Source: an optimization exercise on an open RTL-to-GDS flow (aim: small area and a short achievable clock period). Production flows keep margins and buffers that such runs may drop. Some runs may be left out. An edit can pass the tests and still lose a function that they never use. No run shown here included a check of the RTL's function; only the layout flow was run. The clock cells of runs 6 to 8 come from the design's own scripts or RTL, not from TritonCTS. No driver is modelled on the clock port, so clock power and skew are understated where the tree is cut down; a real chip needs a root buffer or a tree.

Run 1, CTS result over the die:
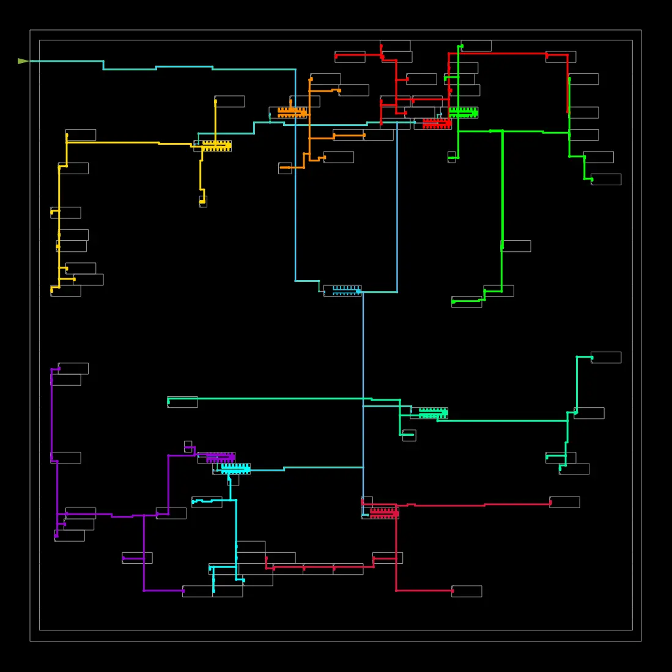
Run 1, routed metal, one color a layer:
Scale: 3 px per um.
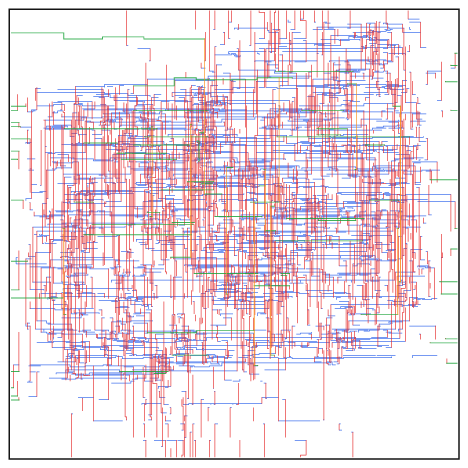
Run 1, cell outlines without signal wires:
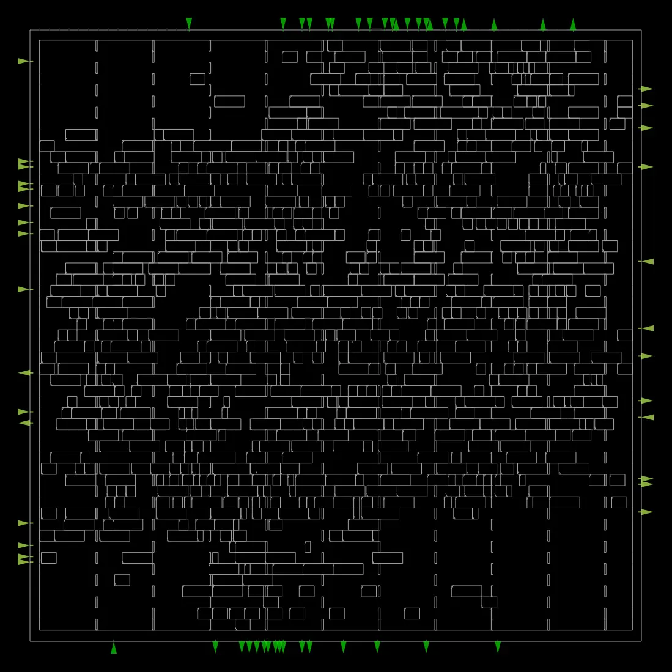
==> flow/design.v <==
module mul16_top(
    input clk,
    input [15:0] a,
    input [15:0] b,
    output reg [31:0] res
);
    reg [15:0] a_r, b_r;
    wire [31:0] p;
    multiplier u_mul(.a(a_r), .b(b_r), .res(p));
    always @(posedge clk) begin
        a_r <= a;
        b_r <= b;
        res <= p;
    end
endmodule

module multiplier(
    input [15:0] a,
    input [15:0] b,
    output [31:0] res
);
  wire pp1;
  wire pp2;
  wire pp3;
  wire pp4;
  wire pp5;
  wire pp6;
  wire pp7;
  wire pp8;
  wire pp9;
  wire pp10;
  wire pp11;
  wire pp12;
  wire pp13;
  wire pp14;
  wire pp15;
  wire pp16;
  wire pp17;
  wire pp18;
  wire pp19;
  wire pp20;
  wire pp21;
  wire pp22;
  wire pp23;
  wire pp24;
  wire pp25;
  wire pp26;
  wire pp27;
  wire pp28;
  wire pp29;
  wire pp30;
  wire pp31;
  wire pp32;
  wire pp33;
  wire pp34;
  wire pp35;
  wire pp36;
  wire pp37;
  wire pp38;
  wire pp39;
  wire pp40;
  wire pp41;
  wire pp42;
  wire pp43;
  wire pp44;
  wire pp45;
  wire pp46;
  wire pp47;
  wire pp48;
  wire pp49;
  wire pp50;
  wire pp51;
  wire pp52;
  wire pp53;
  wire pp54;
  wire pp55;
  wire pp56;
  wire pp57;
  wire pp58;
  wire pp59;
  wire pp60;
  wire pp61;
  wire pp62;
  wire pp63;
  wire pp64;
  wire pp65;
  wire pp66;
  wire pp67;
  wire pp68;
  wire pp69;
  wire pp70;
  wire pp71;
  wire pp72;
  wire pp73;
  wire pp74;
  wire pp75;
  wire pp76;
  wire pp77;
  wire pp78;
  wire pp79;
  wire pp80;
  wire pp81;
  wire pp82;
  wire pp83;
  wire pp84;
  wire pp85;
  wire pp86;
  wire pp87;
  wire pp88;
  wire pp89;
  wire pp90;
  wire pp91;
  wire pp92;
  wire pp93;
  wire pp94;
  wire pp95;
  wire pp96;
  wire pp97;
  wire pp98;
  wire pp99;
  wire pp100;
  wire pp101;
  wire pp102;
  wire pp103;
  wire pp104;
  wire pp105;
  wire pp106;
  wire pp107;
  wire pp108;
  wire pp109;
  wire pp110;
  wire pp111;
  wire pp112;
  wire pp113;
  wire pp114;
  wire pp115;
  wire pp116;
  wire pp117;
  wire pp118;
  wire pp119;
  wire pp120;
  wire pp121;
  wire pp122;
  wire pp123;
  wire pp124;
  wire pp125;
  wire pp126;
  wire pp127;
  wire pp128;
  wire pp129;
  wire pp130;
  wire pp131;
  wire pp132;
  wire pp133;
  wire pp134;
  wire pp135;
  wire pp136;
  wire pp137;
  wire pp138;
  wire pp139;
  wire pp140;
  wire pp141;
  wire pp142;
  wire pp143;
  wire pp144;
  wire pp145;
  wire pp146;
  wire pp147;
  wire pp148;
  wire pp149;
  wire pp150;
  wire pp151;
  wire pp152;
  wire pp153;
  wire pp154;
  wire pp155;
  wire pp156;
  wire pp157;
  wire pp158;
  wire pp159;
  wire pp160;
  wire pp161;
  wire pp162;
  wire pp163;
  wire pp164;
  wire pp165;
  wire pp166;
  wire pp167;
  wire pp168;
  wire pp169;
  wire pp170;
  wire pp171;
  wire pp172;
  wire pp173;
  wire pp174;
  wire pp175;
  wire pp176;
  wire pp177;
  wire pp178;
  wire pp179;
  wire pp180;
  wire pp181;
  wire pp182;
  wire pp183;
  wire pp184;
  wire pp185;
  wire pp186;
  wire pp187;
  wire pp188;
  wire pp189;
  wire pp190;
  wire pp191;
  wire pp192;
  wire pp193;
  wire pp194;
  wire pp195;
  wire pp196;
  wire pp197;
  wire pp198;
  wire pp199;
  wire pp200;
  wire pp201;
  wire pp202;
  wire pp203;
  wire pp204;
  wire pp205;
  wire pp206;
  wire pp207;
  wire pp208;
  wire pp209;
  wire pp210;
  wire pp211;
  wire pp212;
  wire pp213;
  wire pp214;
  wire pp215;
  wire pp216;
  wire pp217;
  wire pp218;
  wire pp219;
  wire pp220;
  wire pp221;
  wire pp222;
  wire pp223;
  wire pp224;
  wire pp225;
  wire pp226;
  wire pp227;
  wire pp228;
  wire pp229;
  wire pp230;
  wire pp231;
  wire pp232;
  wire pp233;
  wire pp234;
  wire pp235;
  wire pp236;
  wire pp237;
  wire pp238;
  wire pp239;
  wire pp240;
  wire pp241;
  wire pp242;
  wire pp243;
  wire pp244;
  wire pp245;
  wire pp246;
  wire pp247;
  wire pp248;
  wire pp249;
  wire pp250;
  wire pp251;
  wire pp252;
  wire pp253;
  wire pp254;
  wire pp255;
  wire pp256;
  wire s257;
  wire c258;
  wire s259;
  wire c260;
  wire s261;
  wire c262;
  wire s263;
  wire c264;
  wire s265;
  wire c266;
  wire s267;
  wire c268;
  wire s269;
  wire c270;
  wire s271;
  wire c272;
  wire s273;
  wire c274;
  wire s275;
  wire c276;
  wire s277;
  wire c278;
  wire s279;
  wire c280;
  wire s281;
  wire c282;
  wire s283;
  wire c284;
  wire s285;
  wire c286;
  wire s287;
  wire c288;
  wire s289;
  wire c290;
  wire s291;
  wire c292;
  wire s293;
  wire c294;
  wire s295;
  wire c296;
  wire s297;
  wire c298;
  wire s299;
  wire c300;
  wire s301;
  wire c302;
  wire s303;
  wire c304;
  wire s305;
  wire c306;
  wire s307;
  wire c308;
  wire s309;
  wire c310;
  wire s311;
  wire c312;
  wire s313;
  wire c314;
  wire s315;
  wire c316;
  wire s317;
  wire c318;
  wire s319;
  wire c320;
  wire s321;
  wire c322;
  wire s323;
  wire c324;
  wire s325;
  wire c326;
  wire s327;
  wire c328;
  wire s329;
  wire c330;
  wire s331;
  wire c332;
  wire s333;
  wire c334;
  wire s335;
  wire c336;
  wire s337;
  wire c338;
  wire s339;
  wire c340;
  wire s341;
  wire c342;
  wire s343;
  wire c344;
  wire s345;
  wire c346;
  wire s347;
  wire c348;
  wire s349;
  wire c350;
  wire s351;
  wire c352;
  wire s353;
  wire c354;
  wire s355;
  wire c356;
  wire s357;
  wire c358;
  wire s359;
  wire c360;
  wire s361;
  wire c362;
  wire s363;
  wire c364;
  wire s365;
  wire c366;
  wire s367;
  wire c368;
  wire s369;
  wire c370;
  wire s371;
  wire c372;
  wire s373;
  wire c374;
  wire s375;
  wire c376;
  wire s377;
  wire c378;
  wire s379;
  wire c380;
  wire s381;
  wire c382;
  wire s383;
  wire c384;
  wire s385;
  wire c386;
  wire s387;
  wire c388;
  wire s389;
  wire c390;
  wire s391;
  wire c392;
  wire s393;
  wire c394;
  wire s395;
  wire c396;
  wire s397;
  wire c398;
  wire s399;
  wire c400;
  wire s401;
  wire c402;
  wire s403;
  wire c404;
  wire s405;
  wire c406;
  wire s407;
  wire c408;
  wire s409;
  wire c410;
  wire s411;
  wire c412;
  wire s413;
  wire c414;
  wire s415;
  wire c416;
  wire s417;
  wire c418;
  wire s419;
  wire c420;
  wire s421;
  wire c422;
  wire s423;
  wire c424;
  wire s425;
  wire c426;
  wire s427;
  wire c428;
  wire s429;
  wire c430;
  wire s431;
  wire c432;
  wire s433;
  wire c434;
  wire s435;
  wire c436;
  wire s437;
  wire c438;
  wire s439;
  wire c440;
  wire s441;
  wire c442;
  wire s443;
  wire c444;
  wire s445;
  wire c446;
  wire s447;
  wire c448;
  wire s449;
  wire c450;
  wire s451;
  wire c452;
  wire s453;
  wire c454;
  wire s455;
  wire c456;
  wire s457;
  wire c458;
  wire s459;
  wire c460;
  wire s461;
  wire c462;
  wire s463;
  wire c464;
  wire s465;
  wire c466;
  wire s467;
  wire c468;
  wire s469;
  wire c470;
  wire s471;
  wire c472;
  wire s473;
  wire c474;
  wire s475;
  wire c476;
  wire s477;
  wire c478;
  wire s479;
  wire c480;
  wire s481;
  wire c482;
  wire s483;
  wire c484;
  wire s485;
  wire c486;
  wire s487;
  wire c488;
  wire s489;
  wire c490;
  wire s491;
  wire c492;
  wire s493;
  wire c494;
  wire s495;
  wire c496;
  wire s497;
  wire c498;
  wire s499;
  wire c500;
  wire s501;
  wire c502;
  wire s503;
  wire c504;
  wire s505;
  wire c506;
  wire s507;
  wire c508;
  wire s509;
  wire c510;
  wire s511;
  wire c512;
  wire s513;
  wire c514;
  wire s515;
  wire c516;
  wire s517;
  wire c518;
  wire s519;
  wire c520;
  wire s521;
  wire c522;
  wire s523;
  wire c524;
  wire s525;
  wire c526;
  wire s527;
  wire c528;
  wire s529;
  wire c530;
  wire s531;
  wire c532;
  wire s533;
  wire c534;
  wire s535;
  wire c536;
  wire s537;
  wire c538;
  wire s539;
  wire c540;
  wire s541;
  wire c542;
  wire s543;
  wire c544;
  wire s545;
  wire c546;
  wire s547;
  wire c548;
  wire s549;
  wire c550;
  wire s551;
  wire c552;
  wire s553;
  wire c554;
  wire s555;
  wire c556;
  wire s557;
  wire c558;
  wire s559;
  wire c560;
  wire s561;
  wire c562;
  wire s563;
  wire c564;
  wire s565;
  wire c566;
  wire s567;
  wire c568;
  wire s569;
  wire c570;
  wire s571;
  wire c572;
  wire s573;
  wire c574;
  wire s575;
  wire c576;
  wire s577;
  wire c578;
  wire s579;
  wire c580;
  wire s581;
  wire c582;
  wire s583;
  wire c584;
  wire s585;
  wire c586;
  wire s587;
  wire c588;
  wire s589;
  wire c590;
  wire s591;
  wire c592;
  wire s593;
  wire c594;
  wire s595;
  wire c596;
  wire s597;
  wire c598;
  wire s599;
  wire c600;
  wire s601;
  wire c602;
  wire s603;
  wire c604;
  wire s605;
  wire c606;
  wire s607;
  wire c608;
  wire s609;
  wire c610;
  wire s611;
  wire c612;
  wire s613;
  wire c614;
  wire s615;
  wire c616;
  wire s617;
  wire c618;
  wire s619;
  wire c620;
  wire s621;
  wire c622;
  wire s623;
  wire c624;
  wire s625;
  wire c626;
  wire s627;
  wire c628;
  wire s629;
  wire c630;
  wire s631;
  wire c632;
  wire s633;
  wire c634;
  wire s635;
  wire c636;
  wire s637;
  wire c638;
  wire s639;
  wire c640;
  wire s641;
  wire c642;
  wire s643;
  wire c644;
  wire s645;
  wire c646;
  wire s647;
  wire c648;
  wire s649;
  wire c650;
  wire s651;
  wire c652;
  wire s653;
  wire c654;
  wire s655;
  wire c656;
  wire s657;
  wire c658;
  wire s659;
  wire c660;
  wire s661;
  wire c662;
  wire s663;
  wire c664;
  wire s665;
  wire c666;
  wire s667;
  wire c668;
  wire s669;
  wire c670;
  wire s671;
  wire c672;
  wire s673;
  wire c674;
  wire s675;
  wire c676;
  wire g677;
  wire p678;
  wire g679;
  wire p680;
  wire g681;
  wire p682;
  wire g683;
  wire p684;
  wire g685;
  wire p686;
  wire g687;
  wire p688;
  wire g689;
  wire p690;
  wire g691;
  wire p692;
  wire g693;
  wire p694;
  wire g695;
  wire p696;
  wire g697;
  wire p698;
  wire g699;
  wire p700;
  wire g701;
  wire p702;
  wire g703;
  wire p704;
  wire g705;
  wire p706;
  wire g707;
  wire p708;
  wire g709;
  wire p710;
  wire g711;
  wire p712;
  wire g713;
  wire p714;
  wire g715;
  wire p716;
  wire g717;
  wire p718;
  wire g719;
  wire p720;
  wire g721;
  wire p722;
  wire g723;
  wire p724;
  wire g725;
  wire p726;
  wire g727;
  wire p728;
  wire g729;
  wire p730;
  wire g731;
  wire p732;
  wire g733;
  wire p734;
  wire g735;
  wire p736;
  wire g737;
  wire p738;
  wire g739;
  wire p740;
  wire g741;
  wire G742;
  wire P743;
  wire G744;
  wire P745;
  wire G746;
  wire P747;
  wire G748;
  wire P749;
  wire G750;
  wire P751;
  wire G752;
  wire P753;
  wire G754;
  wire P755;
  wire G756;
  wire P757;
  wire G758;
  wire P759;
  wire G760;
  wire P761;
  wire G762;
  wire P763;
  wire G764;
  wire P765;
  wire G766;
  wire P767;
  wire G768;
  wire P769;
  wire G770;
  wire P771;
  wire G772;
  wire P773;
  wire G774;
  wire P775;
  wire G776;
  wire P777;
  wire G778;
  wire P779;
  wire G780;
  wire P781;
  wire G782;
  wire P783;
  wire G784;
  wire P785;
  wire G786;
  wire P787;
  wire G788;
  wire P789;
  wire G790;
  wire P791;
  wire G792;
  wire P793;
  wire G794;
  wire P795;
  wire G796;
  wire P797;
  wire G798;
  wire P799;
  wire G800;
  wire P801;
  wire G802;
  wire P803;
  wire G804;
  wire P805;
  wire G806;
  wire P807;
  wire G808;
  wire P809;
  wire G810;
  wire P811;
  wire G812;
  wire P813;
  wire G814;
  wire P815;
  wire G816;
  wire P817;
  wire G818;
  wire P819;
  wire G820;
  wire P821;
  wire G822;
  wire P823;
  wire G824;
  wire P825;
  wire G826;
  wire P827;
  wire G828;
  wire P829;
  wire G830;
  wire P831;
  wire G832;
  wire P833;
  wire G834;
  wire P835;
  wire G836;
  wire P837;
  wire G838;
  wire P839;
  wire G840;
  wire P841;
  wire G842;
  wire P843;
  wire G844;
  wire P845;
  wire G846;
  wire P847;
  wire G848;
  wire P849;
  wire G850;
  wire P851;
  wire G852;
  wire P853;
  wire G854;
  wire P855;
  assign pp1 = a[0] & b[0];
  assign pp2 = a[1] & b[0];
  assign pp3 = a[2] & b[0];
  assign pp4 = a[3] & b[0];
  assign pp5 = a[4] & b[0];
  assign pp6 = a[5] & b[0];
  assign pp7 = a[6] & b[0];
  assign pp8 = a[7] & b[0];
  assign pp9 = a[8] & b[0];
  assign pp10 = a[9] & b[0];
  assign pp11 = a[10] & b[0];
  assign pp12 = a[11] & b[0];
  assign pp13 = a[12] & b[0];
  assign pp14 = a[13] & b[0];
  assign pp15 = a[14] & b[0];
  assign pp16 = a[15] & b[0];
  assign pp17 = a[0] & b[1];
  assign pp18 = a[1] & b[1];
  assign pp19 = a[2] & b[1];
  assign pp20 = a[3] & b[1];
  assign pp21 = a[4] & b[1];
  assign pp22 = a[5] & b[1];
  assign pp23 = a[6] & b[1];
  assign pp24 = a[7] & b[1];
  assign pp25 = a[8] & b[1];
  assign pp26 = a[9] & b[1];
  assign pp27 = a[10] & b[1];
  assign pp28 = a[11] & b[1];
  assign pp29 = a[12] & b[1];
  assign pp30 = a[13] & b[1];
  assign pp31 = a[14] & b[1];
  assign pp32 = a[15] & b[1];
  assign pp33 = a[0] & b[2];
  assign pp34 = a[1] & b[2];
  assign pp35 = a[2] & b[2];
  assign pp36 = a[3] & b[2];
  assign pp37 = a[4] & b[2];
  assign pp38 = a[5] & b[2];
  assign pp39 = a[6] & b[2];
  assign pp40 = a[7] & b[2];
  assign pp41 = a[8] & b[2];
  assign pp42 = a[9] & b[2];
  assign pp43 = a[10] & b[2];
  assign pp44 = a[11] & b[2];
  assign pp45 = a[12] & b[2];
  assign pp46 = a[13] & b[2];
  assign pp47 = a[14] & b[2];
  assign pp48 = a[15] & b[2];
  assign pp49 = a[0] & b[3];
  assign pp50 = a[1] & b[3];
  assign pp51 = a[2] & b[3];
  assign pp52 = a[3] & b[3];
  assign pp53 = a[4] & b[3];
  assign pp54 = a[5] & b[3];
  assign pp55 = a[6] & b[3];
  assign pp56 = a[7] & b[3];
  assign pp57 = a[8] & b[3];
  assign pp58 = a[9] & b[3];
  assign pp59 = a[10] & b[3];
  assign pp60 = a[11] & b[3];
  assign pp61 = a[12] & b[3];
  assign pp62 = a[13] & b[3];
  assign pp63 = a[14] & b[3];
  assign pp64 = a[15] & b[3];
  assign pp65 = a[0] & b[4];
  assign pp66 = a[1] & b[4];
  assign pp67 = a[2] & b[4];
  assign pp68 = a[3] & b[4];
  assign pp69 = a[4] & b[4];
  assign pp70 = a[5] & b[4];
  assign pp71 = a[6] & b[4];
  assign pp72 = a[7] & b[4];
  assign pp73 = a[8] & b[4];
  assign pp74 = a[9] & b[4];
  assign pp75 = a[10] & b[4];
  assign pp76 = a[11] & b[4];
  assign pp77 = a[12] & b[4];
  assign pp78 = a[13] & b[4];
  assign pp79 = a[14] & b[4];
  assign pp80 = a[15] & b[4];
  assign pp81 = a[0] & b[5];
  assign pp82 = a[1] & b[5];
  assign pp83 = a[2] & b[5];
  assign pp84 = a[3] & b[5];
  assign pp85 = a[4] & b[5];
  assign pp86 = a[5] & b[5];
  assign pp87 = a[6] & b[5];
  assign pp88 = a[7] & b[5];
  assign pp89 = a[8] & b[5];
  assign pp90 = a[9] & b[5];
  assign pp91 = a[10] & b[5];
  assign pp92 = a[11] & b[5];
  assign pp93 = a[12] & b[5];
  assign pp94 = a[13] & b[5];
  assign pp95 = a[14] & b[5];
  assign pp96 = a[15] & b[5];
  assign pp97 = a[0] & b[6];
  assign pp98 = a[1] & b[6];
  assign pp99 = a[2] & b[6];
  assign pp100 = a[3] & b[6];
  assign pp101 = a[4] & b[6];
  assign pp102 = a[5] & b[6];
  assign pp103 = a[6] & b[6];
  assign pp104 = a[7] & b[6];
  assign pp105 = a[8] & b[6];
  assign pp106 = a[9] & b[6];
  assign pp107 = a[10] & b[6];
  assign pp108 = a[11] & b[6];
  assign pp109 = a[12] & b[6];
  assign pp110 = a[13] & b[6];
  assign pp111 = a[14] & b[6];
  assign pp112 = a[15] & b[6];
  assign pp113 = a[0] & b[7];
  assign pp114 = a[1] & b[7];
  assign pp115 = a[2] & b[7];
  assign pp116 = a[3] & b[7];
  assign pp117 = a[4] & b[7];
  assign pp118 = a[5] & b[7];
  assign pp119 = a[6] & b[7];
  assign pp120 = a[7] & b[7];
  assign pp121 = a[8] & b[7];
  assign pp122 = a[9] & b[7];
  assign pp123 = a[10] & b[7];
  assign pp124 = a[11] & b[7];
  assign pp125 = a[12] & b[7];
  assign pp126 = a[13] & b[7];
  assign pp127 = a[14] & b[7];
  assign pp128 = a[15] & b[7];
  assign pp129 = a[0] & b[8];
  assign pp130 = a[1] & b[8];
  assign pp131 = a[2] & b[8];
  assign pp132 = a[3] & b[8];
  assign pp133 = a[4] & b[8];
  assign pp134 = a[5] & b[8];
  assign pp135 = a[6] & b[8];
  assign pp136 = a[7] & b[8];
  assign pp137 = a[8] & b[8];
  assign pp138 = a[9] & b[8];
  assign pp139 = a[10] & b[8];
  assign pp140 = a[11] & b[8];
  assign pp141 = a[12] & b[8];
  assign pp142 = a[13] & b[8];
  assign pp143 = a[14] & b[8];
  assign pp144 = a[15] & b[8];
  assign pp145 = a[0] & b[9];
  assign pp146 = a[1] & b[9];
  assign pp147 = a[2] & b[9];
  assign pp148 = a[3] & b[9];
  assign pp149 = a[4] & b[9];
  assign pp150 = a[5] & b[9];
  assign pp151 = a[6] & b[9];
  assign pp152 = a[7] & b[9];
  assign pp153 = a[8] & b[9];
  assign pp154 = a[9] & b[9];
  assign pp155 = a[10] & b[9];
  assign pp156 = a[11] & b[9];
  assign pp157 = a[12] & b[9];
  assign pp158 = a[13] & b[9];
  assign pp159 = a[14] & b[9];
  assign pp160 = a[15] & b[9];
  assign pp161 = a[0] & b[10];
  assign pp162 = a[1] & b[10];
  assign pp163 = a[2] & b[10];
  assign pp164 = a[3] & b[10];
  assign pp165 = a[4] & b[10];
  assign pp166 = a[5] & b[10];
  assign pp167 = a[6] & b[10];
  assign pp168 = a[7] & b[10];
  assign pp169 = a[8] & b[10];
  assign pp170 = a[9] & b[10];
  assign pp171 = a[10] & b[10];
  assign pp172 = a[11] & b[10];
  assign pp173 = a[12] & b[10];
  assign pp174 = a[13] & b[10];
  assign pp175 = a[14] & b[10];
  assign pp176 = a[15] & b[10];
  assign pp177 = a[0] & b[11];
  assign pp178 = a[1] & b[11];
  assign pp179 = a[2] & b[11];
  assign pp180 = a[3] & b[11];
  assign pp181 = a[4] & b[11];
  assign pp182 = a[5] & b[11];
  assign pp183 = a[6] & b[11];
  assign pp184 = a[7] & b[11];
  assign pp185 = a[8] & b[11];
  assign pp186 = a[9] & b[11];
  assign pp187 = a[10] & b[11];
  assign pp188 = a[11] & b[11];
  assign pp189 = a[12] & b[11];
  assign pp190 = a[13] & b[11];
  assign pp191 = a[14] & b[11];
  assign pp192 = a[15] & b[11];
  assign pp193 = a[0] & b[12];
  assign pp194 = a[1] & b[12];
  assign pp195 = a[2] & b[12];
  assign pp196 = a[3] & b[12];
  assign pp197 = a[4] & b[12];
  assign pp198 = a[5] & b[12];
  assign pp199 = a[6] & b[12];
  assign pp200 = a[7] & b[12];
  assign pp201 = a[8] & b[12];
  assign pp202 = a[9] & b[12];
  assign pp203 = a[10] & b[12];
  assign pp204 = a[11] & b[12];
  assign pp205 = a[12] & b[12];
  assign pp206 = a[13] & b[12];
  assign pp207 = a[14] & b[12];
  assign pp208 = a[15] & b[12];
  assign pp209 = a[0] & b[13];
  assign pp210 = a[1] & b[13];
  assign pp211 = a[2] & b[13];
  assign pp212 = a[3] & b[13];
  assign pp213 = a[4] & b[13];
  assign pp214 = a[5] & b[13];
  assign pp215 = a[6] & b[13];
  assign pp216 = a[7] & b[13];
  assign pp217 = a[8] & b[13];
  assign pp218 = a[9] & b[13];
  assign pp219 = a[10] & b[13];
  assign pp220 = a[11] & b[13];
  assign pp221 = a[12] & b[13];
  assign pp222 = a[13] & b[13];
  assign pp223 = a[14] & b[13];
  assign pp224 = a[15] & b[13];
  assign pp225 = a[0] & b[14];
  assign pp226 = a[1] & b[14];
  assign pp227 = a[2] & b[14];
  assign pp228 = a[3] & b[14];
  assign pp229 = a[4] & b[14];
  assign pp230 = a[5] & b[14];
  assign pp231 = a[6] & b[14];
  assign pp232 = a[7] & b[14];
  assign pp233 = a[8] & b[14];
  assign pp234 = a[9] & b[14];
  assign pp235 = a[10] & b[14];
  assign pp236 = a[11] & b[14];
  assign pp237 = a[12] & b[14];
  assign pp238 = a[13] & b[14];
  assign pp239 = a[14] & b[14];
  assign pp240 = a[15] & b[14];
  assign pp241 = a[0] & b[15];
  assign pp242 = a[1] & b[15];
  assign pp243 = a[2] & b[15];
  assign pp244 = a[3] & b[15];
  assign pp245 = a[4] & b[15];
  assign pp246 = a[5] & b[15];
  assign pp247 = a[6] & b[15];
  assign pp248 = a[7] & b[15];
  assign pp249 = a[8] & b[15];
  assign pp250 = a[9] & b[15];
  assign pp251 = a[10] & b[15];
  assign pp252 = a[11] & b[15];
  assign pp253 = a[12] & b[15];
  assign pp254 = a[13] & b[15];
  assign pp255 = a[14] & b[15];
  assign pp256 = a[15] & b[15];
  mul_ha u_s257 (.a(pp104), .b(pp119), .s(s257), .c(c258));
  mul_fa u_s259 (.a(pp105), .b(pp120), .ci(pp135), .s(s259), .co(c260));
  mul_ha u_s261 (.a(pp15), .b(pp150), .s(s261), .c(c262));
  mul_fa u_s263 (.a(pp106), .b(pp121), .ci(pp136), .s(s263), .co(c264));
  mul_fa u_s265 (.a(pp151), .b(pp16), .ci(pp166), .s(s265), .co(c266));
  mul_ha u_s267 (.a(pp181), .b(pp196), .s(s267), .c(c268));
  mul_fa u_s269 (.a(pp107), .b(pp122), .ci(pp137), .s(s269), .co(c270));
  mul_fa u_s271 (.a(pp152), .b(pp167), .ci(pp182), .s(s271), .co(c272));
  mul_ha u_s273 (.a(pp197), .b(pp212), .s(s273), .c(c274));
  mul_fa u_s275 (.a(pp108), .b(pp123), .ci(pp138), .s(s275), .co(c276));
  mul_fa u_s277 (.a(pp153), .b(pp168), .ci(pp183), .s(s277), .co(c278));
  mul_fa u_s279 (.a(pp109), .b(pp124), .ci(pp139), .s(s279), .co(c280));
  mul_ha u_s281 (.a(pp10), .b(pp100), .s(s281), .c(c282));
  mul_fa u_s283 (.a(pp101), .b(pp11), .ci(pp116), .s(s283), .co(c284));
  mul_ha u_s285 (.a(pp131), .b(pp146), .s(s285), .c(c286));
  mul_fa u_s287 (.a(pp102), .b(pp117), .ci(pp12), .s(s287), .co(c288));
  mul_fa u_s289 (.a(pp132), .b(pp147), .ci(pp162), .s(s289), .co(c290));
  mul_ha u_s291 (.a(pp177), .b(pp27), .s(s291), .c(c292));
  mul_fa u_s293 (.a(pp103), .b(pp118), .ci(pp13), .s(s293), .co(c294));
  mul_fa u_s295 (.a(pp133), .b(pp148), .ci(pp163), .s(s295), .co(c296));
  mul_fa u_s297 (.a(pp178), .b(pp193), .ci(pp28), .s(s297), .co(c298));
  mul_ha u_s299 (.a(pp43), .b(pp58), .s(s299), .c(c300));
  mul_fa u_s301 (.a(pp134), .b(pp14), .ci(pp149), .s(s301), .co(c302));
  mul_fa u_s303 (.a(pp164), .b(pp179), .ci(pp194), .s(s303), .co(c304));
  mul_fa u_s305 (.a(pp209), .b(pp29), .ci(pp44), .s(s305), .co(c306));
  mul_fa u_s307 (.a(pp59), .b(pp74), .ci(pp89), .s(s307), .co(c308));
  mul_fa u_s309 (.a(pp165), .b(pp180), .ci(pp195), .s(s309), .co(c310));
  mul_fa u_s311 (.a(pp210), .b(pp225), .ci(pp30), .s(s311), .co(c312));
  mul_fa u_s313 (.a(pp45), .b(pp60), .ci(pp75), .s(s313), .co(c314));
  mul_fa u_s315 (.a(pp90), .b(c258), .ci(s261), .s(s315), .co(c316));
  mul_fa u_s317 (.a(pp211), .b(pp226), .ci(pp241), .s(s317), .co(c318));
  mul_fa u_s319 (.a(pp31), .b(pp46), .ci(pp61), .s(s319), .co(c320));
  mul_fa u_s321 (.a(pp76), .b(pp91), .ci(c262), .s(s321), .co(c322));
  mul_fa u_s323 (.a(s267), .b(c260), .ci(s263), .s(s323), .co(c324));
  mul_fa u_s325 (.a(pp227), .b(pp242), .ci(pp32), .s(s325), .co(c326));
  mul_fa u_s327 (.a(pp47), .b(pp62), .ci(pp77), .s(s327), .co(c328));
  mul_fa u_s329 (.a(pp92), .b(c268), .ci(s273), .s(s329), .co(c330));
  mul_fa u_s331 (.a(c264), .b(c266), .ci(s269), .s(s331), .co(c332));
  mul_fa u_s333 (.a(pp198), .b(pp213), .ci(pp228), .s(s333), .co(c334));
  mul_fa u_s335 (.a(pp243), .b(pp48), .ci(pp63), .s(s335), .co(c336));
  mul_fa u_s337 (.a(pp78), .b(pp93), .ci(c274), .s(s337), .co(c338));
  mul_fa u_s339 (.a(c270), .b(c272), .ci(s275), .s(s339), .co(c340));
  mul_fa u_s341 (.a(pp154), .b(pp169), .ci(pp184), .s(s341), .co(c342));
  mul_fa u_s343 (.a(pp199), .b(pp214), .ci(pp229), .s(s343), .co(c344));
  mul_fa u_s345 (.a(pp244), .b(pp64), .ci(pp79), .s(s345), .co(c346));
  mul_fa u_s347 (.a(pp94), .b(c276), .ci(c278), .s(s347), .co(c348));
  mul_fa u_s349 (.a(pp110), .b(pp125), .ci(pp140), .s(s349), .co(c350));
  mul_fa u_s351 (.a(pp155), .b(pp170), .ci(pp185), .s(s351), .co(c352));
  mul_fa u_s353 (.a(pp200), .b(pp215), .ci(pp230), .s(s353), .co(c354));
  mul_fa u_s355 (.a(pp245), .b(pp80), .ci(pp95), .s(s355), .co(c356));
  mul_fa u_s357 (.a(pp111), .b(pp126), .ci(pp141), .s(s357), .co(c358));
  mul_fa u_s359 (.a(pp156), .b(pp171), .ci(pp186), .s(s359), .co(c360));
  mul_fa u_s361 (.a(pp201), .b(pp216), .ci(pp231), .s(s361), .co(c362));
  mul_fa u_s363 (.a(pp112), .b(pp127), .ci(pp142), .s(s363), .co(c364));
  mul_fa u_s365 (.a(pp157), .b(pp172), .ci(pp187), .s(s365), .co(c366));
  mul_fa u_s367 (.a(pp128), .b(pp143), .ci(pp158), .s(s367), .co(c368));
  mul_ha u_s369 (.a(pp22), .b(pp37), .s(s369), .c(c370));
  mul_fa u_s371 (.a(pp113), .b(pp23), .ci(pp38), .s(s371), .co(c372));
  mul_ha u_s373 (.a(pp53), .b(pp68), .s(s373), .c(c374));
  mul_fa u_s375 (.a(pp114), .b(pp129), .ci(pp24), .s(s375), .co(c376));
  mul_fa u_s377 (.a(pp39), .b(pp54), .ci(pp69), .s(s377), .co(c378));
  mul_ha u_s379 (.a(pp84), .b(pp9), .s(s379), .c(c380));
  mul_fa u_s381 (.a(pp115), .b(pp130), .ci(pp145), .s(s381), .co(c382));
  mul_fa u_s383 (.a(pp25), .b(pp40), .ci(pp55), .s(s383), .co(c384));
  mul_fa u_s385 (.a(pp70), .b(pp85), .ci(s281), .s(s385), .co(c386));
  mul_fa u_s387 (.a(pp161), .b(pp26), .ci(pp41), .s(s387), .co(c388));
  mul_fa u_s389 (.a(pp56), .b(pp71), .ci(pp86), .s(s389), .co(c390));
  mul_fa u_s391 (.a(c282), .b(s285), .ci(s283), .s(s391), .co(c392));
  mul_fa u_s393 (.a(pp42), .b(pp57), .ci(pp72), .s(s393), .co(c394));
  mul_fa u_s395 (.a(pp87), .b(c286), .ci(s291), .s(s395), .co(c396));
  mul_fa u_s397 (.a(c284), .b(s287), .ci(s289), .s(s397), .co(c398));
  mul_fa u_s399 (.a(pp73), .b(pp88), .ci(c292), .s(s399), .co(c400));
  mul_fa u_s401 (.a(s299), .b(c288), .ci(c290), .s(s401), .co(c402));
  mul_fa u_s403 (.a(s293), .b(s295), .ci(s297), .s(s403), .co(c404));
  mul_fa u_s405 (.a(c300), .b(s257), .ci(c294), .s(s405), .co(c406));
  mul_fa u_s407 (.a(c296), .b(c298), .ci(s301), .s(s407), .co(c408));
  mul_fa u_s409 (.a(s303), .b(s305), .ci(s307), .s(s409), .co(c410));
  mul_fa u_s411 (.a(c302), .b(c304), .ci(c306), .s(s411), .co(c412));
  mul_fa u_s413 (.a(c308), .b(s259), .ci(s309), .s(s413), .co(c414));
  mul_fa u_s415 (.a(s311), .b(s313), .ci(s315), .s(s415), .co(c416));
  mul_fa u_s417 (.a(c310), .b(c312), .ci(c314), .s(s417), .co(c418));
  mul_fa u_s419 (.a(s265), .b(s317), .ci(s319), .s(s419), .co(c420));
  mul_fa u_s421 (.a(s321), .b(c316), .ci(s323), .s(s421), .co(c422));
  mul_fa u_s423 (.a(c318), .b(c320), .ci(s271), .s(s423), .co(c424));
  mul_fa u_s425 (.a(s325), .b(s327), .ci(c322), .s(s425), .co(c426));
  mul_fa u_s427 (.a(s329), .b(c324), .ci(s331), .s(s427), .co(c428));
  mul_fa u_s429 (.a(c326), .b(c328), .ci(s277), .s(s429), .co(c430));
  mul_fa u_s431 (.a(s333), .b(s335), .ci(s337), .s(s431), .co(c432));
  mul_fa u_s433 (.a(c330), .b(c332), .ci(s339), .s(s433), .co(c434));
  mul_fa u_s435 (.a(c334), .b(c336), .ci(s279), .s(s435), .co(c436));
  mul_fa u_s437 (.a(s341), .b(s343), .ci(s345), .s(s437), .co(c438));
  mul_fa u_s439 (.a(c338), .b(c340), .ci(s347), .s(s439), .co(c440));
  mul_fa u_s441 (.a(c280), .b(c342), .ci(c344), .s(s441), .co(c442));
  mul_fa u_s443 (.a(c346), .b(s349), .ci(s351), .s(s443), .co(c444));
  mul_fa u_s445 (.a(s353), .b(s355), .ci(c348), .s(s445), .co(c446));
  mul_fa u_s447 (.a(pp246), .b(pp96), .ci(c350), .s(s447), .co(c448));
  mul_fa u_s449 (.a(c352), .b(c354), .ci(c356), .s(s449), .co(c450));
  mul_fa u_s451 (.a(s357), .b(s359), .ci(s361), .s(s451), .co(c452));
  mul_fa u_s453 (.a(pp202), .b(pp217), .ci(pp232), .s(s453), .co(c454));
  mul_fa u_s455 (.a(pp247), .b(c358), .ci(c360), .s(s455), .co(c456));
  mul_fa u_s457 (.a(c362), .b(s363), .ci(s365), .s(s457), .co(c458));
  mul_fa u_s459 (.a(pp173), .b(pp188), .ci(pp203), .s(s459), .co(c460));
  mul_fa u_s461 (.a(pp218), .b(pp233), .ci(pp248), .s(s461), .co(c462));
  mul_fa u_s463 (.a(c364), .b(c366), .ci(s367), .s(s463), .co(c464));
  mul_fa u_s465 (.a(pp144), .b(pp159), .ci(pp174), .s(s465), .co(c466));
  mul_fa u_s467 (.a(pp189), .b(pp204), .ci(pp219), .s(s467), .co(c468));
  mul_fa u_s469 (.a(pp234), .b(pp249), .ci(c368), .s(s469), .co(c470));
  mul_fa u_s471 (.a(pp160), .b(pp175), .ci(pp190), .s(s471), .co(c472));
  mul_fa u_s473 (.a(pp205), .b(pp220), .ci(pp235), .s(s473), .co(c474));
  mul_fa u_s475 (.a(pp176), .b(pp191), .ci(pp206), .s(s475), .co(c476));
  mul_ha u_s477 (.a(pp20), .b(pp35), .s(s477), .c(c478));
  mul_fa u_s479 (.a(pp21), .b(pp36), .ci(pp51), .s(s479), .co(c480));
  mul_ha u_s481 (.a(pp6), .b(pp66), .s(s481), .c(c482));
  mul_fa u_s483 (.a(pp52), .b(pp67), .ci(pp7), .s(s483), .co(c484));
  mul_fa u_s485 (.a(pp82), .b(pp97), .ci(s369), .s(s485), .co(c486));
  mul_fa u_s487 (.a(pp8), .b(pp83), .ci(pp98), .s(s487), .co(c488));
  mul_fa u_s489 (.a(c370), .b(s373), .ci(s371), .s(s489), .co(c490));
  mul_fa u_s491 (.a(pp99), .b(c374), .ci(s379), .s(s491), .co(c492));
  mul_fa u_s493 (.a(c372), .b(s375), .ci(s377), .s(s493), .co(c494));
  mul_fa u_s495 (.a(c380), .b(c376), .ci(c378), .s(s495), .co(c496));
  mul_fa u_s497 (.a(s381), .b(s383), .ci(s385), .s(s497), .co(c498));
  mul_fa u_s499 (.a(c382), .b(c384), .ci(s387), .s(s499), .co(c500));
  mul_fa u_s501 (.a(s389), .b(c386), .ci(s391), .s(s501), .co(c502));
  mul_fa u_s503 (.a(c388), .b(c390), .ci(s393), .s(s503), .co(c504));
  mul_fa u_s505 (.a(s395), .b(c392), .ci(s397), .s(s505), .co(c506));
  mul_fa u_s507 (.a(c394), .b(s399), .ci(c396), .s(s507), .co(c508));
  mul_fa u_s509 (.a(c398), .b(s401), .ci(s403), .s(s509), .co(c510));
  mul_fa u_s511 (.a(c400), .b(c402), .ci(s405), .s(s511), .co(c512));
  mul_fa u_s513 (.a(c404), .b(s407), .ci(s409), .s(s513), .co(c514));
  mul_fa u_s515 (.a(c406), .b(c408), .ci(c410), .s(s515), .co(c516));
  mul_fa u_s517 (.a(s411), .b(s413), .ci(s415), .s(s517), .co(c518));
  mul_fa u_s519 (.a(c412), .b(c414), .ci(s417), .s(s519), .co(c520));
  mul_fa u_s521 (.a(s419), .b(c416), .ci(s421), .s(s521), .co(c522));
  mul_fa u_s523 (.a(c418), .b(c420), .ci(s423), .s(s523), .co(c524));
  mul_fa u_s525 (.a(s425), .b(c422), .ci(s427), .s(s525), .co(c526));
  mul_fa u_s527 (.a(c424), .b(s429), .ci(c426), .s(s527), .co(c528));
  mul_fa u_s529 (.a(s431), .b(c428), .ci(s433), .s(s529), .co(c530));
  mul_fa u_s531 (.a(c430), .b(s435), .ci(s437), .s(s531), .co(c532));
  mul_fa u_s533 (.a(c432), .b(c434), .ci(s439), .s(s533), .co(c534));
  mul_fa u_s535 (.a(c436), .b(c438), .ci(s441), .s(s535), .co(c536));
  mul_fa u_s537 (.a(s443), .b(c440), .ci(s445), .s(s537), .co(c538));
  mul_fa u_s539 (.a(c442), .b(s447), .ci(c444), .s(s539), .co(c540));
  mul_fa u_s541 (.a(s449), .b(s451), .ci(c446), .s(s541), .co(c542));
  mul_fa u_s543 (.a(s453), .b(c448), .ci(c450), .s(s543), .co(c544));
  mul_fa u_s545 (.a(c452), .b(s455), .ci(s457), .s(s545), .co(c546));
  mul_fa u_s547 (.a(c454), .b(s459), .ci(s461), .s(s547), .co(c548));
  mul_fa u_s549 (.a(c456), .b(c458), .ci(s463), .s(s549), .co(c550));
  mul_fa u_s551 (.a(c460), .b(c462), .ci(s465), .s(s551), .co(c552));
  mul_fa u_s553 (.a(s467), .b(c464), .ci(s469), .s(s553), .co(c554));
  mul_fa u_s555 (.a(pp250), .b(c466), .ci(c468), .s(s555), .co(c556));
  mul_fa u_s557 (.a(s471), .b(s473), .ci(c470), .s(s557), .co(c558));
  mul_fa u_s559 (.a(pp221), .b(pp236), .ci(pp251), .s(s559), .co(c560));
  mul_fa u_s561 (.a(c472), .b(c474), .ci(s475), .s(s561), .co(c562));
  mul_fa u_s563 (.a(pp192), .b(pp207), .ci(pp222), .s(s563), .co(c564));
  mul_fa u_s565 (.a(pp237), .b(pp252), .ci(c476), .s(s565), .co(c566));
  mul_fa u_s567 (.a(pp208), .b(pp223), .ci(pp238), .s(s567), .co(c568));
  mul_ha u_s569 (.a(pp19), .b(pp34), .s(s569), .c(c570));
  mul_fa u_s571 (.a(pp5), .b(pp50), .ci(pp65), .s(s571), .co(c572));
  mul_fa u_s573 (.a(pp81), .b(c478), .ci(s481), .s(s573), .co(c574));
  mul_fa u_s575 (.a(c482), .b(c480), .ci(s483), .s(s575), .co(c576));
  mul_fa u_s577 (.a(c484), .b(s487), .ci(c486), .s(s577), .co(c578));
  mul_fa u_s579 (.a(c488), .b(s491), .ci(c490), .s(s579), .co(c580));
  mul_fa u_s581 (.a(c492), .b(c494), .ci(s495), .s(s581), .co(c582));
  mul_fa u_s583 (.a(c496), .b(s499), .ci(c498), .s(s583), .co(c584));
  mul_fa u_s585 (.a(c500), .b(s503), .ci(c502), .s(s585), .co(c586));
  mul_fa u_s587 (.a(c504), .b(s507), .ci(c506), .s(s587), .co(c588));
  mul_fa u_s589 (.a(c508), .b(c510), .ci(s511), .s(s589), .co(c590));
  mul_fa u_s591 (.a(c512), .b(c514), .ci(s515), .s(s591), .co(c592));
  mul_fa u_s593 (.a(c516), .b(s519), .ci(c518), .s(s593), .co(c594));
  mul_fa u_s595 (.a(c520), .b(s523), .ci(c522), .s(s595), .co(c596));
  mul_fa u_s597 (.a(c524), .b(s527), .ci(c526), .s(s597), .co(c598));
  mul_fa u_s599 (.a(s531), .b(c528), .ci(c530), .s(s599), .co(c600));
  mul_fa u_s601 (.a(c532), .b(s535), .ci(c534), .s(s601), .co(c602));
  mul_fa u_s603 (.a(c536), .b(s539), .ci(s541), .s(s603), .co(c604));
  mul_fa u_s605 (.a(c540), .b(s543), .ci(s545), .s(s605), .co(c606));
  mul_fa u_s607 (.a(s547), .b(c544), .ci(c546), .s(s607), .co(c608));
  mul_fa u_s609 (.a(c548), .b(s551), .ci(c550), .s(s609), .co(c610));
  mul_fa u_s611 (.a(c552), .b(s555), .ci(s557), .s(s611), .co(c612));
  mul_fa u_s613 (.a(s559), .b(c556), .ci(s561), .s(s613), .co(c614));
  mul_fa u_s615 (.a(c560), .b(s563), .ci(c562), .s(s615), .co(c616));
  mul_fa u_s617 (.a(pp253), .b(c564), .ci(s567), .s(s617), .co(c618));
  mul_fa u_s619 (.a(pp224), .b(pp239), .ci(pp254), .s(s619), .co(c620));
  mul_ha u_s621 (.a(pp18), .b(pp3), .s(s621), .c(c622));
  mul_fa u_s623 (.a(pp4), .b(pp49), .ci(s569), .s(s623), .co(c624));
  mul_fa u_s625 (.a(c570), .b(s477), .ci(s571), .s(s625), .co(c626));
  mul_fa u_s627 (.a(c572), .b(s479), .ci(s573), .s(s627), .co(c628));
  mul_fa u_s629 (.a(c574), .b(s485), .ci(s575), .s(s629), .co(c630));
  mul_fa u_s631 (.a(c576), .b(s489), .ci(s577), .s(s631), .co(c632));
  mul_fa u_s633 (.a(s493), .b(c578), .ci(s579), .s(s633), .co(c634));
  mul_fa u_s635 (.a(s497), .b(c580), .ci(s581), .s(s635), .co(c636));
  mul_fa u_s637 (.a(c582), .b(s501), .ci(s583), .s(s637), .co(c638));
  mul_fa u_s639 (.a(s505), .b(c584), .ci(s585), .s(s639), .co(c640));
  mul_fa u_s641 (.a(s509), .b(c586), .ci(s587), .s(s641), .co(c642));
  mul_fa u_s643 (.a(s513), .b(c588), .ci(s589), .s(s643), .co(c644));
  mul_fa u_s645 (.a(s517), .b(c590), .ci(s591), .s(s645), .co(c646));
  mul_fa u_s647 (.a(c592), .b(s521), .ci(s593), .s(s647), .co(c648));
  mul_fa u_s649 (.a(s525), .b(c594), .ci(s595), .s(s649), .co(c650));
  mul_fa u_s651 (.a(s529), .b(c596), .ci(s597), .s(s651), .co(c652));
  mul_fa u_s653 (.a(s533), .b(c598), .ci(s599), .s(s653), .co(c654));
  mul_fa u_s655 (.a(s537), .b(c600), .ci(s601), .s(s655), .co(c656));
  mul_fa u_s657 (.a(c538), .b(c602), .ci(s603), .s(s657), .co(c658));
  mul_fa u_s659 (.a(c542), .b(s605), .ci(c604), .s(s659), .co(c660));
  mul_fa u_s661 (.a(s549), .b(c606), .ci(s607), .s(s661), .co(c662));
  mul_fa u_s663 (.a(s553), .b(c608), .ci(s609), .s(s663), .co(c664));
  mul_fa u_s665 (.a(c554), .b(s611), .ci(c610), .s(s665), .co(c666));
  mul_fa u_s667 (.a(c558), .b(s613), .ci(c612), .s(s667), .co(c668));
  mul_fa u_s669 (.a(s565), .b(c614), .ci(s615), .s(s669), .co(c670));
  mul_fa u_s671 (.a(c566), .b(s617), .ci(c616), .s(s671), .co(c672));
  mul_fa u_s673 (.a(c568), .b(s619), .ci(c618), .s(s673), .co(c674));
  mul_fa u_s675 (.a(pp240), .b(pp255), .ci(c620), .s(s675), .co(c676));
  assign g677 = pp1 & 1'b0;
  assign p678 = pp1 ^ 1'b0;
  assign g679 = pp17 & pp2;
  assign p680 = pp17 ^ pp2;
  assign g681 = pp33 & s621;
  assign p682 = pp33 ^ s621;
  assign g683 = c622 & s623;
  assign p684 = c622 ^ s623;
  assign g685 = c624 & s625;
  assign p686 = c624 ^ s625;
  assign g687 = c626 & s627;
  assign p688 = c626 ^ s627;
  assign g689 = c628 & s629;
  assign p690 = c628 ^ s629;
  assign g691 = c630 & s631;
  assign p692 = c630 ^ s631;
  assign g693 = c632 & s633;
  assign p694 = c632 ^ s633;
  assign g695 = c634 & s635;
  assign p696 = c634 ^ s635;
  assign g697 = c636 & s637;
  assign p698 = c636 ^ s637;
  assign g699 = c638 & s639;
  assign p700 = c638 ^ s639;
  assign g701 = c640 & s641;
  assign p702 = c640 ^ s641;
  assign g703 = c642 & s643;
  assign p704 = c642 ^ s643;
  assign g705 = c644 & s645;
  assign p706 = c644 ^ s645;
  assign g707 = c646 & s647;
  assign p708 = c646 ^ s647;
  assign g709 = c648 & s649;
  assign p710 = c648 ^ s649;
  assign g711 = c650 & s651;
  assign p712 = c650 ^ s651;
  assign g713 = c652 & s653;
  assign p714 = c652 ^ s653;
  assign g715 = c654 & s655;
  assign p716 = c654 ^ s655;
  assign g717 = c656 & s657;
  assign p718 = c656 ^ s657;
  assign g719 = s659 & c658;
  assign p720 = s659 ^ c658;
  assign g721 = s661 & c660;
  assign p722 = s661 ^ c660;
  assign g723 = c662 & s663;
  assign p724 = c662 ^ s663;
  assign g725 = c664 & s665;
  assign p726 = c664 ^ s665;
  assign g727 = s667 & c666;
  assign p728 = s667 ^ c666;
  assign g729 = s669 & c668;
  assign p730 = s669 ^ c668;
  assign g731 = s671 & c670;
  assign p732 = s671 ^ c670;
  assign g733 = s673 & c672;
  assign p734 = s673 ^ c672;
  assign g735 = s675 & c674;
  assign p736 = s675 ^ c674;
  assign g737 = pp256 & c676;
  assign p738 = pp256 ^ c676;
  assign g739 = 1'b0 & 1'b0;
  assign p740 = 1'b0 ^ 1'b0;
  assign g741 = g677 | (p678 & 1'b0);
  assign G742 = g679 | (p680 & g741);
  assign P743 = p680 & p678;
  assign G744 = g683 | (p684 & g681);
  assign P745 = p684 & p682;
  assign G746 = g687 | (p688 & g685);
  assign P747 = p688 & p686;
  assign G748 = g691 | (p692 & g689);
  assign P749 = p692 & p690;
  assign G750 = g695 | (p696 & g693);
  assign P751 = p696 & p694;
  assign G752 = g699 | (p700 & g697);
  assign P753 = p700 & p698;
  assign G754 = g703 | (p704 & g701);
  assign P755 = p704 & p702;
  assign G756 = g707 | (p708 & g705);
  assign P757 = p708 & p706;
  assign G758 = g711 | (p712 & g709);
  assign P759 = p712 & p710;
  assign G760 = g715 | (p716 & g713);
  assign P761 = p716 & p714;
  assign G762 = g719 | (p720 & g717);
  assign P763 = p720 & p718;
  assign G764 = g723 | (p724 & g721);
  assign P765 = p724 & p722;
  assign G766 = g727 | (p728 & g725);
  assign P767 = p728 & p726;
  assign G768 = g731 | (p732 & g729);
  assign P769 = p732 & p730;
  assign G770 = g735 | (p736 & g733);
  assign P771 = p736 & p734;
  assign G772 = g739 | (p740 & g737);
  assign P773 = p740 & p738;
  assign G774 = G744 | (P745 & G742);
  assign P775 = P745 & P743;
  assign G776 = G748 | (P749 & G746);
  assign P777 = P749 & P747;
  assign G778 = G752 | (P753 & G750);
  assign P779 = P753 & P751;
  assign G780 = G756 | (P757 & G754);
  assign P781 = P757 & P755;
  assign G782 = G760 | (P761 & G758);
  assign P783 = P761 & P759;
  assign G784 = G764 | (P765 & G762);
  assign P785 = P765 & P763;
  assign G786 = G768 | (P769 & G766);
  assign P787 = P769 & P767;
  assign G788 = G772 | (P773 & G770);
  assign P789 = P773 & P771;
  assign G790 = G776 | (P777 & G774);
  assign P791 = P777 & P775;
  assign G792 = G780 | (P781 & G778);
  assign P793 = P781 & P779;
  assign G794 = G784 | (P785 & G782);
  assign P795 = P785 & P783;
  assign G796 = G788 | (P789 & G786);
  assign P797 = P789 & P787;
  assign G798 = G792 | (P793 & G790);
  assign P799 = P793 & P791;
  assign G800 = G796 | (P797 & G794);
  assign P801 = P797 & P795;
  assign G802 = G800 | (P801 & G798);
  assign P803 = P801 & P799;
  assign G804 = G794 | (P795 & G798);
  assign P805 = P795 & P799;
  assign G806 = G778 | (P779 & G790);
  assign P807 = P779 & P791;
  assign G808 = G782 | (P783 & G798);
  assign P809 = P783 & P799;
  assign G810 = G786 | (P787 & G804);
  assign P811 = P787 & P805;
  assign G812 = G746 | (P747 & G774);
  assign P813 = P747 & P775;
  assign G814 = G750 | (P751 & G790);
  assign P815 = P751 & P791;
  assign G816 = G754 | (P755 & G806);
  assign P817 = P755 & P807;
  assign G818 = G758 | (P759 & G798);
  assign P819 = P759 & P799;
  assign G820 = G762 | (P763 & G808);
  assign P821 = P763 & P809;
  assign G822 = G766 | (P767 & G804);
  assign P823 = P767 & P805;
  assign G824 = G770 | (P771 & G810);
  assign P825 = P771 & P811;
  assign G826 = g681 | (p682 & G742);
  assign P827 = p682 & P743;
  assign G828 = g685 | (p686 & G774);
  assign P829 = p686 & P775;
  assign G830 = g689 | (p690 & G812);
  assign P831 = p690 & P813;
  assign G832 = g693 | (p694 & G790);
  assign P833 = p694 & P791;
  assign G834 = g697 | (p698 & G814);
  assign P835 = p698 & P815;
  assign G836 = g701 | (p702 & G806);
  assign P837 = p702 & P807;
  assign G838 = g705 | (p706 & G816);
  assign P839 = p706 & P817;
  assign G840 = g709 | (p710 & G798);
  assign P841 = p710 & P799;
  assign G842 = g713 | (p714 & G818);
  assign P843 = p714 & P819;
  assign G844 = g717 | (p718 & G808);
  assign P845 = p718 & P809;
  assign G846 = g721 | (p722 & G820);
  assign P847 = p722 & P821;
  assign G848 = g725 | (p726 & G804);
  assign P849 = p726 & P805;
  assign G850 = g729 | (p730 & G822);
  assign P851 = p730 & P823;
  assign G852 = g733 | (p734 & G810);
  assign P853 = p734 & P811;
  assign G854 = g737 | (p738 & G824);
  assign P855 = p738 & P825;
  assign res[0] = (p678 ^ 1'b0);
  assign res[1] = (p680 ^ g741);
  assign res[2] = (p682 ^ G742);
  assign res[3] = (p684 ^ G826);
  assign res[4] = (p686 ^ G774);
  assign res[5] = (p688 ^ G828);
  assign res[6] = (p690 ^ G812);
  assign res[7] = (p692 ^ G830);
  assign res[8] = (p694 ^ G790);
  assign res[9] = (p696 ^ G832);
  assign res[10] = (p698 ^ G814);
  assign res[11] = (p700 ^ G834);
  assign res[12] = (p702 ^ G806);
  assign res[13] = (p704 ^ G836);
  assign res[14] = (p706 ^ G816);
  assign res[15] = (p708 ^ G838);
  assign res[16] = (p710 ^ G798);
  assign res[17] = (p712 ^ G840);
  assign res[18] = (p714 ^ G818);
  assign res[19] = (p716 ^ G842);
  assign res[20] = (p718 ^ G808);
  assign res[21] = (p720 ^ G844);
  assign res[22] = (p722 ^ G820);
  assign res[23] = (p724 ^ G846);
  assign res[24] = (p726 ^ G804);
  assign res[25] = (p728 ^ G848);
  assign res[26] = (p730 ^ G822);
  assign res[27] = (p732 ^ G850);
  assign res[28] = (p734 ^ G810);
  assign res[29] = (p736 ^ G852);
  assign res[30] = (p738 ^ G824);
  assign res[31] = (p740 ^ G854);
endmodule
module mul_fa(input a, input b, input ci, output s, output co);
  assign s = a ^ b ^ ci;
  assign co = (a & b) | (a & ci) | (b & ci);
endmodule
module mul_ha(input a, input b, output s, output c);
  assign s = a ^ b;
  assign c = a & b;
endmodule
==> flow/run.sh <==
#!/bin/bash
# synth_recipe.tcl (not shown) runs the flow's synth.tcl, then flattens the netlist and writes it again
# the make line also repeats each setting of config.mk as NAME=value (left out here)
make -C /OpenROAD-flow-scripts/flow DESIGN_CONFIG=/design/flow/config.mk WORK_HOME=/design/flow/orfs CLKGATE_MAP_FILE= SYNTH_SCRIPT=/design/flow/synth_recipe.tcl finish
==> flow/config.mk <==
export PLATFORM = sky130hd
export DESIGN_NAME = mul16_top
export DESIGN_NICKNAME = mul16_top
export VERILOG_FILES = /design/flow/design.v
export SDC_FILE = /design/flow/constraint.sdc
export NUM_CORES = 4
export LEC_CHECK = 0
export ABC_CLOCK_PERIOD_IN_PS = 1000
export CAP_MARGIN = 20
export CORE_MARGIN = 2
export CORE_UTILIZATION = 40
export SLEW_MARGIN = 20
export SYNTH_HIERARCHICAL = 1
==> flow/constraint.sdc <==
create_clock -name core_clock -period 22.0 [get_ports {clk}]
set_input_delay 4.4000 -clock core_clock [delete_from_list [all_inputs] [get_ports {clk}]]
set_output_delay 4.4000 -clock core_clock [all_outputs]
set_load 0.01 [all_outputs]
==> notes.md, run 1 <==
The flow ran to the end and the layout has no timing, DRC or antenna violations. STA puts the critical path data arrival time at 6020 ps. The clock tree from TritonCTS is yes. The aggregate routed wire length came out at about 21000 um. The final-layout setup total negative slack came out at 0 ps. Leaving out fill and tap cells, the most frequent cell in the layout is sky130_fd_sc_hd__and2_1.

The average cell area after synthesis is ~12 sq um. The count of clock-net buffers in the final layout is 9. For this run, asynchronously set or reset flops after synthesis account for 0%.

The highest attainable clock frequency came out at 172 MHz. By count the netlist is led by sky130_fd_sc_hd__and2_1, sky130_fd_sc_hd__fa_1, sky130_fd_sc_hd__dfxtp_1. The count of multi-input combinational gates came out at between 500 and 600. The routed length on met2 came out at 11200 um.

The die outline height came out at around 150 um. The mapped netlist covers 8460 sq um. The layout sequential cell count came out at 64. The final antenna diode count is 0.

The critical path data required time came out at 22220 ps. In the final layout, the registers with the most flip-flops are res: 32 flops, a_r: 16 flops, b_r: 16 flops. The number of gates resized after cts is 0. In this run the worst path has a maximum fanout of 16. The number of buffers inserted by hold repair at cts came out at 0. The level count of the clock H-tree is 3. The number of nets at the end of the flow came out at 1052. Sequential cells were found to cover between 10% and 20% of the synthesized design area. In this run the worst hold path is classified as reg2reg.

The routed layout has 5350 vias. The wire length per cell is 20.1 um. The total die area is 22300 sq um. The routing usage on met3 came out at 3.06%. The register-to-register setup slack came out at 16200 ps. The launch instance of the worst register-to-register path is a_r[8]$_DFF_P_. The count of cells along the worst register-to-register path came out at 15. The number of nets still failing antenna checks after routing came out at 0. Setup repair after global routing left no endpoint under its margin.

The master of the slowest instance on the critical path is sky130_fd_sc_hd__dfxtp_1. Ranked by total area, the top cell class in this layout is multi-input gates. The post-route core utilization came out at 45.8%. The worst hold-check slack is approximately 800 ps. Multi-input gates account for 72.1% of the area.

The met1 usage came out at 26.0%. The critical path ends at res[25]$_DFF_P_. The maximum clock insertion buffer count came out at 2. The global-route wire length before repair is 34200 um. The main combinational cell family by area after synthesis is adder cells. The register area came out at about 1300 sq um. The launching instance or port of the critical path is a_r[8]$_DFF_P_. Yosys mapped a number of flops with a built-in enable equal to 0. The type of element launching the critical path is a flop. Counting plain and timing-repair buffers in the layout gives between 60 and 70. The total setup buffers inserted after CTS came out at 0.

The clock skew came out at between 10 and 15 ps. The routed metal-1 wire length came out at around 8500 um. Once routing completed, OpenROAD measured the worst setup slack at 16200 ps. In the final layout, clock buffers and inverters account for 2.85% of the cell area. The tool flagged a number of max-cap violations equal to 0.

65 I/O pins were placed. The uppermost layer routed is met4. The combined buffer and inverter count along the critical path is 0. The flip-flop count of the largest register after layout is 32. After Yosys synthesis, full adders, half adders and majority gates account for 56.2% of the synthesized area.

Synthesis produced a netlist whose cell count is roughly 730. The fraction of post-synthesis cell area in the top cell type by area is 49.7%. The count of warnings emitted by yosys is 7. The number of well-tap cells placed is around 280. The commonest register cell after synthesis is sky130_fd_sc_hd__dfxtp_1.

The final non-filler cell area is between 9000 and 10000 sq um. The number of pins exceeding their max-slew limit in the final report came out at 0. The initial antenna violation count is 0. The number of endpoints with negative hold slack in the final report came to 0. In this run, synthesis produced a sequential element count of 64. The largest net degree at the start of global routing came out at 17. The critical path is of the reg2reg type.

The post-route clock period utilization is 26.4%. The mux cell area share after synthesis is 0%. For this block, the initial DRC count from the detailed router was 214.

The worst hold path begins at b_r[0]$_DFF_P_. In the post-synthesis netlist, the biggest area contributors are sky130_fd_sc_hd__fa_1, sky130_fd_sc_hd__and2_1, sky130_fd_sc_hd__dfxtp_1.

met2 is the most crowded layer. The reg-to-reg critical path endpoint is res[25]$_DFF_P_. The initial cell density of the core is around two fifths. The met2 track demand over resource is approximately 36%. The die extent in x came out at 149 um. Leaving out fill and tap cells, the most frequent cells in the layout are sky130_fd_sc_hd__and2_1, sky130_fd_sc_hd__fa_1, sky130_fd_sc_hd__dfxtp_1, sky130_fd_sc_hd__clkdlybuf4s50_1, sky130_fd_sc_hd__ha_1. The placed instances occupy a cell area of 9300 sq um.

The top register by number of flip-flops is res.
## Picture notes: 'CTS result over the die'
CTS sink count: 64
Clk Tree Root Cell: sky130_fd_sc_hd__clkbuf_16

## Picture notes: 'routed metal, one color a layer'
- M1: blue (wire length 8540 um)
- M3: green (wire length 861 um)
- M4: orange (wire length 478 um)
- M2: red (wire length 11200 um)

## Picture notes: 'cell outlines without signal wires'
total number of placement rows: 53
final cell count without fillers: 1045
core region area: 20900 sq um
sequential fraction of total cell area: 13.4%
# fillers: 1932

--- run 2 (changed files replaced; the others as in run 1) ---
==> flow/design.v <==
module mul16_top(
    input clk,
    input [15:0] a,
    input [15:0] b,
    output reg [31:0] res
);
    reg [15:0] a_r, b_r;
    wire [31:0] p;
    multiplier u_mul(.a(a_r), .b(b_r), .res(p));
    always @(posedge clk) begin
        a_r <= a;
        b_r <= b;
        res <= p;
    end
endmodule

module multiplier(
    input [15:0] a,
    input [15:0] b,
    output [31:0] res
);
  wire pp1;
  wire pp2;
  wire pp3;
  wire pp4;
  wire pp5;
  wire pp6;
  wire pp7;
  wire pp8;
  wire pp9;
  wire pp10;
  wire pp11;
  wire pp12;
  wire pp13;
  wire pp14;
  wire pp15;
  wire pp16;
  wire pp17;
  wire pp18;
  wire pp19;
  wire pp20;
  wire pp21;
  wire pp22;
  wire pp23;
  wire pp24;
  wire pp25;
  wire pp26;
  wire pp27;
  wire pp28;
  wire pp29;
  wire pp30;
  wire pp31;
  wire pp32;
  wire pp33;
  wire pp34;
  wire pp35;
  wire pp36;
  wire pp37;
  wire pp38;
  wire pp39;
  wire pp40;
  wire pp41;
  wire pp42;
  wire pp43;
  wire pp44;
  wire pp45;
  wire pp46;
  wire pp47;
  wire pp48;
  wire pp49;
  wire pp50;
  wire pp51;
  wire pp52;
  wire pp53;
  wire pp54;
  wire pp55;
  wire pp56;
  wire pp57;
  wire pp58;
  wire pp59;
  wire pp60;
  wire pp61;
  wire pp62;
  wire pp63;
  wire pp64;
  wire pp65;
  wire pp66;
  wire pp67;
  wire pp68;
  wire pp69;
  wire pp70;
  wire pp71;
  wire pp72;
  wire pp73;
  wire pp74;
  wire pp75;
  wire pp76;
  wire pp77;
  wire pp78;
  wire pp79;
  wire pp80;
  wire pp81;
  wire pp82;
  wire pp83;
  wire pp84;
  wire pp85;
  wire pp86;
  wire pp87;
  wire pp88;
  wire pp89;
  wire pp90;
  wire pp91;
  wire pp92;
  wire pp93;
  wire pp94;
  wire pp95;
  wire pp96;
  wire pp97;
  wire pp98;
  wire pp99;
  wire pp100;
  wire pp101;
  wire pp102;
  wire pp103;
  wire pp104;
  wire pp105;
  wire pp106;
  wire pp107;
  wire pp108;
  wire pp109;
  wire pp110;
  wire pp111;
  wire pp112;
  wire pp113;
  wire pp114;
  wire pp115;
  wire pp116;
  wire pp117;
  wire pp118;
  wire pp119;
  wire pp120;
  wire pp121;
  wire pp122;
  wire pp123;
  wire pp124;
  wire pp125;
  wire pp126;
  wire pp127;
  wire pp128;
  wire pp129;
  wire pp130;
  wire pp131;
  wire pp132;
  wire pp133;
  wire pp134;
  wire pp135;
  wire pp136;
  wire pp137;
  wire pp138;
  wire pp139;
  wire pp140;
  wire pp141;
  wire pp142;
  wire pp143;
  wire pp144;
  wire pp145;
  wire pp146;
  wire pp147;
  wire pp148;
  wire pp149;
  wire pp150;
  wire pp151;
  wire pp152;
  wire pp153;
  wire pp154;
  wire pp155;
  wire pp156;
  wire pp157;
  wire pp158;
  wire pp159;
  wire pp160;
  wire pp161;
  wire pp162;
  wire pp163;
  wire pp164;
  wire pp165;
  wire pp166;
  wire pp167;
  wire pp168;
  wire pp169;
  wire pp170;
  wire pp171;
  wire pp172;
  wire pp173;
  wire pp174;
  wire pp175;
  wire pp176;
  wire pp177;
  wire pp178;
  wire pp179;
  wire pp180;
  wire pp181;
  wire pp182;
  wire pp183;
  wire pp184;
  wire pp185;
  wire pp186;
  wire pp187;
  wire pp188;
  wire pp189;
  wire pp190;
  wire pp191;
  wire pp192;
  wire pp193;
  wire pp194;
  wire pp195;
  wire pp196;
  wire pp197;
  wire pp198;
  wire pp199;
  wire pp200;
  wire pp201;
  wire pp202;
  wire pp203;
  wire pp204;
  wire pp205;
  wire pp206;
  wire pp207;
  wire pp208;
  wire pp209;
  wire pp210;
  wire pp211;
  wire pp212;
  wire pp213;
  wire pp214;
  wire pp215;
  wire pp216;
  wire pp217;
  wire pp218;
  wire pp219;
  wire pp220;
  wire pp221;
  wire pp222;
  wire pp223;
  wire pp224;
  wire pp225;
  wire pp226;
  wire pp227;
  wire pp228;
  wire pp229;
  wire pp230;
  wire pp231;
  wire pp232;
  wire pp233;
  wire pp234;
  wire pp235;
  wire pp236;
  wire pp237;
  wire pp238;
  wire pp239;
  wire pp240;
  wire pp241;
  wire pp242;
  wire pp243;
  wire pp244;
  wire pp245;
  wire pp246;
  wire pp247;
  wire pp248;
  wire pp249;
  wire pp250;
  wire pp251;
  wire pp252;
  wire pp253;
  wire pp254;
  wire pp255;
  wire pp256;
  wire s257;
  wire c258;
  wire s259;
  wire c260;
  wire s261;
  wire c262;
  wire s263;
  wire c264;
  wire s265;
  wire c266;
  wire s267;
  wire c268;
  wire s269;
  wire c270;
  wire s271;
  wire c272;
  wire s273;
  wire c274;
  wire s275;
  wire c276;
  wire s277;
  wire c278;
  wire s279;
  wire c280;
  wire s281;
  wire c282;
  wire s283;
  wire c284;
  wire s285;
  wire c286;
  wire s287;
  wire c288;
  wire s289;
  wire c290;
  wire s291;
  wire c292;
  wire s293;
  wire c294;
  wire s295;
  wire c296;
  wire s297;
  wire c298;
  wire s299;
  wire c300;
  wire s301;
  wire c302;
  wire s303;
  wire c304;
  wire s305;
  wire c306;
  wire s307;
  wire c308;
  wire s309;
  wire c310;
  wire s311;
  wire c312;
  wire s313;
  wire c314;
  wire s315;
  wire c316;
  wire s317;
  wire c318;
  wire s319;
  wire c320;
  wire s321;
  wire c322;
  wire s323;
  wire c324;
  wire s325;
  wire c326;
  wire s327;
  wire c328;
  wire s329;
  wire c330;
  wire s331;
  wire c332;
  wire s333;
  wire c334;
  wire s335;
  wire c336;
  wire s337;
  wire c338;
  wire s339;
  wire c340;
  wire s341;
  wire c342;
  wire s343;
  wire c344;
  wire s345;
  wire c346;
  wire s347;
  wire c348;
  wire s349;
  wire c350;
  wire s351;
  wire c352;
  wire s353;
  wire c354;
  wire s355;
  wire c356;
  wire s357;
  wire c358;
  wire s359;
  wire c360;
  wire s361;
  wire c362;
  wire s363;
  wire c364;
  wire s365;
  wire c366;
  wire s367;
  wire c368;
  wire s369;
  wire c370;
  wire s371;
  wire c372;
  wire s373;
  wire c374;
  wire s375;
  wire c376;
  wire s377;
  wire c378;
  wire s379;
  wire c380;
  wire s381;
  wire c382;
  wire s383;
  wire c384;
  wire s385;
  wire c386;
  wire s387;
  wire c388;
  wire s389;
  wire c390;
  wire s391;
  wire c392;
  wire s393;
  wire c394;
  wire s395;
  wire c396;
  wire s397;
  wire c398;
  wire s399;
  wire c400;
  wire s401;
  wire c402;
  wire s403;
  wire c404;
  wire s405;
  wire c406;
  wire s407;
  wire c408;
  wire s409;
  wire c410;
  wire s411;
  wire c412;
  wire s413;
  wire c414;
  wire s415;
  wire c416;
  wire s417;
  wire c418;
  wire s419;
  wire c420;
  wire s421;
  wire c422;
  wire s423;
  wire c424;
  wire s425;
  wire c426;
  wire s427;
  wire c428;
  wire s429;
  wire c430;
  wire s431;
  wire c432;
  wire s433;
  wire c434;
  wire s435;
  wire c436;
  wire s437;
  wire c438;
  wire s439;
  wire c440;
  wire s441;
  wire c442;
  wire s443;
  wire c444;
  wire s445;
  wire c446;
  wire s447;
  wire c448;
  wire s449;
  wire c450;
  wire s451;
  wire c452;
  wire s453;
  wire c454;
  wire s455;
  wire c456;
  wire s457;
  wire c458;
  wire s459;
  wire c460;
  wire s461;
  wire c462;
  wire s463;
  wire c464;
  wire s465;
  wire c466;
  wire s467;
  wire c468;
  wire s469;
  wire c470;
  wire s471;
  wire c472;
  wire s473;
  wire c474;
  wire s475;
  wire c476;
  wire s477;
  wire c478;
  wire s479;
  wire c480;
  wire s481;
  wire c482;
  wire s483;
  wire c484;
  wire s485;
  wire c486;
  wire s487;
  wire c488;
  wire s489;
  wire c490;
  wire s491;
  wire c492;
  wire s493;
  wire c494;
  wire s495;
  wire c496;
  wire s497;
  wire c498;
  wire s499;
  wire c500;
  wire s501;
  wire c502;
  wire s503;
  wire c504;
  wire s505;
  wire c506;
  wire s507;
  wire c508;
  wire s509;
  wire c510;
  wire s511;
  wire c512;
  wire s513;
  wire c514;
  wire s515;
  wire c516;
  wire s517;
  wire c518;
  wire s519;
  wire c520;
  wire s521;
  wire c522;
  wire s523;
  wire c524;
  wire s525;
  wire c526;
  wire s527;
  wire c528;
  wire s529;
  wire c530;
  wire s531;
  wire c532;
  wire s533;
  wire c534;
  wire s535;
  wire c536;
  wire s537;
  wire c538;
  wire s539;
  wire c540;
  wire s541;
  wire c542;
  wire s543;
  wire c544;
  wire s545;
  wire c546;
  wire s547;
  wire c548;
  wire s549;
  wire c550;
  wire s551;
  wire c552;
  wire s553;
  wire c554;
  wire s555;
  wire c556;
  wire s557;
  wire c558;
  wire s559;
  wire c560;
  wire s561;
  wire c562;
  wire s563;
  wire c564;
  wire s565;
  wire c566;
  wire s567;
  wire c568;
  wire s569;
  wire c570;
  wire s571;
  wire c572;
  wire s573;
  wire c574;
  wire s575;
  wire c576;
  wire s577;
  wire c578;
  wire s579;
  wire c580;
  wire s581;
  wire c582;
  wire s583;
  wire c584;
  wire s585;
  wire c586;
  wire s587;
  wire c588;
  wire s589;
  wire c590;
  wire s591;
  wire c592;
  wire s593;
  wire c594;
  wire s595;
  wire c596;
  wire s597;
  wire c598;
  wire s599;
  wire c600;
  wire s601;
  wire c602;
  wire s603;
  wire c604;
  wire s605;
  wire c606;
  wire s607;
  wire c608;
  wire s609;
  wire c610;
  wire s611;
  wire c612;
  wire s613;
  wire c614;
  wire s615;
  wire c616;
  wire s617;
  wire c618;
  wire s619;
  wire c620;
  wire s621;
  wire c622;
  wire s623;
  wire c624;
  wire s625;
  wire c626;
  wire s627;
  wire c628;
  wire s629;
  wire c630;
  wire s631;
  wire c632;
  wire s633;
  wire c634;
  wire s635;
  wire c636;
  wire s637;
  wire c638;
  wire s639;
  wire c640;
  wire s641;
  wire c642;
  wire s643;
  wire c644;
  wire s645;
  wire c646;
  wire s647;
  wire c648;
  wire s649;
  wire c650;
  wire s651;
  wire c652;
  wire s653;
  wire c654;
  wire s655;
  wire c656;
  wire s657;
  wire c658;
  wire s659;
  wire c660;
  wire s661;
  wire c662;
  wire s663;
  wire c664;
  wire s665;
  wire c666;
  wire s667;
  wire c668;
  wire s669;
  wire c670;
  wire s671;
  wire c672;
  wire s673;
  wire c674;
  wire s675;
  wire c676;
  wire g677;
  wire p678;
  wire g679;
  wire p680;
  wire g681;
  wire p682;
  wire g683;
  wire p684;
  wire g685;
  wire p686;
  wire g687;
  wire p688;
  wire g689;
  wire p690;
  wire g691;
  wire p692;
  wire g693;
  wire p694;
  wire g695;
  wire p696;
  wire g697;
  wire p698;
  wire g699;
  wire p700;
  wire g701;
  wire p702;
  wire g703;
  wire p704;
  wire g705;
  wire p706;
  wire g707;
  wire p708;
  wire g709;
  wire p710;
  wire g711;
  wire p712;
  wire g713;
  wire p714;
  wire g715;
  wire p716;
  wire g717;
  wire p718;
  wire g719;
  wire p720;
  wire g721;
  wire p722;
  wire g723;
  wire p724;
  wire g725;
  wire p726;
  wire g727;
  wire p728;
  wire g729;
  wire p730;
  wire g731;
  wire p732;
  wire g733;
  wire p734;
  wire g735;
  wire p736;
  wire g737;
  wire p738;
  wire g739;
  wire p740;
  wire g741;
  wire G742;
  wire P743;
  wire G744;
  wire P745;
  wire G746;
  wire P747;
  wire G748;
  wire P749;
  wire G750;
  wire P751;
  wire G752;
  wire P753;
  wire G754;
  wire P755;
  wire G756;
  wire P757;
  wire G758;
  wire P759;
  wire G760;
  wire P761;
  wire G762;
  wire P763;
  wire G764;
  wire P765;
  wire G766;
  wire P767;
  wire G768;
  wire P769;
  wire G770;
  wire P771;
  wire G772;
  wire P773;
  wire G774;
  wire P775;
  wire G776;
  wire P777;
  wire G778;
  wire P779;
  wire G780;
  wire P781;
  wire G782;
  wire P783;
  wire G784;
  wire P785;
  wire G786;
  wire P787;
  wire G788;
  wire P789;
  wire G790;
  wire P791;
  wire G792;
  wire P793;
  wire G794;
  wire P795;
  wire G796;
  wire P797;
  wire G798;
  wire P799;
  wire G800;
  wire P801;
  wire G802;
  wire P803;
  wire G804;
  wire P805;
  wire G806;
  wire P807;
  wire G808;
  wire P809;
  wire G810;
  wire P811;
  wire G812;
  wire P813;
  wire G814;
  wire P815;
  wire G816;
  wire P817;
  wire G818;
  wire P819;
  wire G820;
  wire P821;
  wire G822;
  wire P823;
  wire G824;
  wire P825;
  wire G826;
  wire P827;
  wire G828;
  wire P829;
  wire G830;
  wire P831;
  wire G832;
  wire P833;
  wire G834;
  wire P835;
  wire G836;
  wire P837;
  wire G838;
  wire P839;
  wire G840;
  wire P841;
  wire G842;
  wire P843;
  wire G844;
  wire P845;
  wire G846;
  wire P847;
  wire G848;
  wire P849;
  wire G850;
  wire P851;
  wire G852;
  wire P853;
  wire G854;
  wire P855;
  assign pp1 = ~(a[0] & b[0]);
  assign pp2 = ~(a[1] & b[0]);
  assign pp3 = ~(a[2] & b[0]);
  assign pp4 = ~(a[3] & b[0]);
  assign pp5 = ~(a[4] & b[0]);
  assign pp6 = ~(a[5] & b[0]);
  assign pp7 = ~(a[6] & b[0]);
  assign pp8 = ~(a[7] & b[0]);
  assign pp9 = ~(a[8] & b[0]);
  assign pp10 = ~(a[9] & b[0]);
  assign pp11 = ~(a[10] & b[0]);
  assign pp12 = ~(a[11] & b[0]);
  assign pp13 = ~(a[12] & b[0]);
  assign pp14 = ~(a[13] & b[0]);
  assign pp15 = ~(a[14] & b[0]);
  assign pp16 = ~(a[15] & b[0]);
  assign pp17 = ~(a[0] & b[1]);
  assign pp18 = ~(a[1] & b[1]);
  assign pp19 = ~(a[2] & b[1]);
  assign pp20 = ~(a[3] & b[1]);
  assign pp21 = ~(a[4] & b[1]);
  assign pp22 = ~(a[5] & b[1]);
  assign pp23 = ~(a[6] & b[1]);
  assign pp24 = ~(a[7] & b[1]);
  assign pp25 = ~(a[8] & b[1]);
  assign pp26 = ~(a[9] & b[1]);
  assign pp27 = ~(a[10] & b[1]);
  assign pp28 = ~(a[11] & b[1]);
  assign pp29 = ~(a[12] & b[1]);
  assign pp30 = ~(a[13] & b[1]);
  assign pp31 = ~(a[14] & b[1]);
  assign pp32 = ~(a[15] & b[1]);
  assign pp33 = ~(a[0] & b[2]);
  assign pp34 = ~(a[1] & b[2]);
  assign pp35 = ~(a[2] & b[2]);
  assign pp36 = ~(a[3] & b[2]);
  assign pp37 = ~(a[4] & b[2]);
  assign pp38 = ~(a[5] & b[2]);
  assign pp39 = ~(a[6] & b[2]);
  assign pp40 = ~(a[7] & b[2]);
  assign pp41 = ~(a[8] & b[2]);
  assign pp42 = ~(a[9] & b[2]);
  assign pp43 = ~(a[10] & b[2]);
  assign pp44 = ~(a[11] & b[2]);
  assign pp45 = ~(a[12] & b[2]);
  assign pp46 = ~(a[13] & b[2]);
  assign pp47 = ~(a[14] & b[2]);
  assign pp48 = ~(a[15] & b[2]);
  assign pp49 = ~(a[0] & b[3]);
  assign pp50 = ~(a[1] & b[3]);
  assign pp51 = ~(a[2] & b[3]);
  assign pp52 = ~(a[3] & b[3]);
  assign pp53 = ~(a[4] & b[3]);
  assign pp54 = ~(a[5] & b[3]);
  assign pp55 = ~(a[6] & b[3]);
  assign pp56 = ~(a[7] & b[3]);
  assign pp57 = ~(a[8] & b[3]);
  assign pp58 = ~(a[9] & b[3]);
  assign pp59 = ~(a[10] & b[3]);
  assign pp60 = ~(a[11] & b[3]);
  assign pp61 = ~(a[12] & b[3]);
  assign pp62 = ~(a[13] & b[3]);
  assign pp63 = ~(a[14] & b[3]);
  assign pp64 = ~(a[15] & b[3]);
  assign pp65 = ~(a[0] & b[4]);
  assign pp66 = ~(a[1] & b[4]);
  assign pp67 = ~(a[2] & b[4]);
  assign pp68 = ~(a[3] & b[4]);
  assign pp69 = ~(a[4] & b[4]);
  assign pp70 = ~(a[5] & b[4]);
  assign pp71 = ~(a[6] & b[4]);
  assign pp72 = ~(a[7] & b[4]);
  assign pp73 = ~(a[8] & b[4]);
  assign pp74 = ~(a[9] & b[4]);
  assign pp75 = ~(a[10] & b[4]);
  assign pp76 = ~(a[11] & b[4]);
  assign pp77 = ~(a[12] & b[4]);
  assign pp78 = ~(a[13] & b[4]);
  assign pp79 = ~(a[14] & b[4]);
  assign pp80 = ~(a[15] & b[4]);
  assign pp81 = ~(a[0] & b[5]);
  assign pp82 = ~(a[1] & b[5]);
  assign pp83 = ~(a[2] & b[5]);
  assign pp84 = ~(a[3] & b[5]);
  assign pp85 = ~(a[4] & b[5]);
  assign pp86 = ~(a[5] & b[5]);
  assign pp87 = ~(a[6] & b[5]);
  assign pp88 = ~(a[7] & b[5]);
  assign pp89 = ~(a[8] & b[5]);
  assign pp90 = ~(a[9] & b[5]);
  assign pp91 = ~(a[10] & b[5]);
  assign pp92 = ~(a[11] & b[5]);
  assign pp93 = ~(a[12] & b[5]);
  assign pp94 = ~(a[13] & b[5]);
  assign pp95 = ~(a[14] & b[5]);
  assign pp96 = ~(a[15] & b[5]);
  assign pp97 = ~(a[0] & b[6]);
  assign pp98 = ~(a[1] & b[6]);
  assign pp99 = ~(a[2] & b[6]);
  assign pp100 = ~(a[3] & b[6]);
  assign pp101 = ~(a[4] & b[6]);
  assign pp102 = ~(a[5] & b[6]);
  assign pp103 = ~(a[6] & b[6]);
  assign pp104 = ~(a[7] & b[6]);
  assign pp105 = ~(a[8] & b[6]);
  assign pp106 = ~(a[9] & b[6]);
  assign pp107 = ~(a[10] & b[6]);
  assign pp108 = ~(a[11] & b[6]);
  assign pp109 = ~(a[12] & b[6]);
  assign pp110 = ~(a[13] & b[6]);
  assign pp111 = ~(a[14] & b[6]);
  assign pp112 = ~(a[15] & b[6]);
  assign pp113 = ~(a[0] & b[7]);
  assign pp114 = ~(a[1] & b[7]);
  assign pp115 = ~(a[2] & b[7]);
  assign pp116 = ~(a[3] & b[7]);
  assign pp117 = ~(a[4] & b[7]);
  assign pp118 = ~(a[5] & b[7]);
  assign pp119 = ~(a[6] & b[7]);
  assign pp120 = ~(a[7] & b[7]);
  assign pp121 = ~(a[8] & b[7]);
  assign pp122 = ~(a[9] & b[7]);
  assign pp123 = ~(a[10] & b[7]);
  assign pp124 = ~(a[11] & b[7]);
  assign pp125 = ~(a[12] & b[7]);
  assign pp126 = ~(a[13] & b[7]);
  assign pp127 = ~(a[14] & b[7]);
  assign pp128 = ~(a[15] & b[7]);
  assign pp129 = ~(a[0] & b[8]);
  assign pp130 = ~(a[1] & b[8]);
  assign pp131 = ~(a[2] & b[8]);
  assign pp132 = ~(a[3] & b[8]);
  assign pp133 = ~(a[4] & b[8]);
  assign pp134 = ~(a[5] & b[8]);
  assign pp135 = ~(a[6] & b[8]);
  assign pp136 = ~(a[7] & b[8]);
  assign pp137 = ~(a[8] & b[8]);
  assign pp138 = ~(a[9] & b[8]);
  assign pp139 = ~(a[10] & b[8]);
  assign pp140 = ~(a[11] & b[8]);
  assign pp141 = ~(a[12] & b[8]);
  assign pp142 = ~(a[13] & b[8]);
  assign pp143 = ~(a[14] & b[8]);
  assign pp144 = ~(a[15] & b[8]);
  assign pp145 = ~(a[0] & b[9]);
  assign pp146 = ~(a[1] & b[9]);
  assign pp147 = ~(a[2] & b[9]);
  assign pp148 = ~(a[3] & b[9]);
  assign pp149 = ~(a[4] & b[9]);
  assign pp150 = ~(a[5] & b[9]);
  assign pp151 = ~(a[6] & b[9]);
  assign pp152 = ~(a[7] & b[9]);
  assign pp153 = ~(a[8] & b[9]);
  assign pp154 = ~(a[9] & b[9]);
  assign pp155 = ~(a[10] & b[9]);
  assign pp156 = ~(a[11] & b[9]);
  assign pp157 = ~(a[12] & b[9]);
  assign pp158 = ~(a[13] & b[9]);
  assign pp159 = ~(a[14] & b[9]);
  assign pp160 = ~(a[15] & b[9]);
  assign pp161 = ~(a[0] & b[10]);
  assign pp162 = ~(a[1] & b[10]);
  assign pp163 = ~(a[2] & b[10]);
  assign pp164 = ~(a[3] & b[10]);
  assign pp165 = ~(a[4] & b[10]);
  assign pp166 = ~(a[5] & b[10]);
  assign pp167 = ~(a[6] & b[10]);
  assign pp168 = ~(a[7] & b[10]);
  assign pp169 = ~(a[8] & b[10]);
  assign pp170 = ~(a[9] & b[10]);
  assign pp171 = ~(a[10] & b[10]);
  assign pp172 = ~(a[11] & b[10]);
  assign pp173 = ~(a[12] & b[10]);
  assign pp174 = ~(a[13] & b[10]);
  assign pp175 = ~(a[14] & b[10]);
  assign pp176 = ~(a[15] & b[10]);
  assign pp177 = ~(a[0] & b[11]);
  assign pp178 = ~(a[1] & b[11]);
  assign pp179 = ~(a[2] & b[11]);
  assign pp180 = ~(a[3] & b[11]);
  assign pp181 = ~(a[4] & b[11]);
  assign pp182 = ~(a[5] & b[11]);
  assign pp183 = ~(a[6] & b[11]);
  assign pp184 = ~(a[7] & b[11]);
  assign pp185 = ~(a[8] & b[11]);
  assign pp186 = ~(a[9] & b[11]);
  assign pp187 = ~(a[10] & b[11]);
  assign pp188 = ~(a[11] & b[11]);
  assign pp189 = ~(a[12] & b[11]);
  assign pp190 = ~(a[13] & b[11]);
  assign pp191 = ~(a[14] & b[11]);
  assign pp192 = ~(a[15] & b[11]);
  assign pp193 = ~(a[0] & b[12]);
  assign pp194 = ~(a[1] & b[12]);
  assign pp195 = ~(a[2] & b[12]);
  assign pp196 = ~(a[3] & b[12]);
  assign pp197 = ~(a[4] & b[12]);
  assign pp198 = ~(a[5] & b[12]);
  assign pp199 = ~(a[6] & b[12]);
  assign pp200 = ~(a[7] & b[12]);
  assign pp201 = ~(a[8] & b[12]);
  assign pp202 = ~(a[9] & b[12]);
  assign pp203 = ~(a[10] & b[12]);
  assign pp204 = ~(a[11] & b[12]);
  assign pp205 = ~(a[12] & b[12]);
  assign pp206 = ~(a[13] & b[12]);
  assign pp207 = ~(a[14] & b[12]);
  assign pp208 = ~(a[15] & b[12]);
  assign pp209 = ~(a[0] & b[13]);
  assign pp210 = ~(a[1] & b[13]);
  assign pp211 = ~(a[2] & b[13]);
  assign pp212 = ~(a[3] & b[13]);
  assign pp213 = ~(a[4] & b[13]);
  assign pp214 = ~(a[5] & b[13]);
  assign pp215 = ~(a[6] & b[13]);
  assign pp216 = ~(a[7] & b[13]);
  assign pp217 = ~(a[8] & b[13]);
  assign pp218 = ~(a[9] & b[13]);
  assign pp219 = ~(a[10] & b[13]);
  assign pp220 = ~(a[11] & b[13]);
  assign pp221 = ~(a[12] & b[13]);
  assign pp222 = ~(a[13] & b[13]);
  assign pp223 = ~(a[14] & b[13]);
  assign pp224 = ~(a[15] & b[13]);
  assign pp225 = ~(a[0] & b[14]);
  assign pp226 = ~(a[1] & b[14]);
  assign pp227 = ~(a[2] & b[14]);
  assign pp228 = ~(a[3] & b[14]);
  assign pp229 = ~(a[4] & b[14]);
  assign pp230 = ~(a[5] & b[14]);
  assign pp231 = ~(a[6] & b[14]);
  assign pp232 = ~(a[7] & b[14]);
  assign pp233 = ~(a[8] & b[14]);
  assign pp234 = ~(a[9] & b[14]);
  assign pp235 = ~(a[10] & b[14]);
  assign pp236 = ~(a[11] & b[14]);
  assign pp237 = ~(a[12] & b[14]);
  assign pp238 = ~(a[13] & b[14]);
  assign pp239 = ~(a[14] & b[14]);
  assign pp240 = ~(a[15] & b[14]);
  assign pp241 = ~(a[0] & b[15]);
  assign pp242 = ~(a[1] & b[15]);
  assign pp243 = ~(a[2] & b[15]);
  assign pp244 = ~(a[3] & b[15]);
  assign pp245 = ~(a[4] & b[15]);
  assign pp246 = ~(a[5] & b[15]);
  assign pp247 = ~(a[6] & b[15]);
  assign pp248 = ~(a[7] & b[15]);
  assign pp249 = ~(a[8] & b[15]);
  assign pp250 = ~(a[9] & b[15]);
  assign pp251 = ~(a[10] & b[15]);
  assign pp252 = ~(a[11] & b[15]);
  assign pp253 = ~(a[12] & b[15]);
  assign pp254 = ~(a[13] & b[15]);
  assign pp255 = ~(a[14] & b[15]);
  assign pp256 = ~(a[15] & b[15]);
  mul_fa u_s257 (.a(pp104), .b(pp119), .ci(1'b1), .s(s257), .co(c258));
  mul_fa u_s259 (.a(pp105), .b(pp120), .ci(pp135), .s(s259), .co(c260));
  mul_fa u_s261 (.a(pp15), .b(pp150), .ci(1'b1), .s(s261), .co(c262));
  mul_fa u_s263 (.a(pp106), .b(pp121), .ci(pp136), .s(s263), .co(c264));
  mul_fa u_s265 (.a(pp151), .b(pp16), .ci(pp166), .s(s265), .co(c266));
  mul_fa u_s267 (.a(pp181), .b(pp196), .ci(1'b1), .s(s267), .co(c268));
  mul_fa u_s269 (.a(pp107), .b(pp122), .ci(pp137), .s(s269), .co(c270));
  mul_fa u_s271 (.a(pp152), .b(pp167), .ci(pp182), .s(s271), .co(c272));
  mul_fa u_s273 (.a(pp197), .b(pp212), .ci(1'b1), .s(s273), .co(c274));
  mul_fa u_s275 (.a(pp108), .b(pp123), .ci(pp138), .s(s275), .co(c276));
  mul_fa u_s277 (.a(pp153), .b(pp168), .ci(pp183), .s(s277), .co(c278));
  mul_fa u_s279 (.a(pp109), .b(pp124), .ci(pp139), .s(s279), .co(c280));
  mul_fa u_s281 (.a(pp10), .b(pp100), .ci(1'b1), .s(s281), .co(c282));
  mul_fa u_s283 (.a(pp101), .b(pp11), .ci(pp116), .s(s283), .co(c284));
  mul_fa u_s285 (.a(pp131), .b(pp146), .ci(1'b1), .s(s285), .co(c286));
  mul_fa u_s287 (.a(pp102), .b(pp117), .ci(pp12), .s(s287), .co(c288));
  mul_fa u_s289 (.a(pp132), .b(pp147), .ci(pp162), .s(s289), .co(c290));
  mul_fa u_s291 (.a(pp177), .b(pp27), .ci(1'b1), .s(s291), .co(c292));
  mul_fa u_s293 (.a(pp103), .b(pp118), .ci(pp13), .s(s293), .co(c294));
  mul_fa u_s295 (.a(pp133), .b(pp148), .ci(pp163), .s(s295), .co(c296));
  mul_fa u_s297 (.a(pp178), .b(pp193), .ci(pp28), .s(s297), .co(c298));
  mul_fa u_s299 (.a(pp43), .b(pp58), .ci(1'b1), .s(s299), .co(c300));
  mul_fa u_s301 (.a(pp134), .b(pp14), .ci(pp149), .s(s301), .co(c302));
  mul_fa u_s303 (.a(pp164), .b(pp179), .ci(pp194), .s(s303), .co(c304));
  mul_fa u_s305 (.a(pp209), .b(pp29), .ci(pp44), .s(s305), .co(c306));
  mul_fa u_s307 (.a(pp59), .b(pp74), .ci(pp89), .s(s307), .co(c308));
  mul_fa u_s309 (.a(pp165), .b(pp180), .ci(pp195), .s(s309), .co(c310));
  mul_fa u_s311 (.a(pp210), .b(pp225), .ci(pp30), .s(s311), .co(c312));
  mul_fa u_s313 (.a(pp45), .b(pp60), .ci(pp75), .s(s313), .co(c314));
  mul_fa u_s315 (.a(pp90), .b(c258), .ci(s261), .s(s315), .co(c316));
  mul_fa u_s317 (.a(pp211), .b(pp226), .ci(pp241), .s(s317), .co(c318));
  mul_fa u_s319 (.a(pp31), .b(pp46), .ci(pp61), .s(s319), .co(c320));
  mul_fa u_s321 (.a(pp76), .b(pp91), .ci(c262), .s(s321), .co(c322));
  mul_fa u_s323 (.a(s267), .b(c260), .ci(s263), .s(s323), .co(c324));
  mul_fa u_s325 (.a(pp227), .b(pp242), .ci(pp32), .s(s325), .co(c326));
  mul_fa u_s327 (.a(pp47), .b(pp62), .ci(pp77), .s(s327), .co(c328));
  mul_fa u_s329 (.a(pp92), .b(c268), .ci(s273), .s(s329), .co(c330));
  mul_fa u_s331 (.a(c264), .b(c266), .ci(s269), .s(s331), .co(c332));
  mul_fa u_s333 (.a(pp198), .b(pp213), .ci(pp228), .s(s333), .co(c334));
  mul_fa u_s335 (.a(pp243), .b(pp48), .ci(pp63), .s(s335), .co(c336));
  mul_fa u_s337 (.a(pp78), .b(pp93), .ci(c274), .s(s337), .co(c338));
  mul_fa u_s339 (.a(c270), .b(c272), .ci(s275), .s(s339), .co(c340));
  mul_fa u_s341 (.a(pp154), .b(pp169), .ci(pp184), .s(s341), .co(c342));
  mul_fa u_s343 (.a(pp199), .b(pp214), .ci(pp229), .s(s343), .co(c344));
  mul_fa u_s345 (.a(pp244), .b(pp64), .ci(pp79), .s(s345), .co(c346));
  mul_fa u_s347 (.a(pp94), .b(c276), .ci(c278), .s(s347), .co(c348));
  mul_fa u_s349 (.a(pp110), .b(pp125), .ci(pp140), .s(s349), .co(c350));
  mul_fa u_s351 (.a(pp155), .b(pp170), .ci(pp185), .s(s351), .co(c352));
  mul_fa u_s353 (.a(pp200), .b(pp215), .ci(pp230), .s(s353), .co(c354));
  mul_fa u_s355 (.a(pp245), .b(pp80), .ci(pp95), .s(s355), .co(c356));
  mul_fa u_s357 (.a(pp111), .b(pp126), .ci(pp141), .s(s357), .co(c358));
  mul_fa u_s359 (.a(pp156), .b(pp171), .ci(pp186), .s(s359), .co(c360));
  mul_fa u_s361 (.a(pp201), .b(pp216), .ci(pp231), .s(s361), .co(c362));
  mul_fa u_s363 (.a(pp112), .b(pp127), .ci(pp142), .s(s363), .co(c364));
  mul_fa u_s365 (.a(pp157), .b(pp172), .ci(pp187), .s(s365), .co(c366));
  mul_fa u_s367 (.a(pp128), .b(pp143), .ci(pp158), .s(s367), .co(c368));
  mul_fa u_s369 (.a(pp22), .b(pp37), .ci(1'b1), .s(s369), .co(c370));
  mul_fa u_s371 (.a(pp113), .b(pp23), .ci(pp38), .s(s371), .co(c372));
  mul_fa u_s373 (.a(pp53), .b(pp68), .ci(1'b1), .s(s373), .co(c374));
  mul_fa u_s375 (.a(pp114), .b(pp129), .ci(pp24), .s(s375), .co(c376));
  mul_fa u_s377 (.a(pp39), .b(pp54), .ci(pp69), .s(s377), .co(c378));
  mul_fa u_s379 (.a(pp84), .b(pp9), .ci(1'b1), .s(s379), .co(c380));
  mul_fa u_s381 (.a(pp115), .b(pp130), .ci(pp145), .s(s381), .co(c382));
  mul_fa u_s383 (.a(pp25), .b(pp40), .ci(pp55), .s(s383), .co(c384));
  mul_fa u_s385 (.a(pp70), .b(pp85), .ci(s281), .s(s385), .co(c386));
  mul_fa u_s387 (.a(pp161), .b(pp26), .ci(pp41), .s(s387), .co(c388));
  mul_fa u_s389 (.a(pp56), .b(pp71), .ci(pp86), .s(s389), .co(c390));
  mul_fa u_s391 (.a(c282), .b(s285), .ci(s283), .s(s391), .co(c392));
  mul_fa u_s393 (.a(pp42), .b(pp57), .ci(pp72), .s(s393), .co(c394));
  mul_fa u_s395 (.a(pp87), .b(c286), .ci(s291), .s(s395), .co(c396));
  mul_fa u_s397 (.a(c284), .b(s287), .ci(s289), .s(s397), .co(c398));
  mul_fa u_s399 (.a(pp73), .b(pp88), .ci(c292), .s(s399), .co(c400));
  mul_fa u_s401 (.a(s299), .b(c288), .ci(c290), .s(s401), .co(c402));
  mul_fa u_s403 (.a(s293), .b(s295), .ci(s297), .s(s403), .co(c404));
  mul_fa u_s405 (.a(c300), .b(s257), .ci(c294), .s(s405), .co(c406));
  mul_fa u_s407 (.a(c296), .b(c298), .ci(s301), .s(s407), .co(c408));
  mul_fa u_s409 (.a(s303), .b(s305), .ci(s307), .s(s409), .co(c410));
  mul_fa u_s411 (.a(c302), .b(c304), .ci(c306), .s(s411), .co(c412));
  mul_fa u_s413 (.a(c308), .b(s259), .ci(s309), .s(s413), .co(c414));
  mul_fa u_s415 (.a(s311), .b(s313), .ci(s315), .s(s415), .co(c416));
  mul_fa u_s417 (.a(c310), .b(c312), .ci(c314), .s(s417), .co(c418));
  mul_fa u_s419 (.a(s265), .b(s317), .ci(s319), .s(s419), .co(c420));
  mul_fa u_s421 (.a(s321), .b(c316), .ci(s323), .s(s421), .co(c422));
  mul_fa u_s423 (.a(c318), .b(c320), .ci(s271), .s(s423), .co(c424));
  mul_fa u_s425 (.a(s325), .b(s327), .ci(c322), .s(s425), .co(c426));
  mul_fa u_s427 (.a(s329), .b(c324), .ci(s331), .s(s427), .co(c428));
  mul_fa u_s429 (.a(c326), .b(c328), .ci(s277), .s(s429), .co(c430));
  mul_fa u_s431 (.a(s333), .b(s335), .ci(s337), .s(s431), .co(c432));
  mul_fa u_s433 (.a(c330), .b(c332), .ci(s339), .s(s433), .co(c434));
  mul_fa u_s435 (.a(c334), .b(c336), .ci(s279), .s(s435), .co(c436));
  mul_fa u_s437 (.a(s341), .b(s343), .ci(s345), .s(s437), .co(c438));
  mul_fa u_s439 (.a(c338), .b(c340), .ci(s347), .s(s439), .co(c440));
  mul_fa u_s441 (.a(c280), .b(c342), .ci(c344), .s(s441), .co(c442));
  mul_fa u_s443 (.a(c346), .b(s349), .ci(s351), .s(s443), .co(c444));
  mul_fa u_s445 (.a(s353), .b(s355), .ci(c348), .s(s445), .co(c446));
  mul_fa u_s447 (.a(pp246), .b(pp96), .ci(c350), .s(s447), .co(c448));
  mul_fa u_s449 (.a(c352), .b(c354), .ci(c356), .s(s449), .co(c450));
  mul_fa u_s451 (.a(s357), .b(s359), .ci(s361), .s(s451), .co(c452));
  mul_fa u_s453 (.a(pp202), .b(pp217), .ci(pp232), .s(s453), .co(c454));
  mul_fa u_s455 (.a(pp247), .b(c358), .ci(c360), .s(s455), .co(c456));
  mul_fa u_s457 (.a(c362), .b(s363), .ci(s365), .s(s457), .co(c458));
  mul_fa u_s459 (.a(pp173), .b(pp188), .ci(pp203), .s(s459), .co(c460));
  mul_fa u_s461 (.a(pp218), .b(pp233), .ci(pp248), .s(s461), .co(c462));
  mul_fa u_s463 (.a(c364), .b(c366), .ci(s367), .s(s463), .co(c464));
  mul_fa u_s465 (.a(pp144), .b(pp159), .ci(pp174), .s(s465), .co(c466));
  mul_fa u_s467 (.a(pp189), .b(pp204), .ci(pp219), .s(s467), .co(c468));
  mul_fa u_s469 (.a(pp234), .b(pp249), .ci(c368), .s(s469), .co(c470));
  mul_fa u_s471 (.a(pp160), .b(pp175), .ci(pp190), .s(s471), .co(c472));
  mul_fa u_s473 (.a(pp205), .b(pp220), .ci(pp235), .s(s473), .co(c474));
  mul_fa u_s475 (.a(pp176), .b(pp191), .ci(pp206), .s(s475), .co(c476));
  mul_fa u_s477 (.a(pp20), .b(pp35), .ci(1'b1), .s(s477), .co(c478));
  mul_fa u_s479 (.a(pp21), .b(pp36), .ci(pp51), .s(s479), .co(c480));
  mul_fa u_s481 (.a(pp6), .b(pp66), .ci(1'b1), .s(s481), .co(c482));
  mul_fa u_s483 (.a(pp52), .b(pp67), .ci(pp7), .s(s483), .co(c484));
  mul_fa u_s485 (.a(pp82), .b(pp97), .ci(s369), .s(s485), .co(c486));
  mul_fa u_s487 (.a(pp8), .b(pp83), .ci(pp98), .s(s487), .co(c488));
  mul_fa u_s489 (.a(c370), .b(s373), .ci(s371), .s(s489), .co(c490));
  mul_fa u_s491 (.a(pp99), .b(c374), .ci(s379), .s(s491), .co(c492));
  mul_fa u_s493 (.a(c372), .b(s375), .ci(s377), .s(s493), .co(c494));
  mul_fa u_s495 (.a(c380), .b(c376), .ci(c378), .s(s495), .co(c496));
  mul_fa u_s497 (.a(s381), .b(s383), .ci(s385), .s(s497), .co(c498));
  mul_fa u_s499 (.a(c382), .b(c384), .ci(s387), .s(s499), .co(c500));
  mul_fa u_s501 (.a(s389), .b(c386), .ci(s391), .s(s501), .co(c502));
  mul_fa u_s503 (.a(c388), .b(c390), .ci(s393), .s(s503), .co(c504));
  mul_fa u_s505 (.a(s395), .b(c392), .ci(s397), .s(s505), .co(c506));
  mul_fa u_s507 (.a(c394), .b(s399), .ci(c396), .s(s507), .co(c508));
  mul_fa u_s509 (.a(c398), .b(s401), .ci(s403), .s(s509), .co(c510));
  mul_fa u_s511 (.a(c400), .b(c402), .ci(s405), .s(s511), .co(c512));
  mul_fa u_s513 (.a(c404), .b(s407), .ci(s409), .s(s513), .co(c514));
  mul_fa u_s515 (.a(c406), .b(c408), .ci(c410), .s(s515), .co(c516));
  mul_fa u_s517 (.a(s411), .b(s413), .ci(s415), .s(s517), .co(c518));
  mul_fa u_s519 (.a(c412), .b(c414), .ci(s417), .s(s519), .co(c520));
  mul_fa u_s521 (.a(s419), .b(c416), .ci(s421), .s(s521), .co(c522));
  mul_fa u_s523 (.a(c418), .b(c420), .ci(s423), .s(s523), .co(c524));
  mul_fa u_s525 (.a(s425), .b(c422), .ci(s427), .s(s525), .co(c526));
  mul_fa u_s527 (.a(c424), .b(s429), .ci(c426), .s(s527), .co(c528));
  mul_fa u_s529 (.a(s431), .b(c428), .ci(s433), .s(s529), .co(c530));
  mul_fa u_s531 (.a(c430), .b(s435), .ci(s437), .s(s531), .co(c532));
  mul_fa u_s533 (.a(c432), .b(c434), .ci(s439), .s(s533), .co(c534));
  mul_fa u_s535 (.a(c436), .b(c438), .ci(s441), .s(s535), .co(c536));
  mul_fa u_s537 (.a(s443), .b(c440), .ci(s445), .s(s537), .co(c538));
  mul_fa u_s539 (.a(c442), .b(s447), .ci(c444), .s(s539), .co(c540));
  mul_fa u_s541 (.a(s449), .b(s451), .ci(c446), .s(s541), .co(c542));
  mul_fa u_s543 (.a(s453), .b(c448), .ci(c450), .s(s543), .co(c544));
  mul_fa u_s545 (.a(c452), .b(s455), .ci(s457), .s(s545), .co(c546));
  mul_fa u_s547 (.a(c454), .b(s459), .ci(s461), .s(s547), .co(c548));
  mul_fa u_s549 (.a(c456), .b(c458), .ci(s463), .s(s549), .co(c550));
  mul_fa u_s551 (.a(c460), .b(c462), .ci(s465), .s(s551), .co(c552));
  mul_fa u_s553 (.a(s467), .b(c464), .ci(s469), .s(s553), .co(c554));
  mul_fa u_s555 (.a(pp250), .b(c466), .ci(c468), .s(s555), .co(c556));
  mul_fa u_s557 (.a(s471), .b(s473), .ci(c470), .s(s557), .co(c558));
  mul_fa u_s559 (.a(pp221), .b(pp236), .ci(pp251), .s(s559), .co(c560));
  mul_fa u_s561 (.a(c472), .b(c474), .ci(s475), .s(s561), .co(c562));
  mul_fa u_s563 (.a(pp192), .b(pp207), .ci(pp222), .s(s563), .co(c564));
  mul_fa u_s565 (.a(pp237), .b(pp252), .ci(c476), .s(s565), .co(c566));
  mul_fa u_s567 (.a(pp208), .b(pp223), .ci(pp238), .s(s567), .co(c568));
  mul_fa u_s569 (.a(pp19), .b(pp34), .ci(1'b1), .s(s569), .co(c570));
  mul_fa u_s571 (.a(pp5), .b(pp50), .ci(pp65), .s(s571), .co(c572));
  mul_fa u_s573 (.a(pp81), .b(c478), .ci(s481), .s(s573), .co(c574));
  mul_fa u_s575 (.a(c482), .b(c480), .ci(s483), .s(s575), .co(c576));
  mul_fa u_s577 (.a(c484), .b(s487), .ci(c486), .s(s577), .co(c578));
  mul_fa u_s579 (.a(c488), .b(s491), .ci(c490), .s(s579), .co(c580));
  mul_fa u_s581 (.a(c492), .b(c494), .ci(s495), .s(s581), .co(c582));
  mul_fa u_s583 (.a(c496), .b(s499), .ci(c498), .s(s583), .co(c584));
  mul_fa u_s585 (.a(c500), .b(s503), .ci(c502), .s(s585), .co(c586));
  mul_fa u_s587 (.a(c504), .b(s507), .ci(c506), .s(s587), .co(c588));
  mul_fa u_s589 (.a(c508), .b(c510), .ci(s511), .s(s589), .co(c590));
  mul_fa u_s591 (.a(c512), .b(c514), .ci(s515), .s(s591), .co(c592));
  mul_fa u_s593 (.a(c516), .b(s519), .ci(c518), .s(s593), .co(c594));
  mul_fa u_s595 (.a(c520), .b(s523), .ci(c522), .s(s595), .co(c596));
  mul_fa u_s597 (.a(c524), .b(s527), .ci(c526), .s(s597), .co(c598));
  mul_fa u_s599 (.a(s531), .b(c528), .ci(c530), .s(s599), .co(c600));
  mul_fa u_s601 (.a(c532), .b(s535), .ci(c534), .s(s601), .co(c602));
  mul_fa u_s603 (.a(c536), .b(s539), .ci(s541), .s(s603), .co(c604));
  mul_fa u_s605 (.a(c540), .b(s543), .ci(s545), .s(s605), .co(c606));
  mul_fa u_s607 (.a(s547), .b(c544), .ci(c546), .s(s607), .co(c608));
  mul_fa u_s609 (.a(c548), .b(s551), .ci(c550), .s(s609), .co(c610));
  mul_fa u_s611 (.a(c552), .b(s555), .ci(s557), .s(s611), .co(c612));
  mul_fa u_s613 (.a(s559), .b(c556), .ci(s561), .s(s613), .co(c614));
  mul_fa u_s615 (.a(c560), .b(s563), .ci(c562), .s(s615), .co(c616));
  mul_fa u_s617 (.a(pp253), .b(c564), .ci(s567), .s(s617), .co(c618));
  mul_fa u_s619 (.a(pp224), .b(pp239), .ci(pp254), .s(s619), .co(c620));
  mul_fa u_s621 (.a(pp18), .b(pp3), .ci(1'b1), .s(s621), .co(c622));
  mul_fa u_s623 (.a(pp4), .b(pp49), .ci(s569), .s(s623), .co(c624));
  mul_fa u_s625 (.a(c570), .b(s477), .ci(s571), .s(s625), .co(c626));
  mul_fa u_s627 (.a(c572), .b(s479), .ci(s573), .s(s627), .co(c628));
  mul_fa u_s629 (.a(c574), .b(s485), .ci(s575), .s(s629), .co(c630));
  mul_fa u_s631 (.a(c576), .b(s489), .ci(s577), .s(s631), .co(c632));
  mul_fa u_s633 (.a(s493), .b(c578), .ci(s579), .s(s633), .co(c634));
  mul_fa u_s635 (.a(s497), .b(c580), .ci(s581), .s(s635), .co(c636));
  mul_fa u_s637 (.a(c582), .b(s501), .ci(s583), .s(s637), .co(c638));
  mul_fa u_s639 (.a(s505), .b(c584), .ci(s585), .s(s639), .co(c640));
  mul_fa u_s641 (.a(s509), .b(c586), .ci(s587), .s(s641), .co(c642));
  mul_fa u_s643 (.a(s513), .b(c588), .ci(s589), .s(s643), .co(c644));
  mul_fa u_s645 (.a(s517), .b(c590), .ci(s591), .s(s645), .co(c646));
  mul_fa u_s647 (.a(c592), .b(s521), .ci(s593), .s(s647), .co(c648));
  mul_fa u_s649 (.a(s525), .b(c594), .ci(s595), .s(s649), .co(c650));
  mul_fa u_s651 (.a(s529), .b(c596), .ci(s597), .s(s651), .co(c652));
  mul_fa u_s653 (.a(s533), .b(c598), .ci(s599), .s(s653), .co(c654));
  mul_fa u_s655 (.a(s537), .b(c600), .ci(s601), .s(s655), .co(c656));
  mul_fa u_s657 (.a(c538), .b(c602), .ci(s603), .s(s657), .co(c658));
  mul_fa u_s659 (.a(c542), .b(s605), .ci(c604), .s(s659), .co(c660));
  mul_fa u_s661 (.a(s549), .b(c606), .ci(s607), .s(s661), .co(c662));
  mul_fa u_s663 (.a(s553), .b(c608), .ci(s609), .s(s663), .co(c664));
  mul_fa u_s665 (.a(c554), .b(s611), .ci(c610), .s(s665), .co(c666));
  mul_fa u_s667 (.a(c558), .b(s613), .ci(c612), .s(s667), .co(c668));
  mul_fa u_s669 (.a(s565), .b(c614), .ci(s615), .s(s669), .co(c670));
  mul_fa u_s671 (.a(c566), .b(s617), .ci(c616), .s(s671), .co(c672));
  mul_fa u_s673 (.a(c568), .b(s619), .ci(c618), .s(s673), .co(c674));
  mul_fa u_s675 (.a(pp240), .b(pp255), .ci(c620), .s(s675), .co(c676));
  assign g677 = pp1 & 1'b1;
  assign p678 = pp1 ^ 1'b1;
  assign g679 = pp17 & pp2;
  assign p680 = pp17 ^ pp2;
  assign g681 = pp33 & s621;
  assign p682 = pp33 ^ s621;
  assign g683 = c622 & s623;
  assign p684 = c622 ^ s623;
  assign g685 = c624 & s625;
  assign p686 = c624 ^ s625;
  assign g687 = c626 & s627;
  assign p688 = c626 ^ s627;
  assign g689 = c628 & s629;
  assign p690 = c628 ^ s629;
  assign g691 = c630 & s631;
  assign p692 = c630 ^ s631;
  assign g693 = c632 & s633;
  assign p694 = c632 ^ s633;
  assign g695 = c634 & s635;
  assign p696 = c634 ^ s635;
  assign g697 = c636 & s637;
  assign p698 = c636 ^ s637;
  assign g699 = c638 & s639;
  assign p700 = c638 ^ s639;
  assign g701 = c640 & s641;
  assign p702 = c640 ^ s641;
  assign g703 = c642 & s643;
  assign p704 = c642 ^ s643;
  assign g705 = c644 & s645;
  assign p706 = c644 ^ s645;
  assign g707 = c646 & s647;
  assign p708 = c646 ^ s647;
  assign g709 = c648 & s649;
  assign p710 = c648 ^ s649;
  assign g711 = c650 & s651;
  assign p712 = c650 ^ s651;
  assign g713 = c652 & s653;
  assign p714 = c652 ^ s653;
  assign g715 = c654 & s655;
  assign p716 = c654 ^ s655;
  assign g717 = c656 & s657;
  assign p718 = c656 ^ s657;
  assign g719 = s659 & c658;
  assign p720 = s659 ^ c658;
  assign g721 = s661 & c660;
  assign p722 = s661 ^ c660;
  assign g723 = c662 & s663;
  assign p724 = c662 ^ s663;
  assign g725 = c664 & s665;
  assign p726 = c664 ^ s665;
  assign g727 = s667 & c666;
  assign p728 = s667 ^ c666;
  assign g729 = s669 & c668;
  assign p730 = s669 ^ c668;
  assign g731 = s671 & c670;
  assign p732 = s671 ^ c670;
  assign g733 = s673 & c672;
  assign p734 = s673 ^ c672;
  assign g735 = s675 & c674;
  assign p736 = s675 ^ c674;
  assign g737 = pp256 & c676;
  assign p738 = pp256 ^ c676;
  assign g739 = 1'b1 & 1'b1;
  assign p740 = 1'b1 ^ 1'b1;
  assign g741 = g677 | (p678 & 1'b1);
  assign G742 = g679 | (p680 & g741);
  assign P743 = p680 & p678;
  assign G744 = g683 | (p684 & g681);
  assign P745 = p684 & p682;
  assign G746 = g687 | (p688 & g685);
  assign P747 = p688 & p686;
  assign G748 = g691 | (p692 & g689);
  assign P749 = p692 & p690;
  assign G750 = g695 | (p696 & g693);
  assign P751 = p696 & p694;
  assign G752 = g699 | (p700 & g697);
  assign P753 = p700 & p698;
  assign G754 = g703 | (p704 & g701);
  assign P755 = p704 & p702;
  assign G756 = g707 | (p708 & g705);
  assign P757 = p708 & p706;
  assign G758 = g711 | (p712 & g709);
  assign P759 = p712 & p710;
  assign G760 = g715 | (p716 & g713);
  assign P761 = p716 & p714;
  assign G762 = g719 | (p720 & g717);
  assign P763 = p720 & p718;
  assign G764 = g723 | (p724 & g721);
  assign P765 = p724 & p722;
  assign G766 = g727 | (p728 & g725);
  assign P767 = p728 & p726;
  assign G768 = g731 | (p732 & g729);
  assign P769 = p732 & p730;
  assign G770 = g735 | (p736 & g733);
  assign P771 = p736 & p734;
  assign G772 = g739 | (p740 & g737);
  assign P773 = p740 & p738;
  assign G774 = G744 | (P745 & G742);
  assign P775 = P745 & P743;
  assign G776 = G748 | (P749 & G746);
  assign P777 = P749 & P747;
  assign G778 = G752 | (P753 & G750);
  assign P779 = P753 & P751;
  assign G780 = G756 | (P757 & G754);
  assign P781 = P757 & P755;
  assign G782 = G760 | (P761 & G758);
  assign P783 = P761 & P759;
  assign G784 = G764 | (P765 & G762);
  assign P785 = P765 & P763;
  assign G786 = G768 | (P769 & G766);
  assign P787 = P769 & P767;
  assign G788 = G772 | (P773 & G770);
  assign P789 = P773 & P771;
  assign G790 = G776 | (P777 & G774);
  assign P791 = P777 & P775;
  assign G792 = G780 | (P781 & G778);
  assign P793 = P781 & P779;
  assign G794 = G784 | (P785 & G782);
  assign P795 = P785 & P783;
  assign G796 = G788 | (P789 & G786);
  assign P797 = P789 & P787;
  assign G798 = G792 | (P793 & G790);
  assign P799 = P793 & P791;
  assign G800 = G796 | (P797 & G794);
  assign P801 = P797 & P795;
  assign G802 = G800 | (P801 & G798);
  assign P803 = P801 & P799;
  assign G804 = G794 | (P795 & G798);
  assign P805 = P795 & P799;
  assign G806 = G778 | (P779 & G790);
  assign P807 = P779 & P791;
  assign G808 = G782 | (P783 & G798);
  assign P809 = P783 & P799;
  assign G810 = G786 | (P787 & G804);
  assign P811 = P787 & P805;
  assign G812 = G746 | (P747 & G774);
  assign P813 = P747 & P775;
  assign G814 = G750 | (P751 & G790);
  assign P815 = P751 & P791;
  assign G816 = G754 | (P755 & G806);
  assign P817 = P755 & P807;
  assign G818 = G758 | (P759 & G798);
  assign P819 = P759 & P799;
  assign G820 = G762 | (P763 & G808);
  assign P821 = P763 & P809;
  assign G822 = G766 | (P767 & G804);
  assign P823 = P767 & P805;
  assign G824 = G770 | (P771 & G810);
  assign P825 = P771 & P811;
  assign G826 = g681 | (p682 & G742);
  assign P827 = p682 & P743;
  assign G828 = g685 | (p686 & G774);
  assign P829 = p686 & P775;
  assign G830 = g689 | (p690 & G812);
  assign P831 = p690 & P813;
  assign G832 = g693 | (p694 & G790);
  assign P833 = p694 & P791;
  assign G834 = g697 | (p698 & G814);
  assign P835 = p698 & P815;
  assign G836 = g701 | (p702 & G806);
  assign P837 = p702 & P807;
  assign G838 = g705 | (p706 & G816);
  assign P839 = p706 & P817;
  assign G840 = g709 | (p710 & G798);
  assign P841 = p710 & P799;
  assign G842 = g713 | (p714 & G818);
  assign P843 = p714 & P819;
  assign G844 = g717 | (p718 & G808);
  assign P845 = p718 & P809;
  assign G846 = g721 | (p722 & G820);
  assign P847 = p722 & P821;
  assign G848 = g725 | (p726 & G804);
  assign P849 = p726 & P805;
  assign G850 = g729 | (p730 & G822);
  assign P851 = p730 & P823;
  assign G852 = g733 | (p734 & G810);
  assign P853 = p734 & P811;
  assign G854 = g737 | (p738 & G824);
  assign P855 = p738 & P825;
  assign res[0] = ~(p678 ^ 1'b1);
  assign res[1] = ~(p680 ^ g741);
  assign res[2] = ~(p682 ^ G742);
  assign res[3] = ~(p684 ^ G826);
  assign res[4] = ~(p686 ^ G774);
  assign res[5] = ~(p688 ^ G828);
  assign res[6] = ~(p690 ^ G812);
  assign res[7] = ~(p692 ^ G830);
  assign res[8] = ~(p694 ^ G790);
  assign res[9] = ~(p696 ^ G832);
  assign res[10] = ~(p698 ^ G814);
  assign res[11] = ~(p700 ^ G834);
  assign res[12] = ~(p702 ^ G806);
  assign res[13] = ~(p704 ^ G836);
  assign res[14] = ~(p706 ^ G816);
  assign res[15] = ~(p708 ^ G838);
  assign res[16] = ~(p710 ^ G798);
  assign res[17] = ~(p712 ^ G840);
  assign res[18] = ~(p714 ^ G818);
  assign res[19] = ~(p716 ^ G842);
  assign res[20] = ~(p718 ^ G808);
  assign res[21] = ~(p720 ^ G844);
  assign res[22] = ~(p722 ^ G820);
  assign res[23] = ~(p724 ^ G846);
  assign res[24] = ~(p726 ^ G804);
  assign res[25] = ~(p728 ^ G848);
  assign res[26] = ~(p730 ^ G822);
  assign res[27] = ~(p732 ^ G850);
  assign res[28] = ~(p734 ^ G810);
  assign res[29] = ~(p736 ^ G852);
  assign res[30] = ~(p738 ^ G824);
  assign res[31] = ~(p740 ^ G854);
endmodule
module mul_fa(input a, input b, input ci, output s, output co);
  assign s = a ^ b ^ ci;
  assign co = (a & b) | (a & ci) | (b & ci);
endmodule
==> flow/config.mk <==
export PLATFORM = sky130hd
export DESIGN_NAME = mul16_top
export DESIGN_NICKNAME = mul16_top
export VERILOG_FILES = /design/flow/design.v
export SDC_FILE = /design/flow/constraint.sdc
export NUM_CORES = 4
export LEC_CHECK = 0
export CAP_MARGIN = 20
export CORE_MARGIN = 2
export CORE_UTILIZATION = 40
export SLEW_MARGIN = 20
export SYNTH_HIERARCHICAL = 1
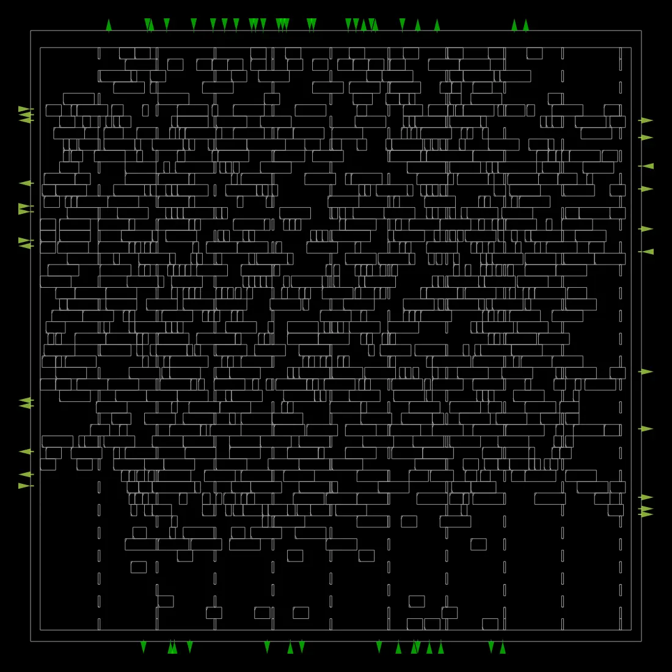
Run 2: cell outlines without signal wires
number of tap cells inserted: 265
sequential fraction of total cell area: 14.1%
core region area: 19500 sq um
post-layout utilization of the core: 46.6%

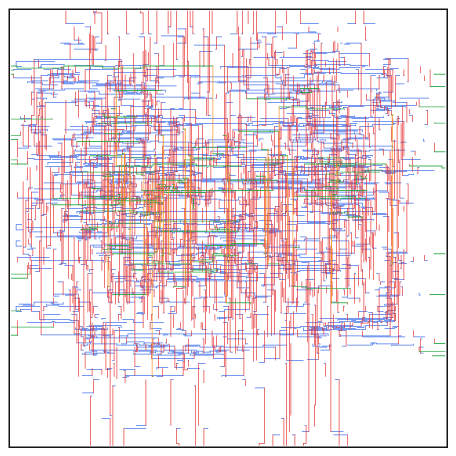
Run 2: routed metal, one color a layer
Scale: 3 px per um.
- M2: red (wire length 9960 um)
- M4: orange (wire length 849 um)
- M1: blue (wire length 7460 um)
- M3: green (wire length 1140 um)
via count: 5318
total global-route track usage: 19.4%

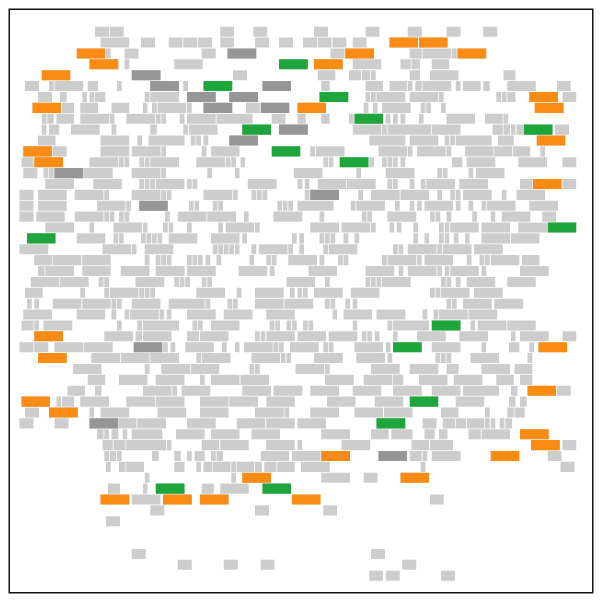
Run 2: where the registers sit
Scale: 4 px per um. Other sequential cells in the stronger gray, the rest of the logic in the fainter gray.
- `a_r`: green (flops 16)
- `res`: orange (flops 32; where widely spread)
Register Area: 1280 sq um

==> notes.md, run 2 <==
The flow ran to the end and the layout has no timing, DRC or antenna violations. In this run the most critical hold path is launched from b_r[0]$_DFF_P_. The detailed-route vias per instance came out at 5.11. Clock-pin slew was measured on the worst setup and hold paths at 60 ps.

The clock skew is 10.6 ps. Once placement completed, the tool counted placed cells totaling 1025. During synthesis, Yosys emitted a total of 7 warnings. Once the clock tree was built, the resizer swapped 0 gates to a different size. The total of plain and repair buffers excluding clock buffers is 64. The area used by multi-input combinational logic is 6430 sq um. The estimated wirelength of the detail-placed design is 15200 um.

The number of logic inverters in the finished layout came out at 28. Along the worst path, the maximum fanout reaches 16. The DRC violation count after routing came out at 0.

Traced cell by cell, the critical path runs through nand2_1 -> fa_1 -> fa_1 -> fa_1 -> fa_1 -> fa_1 -> fa_1 -> ha_1 -> and4_2 -> a221oi_2 -> a21bo_4 -> o31ai_4 -> o31ai_1 -> fa_1 -> inv_1. The final-layout setup total negative slack came out at 0 ps. The clock network contribution to total cell area is 3.28%. The startpoint identified for the worst register-to-register timing path is b_r[6]$_DFF_P_. The path type of the worst setup path is reg2reg. The count of clock-net buffers in the final layout came out at 9.

The pre-CTS worst setup slack is approximately 16000 ps. The xor-xnor portion of the synthesized cell area is 1.53%. The tool flagged a number of max-cap violations equal to 0.

The global route total overflow is 0. The clock period could shrink to 6050 ps. In the final layout, multi-input gates take up a little over two thirds of the cell area. In the final layout, the registers with the most flip-flops are res: 32 flops, a_r: 16 flops, b_r: 16 flops. For this block, wires on met1 add up to 7460 um. The count of cells along the worst register-to-register path came out at 15. The count of unique library cells instantiated by Yosys is 35. The final antenna diode count is 0.

The number of buffers inserted by hold repair at cts came out at 0. The area added between synthesis and finish came out at 13.5%. The register with the most flip-flops in the layout has 32 of them. The register-to-register setup slack came out at 15950 ps. Data arrives at the worst endpoint at 6290 ps. The portion of the post-synthesis area used by sequential elements came out at 16.0%. Among the stages of the critical path, the cell type that occurs most often is sky130_fd_sc_hd__fa_1. Averaged over all synthesized cells, the footprint is 10.8 sq um. The most common library cell in the layout ignoring fill and taps is sky130_fd_sc_hd__nand2_1. The simple-gate share of the synthesized area is 13.5%. The most critical setup path has its endpoint at res[30]$_DFF_P_. The synthesized flop and latch total came out at 64. The total setup buffers inserted after CTS came out at 0. The routing usage on met3 is between 4 and 5%. The number of pins exceeding their max-slew limit in the final report came to 0. The count of nets left with antenna violations once routing finished came out at 0. The floorplan step defined a die boundary enclosing 21200 sq um. The aggregate routed wire length is 19400 um. The portion of the layout cell area used by non-clock buffers is 7.05%. The die is 146 um wide.

The first TritonRoute pass finished after 5 iterations. The global-route wire length before repair came out at roughly 31000 um. In the layout the commonest cells are sky130_fd_sc_hd__nand2_1, sky130_fd_sc_hd__fa_1, sky130_fd_sc_hd__dfxtp_1, sky130_fd_sc_hd__clkdlybuf4s50_1, sky130_fd_sc_hd__ha_1.

The share of layout cells above drive strength 1 came out at 3.09%. By instance count, the leading cell after synthesis is sky130_fd_sc_hd__nand2_1. Summing the areas of all fa, ha and maj instances in the mapped netlist gives 60.8% of the synthesized area. The gate count of the mapped netlist is 744. Among cell families on the critical path, the largest total delay comes from adder cells. The complex-gate fraction of the synthesized area came out at 3.80%.

The endpoint identified for the worst register-to-register timing path is res[30]$_DFF_P_. The most critical setup path has its startpoint at b_r[6]$_DFF_P_. The commonest register cell after synthesis is sky130_fd_sc_hd__dfxtp_1. The maximum cell stage delay along the critical path is 780 ps. The routability congestion estimate from global placement came out at between 0.8 and 0.9. For this design, the slowest cell found on the critical path is sky130_fd_sc_hd__dfxtp_1. The maximum clock insertion buffer count came out at 2.

STA classifies the critical path startpoint as a flop. Clock tree synthesis selected as its root buffer the cell sky130_fd_sc_hd__clkbuf_16. After the last flow step, the layout net total stands at about 1100. Global routing consumed, on the met2 layer, roughly 33% of the routing resources. The highest attainable clock frequency is 165 MHz.

The fraction of registers with async set or reset after synthesis is 0%. By area, the class that comes first in the final layout consists of multi-input gates. Along the worst hold path, the cell count comes to 1. The slew at the pin closest to its max-slew limit came out at ~830 ps. Sorting the synthesized cells by how often they occur yields sky130_fd_sc_hd__nand2_1, sky130_fd_sc_hd__fa_1, sky130_fd_sc_hd__dfxtp_1.

The path class of the tightest hold or removal check is reg2reg. The mux cell area share after synthesis is 0%. The floorplan has 51 rows. Once placement finished, the instance area stood at 8790 sq um. The library cell occupying the most area in the post-synthesis netlist is sky130_fd_sc_hd__fa_1. The die outline height came out at 146 um. In this run the number of cells on the critical path is 15.

The main combinational cell family by area after synthesis is adder cells. Pin placement for this block handled 65 I/O pins. The final instance count without filler cells is 1041. The met1 usage came out at 24.4%. The number of port buffers came out at 64. The wire length per cell is 18.6 um. The initial cell density of the core came out at between 40% and 50%. The count of multi-input combinational gates is 604. The worst setup slack after layout is between 15000 and 20000 ps. Counting every sink on the clock net gives 64. The via count of the first global-routing pass is 5848.

For the worst setup path, the data required time is 22250 ps. The clock reaches the later pin of the worst-skew pair after 350 ps. The number of enable-type register cells in the synthesized netlist is 0. After synthesis, the cell types taking the most area are sky130_fd_sc_hd__fa_1, sky130_fd_sc_hd__dfxtp_1, sky130_fd_sc_hd__nand2_1.

The level count of the clock H-tree came out at 3. The final non-filler cell area is 9090 sq um. For hold timing, the worst endpoint is res[0]$_DFF_P_.

The netlist area before placement came out at 8010 sq um. The fraction of post-synthesis cell area in the top cell type by area came out at 56.2%. The number of endpoints with negative hold slack in the final report came to 0. The routed length on met2 is 9960 um. The final-report setup violation count came out at 0. The count of filler cells inserted in the layout came out at 1892. The number of design-rule violations left by the first detailed-router iteration came out at 280. The combined buffer and inverter count along the critical path came out at 1. Entering global routing, the biggest net connects 17 pins. The layout sequential cell count came out at 64. The routed length on met3 is 1140 um. Setup repair after global routing left no endpoint under its margin.

The TritonCTS buffer count is 9. The register with the most flip-flops in the final layout is res. The initial antenna violation count was 0. In this run the tightest slew margin relative to its limit is 44.8%. The worst hold-check slack is 763 ps. The worst setup path is captured at a flop. The global routing stage identified its most utilized layer as met2. The detailed router used layers up to and including met4.

TritonCTS built the clock tree. Dividing the final minimum period by the clock period gives between 20% and 30%.
==> run 3, diff against run 2 <==
==> flow/flow/run.sh (new file) <==
#!/bin/bash
# Own layout flow: the standard ORFS flow (standard.sh), with
#  - port buffers of a small, fast buffer cell instead of the default delay buffer,
#  - clock tree built from one buffer type and without dummy loads.
#  - timing repair aiming for setup slack above a margin, so that the design is sized for
#    the period it can reach rather than left at minimum size by the loose clock.
# Every tool's output goes to standard.log here; ORFS keeps per-step logs in orfs/logs.
set -euo pipefail
cd "$(dirname "$0")/.."
export BUFFER_PORTS_ARGS="-buffer_cell sky130_fd_sc_hd__buf_1"
export CTS_ARGS="-sink_clustering_enable -repair_clock_nets -dont_use_dummy_load -buf_list sky130_fd_sc_hd__clkbuf_8"
export SETUP_SLACK_MARGIN=16.7
bash standard.sh > standard.log 2>&1
==> flow/standard.sh (new file) <==
#!/bin/bash
# synth_recipe.tcl (not shown) runs the flow's synth.tcl, then flattens the netlist and writes it again
# the make line also repeats each setting of config.mk as NAME=value (left out here)
make -C /OpenROAD-flow-scripts/flow DESIGN_CONFIG=/design/flow/config.mk WORK_HOME=/design/flow/orfs CLKGATE_MAP_FILE= SYNTH_SCRIPT=/design/flow/synth_recipe.tcl "${@:-finish}"
removed: flow/run.sh
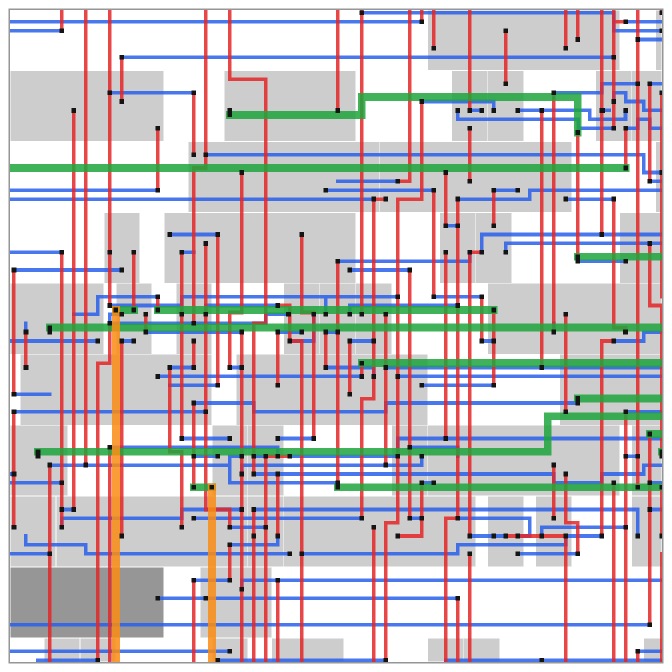
Run 3: a small window of the routed layout
Region (24, 97) to (49, 122) um. Cells in gray, sequential cells in the stronger gray; small squares are vias.
- M3: green
- M1: blue
- M4: orange
- M2: red
- netlist names of flops here include: `b_r` (1)
- most frequent: nand2_1 (19), fa_1 (12)
- sequential cells in the window: 1
- cells with their middle in the window: 34

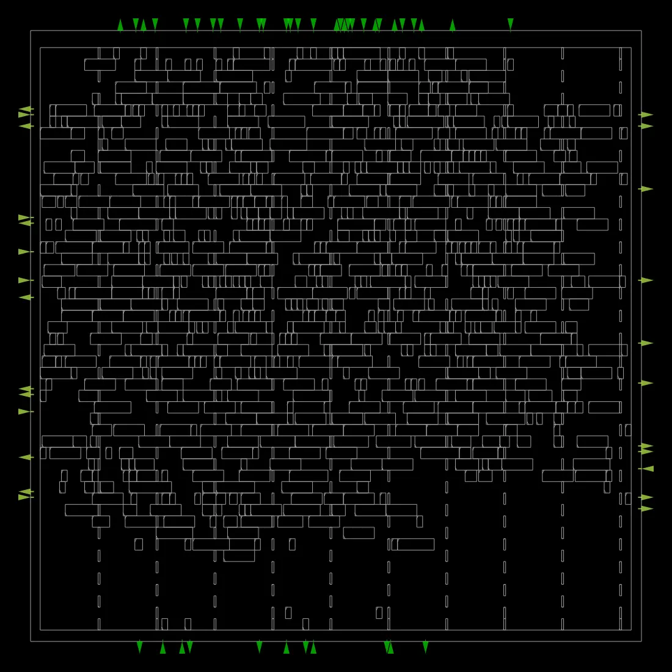
Run 3: cell outlines without signal wires
seq_cells: 64
post-layout utilization of the core: 47.2%

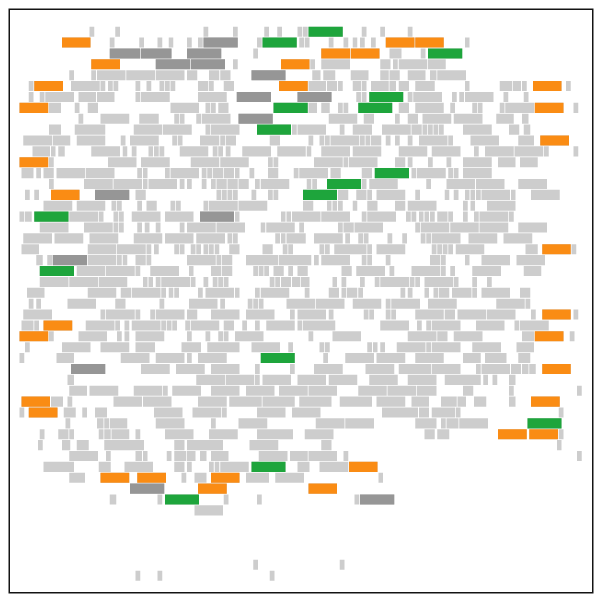
Run 3: where the registers sit
Scale: 4 px per um. Other sequential cells in the stronger gray, the rest of the logic in the fainter gray.
- `res`: orange (flops 32; where widely spread)
- `a_r`: green (flops 16)
sequential fraction of total cell area: 15.2%

==> notes.md, run 3 <==
In this run the most critical hold path is launched from a_r[0]$_DFF_P_. The routed design uses 1230 um of met3 wire. The number of port buffers came out at 64.

The global route total overflow came out at 0. The number of well-tap cells placed came out at 265. The finished cells cover 9210 sq um. The I/O pin count is 65.

For this run, the total global-route usage over all layers was measured as 20.8%. The library cell used most frequently in the layout, excluding fill and tap cells, is sky130_fd_sc_hd__nand2_1. The aggregate routed wire length is 20700 um.

The simple-gate share of the synthesized area is between 10% and 20%. The biggest area contributor in the post-synthesis netlist is sky130_fd_sc_hd__fa_1.

The core region is 19500 sq um. The mapped netlist covers roughly 8000 sq um. Traced cell by cell, the critical path runs through buf_4 -> nand2_1 -> fa_1 -> fa_1 -> fa_1 -> fa_1 -> fa_1 -> ha_4 -> a21o_1 -> a21o_1 -> a221oi_2 -> a21bo_4 -> o31ai_4 -> buf_6 -> o31ai_4 -> fa_1 -> inv_1.

Including well taps, the total number of placed cells is roughly 1000. The die outline height came out at 146 um. The worst hold path belongs to the class reg2reg. The number of enable-type register cells in the synthesized netlist is 0. Dividing the final minimum period by the clock period gives about a quarter. The detailed-route vias per instance came out at 5.09. The worst hold endpoint is res[0]$_DFF_P_. The endpoint identified for the worst register-to-register timing path is res[30]$_DFF_P_. The area added between synthesis and finish came out at 15.0%. Routed signal wires occupy layers up through met4.

The launch instance of the worst register-to-register path is b_r[6]$_DFF_P_. The register area came out at 1400 sq um. The count of clock tree sinks came out at 64. The global-route wire length before repair came out at 33800 um.

The wire length per cell came out at 19.0 um. The share of layout cells above drive strength 1 came out at 16.1%. The busiest layer in global routing is met2.

The run finished with no timing, DRC or antenna violations. Routability-driven placement finished with a final weighted congestion of 0.836. The clock-pin slew on the worst setup and hold paths came out at 80 ps. The via count of the first global-routing pass came out at 6233. The post-route minimum period came out at 5260 ps. In the detailed route, the total length drawn on met2 is around 11000 um.

The routing usage on met3 is under 10%. The fraction of post-synthesis cell area in the top cell type by area came out at 56.2%. The total number of cells along the worst setup path came out at 17.

The multi-input gate share of the layout cell area is between 70% and 80%. The end of the critical path is res[30]$_DFF_P_. The count of filler cells inserted in the layout came out at 1879. The type of destination of the critical path is a flop. The path type of the worst setup path is reg2reg. After synthesis, the share of cell area in mux cells is 0%. Summed over all failing endpoints, the final setup total negative slack is 0 ps. Once the clock tree was built, the resizer swapped between 70 and 80 gates to a different size. The flip-flop count of the largest register after layout is 32. In the layout the tool counted multi-input logic cells amounting to 604. The TritonCTS buffer count came out at 9. The library cells used most frequently in the layout, excluding fill and tap cells, are sky130_fd_sc_hd__nand2_1, sky130_fd_sc_hd__fa_1, sky130_fd_sc_hd__buf_1, sky130_fd_sc_hd__buf_4, sky130_fd_sc_hd__dfxtp_1. The row count came out at 51.

The clock reaches the later pin of the worst-skew pair after 380 ps. The xor-xnor portion of the synthesized cell area came out at ~1.5%. In the finished layout, the clock tree contains a buffer count of 9. By area, the combinational part of the netlist is dominated by adder cells. The gate count of the mapped netlist came out at 744. The launching instance or port of the critical path is b_r[6]$_DFF_P_. The commonest cells after synthesis are sky130_fd_sc_hd__nand2_1, sky130_fd_sc_hd__fa_1, sky130_fd_sc_hd__dfxtp_1. The area used by multi-input combinational logic came out at 6570 sq um. The number of nets still failing antenna checks after routing came out at 0. The clock skew came out at about 20 ps.

In this design, the largest share of critical-path delay is due to adder cells. Counting stages on the worst path, the most repeated cell is sky130_fd_sc_hd__fa_1. In this run the cell area measured after placement is 8410 sq um.

The total of plain and repair buffers excluding clock buffers came out at between 100 and 150. The clock network contribution to total cell area came out at 1.35%. The estimated wirelength of the detail-placed design is 15000 um. The met2 track demand over resource came out at 36.0%.

The number of buffers inserted by hold repair at cts came out at 0. The largest net degree at the start of global routing is 17. Setup violations remaining at the end of the flow were counted as 0. The critical path data required time is between 20000 and 25000 ps. The routed layout has 5551 vias. The synthesized flop and latch total is 64. The count of unique library cells instantiated by Yosys came out at 35. The reported max-cap violation count is 0. The number of detailed-routing iterations run before antenna repair came out at 5. Final hold analysis gives a worst-case slack of 632 ps. The combined buffer and inverter count along the critical path came out at 3. The final antenna diode count came out at 0.

The average cell area after synthesis is 10.8 sq um. The level count of the clock H-tree is 3. Summing the areas of all compound-gate instances in the mapped netlist gives 3.80% of the synthesized area.

The number of pins exceeding their max-slew limit in the final report was 0. The maximum clock insertion buffer count came out at 2.

Of the total synthesized cell area, the portion taken by full adders, half adders and majority gates is roughly three fifths. The highest attainable clock frequency is between 150 and 200 MHz. The pre-CTS worst setup slack came out at 16030 ps.

The biggest slice of the area belongs to multi-input gates. The die covers 21200 sq um. Excluding fillers, the count of instances in the completed layout stands at 1091. The total setup buffers inserted after CTS is around 50. The met1 usage came out at between 20% and 30%. The number of design-rule violations left by the first detailed-router iteration is 431.

The count of warnings emitted by yosys came out at 7. Counting cells, the worst reg-to-reg path comes to 17. Along the worst path, the maximum fanout reaches 8. The depth of the worst hold-timing path came out at 1. The portion of the post-synthesis area used by sequential elements came out at 16.0%. The initial antenna violation count came to 0. The largest individual stage delay along the critical path comes from the cell sky130_fd_sc_hd__fa_1.

The die extent in x is 146 um. The worst setup path is launched from a flop. The portion of the layout cell area used by non-clock buffers is about 7.5%. The register-to-register setup slack came out at 16740 ps.

The maximum cell stage delay along the critical path came out at 530 ps. The worst setup slack after layout is 16740 ps. The tree is rooted in a sky130_fd_sc_hd__clkbuf_8. For this run, design rule violations remaining after detail routing come to 0.

The fraction of registers with async set or reset after synthesis came out at 0%. Data on the critical path arrives at its endpoint at 5540 ps. The number of logic inverters in the finished layout came out at 28.

The top register by number of flip-flops is res. In the synthesized netlist the dominant register cell turns out to be sky130_fd_sc_hd__dfxtp_1. Yosys instantiated no cell more often than sky130_fd_sc_hd__nand2_1. The routed metal-1 wire length is 8150 um. The clock tree from TritonCTS is yes. After synthesis, the cell types taking the most area are sky130_fd_sc_hd__fa_1, sky130_fd_sc_hd__dfxtp_1, sky130_fd_sc_hd__nand2_1.

Setup repair after global routing could not meet its margin everywhere. The number of endpoints with negative hold slack in the final report is 0.
==> run 4, diff against run 3 <==
--- a/flow/design.v
+++ b/flow/design.v
@@ -874,6 +874,52 @@
   wire P853;
   wire G854;
   wire P855;
+  wire G856;
+  wire P857;
+  wire G858;
+  wire P859;
+  wire G860;
+  wire P861;
+  wire G862;
+  wire P863;
+  wire G864;
+  wire P865;
+  wire G866;
+  wire P867;
+  wire G868;
+  wire P869;
+  wire G870;
+  wire P871;
+  wire G872;
+  wire P873;
+  wire G874;
+  wire P875;
+  wire G876;
+  wire P877;
+  wire G878;
+  wire P879;
+  wire G880;
+  wire P881;
+  wire G882;
+  wire P883;
+  wire G884;
+  wire P885;
+  wire G886;
+  wire P887;
+  wire G888;
+  wire P889;
+  wire G890;
+  wire P891;
+  wire G892;
+  wire P893;
+  wire G894;
+  wire P895;
+  wire G896;
+  wire P897;
+  wire G898;
+  wire P899;
+  wire G900;
+  wire P901;
   assign pp1 = ~(a[0] & b[0]);
   assign pp2 = ~(a[1] & b[0]);
   assign pp3 = ~(a[2] & b[0]);
@@ -1437,120 +1483,166 @@
   assign P771 = p736 & p734;
   assign G772 = g739 | (p740 & g737);
   assign P773 = p740 & p738;
-  assign G774 = G744 | (P745 & G742);
-  assign P775 = P745 & P743;
-  assign G776 = G748 | (P749 & G746);
-  assign P777 = P749 & P747;
-  assign G778 = G752 | (P753 & G750);
-  assign P779 = P753 & P751;
-  assign G780 = G756 | (P757 & G754);
-  assign P781 = P757 & P755;
-  assign G782 = G760 | (P761 & G758);
-  assign P783 = P761 & P759;
-  assign G784 = G764 | (P765 & G762);
-  assign P785 = P765 & P763;
-  assign G786 = G768 | (P769 & G766);
-  assign P787 = P769 & P767;
-  assign G788 = G772 | (P773 & G770);
-  assign P789 = P773 & P771;
-  assign G790 = G776 | (P777 & G774);
-  assign P791 = P777 & P775;
-  assign G792 = G780 | (P781 & G778);
-  assign P793 = P781 & P779;
-  assign G794 = G784 | (P785 & G782);
-  assign P795 = P785 & P783;
-  assign G796 = G788 | (P789 & G786);
-  assign P797 = P789 & P787;
-  assign G798 = G792 | (P793 & G790);
-  assign P799 = P793 & P791;
-  assign G800 = G796 | (P797 & G794);
-  assign P801 = P797 & P795;
-  assign G802 = G800 | (P801 & G798);
-  assign P803 = P801 & P799;
-  assign G804 = G794 | (P795 & G798);
-  assign P805 = P795 & P799;
-  assign G806 = G778 | (P779 & G790);
-  assign P807 = P779 & P791;
-  assign G808 = G782 | (P783 & G798);
-  assign P809 = P783 & P799;
-  assign G810 = G786 | (P787 & G804);
-  assign P811 = P787 & P805;
-  assign G812 = G746 | (P747 & G774);
-  assign P813 = P747 & P775;
-  assign G814 = G750 | (P751 & G790);
-  assign P815 = P751 & P791;
-  assign G816 = G754 | (P755 & G806);
-  assign P817 = P755 & P807;
-  assign G818 = G758 | (P759 & G798);
-  assign P819 = P759 & P799;
-  assign G820 = G762 | (P763 & G808);
-  assign P821 = P763 & P809;
-  assign G822 = G766 | (P767 & G804);
-  assign P823 = P767 & P805;
-  assign G824 = G770 | (P771 & G810);
-  assign P825 = P771 & P811;
-  assign G826 = g681 | (p682 & G742);
-  assign P827 = p682 & P743;
-  assign G828 = g685 | (p686 & G774);
-  assign P829 = p686 & P775;
-  assign G830 = g689 | (p690 & G812);
-  assign P831 = p690 & P813;
-  assign G832 = g693 | (p694 & G790);
-  assign P833 = p694 & P791;
-  assign G834 = g697 | (p698 & G814);
-  assign P835 = p698 & P815;
-  assign G836 = g701 | (p702 & G806);
-  assign P837 = p702 & P807;
-  assign G838 = g705 | (p706 & G816);
-  assign P839 = p706 & P817;
-  assign G840 = g709 | (p710 & G798);
-  assign P841 = p710 & P799;
-  assign G842 = g713 | (p714 & G818);
-  assign P843 = p714 & P819;
-  assign G844 = g717 | (p718 & G808);
-  assign P845 = p718 & P809;
-  assign G846 = g721 | (p722 & G820);
-  assign P847 = p722 & P821;
-  assign G848 = g725 | (p726 & G804);
-  assign P849 = p726 & P805;
-  assign G850 = g729 | (p730 & G822);
-  assign P851 = p730 & P823;
-  assign G852 = g733 | (p734 & G810);
-  assign P853 = p734 & P811;
-  assign G854 = g737 | (p738 & G824);
-  assign P855 = p738 & P825;
+  assign G774 = g681 | (p682 & G742);
+  assign P775 = p682 & P743;
+  assign G776 = G744 | (P745 & G742);
+  assign P777 = P745 & P743;
+  assign G778 = g689 | (p690 & G746);
+  assign P779 = p690 & P747;
+  assign G780 = G748 | (P749 & G746);
+  assign P781 = P749 & P747;
+  assign G782 = g697 | (p698 & G750);
+  assign P783 = p698 & P751;
+  assign G784 = G752 | (P753 & G750);
+  assign P785 = P753 & P751;
+  assign G786 = g705 | (p706 & G754);
+  assign P787 = p706 & P755;
+  assign G788 = G756 | (P757 & G754);
+  assign P789 = P757 & P755;
+  assign G790 = g713 | (p714 & G758);
+  assign P791 = p714 & P759;
+  assign G792 = G760 | (P761 & G758);
+  assign P793 = P761 & P759;
+  assign G794 = g721 | (p722 & G762);
+  assign P795 = p722 & P763;
+  assign G796 = G764 | (P765 & G762);
+  assign P797 = P765 & P763;
+  assign G798 = g729 | (p730 & G766);
+  assign P799 = p730 & P767;
+  assign G800 = G768 | (P769 & G766);
+  assign P801 = P769 & P767;
+  assign G802 = g737 | (p738 & G770);
+  assign P803 = p738 & P771;
+  assign G804 = G772 | (P773 & G770);
+  assign P805 = P773 & P771;
+  assign G806 = g685 | (p686 & G776);
+  assign P807 = p686 & P777;
+  assign G808 = G746 | (P747 & G776);
+  assign P809 = P747 & P777;
+  assign G810 = G778 | (P779 & G776);
+  assign P811 = P779 & P777;
+  assign G812 = G780 | (P781 & G776);
+  assign P813 = P781 & P777;
+  assign G814 = g701 | (p702 & G784);
+  assign P815 = p702 & P785;
+  assign G816 = G754 | (P755 & G784);
+  assign P817 = P755 & P785;
+  assign G818 = G786 | (P787 & G784);
+  assign P819 = P787 & P785;
+  assign G820 = G788 | (P789 & G784);
+  assign P821 = P789 & P785;
+  assign G822 = g717 | (p718 & G792);
+  assign P823 = p718 & P793;
+  assign G824 = G762 | (P763 & G792);
+  assign P825 = P763 & P793;
+  assign G826 = G794 | (P795 & G792);
+  assign P827 = P795 & P793;
+  assign G828 = G796 | (P797 & G792);
+  assign P829 = P797 & P793;
+  assign G830 = g733 | (p734 & G800);
+  assign P831 = p734 & P801;
+  assign G832 = G770 | (P771 & G800);
+  assign P833 = P771 & P801;
+  assign G834 = G802 | (P803 & G800);
+  assign P835 = P803 & P801;
+  assign G836 = G804 | (P805 & G800);
+  assign P837 = P805 & P801;
+  assign G838 = g693 | (p694 & G812);
+  assign P839 = p694 & P813;
+  assign G840 = G750 | (P751 & G812);
+  assign P841 = P751 & P813;
+  assign G842 = G782 | (P783 & G812);
+  assign P843 = P783 & P813;
+  assign G844 = G784 | (P785 & G812);
+  assign P845 = P785 & P813;
+  assign G846 = G814 | (P815 & G812);
+  assign P847 = P815 & P813;
+  assign G848 = G816 | (P817 & G812);
+  assign P849 = P817 & P813;
+  assign G850 = G818 | (P819 & G812);
+  assign P851 = P819 & P813;
+  assign G852 = G820 | (P821 & G812);
+  assign P853 = P821 & P813;
+  assign G854 = g725 | (p726 & G828);
+  assign P855 = p726 & P829;
+  assign G856 = G766 | (P767 & G828);
+  assign P857 = P767 & P829;
+  assign G858 = G798 | (P799 & G828);
+  assign P859 = P799 & P829;
+  assign G860 = G800 | (P801 & G828);
+  assign P861 = P801 & P829;
+  assign G862 = G830 | (P831 & G828);
+  assign P863 = P831 & P829;
+  assign G864 = G832 | (P833 & G828);
+  assign P865 = P833 & P829;
+  assign G866 = G834 | (P835 & G828);
+  assign P867 = P835 & P829;
+  assign G868 = G836 | (P837 & G828);
+  assign P869 = P837 & P829;
+  assign G870 = g709 | (p710 & G852);
+  assign P871 = p710 & P853;
+  assign G872 = G758 | (P759 & G852);
+  assign P873 = P759 & P853;
+  assign G874 = G790 | (P791 & G852);
+  assign P875 = P791 & P853;
+  assign G876 = G792 | (P793 & G852);
+  assign P877 = P793 & P853;
+  assign G878 = G822 | (P823 & G852);
+  assign P879 = P823 & P853;
+  assign G880 = G824 | (P825 & G852);
+  assign P881 = P825 & P853;
+  assign G882 = G826 | (P827 & G852);
+  assign P883 = P827 & P853;
+  assign G884 = G828 | (P829 & G852);
+  assign P885 = P829 & P853;
+  assign G886 = G854 | (P855 & G852);
+  assign P887 = P855 & P853;
+  assign G888 = G856 | (P857 & G852);
+  assign P889 = P857 & P853;
+  assign G890 = G858 | (P859 & G852);
+  assign P891 = P859 & P853;
+  assign G892 = G860 | (P861 & G852);
+  assign P893 = P861 & P853;
+  assign G894 = G862 | (P863 & G852);
+  assign P895 = P863 & P853;
+  assign G896 = G864 | (P865 & G852);
+  assign P897 = P865 & P853;
+  assign G898 = G866 | (P867 & G852);
+  assign P899 = P867 & P853;
+  assign G900 = G868 | (P869 & G852);
+  assign P901 = P869 & P853;
   assign res[0] = ~(p678 ^ 1'b1);
   assign res[1] = ~(p680 ^ g741);
   assign res[2] = ~(p682 ^ G742);
-  assign res[3] = ~(p684 ^ G826);
-  assign res[4] = ~(p686 ^ G774);
-  assign res[5] = ~(p688 ^ G828);
-  assign res[6] = ~(p690 ^ G812);
-  assign res[7] = ~(p692 ^ G830);
-  assign res[8] = ~(p694 ^ G790);
-  assign res[9] = ~(p696 ^ G832);
-  assign res[10] = ~(p698 ^ G814);
-  assign res[11] = ~(p700 ^ G834);
-  assign res[12] = ~(p702 ^ G806);
-  assign res[13] = ~(p704 ^ G836);
-  assign res[14] = ~(p706 ^ G816);
-  assign res[15] = ~(p708 ^ G838);
-  assign res[16] = ~(p710 ^ G798);
-  assign res[17] = ~(p712 ^ G840);
-  assign res[18] = ~(p714 ^ G818);
-  assign res[19] = ~(p716 ^ G842);
-  assign res[20] = ~(p718 ^ G808);
-  assign res[21] = ~(p720 ^ G844);
-  assign res[22] = ~(p722 ^ G820);
-  assign res[23] = ~(p724 ^ G846);
-  assign res[24] = ~(p726 ^ G804);
-  assign res[25] = ~(p728 ^ G848);
-  assign res[26] = ~(p730 ^ G822);
-  assign res[27] = ~(p732 ^ G850);
-  assign res[28] = ~(p734 ^ G810);
-  assign res[29] = ~(p736 ^ G852);
-  assign res[30] = ~(p738 ^ G824);
-  assign res[31] = ~(p740 ^ G854);
+  assign res[3] = ~(p684 ^ G774);
+  assign res[4] = ~(p686 ^ G776);
+  assign res[5] = ~(p688 ^ G806);
+  assign res[6] = ~(p690 ^ G808);
+  assign res[7] = ~(p692 ^ G810);
+  assign res[8] = ~(p694 ^ G812);
+  assign res[9] = ~(p696 ^ G838);
+  assign res[10] = ~(p698 ^ G840);
+  assign res[11] = ~(p700 ^ G842);
+  assign res[12] = ~(p702 ^ G844);
+  assign res[13] = ~(p704 ^ G846);
+  assign res[14] = ~(p706 ^ G848);
+  assign res[15] = ~(p708 ^ G850);
+  assign res[16] = ~(p710 ^ G852);
+  assign res[17] = ~(p712 ^ G870);
+  assign res[18] = ~(p714 ^ G872);
+  assign res[19] = ~(p716 ^ G874);
+  assign res[20] = ~(p718 ^ G876);
+  assign res[21] = ~(p720 ^ G878);
+  assign res[22] = ~(p722 ^ G880);
+  assign res[23] = ~(p724 ^ G882);
+  assign res[24] = ~(p726 ^ G884);
+  assign res[25] = ~(p728 ^ G886);
+  assign res[26] = ~(p730 ^ G888);
+  assign res[27] = ~(p732 ^ G890);
+  assign res[28] = ~(p734 ^ G892);
+  assign res[29] = ~(p736 ^ G894);
+  assign res[30] = ~(p738 ^ G896);
+  assign res[31] = ~(p740 ^ G898);
 endmodule
 module mul_fa(input a, input b, input ci, output s, output co);
   assign s = a ^ b ^ ci;
==> flow/run.sh (new file) <==
#!/bin/bash
# synth_recipe.tcl (not shown) runs the flow's synth.tcl, then flattens the netlist and writes it again
# the make line also repeats each setting of config.mk as NAME=value (left out here)
make -C /OpenROAD-flow-scripts/flow DESIGN_CONFIG=/design/flow/config.mk WORK_HOME=/design/flow/orfs CLKGATE_MAP_FILE= SYNTH_SCRIPT=/design/flow/synth_recipe.tcl finish
removed: flow/flow/run.sh
removed: flow/standard.sh
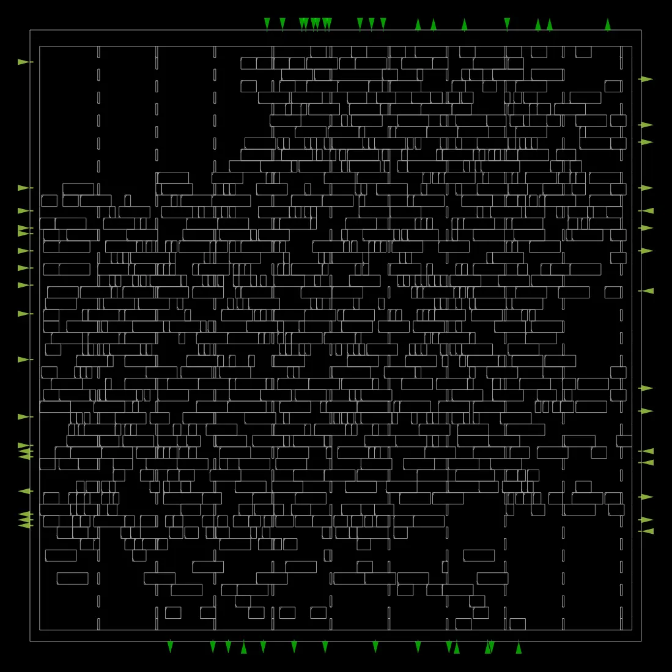
Run 4: cell outlines without signal wires
total number of placement rows: 51
post-layout utilization of the core: 46.3%

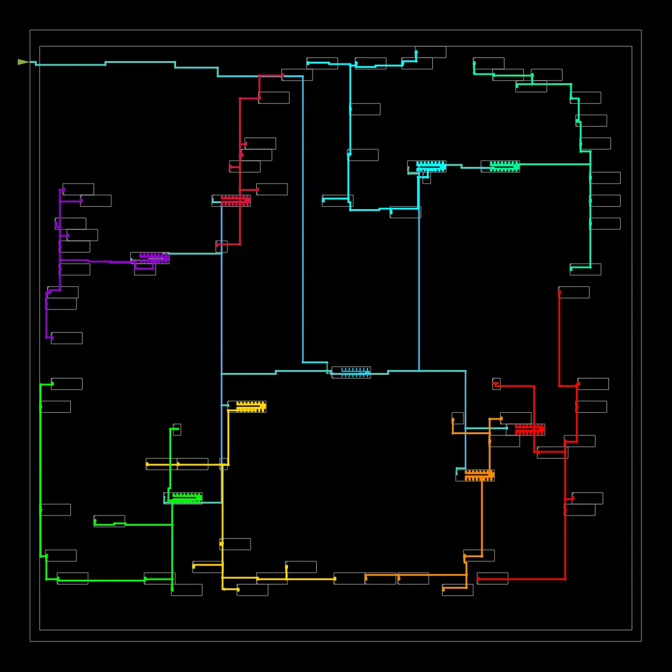
Run 4: CTS result over the die
TritonCTS buffer count: 9
H-tree lvl count: 3

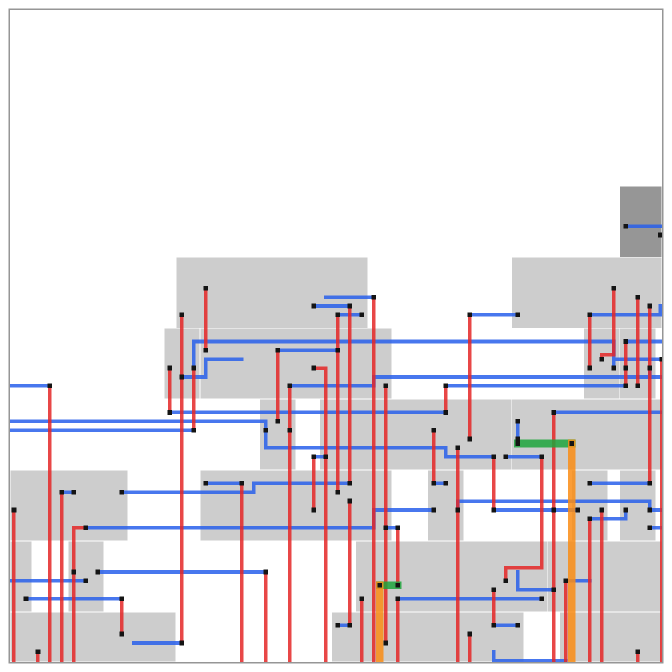
Run 4: a small window of the routed layout
Region (24, 96) to (49, 121) um. Cells in gray, sequential cells in the stronger gray; small squares are vias.
- M3: green
- M2: red
- M4: orange
- M1: blue
- cells with their middle in the window: 20
- sequential cells in the window: 0
- most frequent: fa_1 (11), nand2_1 (8), clkbuf_16 (1)

==> notes.md, run 4 <==
The initial cell density of the core came out at 40.9%. The register area is approximately 1300 sq um. The routed metal-1 wire length is 8010 um. Once routing completed, OpenROAD measured the worst setup slack at 15400 ps.

The clock-pin slew on the worst setup and hold paths is approximately 60 ps. After synthesis, the most frequently instantiated cells are sky130_fd_sc_hd__nand2_1, sky130_fd_sc_hd__fa_1, sky130_fd_sc_hd__dfxtp_1. The worst register-to-register path ends at res[29]$_DFF_P_. The number of detailed-routing iterations run before antenna repair came out at 5. The mapped netlist covers roughly 8000 sq um. Clock tree synthesis selected as its root buffer the cell sky130_fd_sc_hd__clkbuf_16. The number of buffers and inverters on the critical path is 0. The most common library cell in the layout ignoring fill and taps is sky130_fd_sc_hd__nand2_1.

The main combinational cell family by area after synthesis is adder cells. The total die area came out at 21100 sq um. The run finished with no timing, DRC or antenna violations. In the routed design, unresolved DRC markers number 0. The synthesized design devotes to its leading area cell type between 50% and 60% of total area. The estimated wirelength of the detail-placed design came out at between 10000 and 15000 um. The number of nets still failing antenna checks after routing came out at 0.

After Yosys synthesis, and, or, nand and nor cells account for 14.9% of the synthesized area. After routing the design area is ~9000 sq um. The largest registers in the layout are res: 32 flops, a_r: 16 flops, b_r: 16 flops. The clock network contribution to total cell area came out at 3.03%. The later-pin clock latency in the skew report is around 360 ps. In this run the tightest slew margin relative to its limit is 44.1%. The share of layout cells above drive strength 1 came out at a little over 3%. The via count of the first global-routing pass came out at between 6000 and 7000. In the layout the commonest cells are sky130_fd_sc_hd__nand2_1, sky130_fd_sc_hd__fa_1, sky130_fd_sc_hd__dfxtp_1, sky130_fd_sc_hd__clkdlybuf4s50_1, sky130_fd_sc_hd__ha_1. The critical path data required time is 22290 ps. The worst hold endpoint is res[0]$_DFF_P_.

The global route total overflow is 0. The count of filler cells inserted in the layout came out at 1845. There are 64 flip-flops and latches.

The cell type with the highest occurrence count on the critical path is sky130_fd_sc_hd__fa_1. The area added between synthesis and finish came out at 13.1%. The cell with the most instances after synthesis is sky130_fd_sc_hd__nand2_1.

After clock tree synthesis, the setup repair step added 0 buffers. Among all cell classes, the greatest summed area belongs to multi-input gates. The signal arrival time at the worst endpoint is 6890 ps. The count of unique library cells instantiated by Yosys is 44. Global routing used 3.14% of the available met3 tracks. STA classifies the critical path endpoint as a flop. The met2 track demand over resource is 33.9%. Following the worst setup path forward leads to its endpoint at res[29]$_DFF_P_. The count of multi-input combinational gates came out at 636. The synthesized design contains between 60 and 70 register bits.

The number of buffers inserted by hold repair at cts is 0. The total core area is 19500 sq um. The number of port buffers is 64. The xor-xnor portion of the synthesized cell area is 2.41%. The number of logic inverters in the finished layout came out at 6. The critical path is of the reg2reg type. Among all flip-flop cells after synthesis, the most frequent one is sky130_fd_sc_hd__dfxtp_1. Setup repair after global routing left no endpoint under its margin. Global routing used 19.9% of the available tracks. The final antenna diode count came out at 0.

The number of pins exceeding their max-slew limit in the final report was 0. The I/O pin count came out at 65. The total number of cells along the worst setup path is 15. The fraction of registers with async set or reset after synthesis is 0%.

The portion of the layout cell area used by non-clock buffers came out at 7.09%. The library cell occupying the most area in the post-synthesis netlist is sky130_fd_sc_hd__fa_1. The slew at the pin closest to its max-slew limit came out at 837 ps.

The count of clock-net buffers in the final layout is 10. The setup check on the worst reg-to-reg path leaves a slack of about 15000 ps. Counting tap cells, the placed design contains a total of approximately 1000 instances. The initial antenna violation count came out at 0. The number of design-rule violations left by the first detailed-router iteration came out at between 300 and 400.

Sequential cells were found to cover 16.0% of the synthesized design area. The routed length on met2 came out at 10200 um. In this run the most critical hold path is launched from b_r[0]$_DFF_P_. The standard cell area after detailed placement is 8760 sq um. The worst-path maximum fanout is 16. The post-route minimum period came out at 6600 ps.

The path class of the tightest hold or removal check is reg2reg. During synthesis, Yosys emitted a total of 7 warnings. The vias after detailed routing came out at 5430. Entering global routing, the biggest net connects 17 pins. The final instance count without filler cells came out at 1051.

The number of enable-type register cells in the synthesized netlist is 0. The adder-cell share of the synthesized area came out at about three fifths. The number of nets at the end of the flow is around 1100. The startpoint identified for the worst register-to-register timing path is a_r[10]$_DFF_P_. The synthesized netlist devotes 4.67% of its cell area to compound gates. The count of cells along the worst register-to-register path came out at 15. The clock skew came out at ~11 ps. The flip-flop count of the largest register after layout came out at 32. The highest attainable clock frequency came out at 152 MHz.
==> run 5, diff against run 4 <==
==> flow/flow/run.sh (new file) <==
#!/bin/bash
# Own layout flow: the standard ORFS flow (standard.sh), with
#  - port buffers of a small, fast buffer cell instead of the default delay buffer,
#  - clock tree built from one buffer type and without dummy loads.
#  - timing repair aiming for setup slack above a margin, so that the design is sized for
#    the period it can reach rather than left at minimum size by the loose clock.
# Every tool's output goes to standard.log here; ORFS keeps per-step logs in orfs/logs.
set -euo pipefail
cd "$(dirname "$0")/.."
export BUFFER_PORTS_ARGS="-buffer_cell sky130_fd_sc_hd__buf_1"
export CTS_ARGS="-sink_clustering_enable -repair_clock_nets -dont_use_dummy_load -buf_list sky130_fd_sc_hd__clkbuf_8"
export SETUP_SLACK_MARGIN=16.7
bash standard.sh > standard.log 2>&1
==> flow/standard.sh (new file) <==
#!/bin/bash
# synth_recipe.tcl (not shown) runs the flow's synth.tcl, then flattens the netlist and writes it again
# the make line also repeats each setting of config.mk as NAME=value (left out here)
make -C /OpenROAD-flow-scripts/flow DESIGN_CONFIG=/design/flow/config.mk WORK_HOME=/design/flow/orfs CLKGATE_MAP_FILE= SYNTH_SCRIPT=/design/flow/synth_recipe.tcl "${@:-finish}"
removed: flow/run.sh
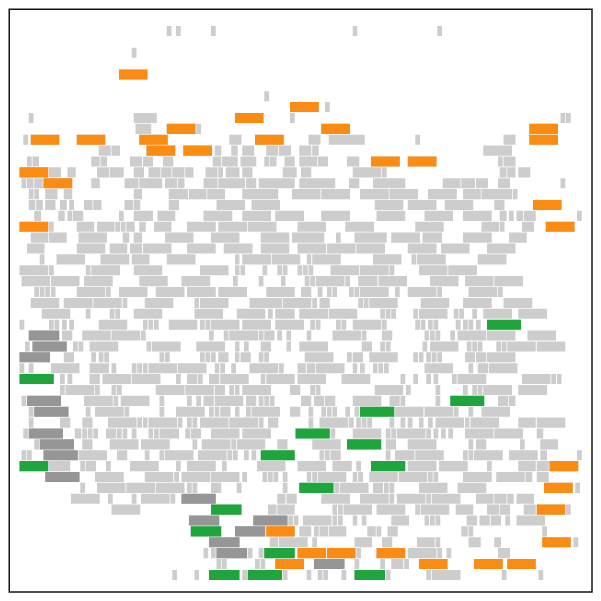
Run 5: where the registers sit
Scale: 4 px per um. Other sequential cells in the stronger gray, the rest of the logic in the fainter gray.
- `res`: orange (flops 32; where widely spread)
- `a_r`: green (flops 16)
Register Area: 1370 sq um
post-layout utilization of the core: 47.0%
sequential fraction of total cell area: 14.9%

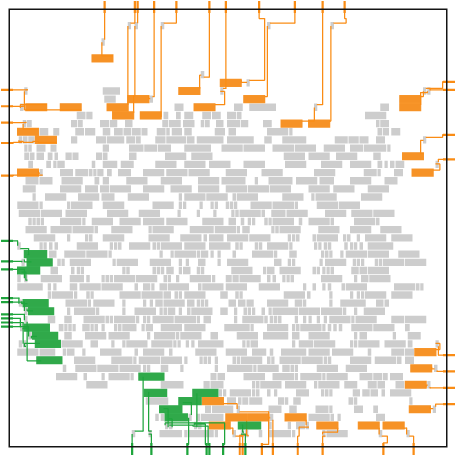
Run 5: I/O nets highlighted
Scale: 3 px per um.
- `res`: orange (bits 32; direction output; end cells 32; buffers 32; wire 620 um)
- `b`: green (bits 16; direction input; end cells 16; buffers 16; wire 253 um)

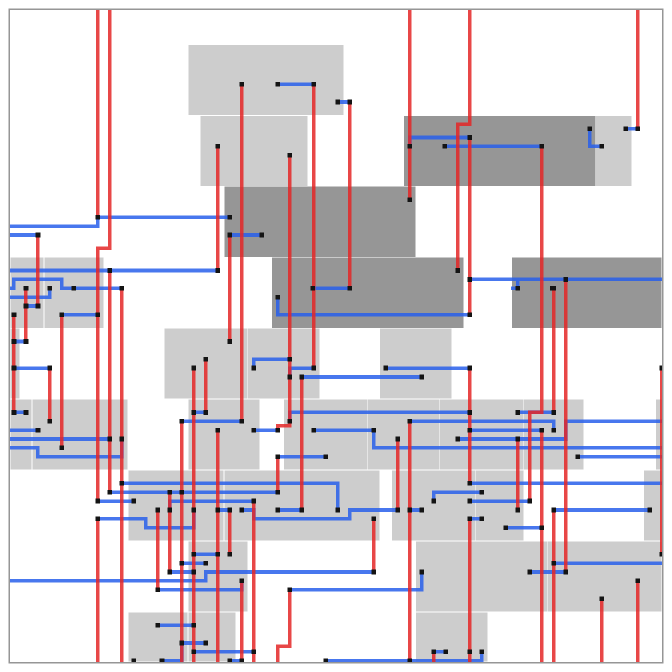
Run 5: a small window of the routed layout
Region (24, 96) to (49, 121) um. Cells in gray, sequential cells in the stronger gray; small squares are vias.
- M1: blue
- M2: red
- sequential cells in the window: 4
- cells with their middle in the window: 27
- most frequent: dfxtp_1 (4), buf_4 (3)
- netlist names of flops here include: `res` (4)

==> notes.md, run 5 <==
The final instance count without filler cells is 1098. The area used by multi-input combinational logic is about 6600 sq um. The region available for standard cell placement spans 19500 sq um. The clock network contribution to total cell area is 1.35%. The design has 64 sequential cells. The remaining max-slew budget at the tightest pin came out at 66.3%.

Of the post-synthesis cell area, the part taken by muxes is less than 1%. STA classifies the critical path endpoint as a flop. The type of element launching the critical path is a flop. The number of design-rule violations left by the first detailed-router iteration is 304. The worst hold-check slack is roughly 690 ps. The number of pins exceeding their max-slew limit in the final report is 0. Ranked by flip-flop count, first place goes to res.

The standard cell area after detailed placement is between 8000 and 9000 sq um. The post-route minimum period came out at around 5300 ps. The synthesized design spends more area on one cell type than any other, namely sky130_fd_sc_hd__fa_1. The number of gates resized after cts is 61. The number of buffers inserted by hold repair at cts is 0. The non-clock inverters instantiated in the layout total 6. The cell family contributing the most delay on the critical path is adder cells. The routed design has between 20000 and 25000 um of wire.

65 I/O pins were placed. Entering global routing, the biggest net connects 17 pins. Walking the worst path, the cells encountered are nand2_2 -> fa_1 -> fa_1 -> fa_1 -> fa_2 -> fa_1 -> fa_1 -> ha_4 -> a211oi_2 -> nor2_1 -> o41a_1 -> a221o_1 -> or2_4 -> buf_6 -> a21o_1 -> xnor2_1. In the synthesized netlist the async set-or-reset flop fraction comes to 0%. The estimated wirelength of the detail-placed design came out at 14800 um. Across the placement rows, the number of tap cells is roughly 270. The level count of the clock H-tree is 3. The later-pin clock latency in the skew report came out at between 300 and 400 ps. The number of port buffers came out at 64. The count of unique library cells instantiated by Yosys came out at 44.

The number of detailed-routing iterations run before antenna repair is 5. The number of nets still failing antenna checks after routing is 0. The final non-filler cell area is 9170 sq um. The count of clock-net buffers in the final layout is 9. The via count of the first global-routing pass came out at between 6000 and 7000. The number of endpoints with negative hold slack in the final report is 0.

The depth of the worst hold-timing path is 1. The detailed-route vias per instance is 5.24.

The worst register-to-register path ends at res[25]$_DFF_P_. The met2 track demand over resource is 35.1%. Sorting the synthesized cells by area gives the leading types as sky130_fd_sc_hd__fa_1, sky130_fd_sc_hd__dfxtp_1, sky130_fd_sc_hd__nand2_1. A synthesized cell averages about 11 sq um. The portion of the post-synthesis area used by sequential elements came out at 16.0%. Counting the buffers created by CTS gives 9. The routed length on met2 is ~10000 um. The simple-gate share of the synthesized area is 14.9%. The slowest stage of the critical path belongs to the cell sky130_fd_sc_hd__fa_1. The cell type with the highest occurrence count on the critical path is sky130_fd_sc_hd__fa_1.

The total of plain and repair buffers excluding clock buffers came out at 118. The wire length per cell came out at 18.8 um. The final antenna diode count came out at 0. The worst-path maximum fanout came out at 7. The flip-flop count of the largest register after layout is 32. The path type of the worst setup path is reg2reg.

In this run, synthesis inferred 0 flip-flops with an integrated enable. TritonCTS built the clock tree. The synthesized netlist devotes 4.67% of its cell area to compound gates.

The initial utilization of the core area, before any placement, comes to 40.9%. The gate count of the mapped netlist came out at roughly 760.

The clock passes through at most 2 buffers. The routing usage on met3 is 4.28%.

Static timing analysis puts the maximum clock frequency at 187 MHz. Routed signal wires occupy layers up through met4.

The number of cells after detailed placement is 1036. In the layout the commonest cells are sky130_fd_sc_hd__nand2_1, sky130_fd_sc_hd__fa_1, sky130_fd_sc_hd__buf_1, sky130_fd_sc_hd__buf_4, sky130_fd_sc_hd__dfxtp_1. The worst hold path terminates at res[0]$_DFF_P_. sky130_fd_sc_hd__nand2_1 is the most common cell in the netlist. The final-report setup violation count came out at 0.

The clock-pin slew on the worst setup and hold paths came out at 80 ps. The reported max-cap violation count is 0. The busiest layer in global routing is met2. The most common library cell in the layout ignoring fill and taps is sky130_fd_sc_hd__nand2_1. The largest registers in the layout are res: 32 flops, a_r: 16 flops, b_r: 16 flops. In the final layout, the share of cells above drive strength 1 is 15.0%. The most critical setup path has its endpoint at res[25]$_DFF_P_.

The count of warnings emitted by yosys came out at 7. The area-dominant cell class after layout is multi-input gates. The floorplan has 51 rows. The largest single stage delay on the critical path is 570 ps. The total number of cells along the worst setup path came out at 16. The total setup buffers inserted after CTS came out at 41. The netlist area before placement is 7990 sq um. In the synthesized netlist the dominant register cell turns out to be sky130_fd_sc_hd__dfxtp_1.

In the routed design, unresolved DRC markers number 0. The multi-input gate share of the layout cell area is between 70% and 80%. The number of nets at the end of the flow is 1112.

The clock skew came out at roughly 27 ps. The area added between synthesis and finish is 14.8%. The count of filler cells inserted in the layout came out at between 1500 and 2000. The met1 usage came out at about 25%. The die outline height is 145 um.

The initial antenna violation count is 0. The critical path data required time came out at between 20000 and 25000 ps. The xor-xnor portion of the synthesized cell area came out at 2.41%. Synthesis inferred 64 register bits. The signal arrival time at the worst endpoint came out at between 5000 and 6000 ps.

Across all register-to-register paths, the minimum setup slack is 16660 ps. The launch instance of the worst register-to-register path is b_r[8]$_DFF_P_. The routed metal-1 wire length is 7860 um. Setup repair after global routing could not meet its margin everywhere. For the pin with the worst max-slew slack, the measured transition is 493 ps. For this run the aggregate overflow at the end of global routing stands at 0. The tree is rooted in a sky130_fd_sc_hd__clkbuf_8. The start point of the worst min-delay path is a_r[0]$_DFF_P_.

By area, the combinational part of the netlist is dominated by adder cells. In the final timing run, aggregate negative setup slack is 0 ps. The combined buffer and inverter count along the critical path is 1.

The worst setup slack after layout is 16660 ps. The flow ran to the end and the layout has no timing, DRC or antenna violations. The total die area is between 20000 and 25000 sq um. The overall track demand over capacity in global routing came out at 20.7%. The count of multi-input combinational gates came out at 636. The global-route wire length before repair is 33700 um.
==> run 6, diff against run 5 <==
--- a/flow/design.v
+++ b/flow/design.v
@@ -1176,28 +1176,36 @@
   assign pp254 = ~(a[13] & b[15]);
   assign pp255 = ~(a[14] & b[15]);
   assign pp256 = ~(a[15] & b[15]);
-  mul_fa u_s257 (.a(pp104), .b(pp119), .ci(1'b1), .s(s257), .co(c258));
+  mul_xnor u_s257 (.a(pp104), .b(pp119), .y(s257));
+  mul_or u_c258 (.a(pp104), .b(pp119), .y(c258));
   mul_fa u_s259 (.a(pp105), .b(pp120), .ci(pp135), .s(s259), .co(c260));
-  mul_fa u_s261 (.a(pp15), .b(pp150), .ci(1'b1), .s(s261), .co(c262));
+  mul_xnor u_s261 (.a(pp15), .b(pp150), .y(s261));
+  mul_or u_c262 (.a(pp15), .b(pp150), .y(c262));
   mul_fa u_s263 (.a(pp106), .b(pp121), .ci(pp136), .s(s263), .co(c264));
   mul_fa u_s265 (.a(pp151), .b(pp16), .ci(pp166), .s(s265), .co(c266));
-  mul_fa u_s267 (.a(pp181), .b(pp196), .ci(1'b1), .s(s267), .co(c268));
+  mul_xnor u_s267 (.a(pp181), .b(pp196), .y(s267));
+  mul_or u_c268 (.a(pp181), .b(pp196), .y(c268));
   mul_fa u_s269 (.a(pp107), .b(pp122), .ci(pp137), .s(s269), .co(c270));
   mul_fa u_s271 (.a(pp152), .b(pp167), .ci(pp182), .s(s271), .co(c272));
-  mul_fa u_s273 (.a(pp197), .b(pp212), .ci(1'b1), .s(s273), .co(c274));
+  mul_xnor u_s273 (.a(pp197), .b(pp212), .y(s273));
+  mul_or u_c274 (.a(pp197), .b(pp212), .y(c274));
   mul_fa u_s275 (.a(pp108), .b(pp123), .ci(pp138), .s(s275), .co(c276));
   mul_fa u_s277 (.a(pp153), .b(pp168), .ci(pp183), .s(s277), .co(c278));
   mul_fa u_s279 (.a(pp109), .b(pp124), .ci(pp139), .s(s279), .co(c280));
-  mul_fa u_s281 (.a(pp10), .b(pp100), .ci(1'b1), .s(s281), .co(c282));
+  mul_xnor u_s281 (.a(pp10), .b(pp100), .y(s281));
+  mul_or u_c282 (.a(pp10), .b(pp100), .y(c282));
   mul_fa u_s283 (.a(pp101), .b(pp11), .ci(pp116), .s(s283), .co(c284));
-  mul_fa u_s285 (.a(pp131), .b(pp146), .ci(1'b1), .s(s285), .co(c286));
+  mul_xnor u_s285 (.a(pp131), .b(pp146), .y(s285));
+  mul_or u_c286 (.a(pp131), .b(pp146), .y(c286));
   mul_fa u_s287 (.a(pp102), .b(pp117), .ci(pp12), .s(s287), .co(c288));
   mul_fa u_s289 (.a(pp132), .b(pp147), .ci(pp162), .s(s289), .co(c290));
-  mul_fa u_s291 (.a(pp177), .b(pp27), .ci(1'b1), .s(s291), .co(c292));
+  mul_xnor u_s291 (.a(pp177), .b(pp27), .y(s291));
+  mul_or u_c292 (.a(pp177), .b(pp27), .y(c292));
   mul_fa u_s293 (.a(pp103), .b(pp118), .ci(pp13), .s(s293), .co(c294));
   mul_fa u_s295 (.a(pp133), .b(pp148), .ci(pp163), .s(s295), .co(c296));
   mul_fa u_s297 (.a(pp178), .b(pp193), .ci(pp28), .s(s297), .co(c298));
-  mul_fa u_s299 (.a(pp43), .b(pp58), .ci(1'b1), .s(s299), .co(c300));
+  mul_xnor u_s299 (.a(pp43), .b(pp58), .y(s299));
+  mul_or u_c300 (.a(pp43), .b(pp58), .y(c300));
   mul_fa u_s301 (.a(pp134), .b(pp14), .ci(pp149), .s(s301), .co(c302));
   mul_fa u_s303 (.a(pp164), .b(pp179), .ci(pp194), .s(s303), .co(c304));
   mul_fa u_s305 (.a(pp209), .b(pp29), .ci(pp44), .s(s305), .co(c306));
@@ -1232,12 +1240,15 @@
   mul_fa u_s363 (.a(pp112), .b(pp127), .ci(pp142), .s(s363), .co(c364));
   mul_fa u_s365 (.a(pp157), .b(pp172), .ci(pp187), .s(s365), .co(c366));
   mul_fa u_s367 (.a(pp128), .b(pp143), .ci(pp158), .s(s367), .co(c368));
-  mul_fa u_s369 (.a(pp22), .b(pp37), .ci(1'b1), .s(s369), .co(c370));
+  mul_xnor u_s369 (.a(pp22), .b(pp37), .y(s369));
+  mul_or u_c370 (.a(pp22), .b(pp37), .y(c370));
   mul_fa u_s371 (.a(pp113), .b(pp23), .ci(pp38), .s(s371), .co(c372));
-  mul_fa u_s373 (.a(pp53), .b(pp68), .ci(1'b1), .s(s373), .co(c374));
+  mul_xnor u_s373 (.a(pp53), .b(pp68), .y(s373));
+  mul_or u_c374 (.a(pp53), .b(pp68), .y(c374));
   mul_fa u_s375 (.a(pp114), .b(pp129), .ci(pp24), .s(s375), .co(c376));
   mul_fa u_s377 (.a(pp39), .b(pp54), .ci(pp69), .s(s377), .co(c378));
-  mul_fa u_s379 (.a(pp84), .b(pp9), .ci(1'b1), .s(s379), .co(c380));
+  mul_xnor u_s379 (.a(pp84), .b(pp9), .y(s379));
+  mul_or u_c380 (.a(pp84), .b(pp9), .y(c380));
   mul_fa u_s381 (.a(pp115), .b(pp130), .ci(pp145), .s(s381), .co(c382));
   mul_fa u_s383 (.a(pp25), .b(pp40), .ci(pp55), .s(s383), .co(c384));
   mul_fa u_s385 (.a(pp70), .b(pp85), .ci(s281), .s(s385), .co(c386));
@@ -1286,9 +1297,11 @@
   mul_fa u_s471 (.a(pp160), .b(pp175), .ci(pp190), .s(s471), .co(c472));
   mul_fa u_s473 (.a(pp205), .b(pp220), .ci(pp235), .s(s473), .co(c474));
   mul_fa u_s475 (.a(pp176), .b(pp191), .ci(pp206), .s(s475), .co(c476));
-  mul_fa u_s477 (.a(pp20), .b(pp35), .ci(1'b1), .s(s477), .co(c478));
+  mul_xnor u_s477 (.a(pp20), .b(pp35), .y(s477));
+  mul_or u_c478 (.a(pp20), .b(pp35), .y(c478));
   mul_fa u_s479 (.a(pp21), .b(pp36), .ci(pp51), .s(s479), .co(c480));
-  mul_fa u_s481 (.a(pp6), .b(pp66), .ci(1'b1), .s(s481), .co(c482));
+  mul_xnor u_s481 (.a(pp6), .b(pp66), .y(s481));
+  mul_or u_c482 (.a(pp6), .b(pp66), .y(c482));
   mul_fa u_s483 (.a(pp52), .b(pp67), .ci(pp7), .s(s483), .co(c484));
   mul_fa u_s485 (.a(pp82), .b(pp97), .ci(s369), .s(s485), .co(c486));
   mul_fa u_s487 (.a(pp8), .b(pp83), .ci(pp98), .s(s487), .co(c488));
@@ -1332,7 +1345,8 @@
   mul_fa u_s563 (.a(pp192), .b(pp207), .ci(pp222), .s(s563), .co(c564));
   mul_fa u_s565 (.a(pp237), .b(pp252), .ci(c476), .s(s565), .co(c566));
   mul_fa u_s567 (.a(pp208), .b(pp223), .ci(pp238), .s(s567), .co(c568));
-  mul_fa u_s569 (.a(pp19), .b(pp34), .ci(1'b1), .s(s569), .co(c570));
+  mul_xnor u_s569 (.a(pp19), .b(pp34), .y(s569));
+  mul_or u_c570 (.a(pp19), .b(pp34), .y(c570));
   mul_fa u_s571 (.a(pp5), .b(pp50), .ci(pp65), .s(s571), .co(c572));
   mul_fa u_s573 (.a(pp81), .b(c478), .ci(s481), .s(s573), .co(c574));
   mul_fa u_s575 (.a(c482), .b(c480), .ci(s483), .s(s575), .co(c576));
@@ -1358,7 +1372,8 @@
   mul_fa u_s615 (.a(c560), .b(s563), .ci(c562), .s(s615), .co(c616));
   mul_fa u_s617 (.a(pp253), .b(c564), .ci(s567), .s(s617), .co(c618));
   mul_fa u_s619 (.a(pp224), .b(pp239), .ci(pp254), .s(s619), .co(c620));
-  mul_fa u_s621 (.a(pp18), .b(pp3), .ci(1'b1), .s(s621), .co(c622));
+  mul_xnor u_s621 (.a(pp18), .b(pp3), .y(s621));
+  mul_or u_c622 (.a(pp18), .b(pp3), .y(c622));
   mul_fa u_s623 (.a(pp4), .b(pp49), .ci(s569), .s(s623), .co(c624));
   mul_fa u_s625 (.a(c570), .b(s477), .ci(s571), .s(s625), .co(c626));
   mul_fa u_s627 (.a(c572), .b(s479), .ci(s573), .s(s627), .co(c628));
@@ -1648,3 +1663,9 @@
   assign s = a ^ b ^ ci;
   assign co = (a & b) | (a & ci) | (b & ci);
 endmodule
+module mul_xnor(input a, input b, output y);
+  assign y = ~(a ^ b);
+endmodule
+module mul_or(input a, input b, output y);
+  assign y = a | b;
+endmodule
==> flow/flow/run.sh (replaced) <==
#!/bin/bash
# Own layout flow: the standard ORFS flow (standard.sh), with
#  - port buffers of a small, fast buffer cell instead of the default delay buffer;
#  - the clock tree rebuilt after CTS as one level of four buffers driven by the clock
#    port (flatten_clock_core.tcl), which shortens the clock's insertion delay for all
#    registers alike;
#  - after that, and after global routing, timing repair aiming for setup slack above a
#    margin, so that the design is sized for the period it can reach rather than left at
#    minimum size by the loose clock.
# make's output goes to standard.log here; ORFS keeps each step's log in orfs/logs.
set -euo pipefail
cd "$(dirname "$0")/.."
export FLOW_DIR_OWN="$PWD/flow"
export FLOW_SETUP_MARGIN=0
export FLOW_IN_REG_CELL=sky130_fd_sc_hd__dfxtp_4
export BUFFER_PORTS_ARGS="-buffer_cell sky130_fd_sc_hd__buf_1"
export CTS_ARGS="-sink_clustering_enable -repair_clock_nets -dont_use_dummy_load -buf_list sky130_fd_sc_hd__clkbuf_8"
export POST_CTS_TCL="$PWD/flow/flatten_clock_post.tcl"
export PRE_GLOBAL_ROUTE_TCL="$PWD/flow/grt_margin.tcl"
bash standard.sh > standard.log 2>&1
==> flow/flow/flatten_clock_core.tcl (new file) <==
# Rebuild the clock tree that CTS made as a single level: the clock port drives
# NLEAF clock buffers directly, each driving the registers of one region of the
# core. This removes the root buffer level and so the clock's insertion delay
# (it does not skew registers against each other: all go through one buffer).
set nleaf 4
set bufcell sky130_fd_sc_hd__clkbuf_16
set block [ord::get_db_block]
set clknet [$block findNet clk]
# every register clock pin (sink) of the tree, and every clock-tree buffer
set sinks {}
set bufs {}
set todo [list $clknet]
while {[llength $todo]} {
  set net [lindex $todo 0]
  set todo [lrange $todo 1 end]
  foreach it [$net getITerms] {
    if {![$it isInputSignal] && [$it getIoType] ne "INPUT"} { continue }
    set inst [$it getInst]
    set m [[$inst getMaster] getName]
    if {[string match "sky130_fd_sc_hd__clkbuf*" $m] || [string match "sky130_fd_sc_hd__clkinv*" $m] || [string match "sky130_fd_sc_hd__buf*" $m]} {
      if {[lsearch -exact $bufs $inst] < 0} {
        lappend bufs $inst
        foreach o [$inst getITerms] {
          if {[$o isOutputSignal]} { lappend todo [$o getNet] }
        }
      }
    } else {
      lappend sinks $it
    }
  }
}
puts "flatten_clock: [llength $sinks] sinks, [llength $bufs] buffers"
# split the sinks into nleaf groups: halves by x, then each half by y
proc loc {it} {
  set b [[$it getInst] getBBox]
  return [list [expr {([$b xMin] + [$b xMax]) / 2}] [expr {([$b yMin] + [$b yMax]) / 2}]]
}
proc split_by {items idx} {
  set s [lsort -real -index 1 [lmap it $items {list $it [lindex [loc $it] $idx]}]]
  set n [expr {[llength $s] / 2}]
  return [list [lmap p [lrange $s 0 [expr {$n - 1}]] {lindex $p 0}] [lmap p [lrange $s $n end] {lindex $p 0}]]
}
set groups {}
foreach half [split_by $sinks 0] {
  foreach q [split_by $half 1] { lappend groups $q }
}
# remove the old tree
foreach inst $bufs {
  foreach o [$inst getITerms] {
    if {[$o isOutputSignal]} {
      set n [$o getNet]
      foreach it [$n getITerms] { $it disconnect }
      odb::dbNet_destroy $n
    }
  }
  odb::dbInst_destroy $inst
}
# one buffer per group, at the group's centre
set master [[ord::get_db] findMaster $bufcell]
set k 0
foreach g $groups {
  set sx 0; set sy 0
  foreach it $g { lassign [loc $it] x y; incr sx $x; incr sy $y }
  set cx [expr {$sx / [llength $g]}]; set cy [expr {$sy / [llength $g]}]
  set inst [odb::dbInst_create $block $master "clkbuf_leaf_$k"]
  set net [odb::dbNet_create $block "clknet_leaf_$k"]
  $net setSigType CLOCK
  [$inst findITerm A] connect $clknet
  [$inst findITerm X] connect $net
  foreach it $g { $it connect $net }
  $inst setLocation $cx $cy
  $inst setPlacementStatus PLACED
  puts "flatten_clock: clkbuf_leaf_$k drives [llength $g] sinks"
  incr k
}
==> flow/flow/flatten_clock_post.tcl (new file) <==
source $::env(FLOW_DIR_OWN)/flatten_clock_core.tcl
if {[info exists ::env(FLOW_IN_REG_CELL)] && $::env(FLOW_IN_REG_CELL) ne ""} {
  foreach inst [get_cells {a_r* b_r*}] {
    replace_cell $inst $::env(FLOW_IN_REG_CELL)
  }
}
detailed_placement
estimate_parasitics -placement
# size the design for the period it can reach: repair setup against a margin
set ::env(SETUP_SLACK_MARGIN) $::env(FLOW_SETUP_MARGIN)
repair_timing_helper
detailed_placement
check_placement -verbose
==> flow/flow/grt_margin.tcl (new file) <==
# the global-route stage's timing repair uses the same setup margin as after CTS
set ::env(SETUP_SLACK_MARGIN) $::env(FLOW_SETUP_MARGIN)
--- a/flow/config.mk
+++ b/flow/config.mk
@@ -7,6 +7,6 @@
 export LEC_CHECK = 0
 export CAP_MARGIN = 20
 export CORE_MARGIN = 2
-export CORE_UTILIZATION = 40
+export CORE_UTILIZATION = 55
 export SLEW_MARGIN = 20
 export SYNTH_HIERARCHICAL = 1
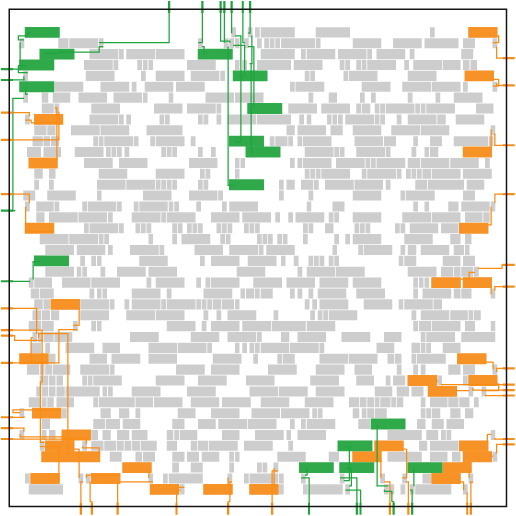
Run 6: I/O nets highlighted
Scale: 4 px per um.
- `res`: orange (bits 32; direction output; end cells 32; buffers 32; wire 515 um)
- `b`: green (bits 16; direction input; end cells 16; buffers 16; wire 363 um)

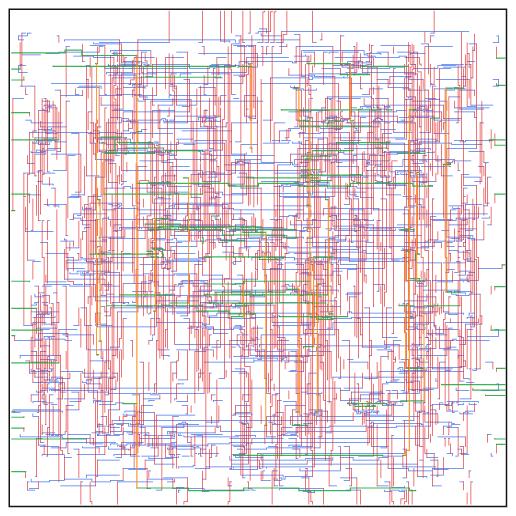
Run 6: routed metal, one color a layer
Scale: 4 px per um.
- M3: green (wire length 1110 um)
- M1: blue (wire length 7300 um)
- M2: red (wire length 10700 um)
- M4: orange (wire length 759 um)

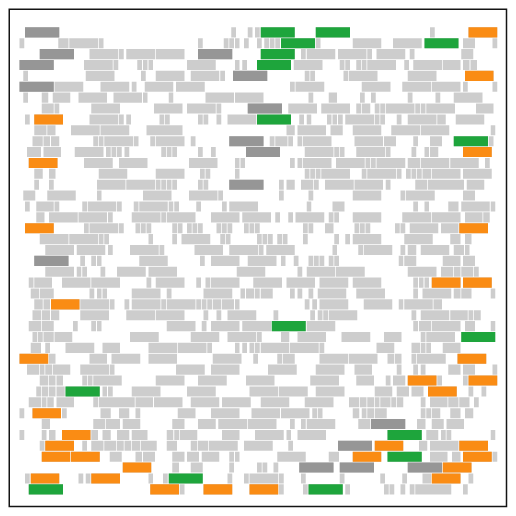
Run 6: where the registers sit
Scale: 4 px per um. Other sequential cells in the stronger gray, the rest of the logic in the fainter gray.
- `res`: orange (flops 32; where widely spread)
- `a_r`: green (flops 16; where widely spread)
- not colored: 16
Register Area: 1400 sq um
sequential fraction of total cell area: 16.8%
post-layout utilization of the core: 59.7%

==> notes.md, run 6 <==
The run finished with no timing, DRC or antenna violations. The clock skew came out at 11.9 ps.

The fraction of post-synthesis cell area in the top cell type by area is 50.4%. A synthesized cell averages 10.3 sq um. The critical path is of the reg2reg type. The number of nets at the end of the flow came out at between 1000 and 1500. The start point of the worst min-delay path is b_r[0]$_DFF_P_. The initial antenna violation count came out at 0. The fraction of registers with async set or reset after synthesis is 0%. The highest attainable clock frequency is 167 MHz. The critical path data required time is 22050 ps. The count of cells in the finished layout, fillers not included, comes to 956.

In this run the worst setup path begins at a_r[9]$_DFF_P_. Global routing used 52.3% of the available met2 tracks. The met1 usage is 34.3%. The final-layout setup total negative slack came out at 0 ps. The number of pins exceeding their max-slew limit in the final report came out at 0. The number of logic inverters in the finished layout is 6. The detailed-route vias per instance came out at around 5.7.

In the final layout, the registers with the most flip-flops are res: 32 flops, a_r: 16 flops, b_r: 16 flops. The depth of the worst hold-timing path is 1.

The worst register-to-register path begins at a_r[9]$_DFF_P_. The maximum cell stage delay along the critical path came out at 560 ps. The worst-path maximum fanout is 16. The number of endpoints with negative hold slack in the final report is 0. The die extent in x came out at 124 um. The standard cell area after detailed placement is 8140 sq um. For this design, the slowest cell found on the critical path is sky130_fd_sc_hd__fa_1. The floorplan step set the die height to 124 um. The flip-flop count of the largest register after layout is 32. The worst path uses 27.2% of the clock period. The endpoint identified for the worst register-to-register timing path is res[28]$_DFF_P_.

The simple-gate share of the synthesized area came out at 16.3%. The adder-cell share of the synthesized area is between 50% and 60%. The slew at the pin closest to its max-slew limit came out at 605 ps. At the worst endpoint, the arrival time is 6040 ps.

The worst setup path is launched from a flop. The count of filler cells inserted in the layout came out at around 1200. In this run the number of cells on the critical path is 15.

The pre-CTS worst setup slack came out at approximately 16000 ps. The initialized floorplan defines 43 standard-cell rows. The routed length on met2 is 10700 um. The largest total area in the synthesized netlist belongs to sky130_fd_sc_hd__fa_1.

The final antenna diode count is 0. The overall track demand over capacity in global routing is around 29%. In the layout the commonest cells are sky130_fd_sc_hd__nand2_1, sky130_fd_sc_hd__fa_1, sky130_fd_sc_hd__buf_1, sky130_fd_sc_hd__dfxtp_4, sky130_fd_sc_hd__dfxtp_1. The most critical setup path has its endpoint at res[28]$_DFF_P_.

The vias after detailed routing came out at 5484. The final-report setup violation count came out at 0. The register-to-register setup slack came out at 16010 ps. The routability congestion estimate from global placement is approximately 0.9. The I/O pin count is 65.

Entering global routing, the biggest net connects 17 pins. The count of cells along the worst register-to-register path came out at 15. Counting every instance in the synthesized netlist gives slightly below 800. The count of warnings emitted by yosys is 7. The first global-routing pass estimated about 33000 um of wire.

The number of well-tap cells placed came out at between 150 and 200. By area, the combinational part of the netlist is dominated by adder cells. The routed length on met3 is ~1100 um. On the critical path the largest part of the delay comes from adder cells. From synthesis to final layout, the design area changed by 5.68%.

The worst setup path is captured at a flop. The path with the worst hold slack has its endpoint at res[0]$_DFF_P_. The portion of the post-synthesis area used by sequential elements came out at 16.2%. Among all cell classes, the greatest summed area belongs to multi-input gates. The via count of the first global-routing pass is 6244. The number of cells after detailed placement is 952.

The aggregate routed wire length came out at 19900 um. The layout contains a multi-input combinational cell count of 636. The worst hold path belongs to the class reg2reg.

Setup slack closes at 16010 ps.
==> run 7, diff against run 6 <==
--- a/flow/design.v
+++ b/flow/design.v
@@ -874,52 +874,6 @@
   wire P853;
   wire G854;
   wire P855;
-  wire G856;
-  wire P857;
-  wire G858;
-  wire P859;
-  wire G860;
-  wire P861;
-  wire G862;
-  wire P863;
-  wire G864;
-  wire P865;
-  wire G866;
-  wire P867;
-  wire G868;
-  wire P869;
-  wire G870;
-  wire P871;
-  wire G872;
-  wire P873;
-  wire G874;
-  wire P875;
-  wire G876;
-  wire P877;
-  wire G878;
-  wire P879;
-  wire G880;
-  wire P881;
-  wire G882;
-  wire P883;
-  wire G884;
-  wire P885;
-  wire G886;
-  wire P887;
-  wire G888;
-  wire P889;
-  wire G890;
-  wire P891;
-  wire G892;
-  wire P893;
-  wire G894;
-  wire P895;
-  wire G896;
-  wire P897;
-  wire G898;
-  wire P899;
-  wire G900;
-  wire P901;
   assign pp1 = ~(a[0] & b[0]);
   assign pp2 = ~(a[1] & b[0]);
   assign pp3 = ~(a[2] & b[0]);
@@ -1498,166 +1452,120 @@
   assign P771 = p736 & p734;
   assign G772 = g739 | (p740 & g737);
   assign P773 = p740 & p738;
-  assign G774 = g681 | (p682 & G742);
-  assign P775 = p682 & P743;
-  assign G776 = G744 | (P745 & G742);
-  assign P777 = P745 & P743;
-  assign G778 = g689 | (p690 & G746);
-  assign P779 = p690 & P747;
-  assign G780 = G748 | (P749 & G746);
-  assign P781 = P749 & P747;
-  assign G782 = g697 | (p698 & G750);
-  assign P783 = p698 & P751;
-  assign G784 = G752 | (P753 & G750);
-  assign P785 = P753 & P751;
-  assign G786 = g705 | (p706 & G754);
-  assign P787 = p706 & P755;
-  assign G788 = G756 | (P757 & G754);
-  assign P789 = P757 & P755;
-  assign G790 = g713 | (p714 & G758);
-  assign P791 = p714 & P759;
-  assign G792 = G760 | (P761 & G758);
-  assign P793 = P761 & P759;
-  assign G794 = g721 | (p722 & G762);
-  assign P795 = p722 & P763;
-  assign G796 = G764 | (P765 & G762);
-  assign P797 = P765 & P763;
-  assign G798 = g729 | (p730 & G766);
-  assign P799 = p730 & P767;
-  assign G800 = G768 | (P769 & G766);
-  assign P801 = P769 & P767;
-  assign G802 = g737 | (p738 & G770);
-  assign P803 = p738 & P771;
-  assign G804 = G772 | (P773 & G770);
-  assign P805 = P773 & P771;
-  assign G806 = g685 | (p686 & G776);
-  assign P807 = p686 & P777;
-  assign G808 = G746 | (P747 & G776);
-  assign P809 = P747 & P777;
-  assign G810 = G778 | (P779 & G776);
-  assign P811 = P779 & P777;
-  assign G812 = G780 | (P781 & G776);
-  assign P813 = P781 & P777;
-  assign G814 = g701 | (p702 & G784);
-  assign P815 = p702 & P785;
-  assign G816 = G754 | (P755 & G784);
-  assign P817 = P755 & P785;
-  assign G818 = G786 | (P787 & G784);
-  assign P819 = P787 & P785;
-  assign G820 = G788 | (P789 & G784);
-  assign P821 = P789 & P785;
-  assign G822 = g717 | (p718 & G792);
-  assign P823 = p718 & P793;
-  assign G824 = G762 | (P763 & G792);
-  assign P825 = P763 & P793;
-  assign G826 = G794 | (P795 & G792);
-  assign P827 = P795 & P793;
-  assign G828 = G796 | (P797 & G792);
-  assign P829 = P797 & P793;
-  assign G830 = g733 | (p734 & G800);
-  assign P831 = p734 & P801;
-  assign G832 = G770 | (P771 & G800);
-  assign P833 = P771 & P801;
-  assign G834 = G802 | (P803 & G800);
-  assign P835 = P803 & P801;
-  assign G836 = G804 | (P805 & G800);
-  assign P837 = P805 & P801;
-  assign G838 = g693 | (p694 & G812);
-  assign P839 = p694 & P813;
-  assign G840 = G750 | (P751 & G812);
-  assign P841 = P751 & P813;
-  assign G842 = G782 | (P783 & G812);
-  assign P843 = P783 & P813;
-  assign G844 = G784 | (P785 & G812);
-  assign P845 = P785 & P813;
-  assign G846 = G814 | (P815 & G812);
-  assign P847 = P815 & P813;
-  assign G848 = G816 | (P817 & G812);
-  assign P849 = P817 & P813;
-  assign G850 = G818 | (P819 & G812);
-  assign P851 = P819 & P813;
-  assign G852 = G820 | (P821 & G812);
-  assign P853 = P821 & P813;
-  assign G854 = g725 | (p726 & G828);
-  assign P855 = p726 & P829;
-  assign G856 = G766 | (P767 & G828);
-  assign P857 = P767 & P829;
-  assign G858 = G798 | (P799 & G828);
-  assign P859 = P799 & P829;
-  assign G860 = G800 | (P801 & G828);
-  assign P861 = P801 & P829;
-  assign G862 = G830 | (P831 & G828);
-  assign P863 = P831 & P829;
-  assign G864 = G832 | (P833 & G828);
-  assign P865 = P833 & P829;
-  assign G866 = G834 | (P835 & G828);
-  assign P867 = P835 & P829;
-  assign G868 = G836 | (P837 & G828);
-  assign P869 = P837 & P829;
-  assign G870 = g709 | (p710 & G852);
-  assign P871 = p710 & P853;
-  assign G872 = G758 | (P759 & G852);
-  assign P873 = P759 & P853;
-  assign G874 = G790 | (P791 & G852);
-  assign P875 = P791 & P853;
-  assign G876 = G792 | (P793 & G852);
-  assign P877 = P793 & P853;
-  assign G878 = G822 | (P823 & G852);
-  assign P879 = P823 & P853;
-  assign G880 = G824 | (P825 & G852);
-  assign P881 = P825 & P853;
-  assign G882 = G826 | (P827 & G852);
-  assign P883 = P827 & P853;
-  assign G884 = G828 | (P829 & G852);
-  assign P885 = P829 & P853;
-  assign G886 = G854 | (P855 & G852);
-  assign P887 = P855 & P853;
-  assign G888 = G856 | (P857 & G852);
-  assign P889 = P857 & P853;
-  assign G890 = G858 | (P859 & G852);
-  assign P891 = P859 & P853;
-  assign G892 = G860 | (P861 & G852);
-  assign P893 = P861 & P853;
-  assign G894 = G862 | (P863 & G852);
-  assign P895 = P863 & P853;
-  assign G896 = G864 | (P865 & G852);
-  assign P897 = P865 & P853;
-  assign G898 = G866 | (P867 & G852);
-  assign P899 = P867 & P853;
-  assign G900 = G868 | (P869 & G852);
-  assign P901 = P869 & P853;
+  assign G774 = G744 | (P745 & G742);
+  assign P775 = P745 & P743;
+  assign G776 = G748 | (P749 & G746);
+  assign P777 = P749 & P747;
+  assign G778 = G752 | (P753 & G750);
+  assign P779 = P753 & P751;
+  assign G780 = G756 | (P757 & G754);
+  assign P781 = P757 & P755;
+  assign G782 = G760 | (P761 & G758);
+  assign P783 = P761 & P759;
+  assign G784 = G764 | (P765 & G762);
+  assign P785 = P765 & P763;
+  assign G786 = G768 | (P769 & G766);
+  assign P787 = P769 & P767;
+  assign G788 = G772 | (P773 & G770);
+  assign P789 = P773 & P771;
+  assign G790 = G776 | (P777 & G774);
+  assign P791 = P777 & P775;
+  assign G792 = G780 | (P781 & G778);
+  assign P793 = P781 & P779;
+  assign G794 = G784 | (P785 & G782);
+  assign P795 = P785 & P783;
+  assign G796 = G788 | (P789 & G786);
+  assign P797 = P789 & P787;
+  assign G798 = G792 | (P793 & G790);
+  assign P799 = P793 & P791;
+  assign G800 = G796 | (P797 & G794);
+  assign P801 = P797 & P795;
+  assign G802 = G800 | (P801 & G798);
+  assign P803 = P801 & P799;
+  assign G804 = G794 | (P795 & G798);
+  assign P805 = P795 & P799;
+  assign G806 = G778 | (P779 & G790);
+  assign P807 = P779 & P791;
+  assign G808 = G782 | (P783 & G798);
+  assign P809 = P783 & P799;
+  assign G810 = G786 | (P787 & G804);
+  assign P811 = P787 & P805;
+  assign G812 = G746 | (P747 & G774);
+  assign P813 = P747 & P775;
+  assign G814 = G750 | (P751 & G790);
+  assign P815 = P751 & P791;
+  assign G816 = G754 | (P755 & G806);
+  assign P817 = P755 & P807;
+  assign G818 = G758 | (P759 & G798);
+  assign P819 = P759 & P799;
+  assign G820 = G762 | (P763 & G808);
+  assign P821 = P763 & P809;
+  assign G822 = G766 | (P767 & G804);
+  assign P823 = P767 & P805;
+  assign G824 = G770 | (P771 & G810);
+  assign P825 = P771 & P811;
+  assign G826 = g681 | (p682 & G742);
+  assign P827 = p682 & P743;
+  assign G828 = g685 | (p686 & G774);
+  assign P829 = p686 & P775;
+  assign G830 = g689 | (p690 & G812);
+  assign P831 = p690 & P813;
+  assign G832 = g693 | (p694 & G790);
+  assign P833 = p694 & P791;
+  assign G834 = g697 | (p698 & G814);
+  assign P835 = p698 & P815;
+  assign G836 = g701 | (p702 & G806);
+  assign P837 = p702 & P807;
+  assign G838 = g705 | (p706 & G816);
+  assign P839 = p706 & P817;
+  assign G840 = g709 | (p710 & G798);
+  assign P841 = p710 & P799;
+  assign G842 = g713 | (p714 & G818);
+  assign P843 = p714 & P819;
+  assign G844 = g717 | (p718 & G808);
+  assign P845 = p718 & P809;
+  assign G846 = g721 | (p722 & G820);
+  assign P847 = p722 & P821;
+  assign G848 = g725 | (p726 & G804);
+  assign P849 = p726 & P805;
+  assign G850 = g729 | (p730 & G822);
+  assign P851 = p730 & P823;
+  assign G852 = g733 | (p734 & G810);
+  assign P853 = p734 & P811;
+  assign G854 = g737 | (p738 & G824);
+  assign P855 = p738 & P825;
   assign res[0] = ~(p678 ^ 1'b1);
   assign res[1] = ~(p680 ^ g741);
   assign res[2] = ~(p682 ^ G742);
-  assign res[3] = ~(p684 ^ G774);
-  assign res[4] = ~(p686 ^ G776);
-  assign res[5] = ~(p688 ^ G806);
-  assign res[6] = ~(p690 ^ G808);
-  assign res[7] = ~(p692 ^ G810);
-  assign res[8] = ~(p694 ^ G812);
-  assign res[9] = ~(p696 ^ G838);
-  assign res[10] = ~(p698 ^ G840);
-  assign res[11] = ~(p700 ^ G842);
-  assign res[12] = ~(p702 ^ G844);
-  assign res[13] = ~(p704 ^ G846);
-  assign res[14] = ~(p706 ^ G848);
-  assign res[15] = ~(p708 ^ G850);
-  assign res[16] = ~(p710 ^ G852);
-  assign res[17] = ~(p712 ^ G870);
-  assign res[18] = ~(p714 ^ G872);
-  assign res[19] = ~(p716 ^ G874);
-  assign res[20] = ~(p718 ^ G876);
-  assign res[21] = ~(p720 ^ G878);
-  assign res[22] = ~(p722 ^ G880);
-  assign res[23] = ~(p724 ^ G882);
-  assign res[24] = ~(p726 ^ G884);
-  assign res[25] = ~(p728 ^ G886);
-  assign res[26] = ~(p730 ^ G888);
-  assign res[27] = ~(p732 ^ G890);
-  assign res[28] = ~(p734 ^ G892);
-  assign res[29] = ~(p736 ^ G894);
-  assign res[30] = ~(p738 ^ G896);
-  assign res[31] = ~(p740 ^ G898);
+  assign res[3] = ~(p684 ^ G826);
+  assign res[4] = ~(p686 ^ G774);
+  assign res[5] = ~(p688 ^ G828);
+  assign res[6] = ~(p690 ^ G812);
+  assign res[7] = ~(p692 ^ G830);
+  assign res[8] = ~(p694 ^ G790);
+  assign res[9] = ~(p696 ^ G832);
+  assign res[10] = ~(p698 ^ G814);
+  assign res[11] = ~(p700 ^ G834);
+  assign res[12] = ~(p702 ^ G806);
+  assign res[13] = ~(p704 ^ G836);
+  assign res[14] = ~(p706 ^ G816);
+  assign res[15] = ~(p708 ^ G838);
+  assign res[16] = ~(p710 ^ G798);
+  assign res[17] = ~(p712 ^ G840);
+  assign res[18] = ~(p714 ^ G818);
+  assign res[19] = ~(p716 ^ G842);
+  assign res[20] = ~(p718 ^ G808);
+  assign res[21] = ~(p720 ^ G844);
+  assign res[22] = ~(p722 ^ G820);
+  assign res[23] = ~(p724 ^ G846);
+  assign res[24] = ~(p726 ^ G804);
+  assign res[25] = ~(p728 ^ G848);
+  assign res[26] = ~(p730 ^ G822);
+  assign res[27] = ~(p732 ^ G850);
+  assign res[28] = ~(p734 ^ G810);
+  assign res[29] = ~(p736 ^ G852);
+  assign res[30] = ~(p738 ^ G824);
+  assign res[31] = ~(p740 ^ G854);
 endmodule
 module mul_fa(input a, input b, input ci, output s, output co);
   assign s = a ^ b ^ ci;
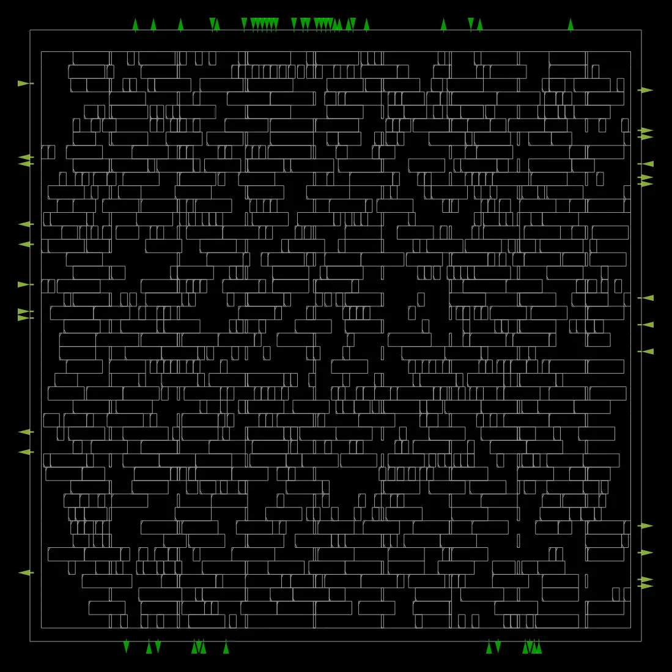
Run 7: cell outlines without signal wires
post-layout utilization of the core: 59.9%
total number of placement rows: 43
sequential fraction of total cell area: 16.7%
number of tap cells inserted: 180

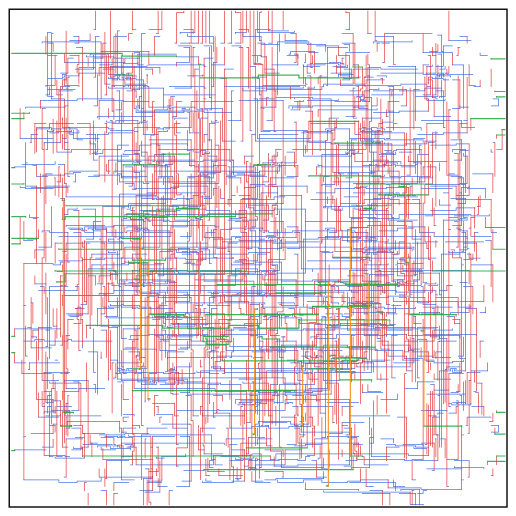
Run 7: routed metal, one color a layer
Scale: 4 px per um.
- M1: blue (wire length 7570 um)
- M2: red (wire length 10000 um)
- M3: green (wire length 1140 um)
- M4: orange (wire length 424 um)

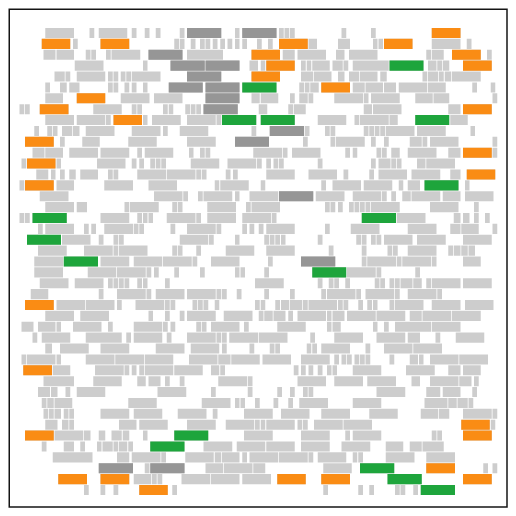
Run 7: where the registers sit
Scale: 4 px per um. Other sequential cells in the stronger gray, the rest of the logic in the fainter gray.
- `res`: orange (flops 32; where widely spread)
- `a_r`: green (flops 16; where widely spread)

==> notes.md, run 7 <==
The count of clock tree sinks came out at 64. The worst hold-check slack is 601 ps. The number of cells after detailed placement came out at 941. The number of nets still failing antenna checks after routing is 0.

The cell type with the highest occurrence count on the critical path is sky130_fd_sc_hd__fa_1. The adder-cell share of the synthesized area is 57.6%. The initial antenna violation count was 0. The number of nets at the end of the flow is between 1000 and 1500. The wire length per cell came out at 20.3 um. The depth of the worst hold-timing path came out at 1. The flip-flop count of the largest register after layout came out at 32.

The largest single stage delay on the critical path is 560 ps. Together, buffers and inverters on the worst path number 1. The total core area came out at 14000 sq um.

The initial cell density of the core came out at between 50% and 60%. The mux cell area share after synthesis is 0%. The remaining max-slew budget at the tightest pin came out at 62.5%. The via count of the first global-routing pass came to about 6000.

The number of endpoints with negative hold slack in the final report is 0. The fraction of registers with async set or reset after synthesis is 0%. In this run the worst hold path is classified as reg2reg.

The area-dominant cell class after layout is multi-input gates. The highest attainable clock frequency came out at ~180 MHz. The floorplan step defined a die boundary enclosing 15400 sq um.

sky130_fd_sc_hd__fa_1 takes more of the synthesized area than any other cell. The count of unique library cells instantiated by Yosys came out at 35. Counting instances in the post-synthesis netlist gives the leading cell types as sky130_fd_sc_hd__nand2_1, sky130_fd_sc_hd__fa_1, sky130_fd_sc_hd__dfxtp_1. Routability-driven placement finished with a final weighted congestion of 0.871. The later-pin clock latency in the skew report came out at 150 ps. The launch instance of the worst register-to-register path is a_r[9]$_DFF_P_. The routed length on met3 is roughly 1100 um. The number of logic inverters in the finished layout is 28. Across all register-to-register paths, the minimum setup slack is 16400 ps. Setup slack on the critical path of the routed design comes to approximately 16000 ps.

The final-report setup violation count is 0. The met2 track demand over resource is 47.5%. For the pin with the worst max-slew slack, the measured transition is 558 ps. The repair_antennas step left the layout with diodes totalling 0. The worst setup path is launched from a flop. The estimated wirelength of the detail-placed design came out at 14800 um. The share of layout cells above drive strength 1 came out at 5.88%.

The number of enable-type register cells in the synthesized netlist came out at 0. The highest layer touched by signal routing is met4. The register area came out at 1400 sq um. The master of the slowest instance on the critical path is sky130_fd_sc_hd__fa_1. The final-layout setup total negative slack is 0 ps.

Data arrives at the worst endpoint at 5680 ps. The count of multi-input combinational gates is 604. By area the synthesized netlist is led by sky130_fd_sc_hd__fa_1, sky130_fd_sc_hd__dfxtp_1, sky130_fd_sc_hd__nand2_1. In this run the mean area of a mapped cell was 10.5 sq um. In the final layout, the registers with the most flip-flops are res: 32 flops, a_r: 16 flops, b_r: 16 flops. The I/O pin count came out at 65. Sequential cells placed in the final layout were counted as 64. The routed metal-1 wire length came out at around 7600 um.

The number of port buffers came out at 64. The most common library cell in the layout ignoring fill and taps is sky130_fd_sc_hd__nand2_1.

The die extent in x came out at 124 um. Setup repair after global routing left no endpoint under its margin.

The xor-xnor portion of the synthesized cell area came out at 3.20%. In the global route stage, met3 resource usage came out at 6.27%. Among all flip-flop cells after synthesis, the most frequent one is sky130_fd_sc_hd__dfxtp_1. Summing the sequential cell areas from Yosys gives about 16% of the chip area.

The signal on the critical path passes through nand2_1 -> fa_1 -> fa_1 -> fa_1 -> fa_1 -> fa_1 -> fa_1 -> ha_1 -> a21oi_1 -> o211ai_1 -> a21oi_1 -> nor2_1 -> o31ai_4 -> o31ai_1 -> fa_1 -> inv_1. The detailed-route vias per instance came out at 5.67. The simple-gate share of the synthesized area is 14.9%. The library cells used most frequently in the layout, excluding fill and tap cells, are sky130_fd_sc_hd__nand2_1, sky130_fd_sc_hd__fa_1, sky130_fd_sc_hd__buf_1, sky130_fd_sc_hd__dfxtp_4, sky130_fd_sc_hd__dfxtp_1.

Timing analysis after detailed placement gives a worst setup slack of 16010 ps. The tool flagged a number of max-cap violations equal to 0. The total number of cells along the worst setup path is 16. The standard cell area after detailed placement came out at 8160 sq um.

The number of design-rule violations left by the first detailed-router iteration is 330. Following the worst setup path forward leads to its endpoint at res[30]$_DFF_P_. The count of warnings emitted by yosys is 7. The cell with the most instances after synthesis is sky130_fd_sc_hd__nand2_1.

The worst hold path terminates at res[0]$_DFF_P_. The finished layout holds about 950 standard cells, fillers aside. res holds more flip-flops than any other register. For this block, the routed nets add up to roughly 19000 um of wire. The count of filler cells inserted in the layout is approximately 1200.

The global route total overflow is 0. The netlist area before placement came out at 7930 sq um. The worst setup path is captured at a flop.

By area, the combinational part of the netlist is dominated by adder cells.

Among cell families on the critical path, the largest total delay comes from adder cells. The largest net degree at the start of global routing came out at 17. Measured in cells, the most critical reg-to-reg path has a length of 16. In the final layout, the multi-input gates occupy around 6300 sq um. The first global-routing pass estimated 31800 um of wire.

In the final layout, multi-input gates take up 75.2% of the cell area. For this run, global-route usage on met1 was measured as a little over a third. met2 is the most crowded layer. The run finished with no timing, DRC or antenna violations. The post-route minimum period came out at 5600 ps.

The start point of the worst min-delay path is a_r[0]$_DFF_P_. The final non-filler cell area came out at between 8000 and 9000 sq um. Summing the areas of all compound-gate instances in the mapped netlist gives 3.83% of the synthesized area. The number of detailed-routing iterations run before antenna repair is 4. Synthesis produced 758 cells. The reg-to-reg critical path endpoint is res[30]$_DFF_P_.

The overall track demand over capacity in global routing is 27.9%. The clock skew came out at roughly 17 ps. The area added between synthesis and finish is 5.71%. After clock tree synthesis, the clock-pin slew on the worst setup and hold paths is about 90 ps. The fraction of post-synthesis cell area in the top cell type by area is between 50% and 60%. The path type of the worst setup path is reg2reg.

The number of pins exceeding their max-slew limit in the final report came to 0. In this run the worst path has a maximum fanout of 16. In the finished design, the share of the clock period the worst path needs comes to between 20% and 30%. The critical path data required time is 22090 ps. In this run, synthesis produced a sequential element count of 64. In this run the worst setup path begins at a_r[9]$_DFF_P_. The routed length on met2 is roughly 10000 um. The vias after detailed routing is 5356. The die outline height is 124 um.

The DRC violation count after routing came out at 0.
==> run 8, diff against run 7 <==
--- a/flow/design.v
+++ b/flow/design.v
@@ -695,185 +695,6 @@
   wire c674;
   wire s675;
   wire c676;
-  wire g677;
-  wire p678;
-  wire g679;
-  wire p680;
-  wire g681;
-  wire p682;
-  wire g683;
-  wire p684;
-  wire g685;
-  wire p686;
-  wire g687;
-  wire p688;
-  wire g689;
-  wire p690;
-  wire g691;
-  wire p692;
-  wire g693;
-  wire p694;
-  wire g695;
-  wire p696;
-  wire g697;
-  wire p698;
-  wire g699;
-  wire p700;
-  wire g701;
-  wire p702;
-  wire g703;
-  wire p704;
-  wire g705;
-  wire p706;
-  wire g707;
-  wire p708;
-  wire g709;
-  wire p710;
-  wire g711;
-  wire p712;
-  wire g713;
-  wire p714;
-  wire g715;
-  wire p716;
-  wire g717;
-  wire p718;
-  wire g719;
-  wire p720;
-  wire g721;
-  wire p722;
-  wire g723;
-  wire p724;
-  wire g725;
-  wire p726;
-  wire g727;
-  wire p728;
-  wire g729;
-  wire p730;
-  wire g731;
-  wire p732;
-  wire g733;
-  wire p734;
-  wire g735;
-  wire p736;
-  wire g737;
-  wire p738;
-  wire g739;
-  wire p740;
-  wire g741;
-  wire G742;
-  wire P743;
-  wire G744;
-  wire P745;
-  wire G746;
-  wire P747;
-  wire G748;
-  wire P749;
-  wire G750;
-  wire P751;
-  wire G752;
-  wire P753;
-  wire G754;
-  wire P755;
-  wire G756;
-  wire P757;
-  wire G758;
-  wire P759;
-  wire G760;
-  wire P761;
-  wire G762;
-  wire P763;
-  wire G764;
-  wire P765;
-  wire G766;
-  wire P767;
-  wire G768;
-  wire P769;
-  wire G770;
-  wire P771;
-  wire G772;
-  wire P773;
-  wire G774;
-  wire P775;
-  wire G776;
-  wire P777;
-  wire G778;
-  wire P779;
-  wire G780;
-  wire P781;
-  wire G782;
-  wire P783;
-  wire G784;
-  wire P785;
-  wire G786;
-  wire P787;
-  wire G788;
-  wire P789;
-  wire G790;
-  wire P791;
-  wire G792;
-  wire P793;
-  wire G794;
-  wire P795;
-  wire G796;
-  wire P797;
-  wire G798;
-  wire P799;
-  wire G800;
-  wire P801;
-  wire G802;
-  wire P803;
-  wire G804;
-  wire P805;
-  wire G806;
-  wire P807;
-  wire G808;
-  wire P809;
-  wire G810;
-  wire P811;
-  wire G812;
-  wire P813;
-  wire G814;
-  wire P815;
-  wire G816;
-  wire P817;
-  wire G818;
-  wire P819;
-  wire G820;
-  wire P821;
-  wire G822;
-  wire P823;
-  wire G824;
-  wire P825;
-  wire G826;
-  wire P827;
-  wire G828;
-  wire P829;
-  wire G830;
-  wire P831;
-  wire G832;
-  wire P833;
-  wire G834;
-  wire P835;
-  wire G836;
-  wire P837;
-  wire G838;
-  wire P839;
-  wire G840;
-  wire P841;
-  wire G842;
-  wire P843;
-  wire G844;
-  wire P845;
-  wire G846;
-  wire P847;
-  wire G848;
-  wire P849;
-  wire G850;
-  wire P851;
-  wire G852;
-  wire P853;
-  wire G854;
-  wire P855;
   assign pp1 = ~(a[0] & b[0]);
   assign pp2 = ~(a[1] & b[0]);
   assign pp3 = ~(a[2] & b[0]);
@@ -1355,217 +1176,9 @@
   mul_fa u_s671 (.a(c566), .b(s617), .ci(c616), .s(s671), .co(c672));
   mul_fa u_s673 (.a(c568), .b(s619), .ci(c618), .s(s673), .co(c674));
   mul_fa u_s675 (.a(pp240), .b(pp255), .ci(c620), .s(s675), .co(c676));
-  assign g677 = pp1 & 1'b1;
-  assign p678 = pp1 ^ 1'b1;
-  assign g679 = pp17 & pp2;
-  assign p680 = pp17 ^ pp2;
-  assign g681 = pp33 & s621;
-  assign p682 = pp33 ^ s621;
-  assign g683 = c622 & s623;
-  assign p684 = c622 ^ s623;
-  assign g685 = c624 & s625;
-  assign p686 = c624 ^ s625;
-  assign g687 = c626 & s627;
-  assign p688 = c626 ^ s627;
-  assign g689 = c628 & s629;
-  assign p690 = c628 ^ s629;
-  assign g691 = c630 & s631;
-  assign p692 = c630 ^ s631;
-  assign g693 = c632 & s633;
-  assign p694 = c632 ^ s633;
-  assign g695 = c634 & s635;
-  assign p696 = c634 ^ s635;
-  assign g697 = c636 & s637;
-  assign p698 = c636 ^ s637;
-  assign g699 = c638 & s639;
-  assign p700 = c638 ^ s639;
-  assign g701 = c640 & s641;
-  assign p702 = c640 ^ s641;
-  assign g703 = c642 & s643;
-  assign p704 = c642 ^ s643;
-  assign g705 = c644 & s645;
-  assign p706 = c644 ^ s645;
-  assign g707 = c646 & s647;
-  assign p708 = c646 ^ s647;
-  assign g709 = c648 & s649;
-  assign p710 = c648 ^ s649;
-  assign g711 = c650 & s651;
-  assign p712 = c650 ^ s651;
-  assign g713 = c652 & s653;
-  assign p714 = c652 ^ s653;
-  assign g715 = c654 & s655;
-  assign p716 = c654 ^ s655;
-  assign g717 = c656 & s657;
-  assign p718 = c656 ^ s657;
-  assign g719 = s659 & c658;
-  assign p720 = s659 ^ c658;
-  assign g721 = s661 & c660;
-  assign p722 = s661 ^ c660;
-  assign g723 = c662 & s663;
-  assign p724 = c662 ^ s663;
-  assign g725 = c664 & s665;
-  assign p726 = c664 ^ s665;
-  assign g727 = s667 & c666;
-  assign p728 = s667 ^ c666;
-  assign g729 = s669 & c668;
-  assign p730 = s669 ^ c668;
-  assign g731 = s671 & c670;
-  assign p732 = s671 ^ c670;
-  assign g733 = s673 & c672;
-  assign p734 = s673 ^ c672;
-  assign g735 = s675 & c674;
-  assign p736 = s675 ^ c674;
-  assign g737 = pp256 & c676;
-  assign p738 = pp256 ^ c676;
-  assign g739 = 1'b1 & 1'b1;
-  assign p740 = 1'b1 ^ 1'b1;
-  assign g741 = g677 | (p678 & 1'b1);
-  assign G742 = g679 | (p680 & g741);
-  assign P743 = p680 & p678;
-  assign G744 = g683 | (p684 & g681);
-  assign P745 = p684 & p682;
-  assign G746 = g687 | (p688 & g685);
-  assign P747 = p688 & p686;
-  assign G748 = g691 | (p692 & g689);
-  assign P749 = p692 & p690;
-  assign G750 = g695 | (p696 & g693);
-  assign P751 = p696 & p694;
-  assign G752 = g699 | (p700 & g697);
-  assign P753 = p700 & p698;
-  assign G754 = g703 | (p704 & g701);
-  assign P755 = p704 & p702;
-  assign G756 = g707 | (p708 & g705);
-  assign P757 = p708 & p706;
-  assign G758 = g711 | (p712 & g709);
-  assign P759 = p712 & p710;
-  assign G760 = g715 | (p716 & g713);
-  assign P761 = p716 & p714;
-  assign G762 = g719 | (p720 & g717);
-  assign P763 = p720 & p718;
-  assign G764 = g723 | (p724 & g721);
-  assign P765 = p724 & p722;
-  assign G766 = g727 | (p728 & g725);
-  assign P767 = p728 & p726;
-  assign G768 = g731 | (p732 & g729);
-  assign P769 = p732 & p730;
-  assign G770 = g735 | (p736 & g733);
-  assign P771 = p736 & p734;
-  assign G772 = g739 | (p740 & g737);
-  assign P773 = p740 & p738;
-  assign G774 = G744 | (P745 & G742);
-  assign P775 = P745 & P743;
-  assign G776 = G748 | (P749 & G746);
-  assign P777 = P749 & P747;
-  assign G778 = G752 | (P753 & G750);
-  assign P779 = P753 & P751;
-  assign G780 = G756 | (P757 & G754);
-  assign P781 = P757 & P755;
-  assign G782 = G760 | (P761 & G758);
-  assign P783 = P761 & P759;
-  assign G784 = G764 | (P765 & G762);
-  assign P785 = P765 & P763;
-  assign G786 = G768 | (P769 & G766);
-  assign P787 = P769 & P767;
-  assign G788 = G772 | (P773 & G770);
-  assign P789 = P773 & P771;
-  assign G790 = G776 | (P777 & G774);
-  assign P791 = P777 & P775;
-  assign G792 = G780 | (P781 & G778);
-  assign P793 = P781 & P779;
-  assign G794 = G784 | (P785 & G782);
-  assign P795 = P785 & P783;
-  assign G796 = G788 | (P789 & G786);
-  assign P797 = P789 & P787;
-  assign G798 = G792 | (P793 & G790);
-  assign P799 = P793 & P791;
-  assign G800 = G796 | (P797 & G794);
-  assign P801 = P797 & P795;
-  assign G802 = G800 | (P801 & G798);
-  assign P803 = P801 & P799;
-  assign G804 = G794 | (P795 & G798);
-  assign P805 = P795 & P799;
-  assign G806 = G778 | (P779 & G790);
-  assign P807 = P779 & P791;
-  assign G808 = G782 | (P783 & G798);
-  assign P809 = P783 & P799;
-  assign G810 = G786 | (P787 & G804);
-  assign P811 = P787 & P805;
-  assign G812 = G746 | (P747 & G774);
-  assign P813 = P747 & P775;
-  assign G814 = G750 | (P751 & G790);
-  assign P815 = P751 & P791;
-  assign G816 = G754 | (P755 & G806);
-  assign P817 = P755 & P807;
-  assign G818 = G758 | (P759 & G798);
-  assign P819 = P759 & P799;
-  assign G820 = G762 | (P763 & G808);
-  assign P821 = P763 & P809;
-  assign G822 = G766 | (P767 & G804);
-  assign P823 = P767 & P805;
-  assign G824 = G770 | (P771 & G810);
-  assign P825 = P771 & P811;
-  assign G826 = g681 | (p682 & G742);
-  assign P827 = p682 & P743;
-  assign G828 = g685 | (p686 & G774);
-  assign P829 = p686 & P775;
-  assign G830 = g689 | (p690 & G812);
-  assign P831 = p690 & P813;
-  assign G832 = g693 | (p694 & G790);
-  assign P833 = p694 & P791;
-  assign G834 = g697 | (p698 & G814);
-  assign P835 = p698 & P815;
-  assign G836 = g701 | (p702 & G806);
-  assign P837 = p702 & P807;
-  assign G838 = g705 | (p706 & G816);
-  assign P839 = p706 & P817;
-  assign G840 = g709 | (p710 & G798);
-  assign P841 = p710 & P799;
-  assign G842 = g713 | (p714 & G818);
-  assign P843 = p714 & P819;
-  assign G844 = g717 | (p718 & G808);
-  assign P845 = p718 & P809;
-  assign G846 = g721 | (p722 & G820);
-  assign P847 = p722 & P821;
-  assign G848 = g725 | (p726 & G804);
-  assign P849 = p726 & P805;
-  assign G850 = g729 | (p730 & G822);
-  assign P851 = p730 & P823;
-  assign G852 = g733 | (p734 & G810);
-  assign P853 = p734 & P811;
-  assign G854 = g737 | (p738 & G824);
-  assign P855 = p738 & P825;
-  assign res[0] = ~(p678 ^ 1'b1);
-  assign res[1] = ~(p680 ^ g741);
-  assign res[2] = ~(p682 ^ G742);
-  assign res[3] = ~(p684 ^ G826);
-  assign res[4] = ~(p686 ^ G774);
-  assign res[5] = ~(p688 ^ G828);
-  assign res[6] = ~(p690 ^ G812);
-  assign res[7] = ~(p692 ^ G830);
-  assign res[8] = ~(p694 ^ G790);
-  assign res[9] = ~(p696 ^ G832);
-  assign res[10] = ~(p698 ^ G814);
-  assign res[11] = ~(p700 ^ G834);
-  assign res[12] = ~(p702 ^ G806);
-  assign res[13] = ~(p704 ^ G836);
-  assign res[14] = ~(p706 ^ G816);
-  assign res[15] = ~(p708 ^ G838);
-  assign res[16] = ~(p710 ^ G798);
-  assign res[17] = ~(p712 ^ G840);
-  assign res[18] = ~(p714 ^ G818);
-  assign res[19] = ~(p716 ^ G842);
-  assign res[20] = ~(p718 ^ G808);
-  assign res[21] = ~(p720 ^ G844);
-  assign res[22] = ~(p722 ^ G820);
-  assign res[23] = ~(p724 ^ G846);
-  assign res[24] = ~(p726 ^ G804);
-  assign res[25] = ~(p728 ^ G848);
-  assign res[26] = ~(p730 ^ G822);
-  assign res[27] = ~(p732 ^ G850);
-  assign res[28] = ~(p734 ^ G810);
-  assign res[29] = ~(p736 ^ G852);
-  assign res[30] = ~(p738 ^ G824);
-  assign res[31] = ~(p740 ^ G854);
+  wire [31:0] fx = {1'b1, pp256, s675, s673, s671, s669, s667, c664, c662, s661, s659, c656, c654, c652, c650, c648, c646, c644, c642, c640, c638, c636, c634, c632, c630, c628, c626, c624, c622, pp33, pp17, pp1};
+  wire [31:0] fy = {1'b1, c676, c674, c672, c670, c668, c666, s665, s663, c660, c658, s657, s655, s653, s651, s649, s647, s645, s643, s641, s639, s637, s635, s633, s631, s629, s627, s625, s623, s621, pp2, 1'b1};
+  assign res = ~(fx + fy + 32'd1);
 endmodule
 module mul_fa(input a, input b, input ci, output s, output co);
   assign s = a ^ b ^ ci;
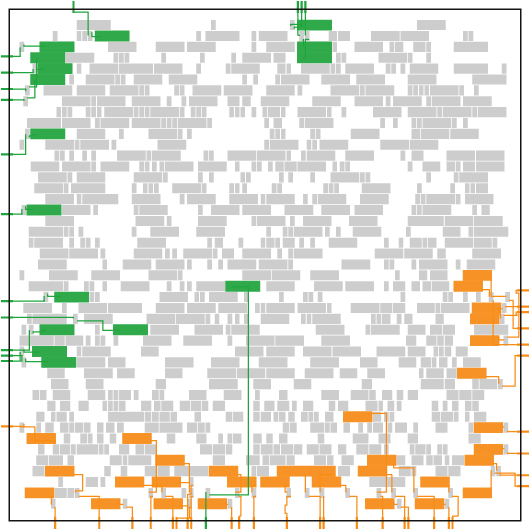
Run 8: I/O nets highlighted
Scale: 4 px per um.
- `res`: orange (bits 32; direction output; end cells 32; buffers 32; wire 395 um)
- `b`: green (bits 16; direction input; end cells 16; buffers 16; wire 248 um)
I/O pin count: 65
count of input and output buffers: 64

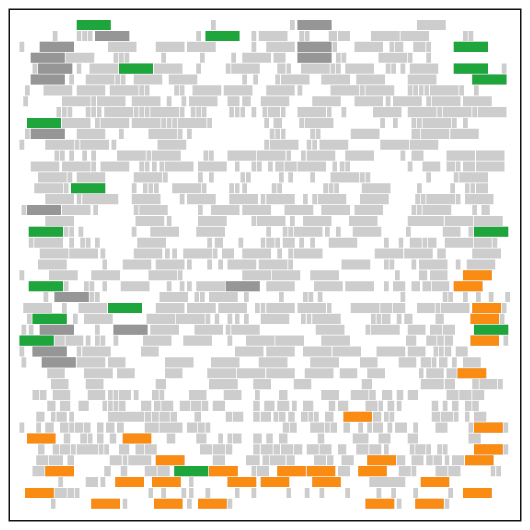
Run 8: where the registers sit
Scale: 4 px per um. Other sequential cells in the stronger gray, the rest of the logic in the fainter gray.
- `a_r`: green (flops 16)
- `res`: orange (flops 32)
sequential fraction of total cell area: 15.9%
post-layout utilization of the core: 58.6%

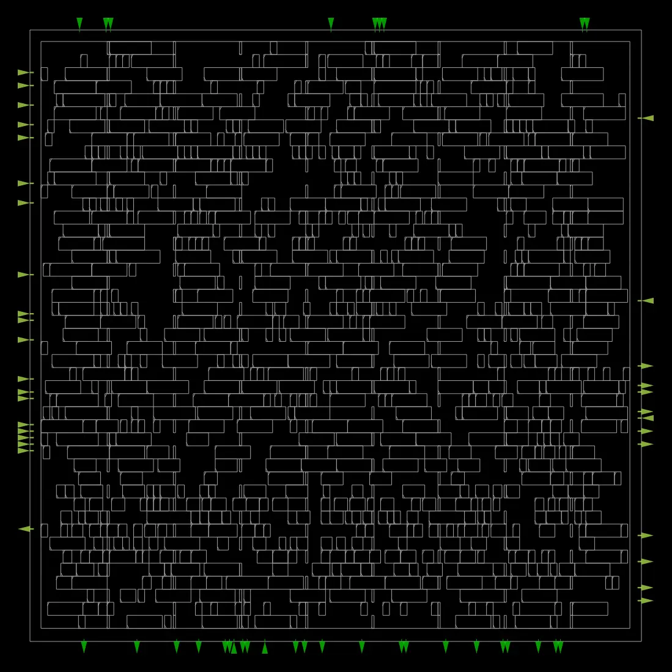
Run 8: cell outlines without signal wires
number of tap cells inserted: 188
core region area: 15000 sq um
# fillers: 1367
total number of placement rows: 45

==> notes.md, run 8 <==
The flow ran to the end and the layout has no timing, DRC or antenna violations. The most common library cell in the layout ignoring fill and taps is sky130_fd_sc_hd__nand2_1. The die extent in x came out at 128 um. The gate count of the mapped netlist came out at 859.

Detailed routing placed a total of 1080 um of wire on met3. More flip-flops sit in one register than any other, and that register is res. The initial antenna violation count came out at 0. The post-route clock period utilization is 24.7%. For this design, the slowest cell found on the critical path is sky130_fd_sc_hd__fa_1. In this design, the stage delay of the slowest critical-path cell is between 500 and 600 ps. By area the synthesized netlist is led by sky130_fd_sc_hd__fa_1, sky130_fd_sc_hd__dfxtp_1, sky130_fd_sc_hd__nand2_1. The die outline height is 128 um.

Global routing used 28.3% of the available tracks. The final instance count without filler cells came out at around 1000. By count the netlist is led by sky130_fd_sc_hd__nand2_1, sky130_fd_sc_hd__fa_1, sky130_fd_sc_hd__clkbuf_1.

The worst setup slack after layout is 16570 ps. The via count of the first global-routing pass came out at between 6000 and 7000. The final-layout setup total negative slack came out at 0 ps. The depth of the worst hold-timing path is 1. The detailed-route vias per instance is ~5.9.

The total number of cells along the worst setup path came out at 15. The routed layout has 6193 vias. The worst setup path is launched from a flop. During synthesis, Yosys emitted a total of 7 warnings. Headroom to the max-slew limit came out at 69.0%.

The worst hold-check slack is 626 ps. The register area came out at ~1400 sq um. The signal arrival time at the worst endpoint came out at 5440 ps.

The average cell area after synthesis came out at 9.77 sq um. The adder-cell share of the synthesized area came out at 51.2%. The worst hold path terminates at res[0]$_DFF_P_.

The area used by multi-input combinational logic is 6800 sq um. The reported max-cap violation count is 0. The xor-xnor portion of the synthesized cell area is around 4.0%. The complex-gate fraction of the synthesized area is 7.86%. The most critical setup path has its startpoint at b_r[6]$_DFF_P_. The kind of cell with the highest combined delay along the critical path is adder cells. The slew at the pin closest to its max-slew limit came out at 460 ps.

The synthesized flop and latch total is 64. The number of endpoints with negative hold slack in the final report came to 0. The wire length per cell is roughly 21 um. The global route total overflow came out at 0. In this run the worst setup path terminates at res[26]$_DFF_P_. The routability congestion estimate from global placement came out at 0.894.

Global routing used 50.1% of the available met2 tracks. The count of unique library cells instantiated by Yosys is 55. The detailed router used layers up to and including met4. The final antenna diode count is 0. Sequential cells were found to cover 15.3% of the synthesized design area. After Yosys synthesis, and, or, nand and nor cells account for between 15 and 20% of the synthesized area. In the finished design the tool counted flip-flops and latches totalling 64. The routed metal-1 wire length is just under 9000 um. The total die area came out at 16300 sq um. The fraction of post-synthesis cell area in the top cell type by area came out at about 47%.

By area, multi-input gates come first. In the post-synthesis netlist, the cell with the most instances is sky130_fd_sc_hd__nand2_1. The main combinational cell family by area after synthesis is adder cells. OpenSTA, run right after detailed placement, puts the worst setup slack at 16240 ps. Non-clock inverters in the final layout number 8. The mux cell area share after synthesis is 0%. Yosys mapped a number of flops with a built-in enable equal to 0. The tightest min-delay check is of the reg2reg type. The DRC violation count after routing came out at 0. The worst path in the final design needs a cycle of 5430 ps, including I/O delays and setup.

The worst-path maximum fanout is 16. The largest net degree at the start of global routing came out at 17.
==> run 9, diff against run 8 <==
--- a/flow/design.v
+++ b/flow/design.v
@@ -951,36 +951,28 @@
   assign pp254 = ~(a[13] & b[15]);
   assign pp255 = ~(a[14] & b[15]);
   assign pp256 = ~(a[15] & b[15]);
-  mul_xnor u_s257 (.a(pp104), .b(pp119), .y(s257));
-  mul_or u_c258 (.a(pp104), .b(pp119), .y(c258));
+  mul_fa u_s257 (.a(pp104), .b(pp119), .ci(1'b1), .s(s257), .co(c258));
   mul_fa u_s259 (.a(pp105), .b(pp120), .ci(pp135), .s(s259), .co(c260));
-  mul_xnor u_s261 (.a(pp15), .b(pp150), .y(s261));
-  mul_or u_c262 (.a(pp15), .b(pp150), .y(c262));
+  mul_fa u_s261 (.a(pp15), .b(pp150), .ci(1'b1), .s(s261), .co(c262));
   mul_fa u_s263 (.a(pp106), .b(pp121), .ci(pp136), .s(s263), .co(c264));
   mul_fa u_s265 (.a(pp151), .b(pp16), .ci(pp166), .s(s265), .co(c266));
-  mul_xnor u_s267 (.a(pp181), .b(pp196), .y(s267));
-  mul_or u_c268 (.a(pp181), .b(pp196), .y(c268));
+  mul_fa u_s267 (.a(pp181), .b(pp196), .ci(1'b1), .s(s267), .co(c268));
   mul_fa u_s269 (.a(pp107), .b(pp122), .ci(pp137), .s(s269), .co(c270));
   mul_fa u_s271 (.a(pp152), .b(pp167), .ci(pp182), .s(s271), .co(c272));
-  mul_xnor u_s273 (.a(pp197), .b(pp212), .y(s273));
-  mul_or u_c274 (.a(pp197), .b(pp212), .y(c274));
+  mul_fa u_s273 (.a(pp197), .b(pp212), .ci(1'b1), .s(s273), .co(c274));
   mul_fa u_s275 (.a(pp108), .b(pp123), .ci(pp138), .s(s275), .co(c276));
   mul_fa u_s277 (.a(pp153), .b(pp168), .ci(pp183), .s(s277), .co(c278));
   mul_fa u_s279 (.a(pp109), .b(pp124), .ci(pp139), .s(s279), .co(c280));
-  mul_xnor u_s281 (.a(pp10), .b(pp100), .y(s281));
-  mul_or u_c282 (.a(pp10), .b(pp100), .y(c282));
+  mul_fa u_s281 (.a(pp10), .b(pp100), .ci(1'b1), .s(s281), .co(c282));
   mul_fa u_s283 (.a(pp101), .b(pp11), .ci(pp116), .s(s283), .co(c284));
-  mul_xnor u_s285 (.a(pp131), .b(pp146), .y(s285));
-  mul_or u_c286 (.a(pp131), .b(pp146), .y(c286));
+  mul_fa u_s285 (.a(pp131), .b(pp146), .ci(1'b1), .s(s285), .co(c286));
   mul_fa u_s287 (.a(pp102), .b(pp117), .ci(pp12), .s(s287), .co(c288));
   mul_fa u_s289 (.a(pp132), .b(pp147), .ci(pp162), .s(s289), .co(c290));
-  mul_xnor u_s291 (.a(pp177), .b(pp27), .y(s291));
-  mul_or u_c292 (.a(pp177), .b(pp27), .y(c292));
+  mul_fa u_s291 (.a(pp177), .b(pp27), .ci(1'b1), .s(s291), .co(c292));
   mul_fa u_s293 (.a(pp103), .b(pp118), .ci(pp13), .s(s293), .co(c294));
   mul_fa u_s295 (.a(pp133), .b(pp148), .ci(pp163), .s(s295), .co(c296));
   mul_fa u_s297 (.a(pp178), .b(pp193), .ci(pp28), .s(s297), .co(c298));
-  mul_xnor u_s299 (.a(pp43), .b(pp58), .y(s299));
-  mul_or u_c300 (.a(pp43), .b(pp58), .y(c300));
+  mul_fa u_s299 (.a(pp43), .b(pp58), .ci(1'b1), .s(s299), .co(c300));
   mul_fa u_s301 (.a(pp134), .b(pp14), .ci(pp149), .s(s301), .co(c302));
   mul_fa u_s303 (.a(pp164), .b(pp179), .ci(pp194), .s(s303), .co(c304));
   mul_fa u_s305 (.a(pp209), .b(pp29), .ci(pp44), .s(s305), .co(c306));
@@ -1015,15 +1007,12 @@
   mul_fa u_s363 (.a(pp112), .b(pp127), .ci(pp142), .s(s363), .co(c364));
   mul_fa u_s365 (.a(pp157), .b(pp172), .ci(pp187), .s(s365), .co(c366));
   mul_fa u_s367 (.a(pp128), .b(pp143), .ci(pp158), .s(s367), .co(c368));
-  mul_xnor u_s369 (.a(pp22), .b(pp37), .y(s369));
-  mul_or u_c370 (.a(pp22), .b(pp37), .y(c370));
+  mul_fa u_s369 (.a(pp22), .b(pp37), .ci(1'b1), .s(s369), .co(c370));
   mul_fa u_s371 (.a(pp113), .b(pp23), .ci(pp38), .s(s371), .co(c372));
-  mul_xnor u_s373 (.a(pp53), .b(pp68), .y(s373));
-  mul_or u_c374 (.a(pp53), .b(pp68), .y(c374));
+  mul_fa u_s373 (.a(pp53), .b(pp68), .ci(1'b1), .s(s373), .co(c374));
   mul_fa u_s375 (.a(pp114), .b(pp129), .ci(pp24), .s(s375), .co(c376));
   mul_fa u_s377 (.a(pp39), .b(pp54), .ci(pp69), .s(s377), .co(c378));
-  mul_xnor u_s379 (.a(pp84), .b(pp9), .y(s379));
-  mul_or u_c380 (.a(pp84), .b(pp9), .y(c380));
+  mul_fa u_s379 (.a(pp84), .b(pp9), .ci(1'b1), .s(s379), .co(c380));
   mul_fa u_s381 (.a(pp115), .b(pp130), .ci(pp145), .s(s381), .co(c382));
   mul_fa u_s383 (.a(pp25), .b(pp40), .ci(pp55), .s(s383), .co(c384));
   mul_fa u_s385 (.a(pp70), .b(pp85), .ci(s281), .s(s385), .co(c386));
@@ -1072,11 +1061,9 @@
   mul_fa u_s471 (.a(pp160), .b(pp175), .ci(pp190), .s(s471), .co(c472));
   mul_fa u_s473 (.a(pp205), .b(pp220), .ci(pp235), .s(s473), .co(c474));
   mul_fa u_s475 (.a(pp176), .b(pp191), .ci(pp206), .s(s475), .co(c476));
-  mul_xnor u_s477 (.a(pp20), .b(pp35), .y(s477));
-  mul_or u_c478 (.a(pp20), .b(pp35), .y(c478));
+  mul_fa u_s477 (.a(pp20), .b(pp35), .ci(1'b1), .s(s477), .co(c478));
   mul_fa u_s479 (.a(pp21), .b(pp36), .ci(pp51), .s(s479), .co(c480));
-  mul_xnor u_s481 (.a(pp6), .b(pp66), .y(s481));
-  mul_or u_c482 (.a(pp6), .b(pp66), .y(c482));
+  mul_fa u_s481 (.a(pp6), .b(pp66), .ci(1'b1), .s(s481), .co(c482));
   mul_fa u_s483 (.a(pp52), .b(pp67), .ci(pp7), .s(s483), .co(c484));
   mul_fa u_s485 (.a(pp82), .b(pp97), .ci(s369), .s(s485), .co(c486));
   mul_fa u_s487 (.a(pp8), .b(pp83), .ci(pp98), .s(s487), .co(c488));
@@ -1120,8 +1107,7 @@
   mul_fa u_s563 (.a(pp192), .b(pp207), .ci(pp222), .s(s563), .co(c564));
   mul_fa u_s565 (.a(pp237), .b(pp252), .ci(c476), .s(s565), .co(c566));
   mul_fa u_s567 (.a(pp208), .b(pp223), .ci(pp238), .s(s567), .co(c568));
-  mul_xnor u_s569 (.a(pp19), .b(pp34), .y(s569));
-  mul_or u_c570 (.a(pp19), .b(pp34), .y(c570));
+  mul_fa u_s569 (.a(pp19), .b(pp34), .ci(1'b1), .s(s569), .co(c570));
   mul_fa u_s571 (.a(pp5), .b(pp50), .ci(pp65), .s(s571), .co(c572));
   mul_fa u_s573 (.a(pp81), .b(c478), .ci(s481), .s(s573), .co(c574));
   mul_fa u_s575 (.a(c482), .b(c480), .ci(s483), .s(s575), .co(c576));
@@ -1147,8 +1133,7 @@
   mul_fa u_s615 (.a(c560), .b(s563), .ci(c562), .s(s615), .co(c616));
   mul_fa u_s617 (.a(pp253), .b(c564), .ci(s567), .s(s617), .co(c618));
   mul_fa u_s619 (.a(pp224), .b(pp239), .ci(pp254), .s(s619), .co(c620));
-  mul_xnor u_s621 (.a(pp18), .b(pp3), .y(s621));
-  mul_or u_c622 (.a(pp18), .b(pp3), .y(c622));
+  mul_fa u_s621 (.a(pp18), .b(pp3), .ci(1'b1), .s(s621), .co(c622));
   mul_fa u_s623 (.a(pp4), .b(pp49), .ci(s569), .s(s623), .co(c624));
   mul_fa u_s625 (.a(c570), .b(s477), .ci(s571), .s(s625), .co(c626));
   mul_fa u_s627 (.a(c572), .b(s479), .ci(s573), .s(s627), .co(c628));
@@ -1184,9 +1169,3 @@
   assign s = a ^ b ^ ci;
   assign co = (a & b) | (a & ci) | (b & ci);
 endmodule
-module mul_xnor(input a, input b, output y);
-  assign y = ~(a ^ b);
-endmodule
-module mul_or(input a, input b, output y);
-  assign y = a | b;
-endmodule
==> flow/run.sh (new file) <==
#!/bin/bash
# synth_recipe.tcl (not shown) runs the flow's synth.tcl, then flattens the netlist and writes it again
# the make line also repeats each setting of config.mk as NAME=value (left out here)
make -C /OpenROAD-flow-scripts/flow DESIGN_CONFIG=/design/flow/config.mk WORK_HOME=/design/flow/orfs CLKGATE_MAP_FILE= SYNTH_SCRIPT=/design/flow/synth_recipe.tcl finish
--- a/flow/config.mk
+++ b/flow/config.mk
@@ -7,6 +7,6 @@
 export LEC_CHECK = 0
 export CAP_MARGIN = 20
 export CORE_MARGIN = 2
-export CORE_UTILIZATION = 55
+export CORE_UTILIZATION = 40
 export SLEW_MARGIN = 20
 export SYNTH_HIERARCHICAL = 1
removed: flow/flow/run.sh
removed: flow/flow/flatten_clock_core.tcl
removed: flow/flow/flatten_clock_post.tcl
removed: flow/flow/grt_margin.tcl
removed: flow/standard.sh
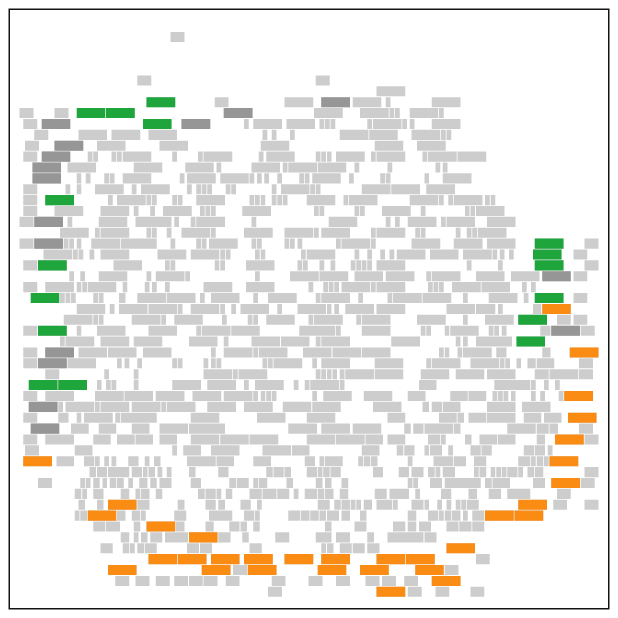
Run 9: where the registers sit
Scale: 4 px per um. Other sequential cells in the stronger gray, the rest of the logic in the fainter gray.
- `a_r`: green (flops 16)
- `res`: orange (flops 32)
- not colored: 16

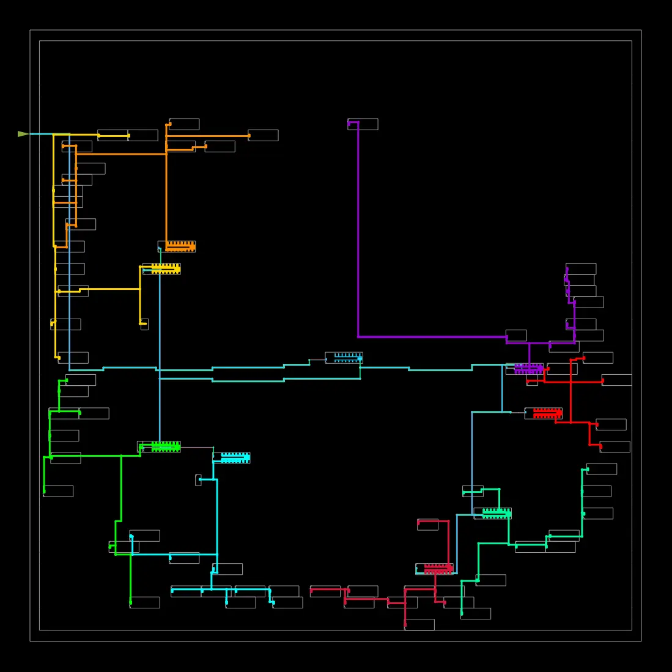
Run 9: CTS result over the die

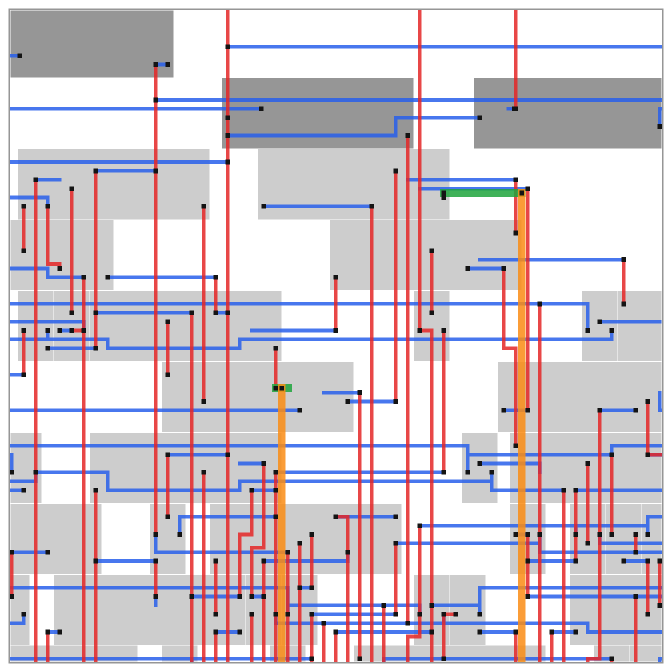
Run 9: a small window of the routed layout
Region (25, 100) to (50, 125) um. Cells in gray, sequential cells in the stronger gray; small squares are vias.
- M2: red
- M1: blue
- M3: green
- M4: orange
- cells with their middle in the window: 30
- sequential cells in the window: 3
- netlist names of flops here include: `a_r` (2), `b_r` (1)
- most frequent: nand2_1 (16), fa_1 (11), dfxtp_1 (3)

==> notes.md, run 9 <==
The run finished with no timing, DRC or antenna violations. The multi-input combinational cells in the finished layout cover a total of between 6000 and 7000 sq um. The flow inserted 275 tap cells. The average cell area after synthesis came out at roughly 10 sq um.

In this run the most critical hold path is launched from b_r[15]$_DFF_P_. The share of layout cells above drive strength 1 is 4.02%. The mux cell area share after synthesis is 0%. The commonest cells after synthesis are sky130_fd_sc_hd__nand2_1, sky130_fd_sc_hd__fa_1, sky130_fd_sc_hd__clkbuf_1. The top cell types in the final layout, fill and taps aside, are sky130_fd_sc_hd__nand2_1, sky130_fd_sc_hd__fa_1, sky130_fd_sc_hd__dfxtp_1, sky130_fd_sc_hd__clkdlybuf4s50_1, sky130_fd_sc_hd__ha_1. The final instance count without filler cells came out at 1145.

The number of enable-type register cells in the synthesized netlist is 0. The maximum clock insertion buffer count came out at 2.

Signal routing reaches up to met4. Counting stages on the worst path, the most repeated cell is sky130_fd_sc_hd__fa_1. The area added between synthesis and finish came out at 12.5%.

The number of endpoints with negative hold slack in the final report was 0. The largest registers in the layout are res: 32 flops, a_r: 16 flops, b_r: 16 flops. The count of warnings emitted by yosys is 7. The total of plain and repair buffers excluding clock buffers is 66.

Data arrives at the worst endpoint at roughly 6100 ps. In the post-synthesis netlist, the biggest area contributors are sky130_fd_sc_hd__fa_1, sky130_fd_sc_hd__dfxtp_1, sky130_fd_sc_hd__nand2_1. After detailed placement, the design holds a cell count of 1129. Across the run, the number of max-cap violations was 0. The cell with the most instances after synthesis is sky130_fd_sc_hd__nand2_1.

The met2 track demand over resource came out at 35.6%. The reg-to-reg critical path endpoint is res[28]$_DFF_P_. The via count of the first global-routing pass is 6640. The number of port buffers is 64.

The type of destination of the critical path is a flop. The synthesized flop and latch total came out at 64. The combined buffer and inverter count along the critical path is 0. In this run the biggest area consumer among cell types represents 49.9% of the synthesized area.

The adder-cell share of the synthesized area came out at between 50% and 60%. The count of unique library cells instantiated by Yosys is 56. The worst hold-check slack is 800 ps. In this run the register-to-register setup slack is approximately 16000 ps.

After detailed routing, the number of vias per cell comes to 5.37. The number of detailed-routing iterations run before antenna repair is 5. The maximum cell stage delay along the critical path is 820 ps. The global route total overflow came out at 0.

Sequential cells make up between 10% and 20% of the cell area. The largest net degree at the start of global routing came out at 17. In the global route stage, met3 resource usage came out at between 4 and 5%. The die outline height came out at approximately 150 um.

The wire length per cell came out at 19.5 um. In this run the clock root is driven by a sky130_fd_sc_hd__clkbuf_16.

The estimated wirelength of the detail-placed design is 16600 um. The area-dominant cell class after layout is multi-input gates. The register with the most flip-flops in the layout has 32 of them. The TritonCTS buffer count came out at 9. The final-report setup violation count is 0. In this run the core area contains 53 standard-cell rows. Setup repair after global routing left no endpoint under its margin. The startpoint identified for the worst register-to-register timing path is a_r[4]$_DFF_P_. The number of pins exceeding their max-slew limit in the final report is 0. The DRC violation count after routing is 0.

The standard cell area after detailed placement came out at 9240 sq um. The clock skew is 11.2 ps. Static timing analysis puts the maximum clock frequency at ~170 MHz. Summing the sequential cell areas from Yosys gives 15.1% of the chip area.

The later-pin clock latency in the skew report is between 300 and 400 ps. After detailed routing, the met2 layer carries 11500 um of wire. The complex-gate fraction of the synthesized area is a little under 8%. The path type of the worst setup path is reg2reg. The number of logic inverters in the finished layout came out at 8. The register area came out at 1280 sq um. From left edge to right edge, the die measures 150 um.

The met1 usage is 26.3%. The pre-CTS worst setup slack came out at 16240 ps. The count of clock-net buffers in the final layout is 14.

The multi-input gate share of the layout cell area is slightly above 70%. The clock-pin slew on the worst setup and hold paths came out at about 60 ps. The total die area is 22400 sq um. Following the worst setup path forward leads to its endpoint at res[28]$_DFF_P_. The depth of the worst hold-timing path came out at 4. The library cell used most frequently in the layout, excluding fill and tap cells, is sky130_fd_sc_hd__nand2_1. The vias after detailed routing is just over 6000.

The critical path runs through a total of 15 cells. The type of element launching the critical path is a flop. The worst register-to-register path has a depth of 15. The global-route wire length before repair is 35600 um. The critical path goes through nand2_1 -> fa_1 -> fa_1 -> fa_1 -> fa_1 -> fa_1 -> fa_1 -> ha_1 -> and2_1 -> nand2_1 -> nor2_1 -> o2111ai_1 -> a21oi_2 -> and4_1 -> nor3_2. The critical path data required time came out at 22230 ps. The number of design-rule violations left by the first detailed-router iteration came out at 298.

The number of gates resized after cts is 0. The busiest layer in global routing is met2. The path type of the worst min-delay path is reg2reg.

The final non-filler cell area came out at approximately 9500 sq um. The filler cells instantiated in the layout total between 2000 and 2500. The number of nets at the end of the flow is 1139. The routed metal-1 wire length came out at 8900 um. The biggest area contributor in the post-synthesis netlist is sky130_fd_sc_hd__fa_1. The overall track demand over capacity in global routing is a little over a fifth. After synthesis, the largest family of logic cells by area is adder cells. The gate count of the mapped netlist is around 850. TritonCTS built the clock tree. The top register by number of flip-flops is res. The remaining max-slew budget at the tightest pin is between 30% and 40%. The congestion estimate from routability-driven global placement came to 0.881. Summing the areas of all xor and xnor instances in the mapped netlist gives 2.38% of the synthesized area. The most critical setup path has its startpoint at a_r[4]$_DFF_P_. The commonest register cell after synthesis is sky130_fd_sc_hd__dfxtp_1.

Cells fill 45.6% of the core in the end. The initial antenna violation count came out at 0. Dividing the final minimum period by the clock period gives about a quarter. The portion of the layout cell area used by non-clock buffers is 6.88%. The number of buffers inserted by hold repair at cts came out at 0. The count of multi-input combinational gates came out at between 700 and 800. The slowest stage of the critical path belongs to the cell sky130_fd_sc_hd__dfxtp_1. The total setup buffers inserted after CTS came out at 0. Setup slack closes at 16160 ps. The fraction of final cell area spent on clock buffers and inverters in this run is under 10%.

The total core area came out at 20900 sq um. The final antenna diode count is 0. The count of clock tree sinks is 64. The level count of the clock H-tree is 3. For this configuration, the core starts out at a cell density of 40.6%.

The routed length on met3 came out at 1170 um.
==> run 10, diff against run 9 <==
==> flow/flow/run.sh (new file) <==
#!/bin/bash
# Own layout flow: the standard ORFS flow (standard.sh), with
#  - port buffers of a small, fast buffer cell instead of the default delay buffer,
#  - clock tree built from one buffer type and without dummy loads.
#  - timing repair aiming for setup slack above a margin, so that the design is sized for
#    the period it can reach rather than left at minimum size by the loose clock.
# Every tool's output goes to standard.log here; ORFS keeps per-step logs in orfs/logs.
set -euo pipefail
cd "$(dirname "$0")/.."
export BUFFER_PORTS_ARGS="-buffer_cell sky130_fd_sc_hd__buf_1"
export CTS_ARGS="-sink_clustering_enable -repair_clock_nets -dont_use_dummy_load -buf_list sky130_fd_sc_hd__clkbuf_8"
export SETUP_SLACK_MARGIN=16.7
bash standard.sh > standard.log 2>&1
==> flow/standard.sh (new file) <==
#!/bin/bash
# synth_recipe.tcl (not shown) runs the flow's synth.tcl, then flattens the netlist and writes it again
# the make line also repeats each setting of config.mk as NAME=value (left out here)
make -C /OpenROAD-flow-scripts/flow DESIGN_CONFIG=/design/flow/config.mk WORK_HOME=/design/flow/orfs CLKGATE_MAP_FILE= SYNTH_SCRIPT=/design/flow/synth_recipe.tcl "${@:-finish}"
removed: flow/run.sh
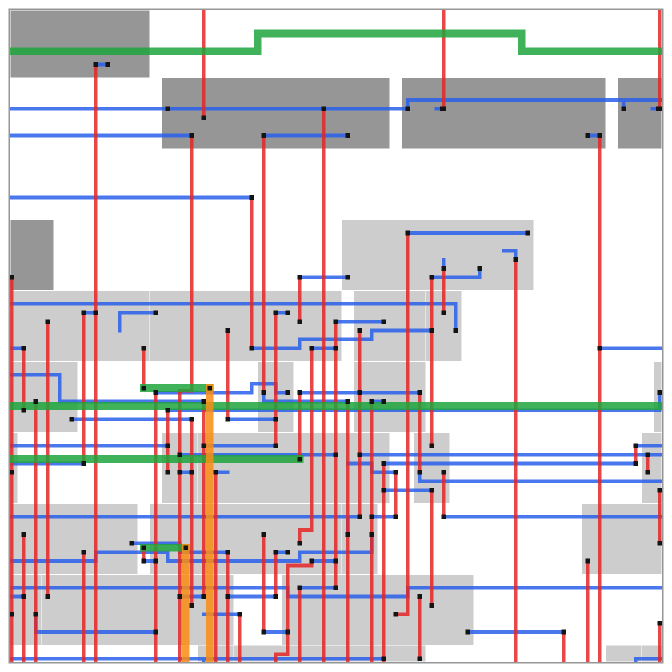
Run 10: a small window of the routed layout
Region (25, 100) to (50, 125) um. Cells in gray, sequential cells in the stronger gray; small squares are vias.
- M3: green
- M2: red
- M4: orange
- M1: blue
- netlist names of flops here include: `a_r` (2), `b_r` (1)
- sequential cells in the window: 3
- cells with their middle in the window: 20
- most frequent: fa_1 (8), nand2_1 (7)

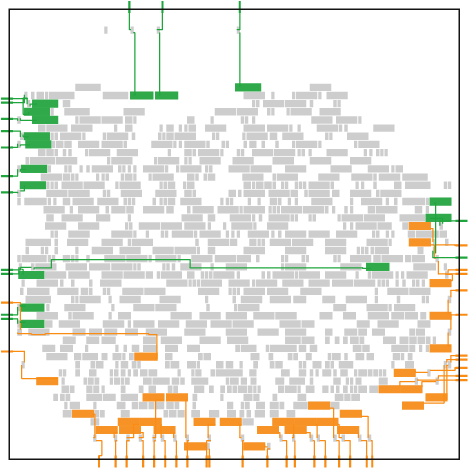
Run 10: I/O nets highlighted
Scale: 3 px per um.
- `b`: green (bits 16; direction input; end cells 16; buffers 16; wire 329 um)
- `res`: orange (bits 32; direction output; end cells 32; buffers 32; wire 484 um)

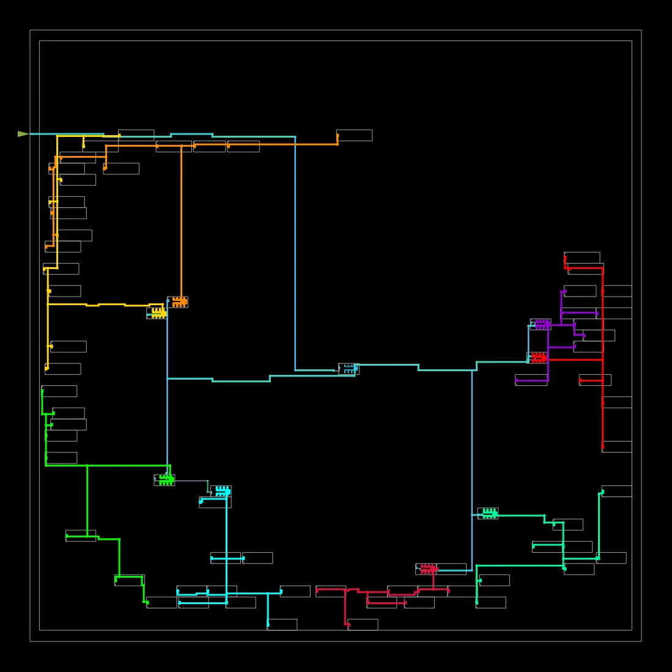
Run 10: CTS result over the die
Clk Tree Root Cell: sky130_fd_sc_hd__clkbuf_8

==> notes.md, run 10 <==
The launching instance or port of the critical path is res[26]$_DFF_P_. The total of plain and repair buffers excluding clock buffers is about 120. The worst hold path belongs to the class reg2reg.

The final layout contains routed wiring with a total length of between 20000 and 25000 um. The top register by number of flip-flops is res. The overall track demand over capacity in global routing came out at 20.8%. The end of the critical path is res[26]. Summing the areas of all and, or, nand and nor instances in the mapped netlist gives 16.7% of the synthesized area.

The register fraction of the total cell area came out at between 10% and 20%. The global route total overflow is 0. In this run the post-CTS setup repair buffer count came out at 5. Of all nets on the critical path, the largest fanout is 1. The share of layout cells above drive strength 1 is 13.4%.

Entering global routing, the biggest net connects 17 pins. The number of endpoints with negative hold slack in the final report is 0. The worst register-to-register path has a depth of 15. The count of clock tree sinks is 64. The number of buffers inserted by hold repair at cts came out at 0. The most common library cell in the layout ignoring fill and taps is sky130_fd_sc_hd__nand2_1. The gate count of the mapped netlist is about 850. The combined buffer and inverter count along the critical path came out at 1. Once the floorplan was initialized, standard cells occupied between 40% and 50% of the core. The commonest cells after synthesis are sky130_fd_sc_hd__nand2_1, sky130_fd_sc_hd__fa_1, sky130_fd_sc_hd__clkbuf_1. In this run, distinct cell masters in the synthesized netlist total 56. The critical path data required time came out at 17600 ps. In the layout the tool counted multi-input logic cells amounting to 716.

The via count of the first global-routing pass came out at 6497. The final non-filler cell area is 9500 sq um. The total die area is 22400 sq um. The family with the most delay on the worst path is flip-flops. The die extent in x is 150 um. Clock-pin slew was measured on the worst setup and hold paths at 70 ps.

In the finished layout, the clock tree contains a buffer count of 9. TritonCTS built the clock tree. For this design, the slowest cell found on the critical path is sky130_fd_sc_hd__dfxtp_1. The flow ran to the end and the layout has no timing, DRC or antenna violations.

The routing usage on met3 is 4.27%. Among all flip-flop cells after synthesis, the most frequent one is sky130_fd_sc_hd__dfxtp_1. STA classifies the critical path endpoint as a primary output. The portion of the layout cell area used by non-clock buffers came out at 6.65%.

The multi-input gate share of the layout cell area came out at around three quarters. The uppermost layer routed is met4. Of all cell types, the one taking the most synthesized area is sky130_fd_sc_hd__fa_1. In the detailed route, the total length drawn on met3 is approximately 1300 um. The critical path is of the reg2out type.

The maximum cell stage delay along the critical path is 320 ps. The global-route wire length before repair came out at 34900 um. The cell with the most instances after synthesis is sky130_fd_sc_hd__nand2_1. Derived from the worst setup path, the maximum achievable clock frequency is 191 MHz. The worst hold-check slack is between 500 and 600 ps. In the routed design, unresolved DRC markers number 0. The number of gates resized after CTS was 44. By area, the combinational part of the netlist is dominated by adder cells. The area growth from synthesis to layout is 12.1%. The die outline height came out at 150 um. In this run the critical register-to-register path is launched from b_r[0]$_DFF_P_. The routability congestion estimate from global placement is 0.843. The TritonCTS buffer count came out at 9. For the worst-skew pair, the clock arrives at the later sink with an insertion delay of 370 ps. The number of nets still failing antenna checks after routing came out at 0. The post-route core utilization is 45.5%.

The wire length per cell is 19.1 um. The startpoint identified for the worst hold timing path is b_r[0]$_DFF_P_. The largest registers in the layout are res: 32 flops, a_r: 16 flops, b_r: 16 flops.

The initial antenna violation count came out at 0. Across the run, the number of max-cap violations was 0. The busiest layer in global routing is met2. The level count of the clock H-tree is 3.

The library cells used most frequently in the layout, excluding fill and tap cells, are sky130_fd_sc_hd__nand2_1, sky130_fd_sc_hd__fa_1, sky130_fd_sc_hd__buf_1, sky130_fd_sc_hd__buf_4, sky130_fd_sc_hd__dfxtp_1. The met2 track demand over resource is 34.6%. The fraction of registers with async set or reset after synthesis is 0%. The routed length on met2 came out at 11500 um.

For the final database, setup skew stands at approximately 20 ps. The post-route minimum period came out at 5240 ps. The first routing iteration left just over 400 violations. The layout sequential cell count came out at 64. Counting instances, the worst hold path has a depth of 1. The detailed-route vias per instance came out at 5.37. The floorplan has between 50 and 60 rows. For this run, global-route usage on met1 was measured as 26.9%. The number of pins exceeding their max-slew limit in the final report came out at 0.

The netlist area before placement is 8470 sq um. The register-to-register setup slack came out at 16870 ps. The final antenna diode count came out at 0.

The fraction of post-synthesis cell area in the top cell type by area came out at about half. The average cell area after synthesis is 10.0 sq um. Walking the worst path, the cells encountered are buf_1. The number of detailed-routing iterations run before antenna repair came out at 5. The maximum clock insertion buffer count came out at 2.

Multiplexer cells account for 0% of the synthesized area. Yosys mapped a number of flops with a built-in enable equal to 0. In the final layout, the multi-input gates occupy between 6000 and 7000 sq um. The standard cell area after detailed placement is 8830 sq um. The count of warnings emitted by yosys came out at 7. The estimated wirelength of the detail-placed design came out at 16600 um. The worst setup path is launched from a flop. The number of cells after detailed placement came out at 1128. The register with the most flip-flops in the layout has 32 of them. After synthesis, the cell types taking the most area are sky130_fd_sc_hd__fa_1, sky130_fd_sc_hd__dfxtp_1, sky130_fd_sc_hd__nand2_1.

The reg-to-reg critical path endpoint is res[26]$_DFF_P_. The xor-xnor portion of the synthesized cell area is 2.38%. The routed layout has between 6000 and 7000 vias. The total number of cells along the worst setup path came out at 1. The adder-cell share of the synthesized area is 54.3%. The signal arrival time at the worst endpoint is 840 ps. The number of nets at the end of the flow is about 1200.

The worst hold endpoint is res[0]$_DFF_P_. Setup repair after global routing left no endpoint under its margin. The portion of the post-synthesis area used by sequential elements came out at 15.1%. The complex-gate fraction of the synthesized area is 7.78%.

The pre-CTS worst setup slack came out at between 15000 and 20000 ps. The final-report setup violation count is 0. In this run the tool buffered the top-level ports with 64 buffer cells. Setup total negative slack on the finished layout was measured at 0 ps. The register area came out at 1370 sq um. The worst setup slack after layout is 16760 ps. By area, multi-input gates come first. The number of well-tap cells placed is 275. The total core area came out at 20900 sq um. The post-route clock period utilization came out at a little under a quarter.

The final instance count without filler cells came out at about 1200. The synthesized design contains 64 register bits. The count of filler cells inserted in the layout came out at 1998. The clock network takes up 1.30% of total cell area after layout. Counting the inverters off the clock network in the layout gives 8. The routed metal-1 wire length is between 9000 and 10000 um. The I/O pin count came out at 65.

==> notes/layouts.md <==
Pictures saved along the way, in no particular order.

I/O nets highlighted.
Plate I
Scale: 3 px per um.
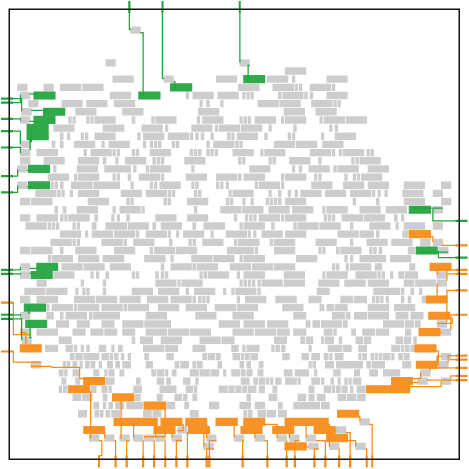
Plate II
Scale: 3 px per um.
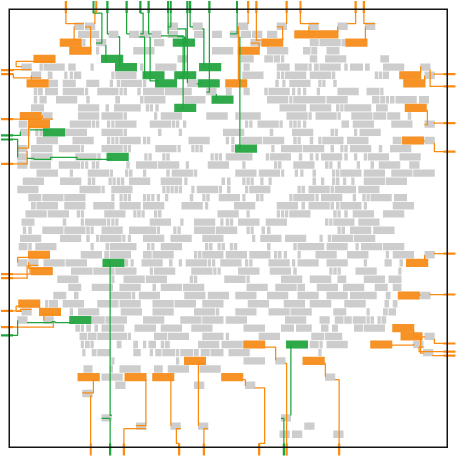
Plate III
Scale: 4 px per um.
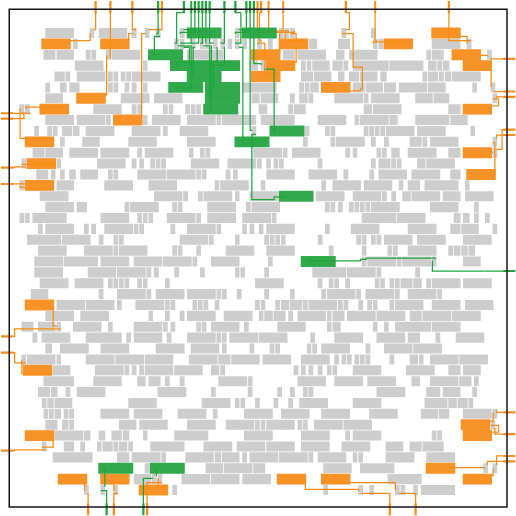
Plate IV
Scale: 3 px per um.
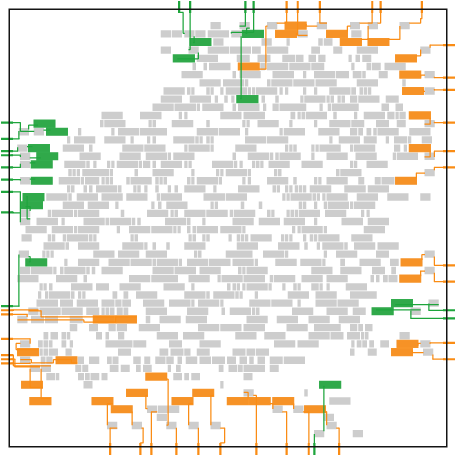
Run 9 is Plate I.
Run 4 is Plate IV.
Run 2 is Plate II.
Run 7 is Plate III.
Of these, smallest die: Plate III


==> notes/layouts.md <==
Pictures saved along the way, in no particular order.

Routed metal, one color a layer.
panel A
Scale: 3 px per um.
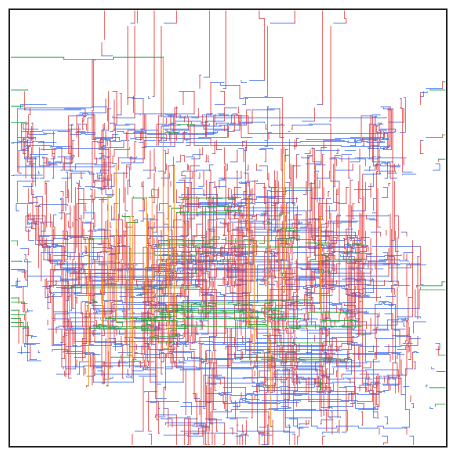
panel B
Scale: 4 px per um.
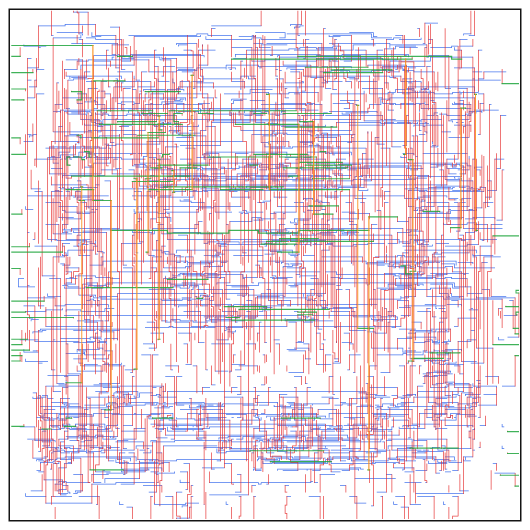
panel C
Scale: 3 px per um.
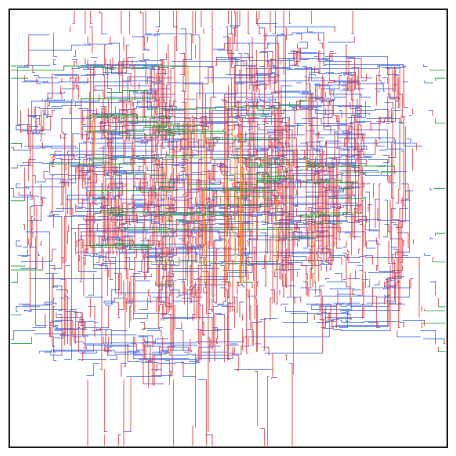
panel D
Scale: 3 px per um.
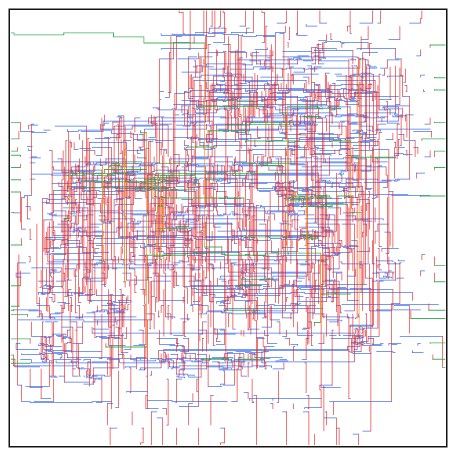
panel E
Scale: 3 px per um.
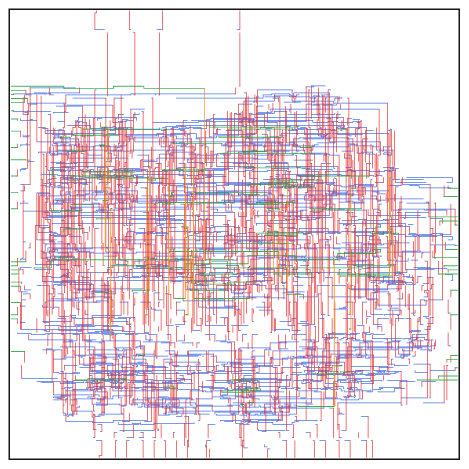
Panel E is run 10.
Panel D is run 4.
Panel A is run 5.
Panel B is run 8.
Panel C is run 3.
- smallest die: panel B

Key to panel B:
- M2: red (wire length 11600 um)
- M1: blue (wire length 8660 um)
- M3: green (wire length 1080 um)
- M4: orange (wire length 636 um)

==> port drivers added, routing unchanged <==
No port has a modelled driver above. Below, the same layouts with a new extraction and two added sets of constraints.
Step 1, drivers: a clkbuf_16 drives clk and a buf_2 each remaining input, both assumed.
Step 2 times the ports against the registers' clock, not the clock port: input delays grow and output delays shrink by t, the midpoint of the rising clock arrivals with the driver on.
Slacks: ideal / step 1 / step 2; pairs: ideal / step 1.
run	t (ns)	slack for setup (ns)	worst data-port slew with drivers (ns)	pins driven straight from the clock port
run 1	0.386	16.200 / 16.200 / 16.200	0.04	1
run 2	0.386	15.954 / 15.954 / 15.954	0.04	1
run 3	0.404	16.738 / 16.717 / 16.738	0.03	1
run 4	0.398	15.403 / 15.403 / 15.403	0.04	1
run 5	0.394	16.657 / 16.657 / 16.657	0.04	1
run 6	0.239	16.013 / 16.013 / 16.013	0.04	4
run 7	0.235	16.404 / 16.404 / 16.404	0.04	4
run 8	0.242	16.575 / 16.575 / 16.575	0.04	4
run 9	0.387	16.159 / 16.159 / 16.159	0.04	1
run 10	0.399	16.765 / 16.725 / 16.872	0.03	1
After both steps setup and hold are still met in every run listed.
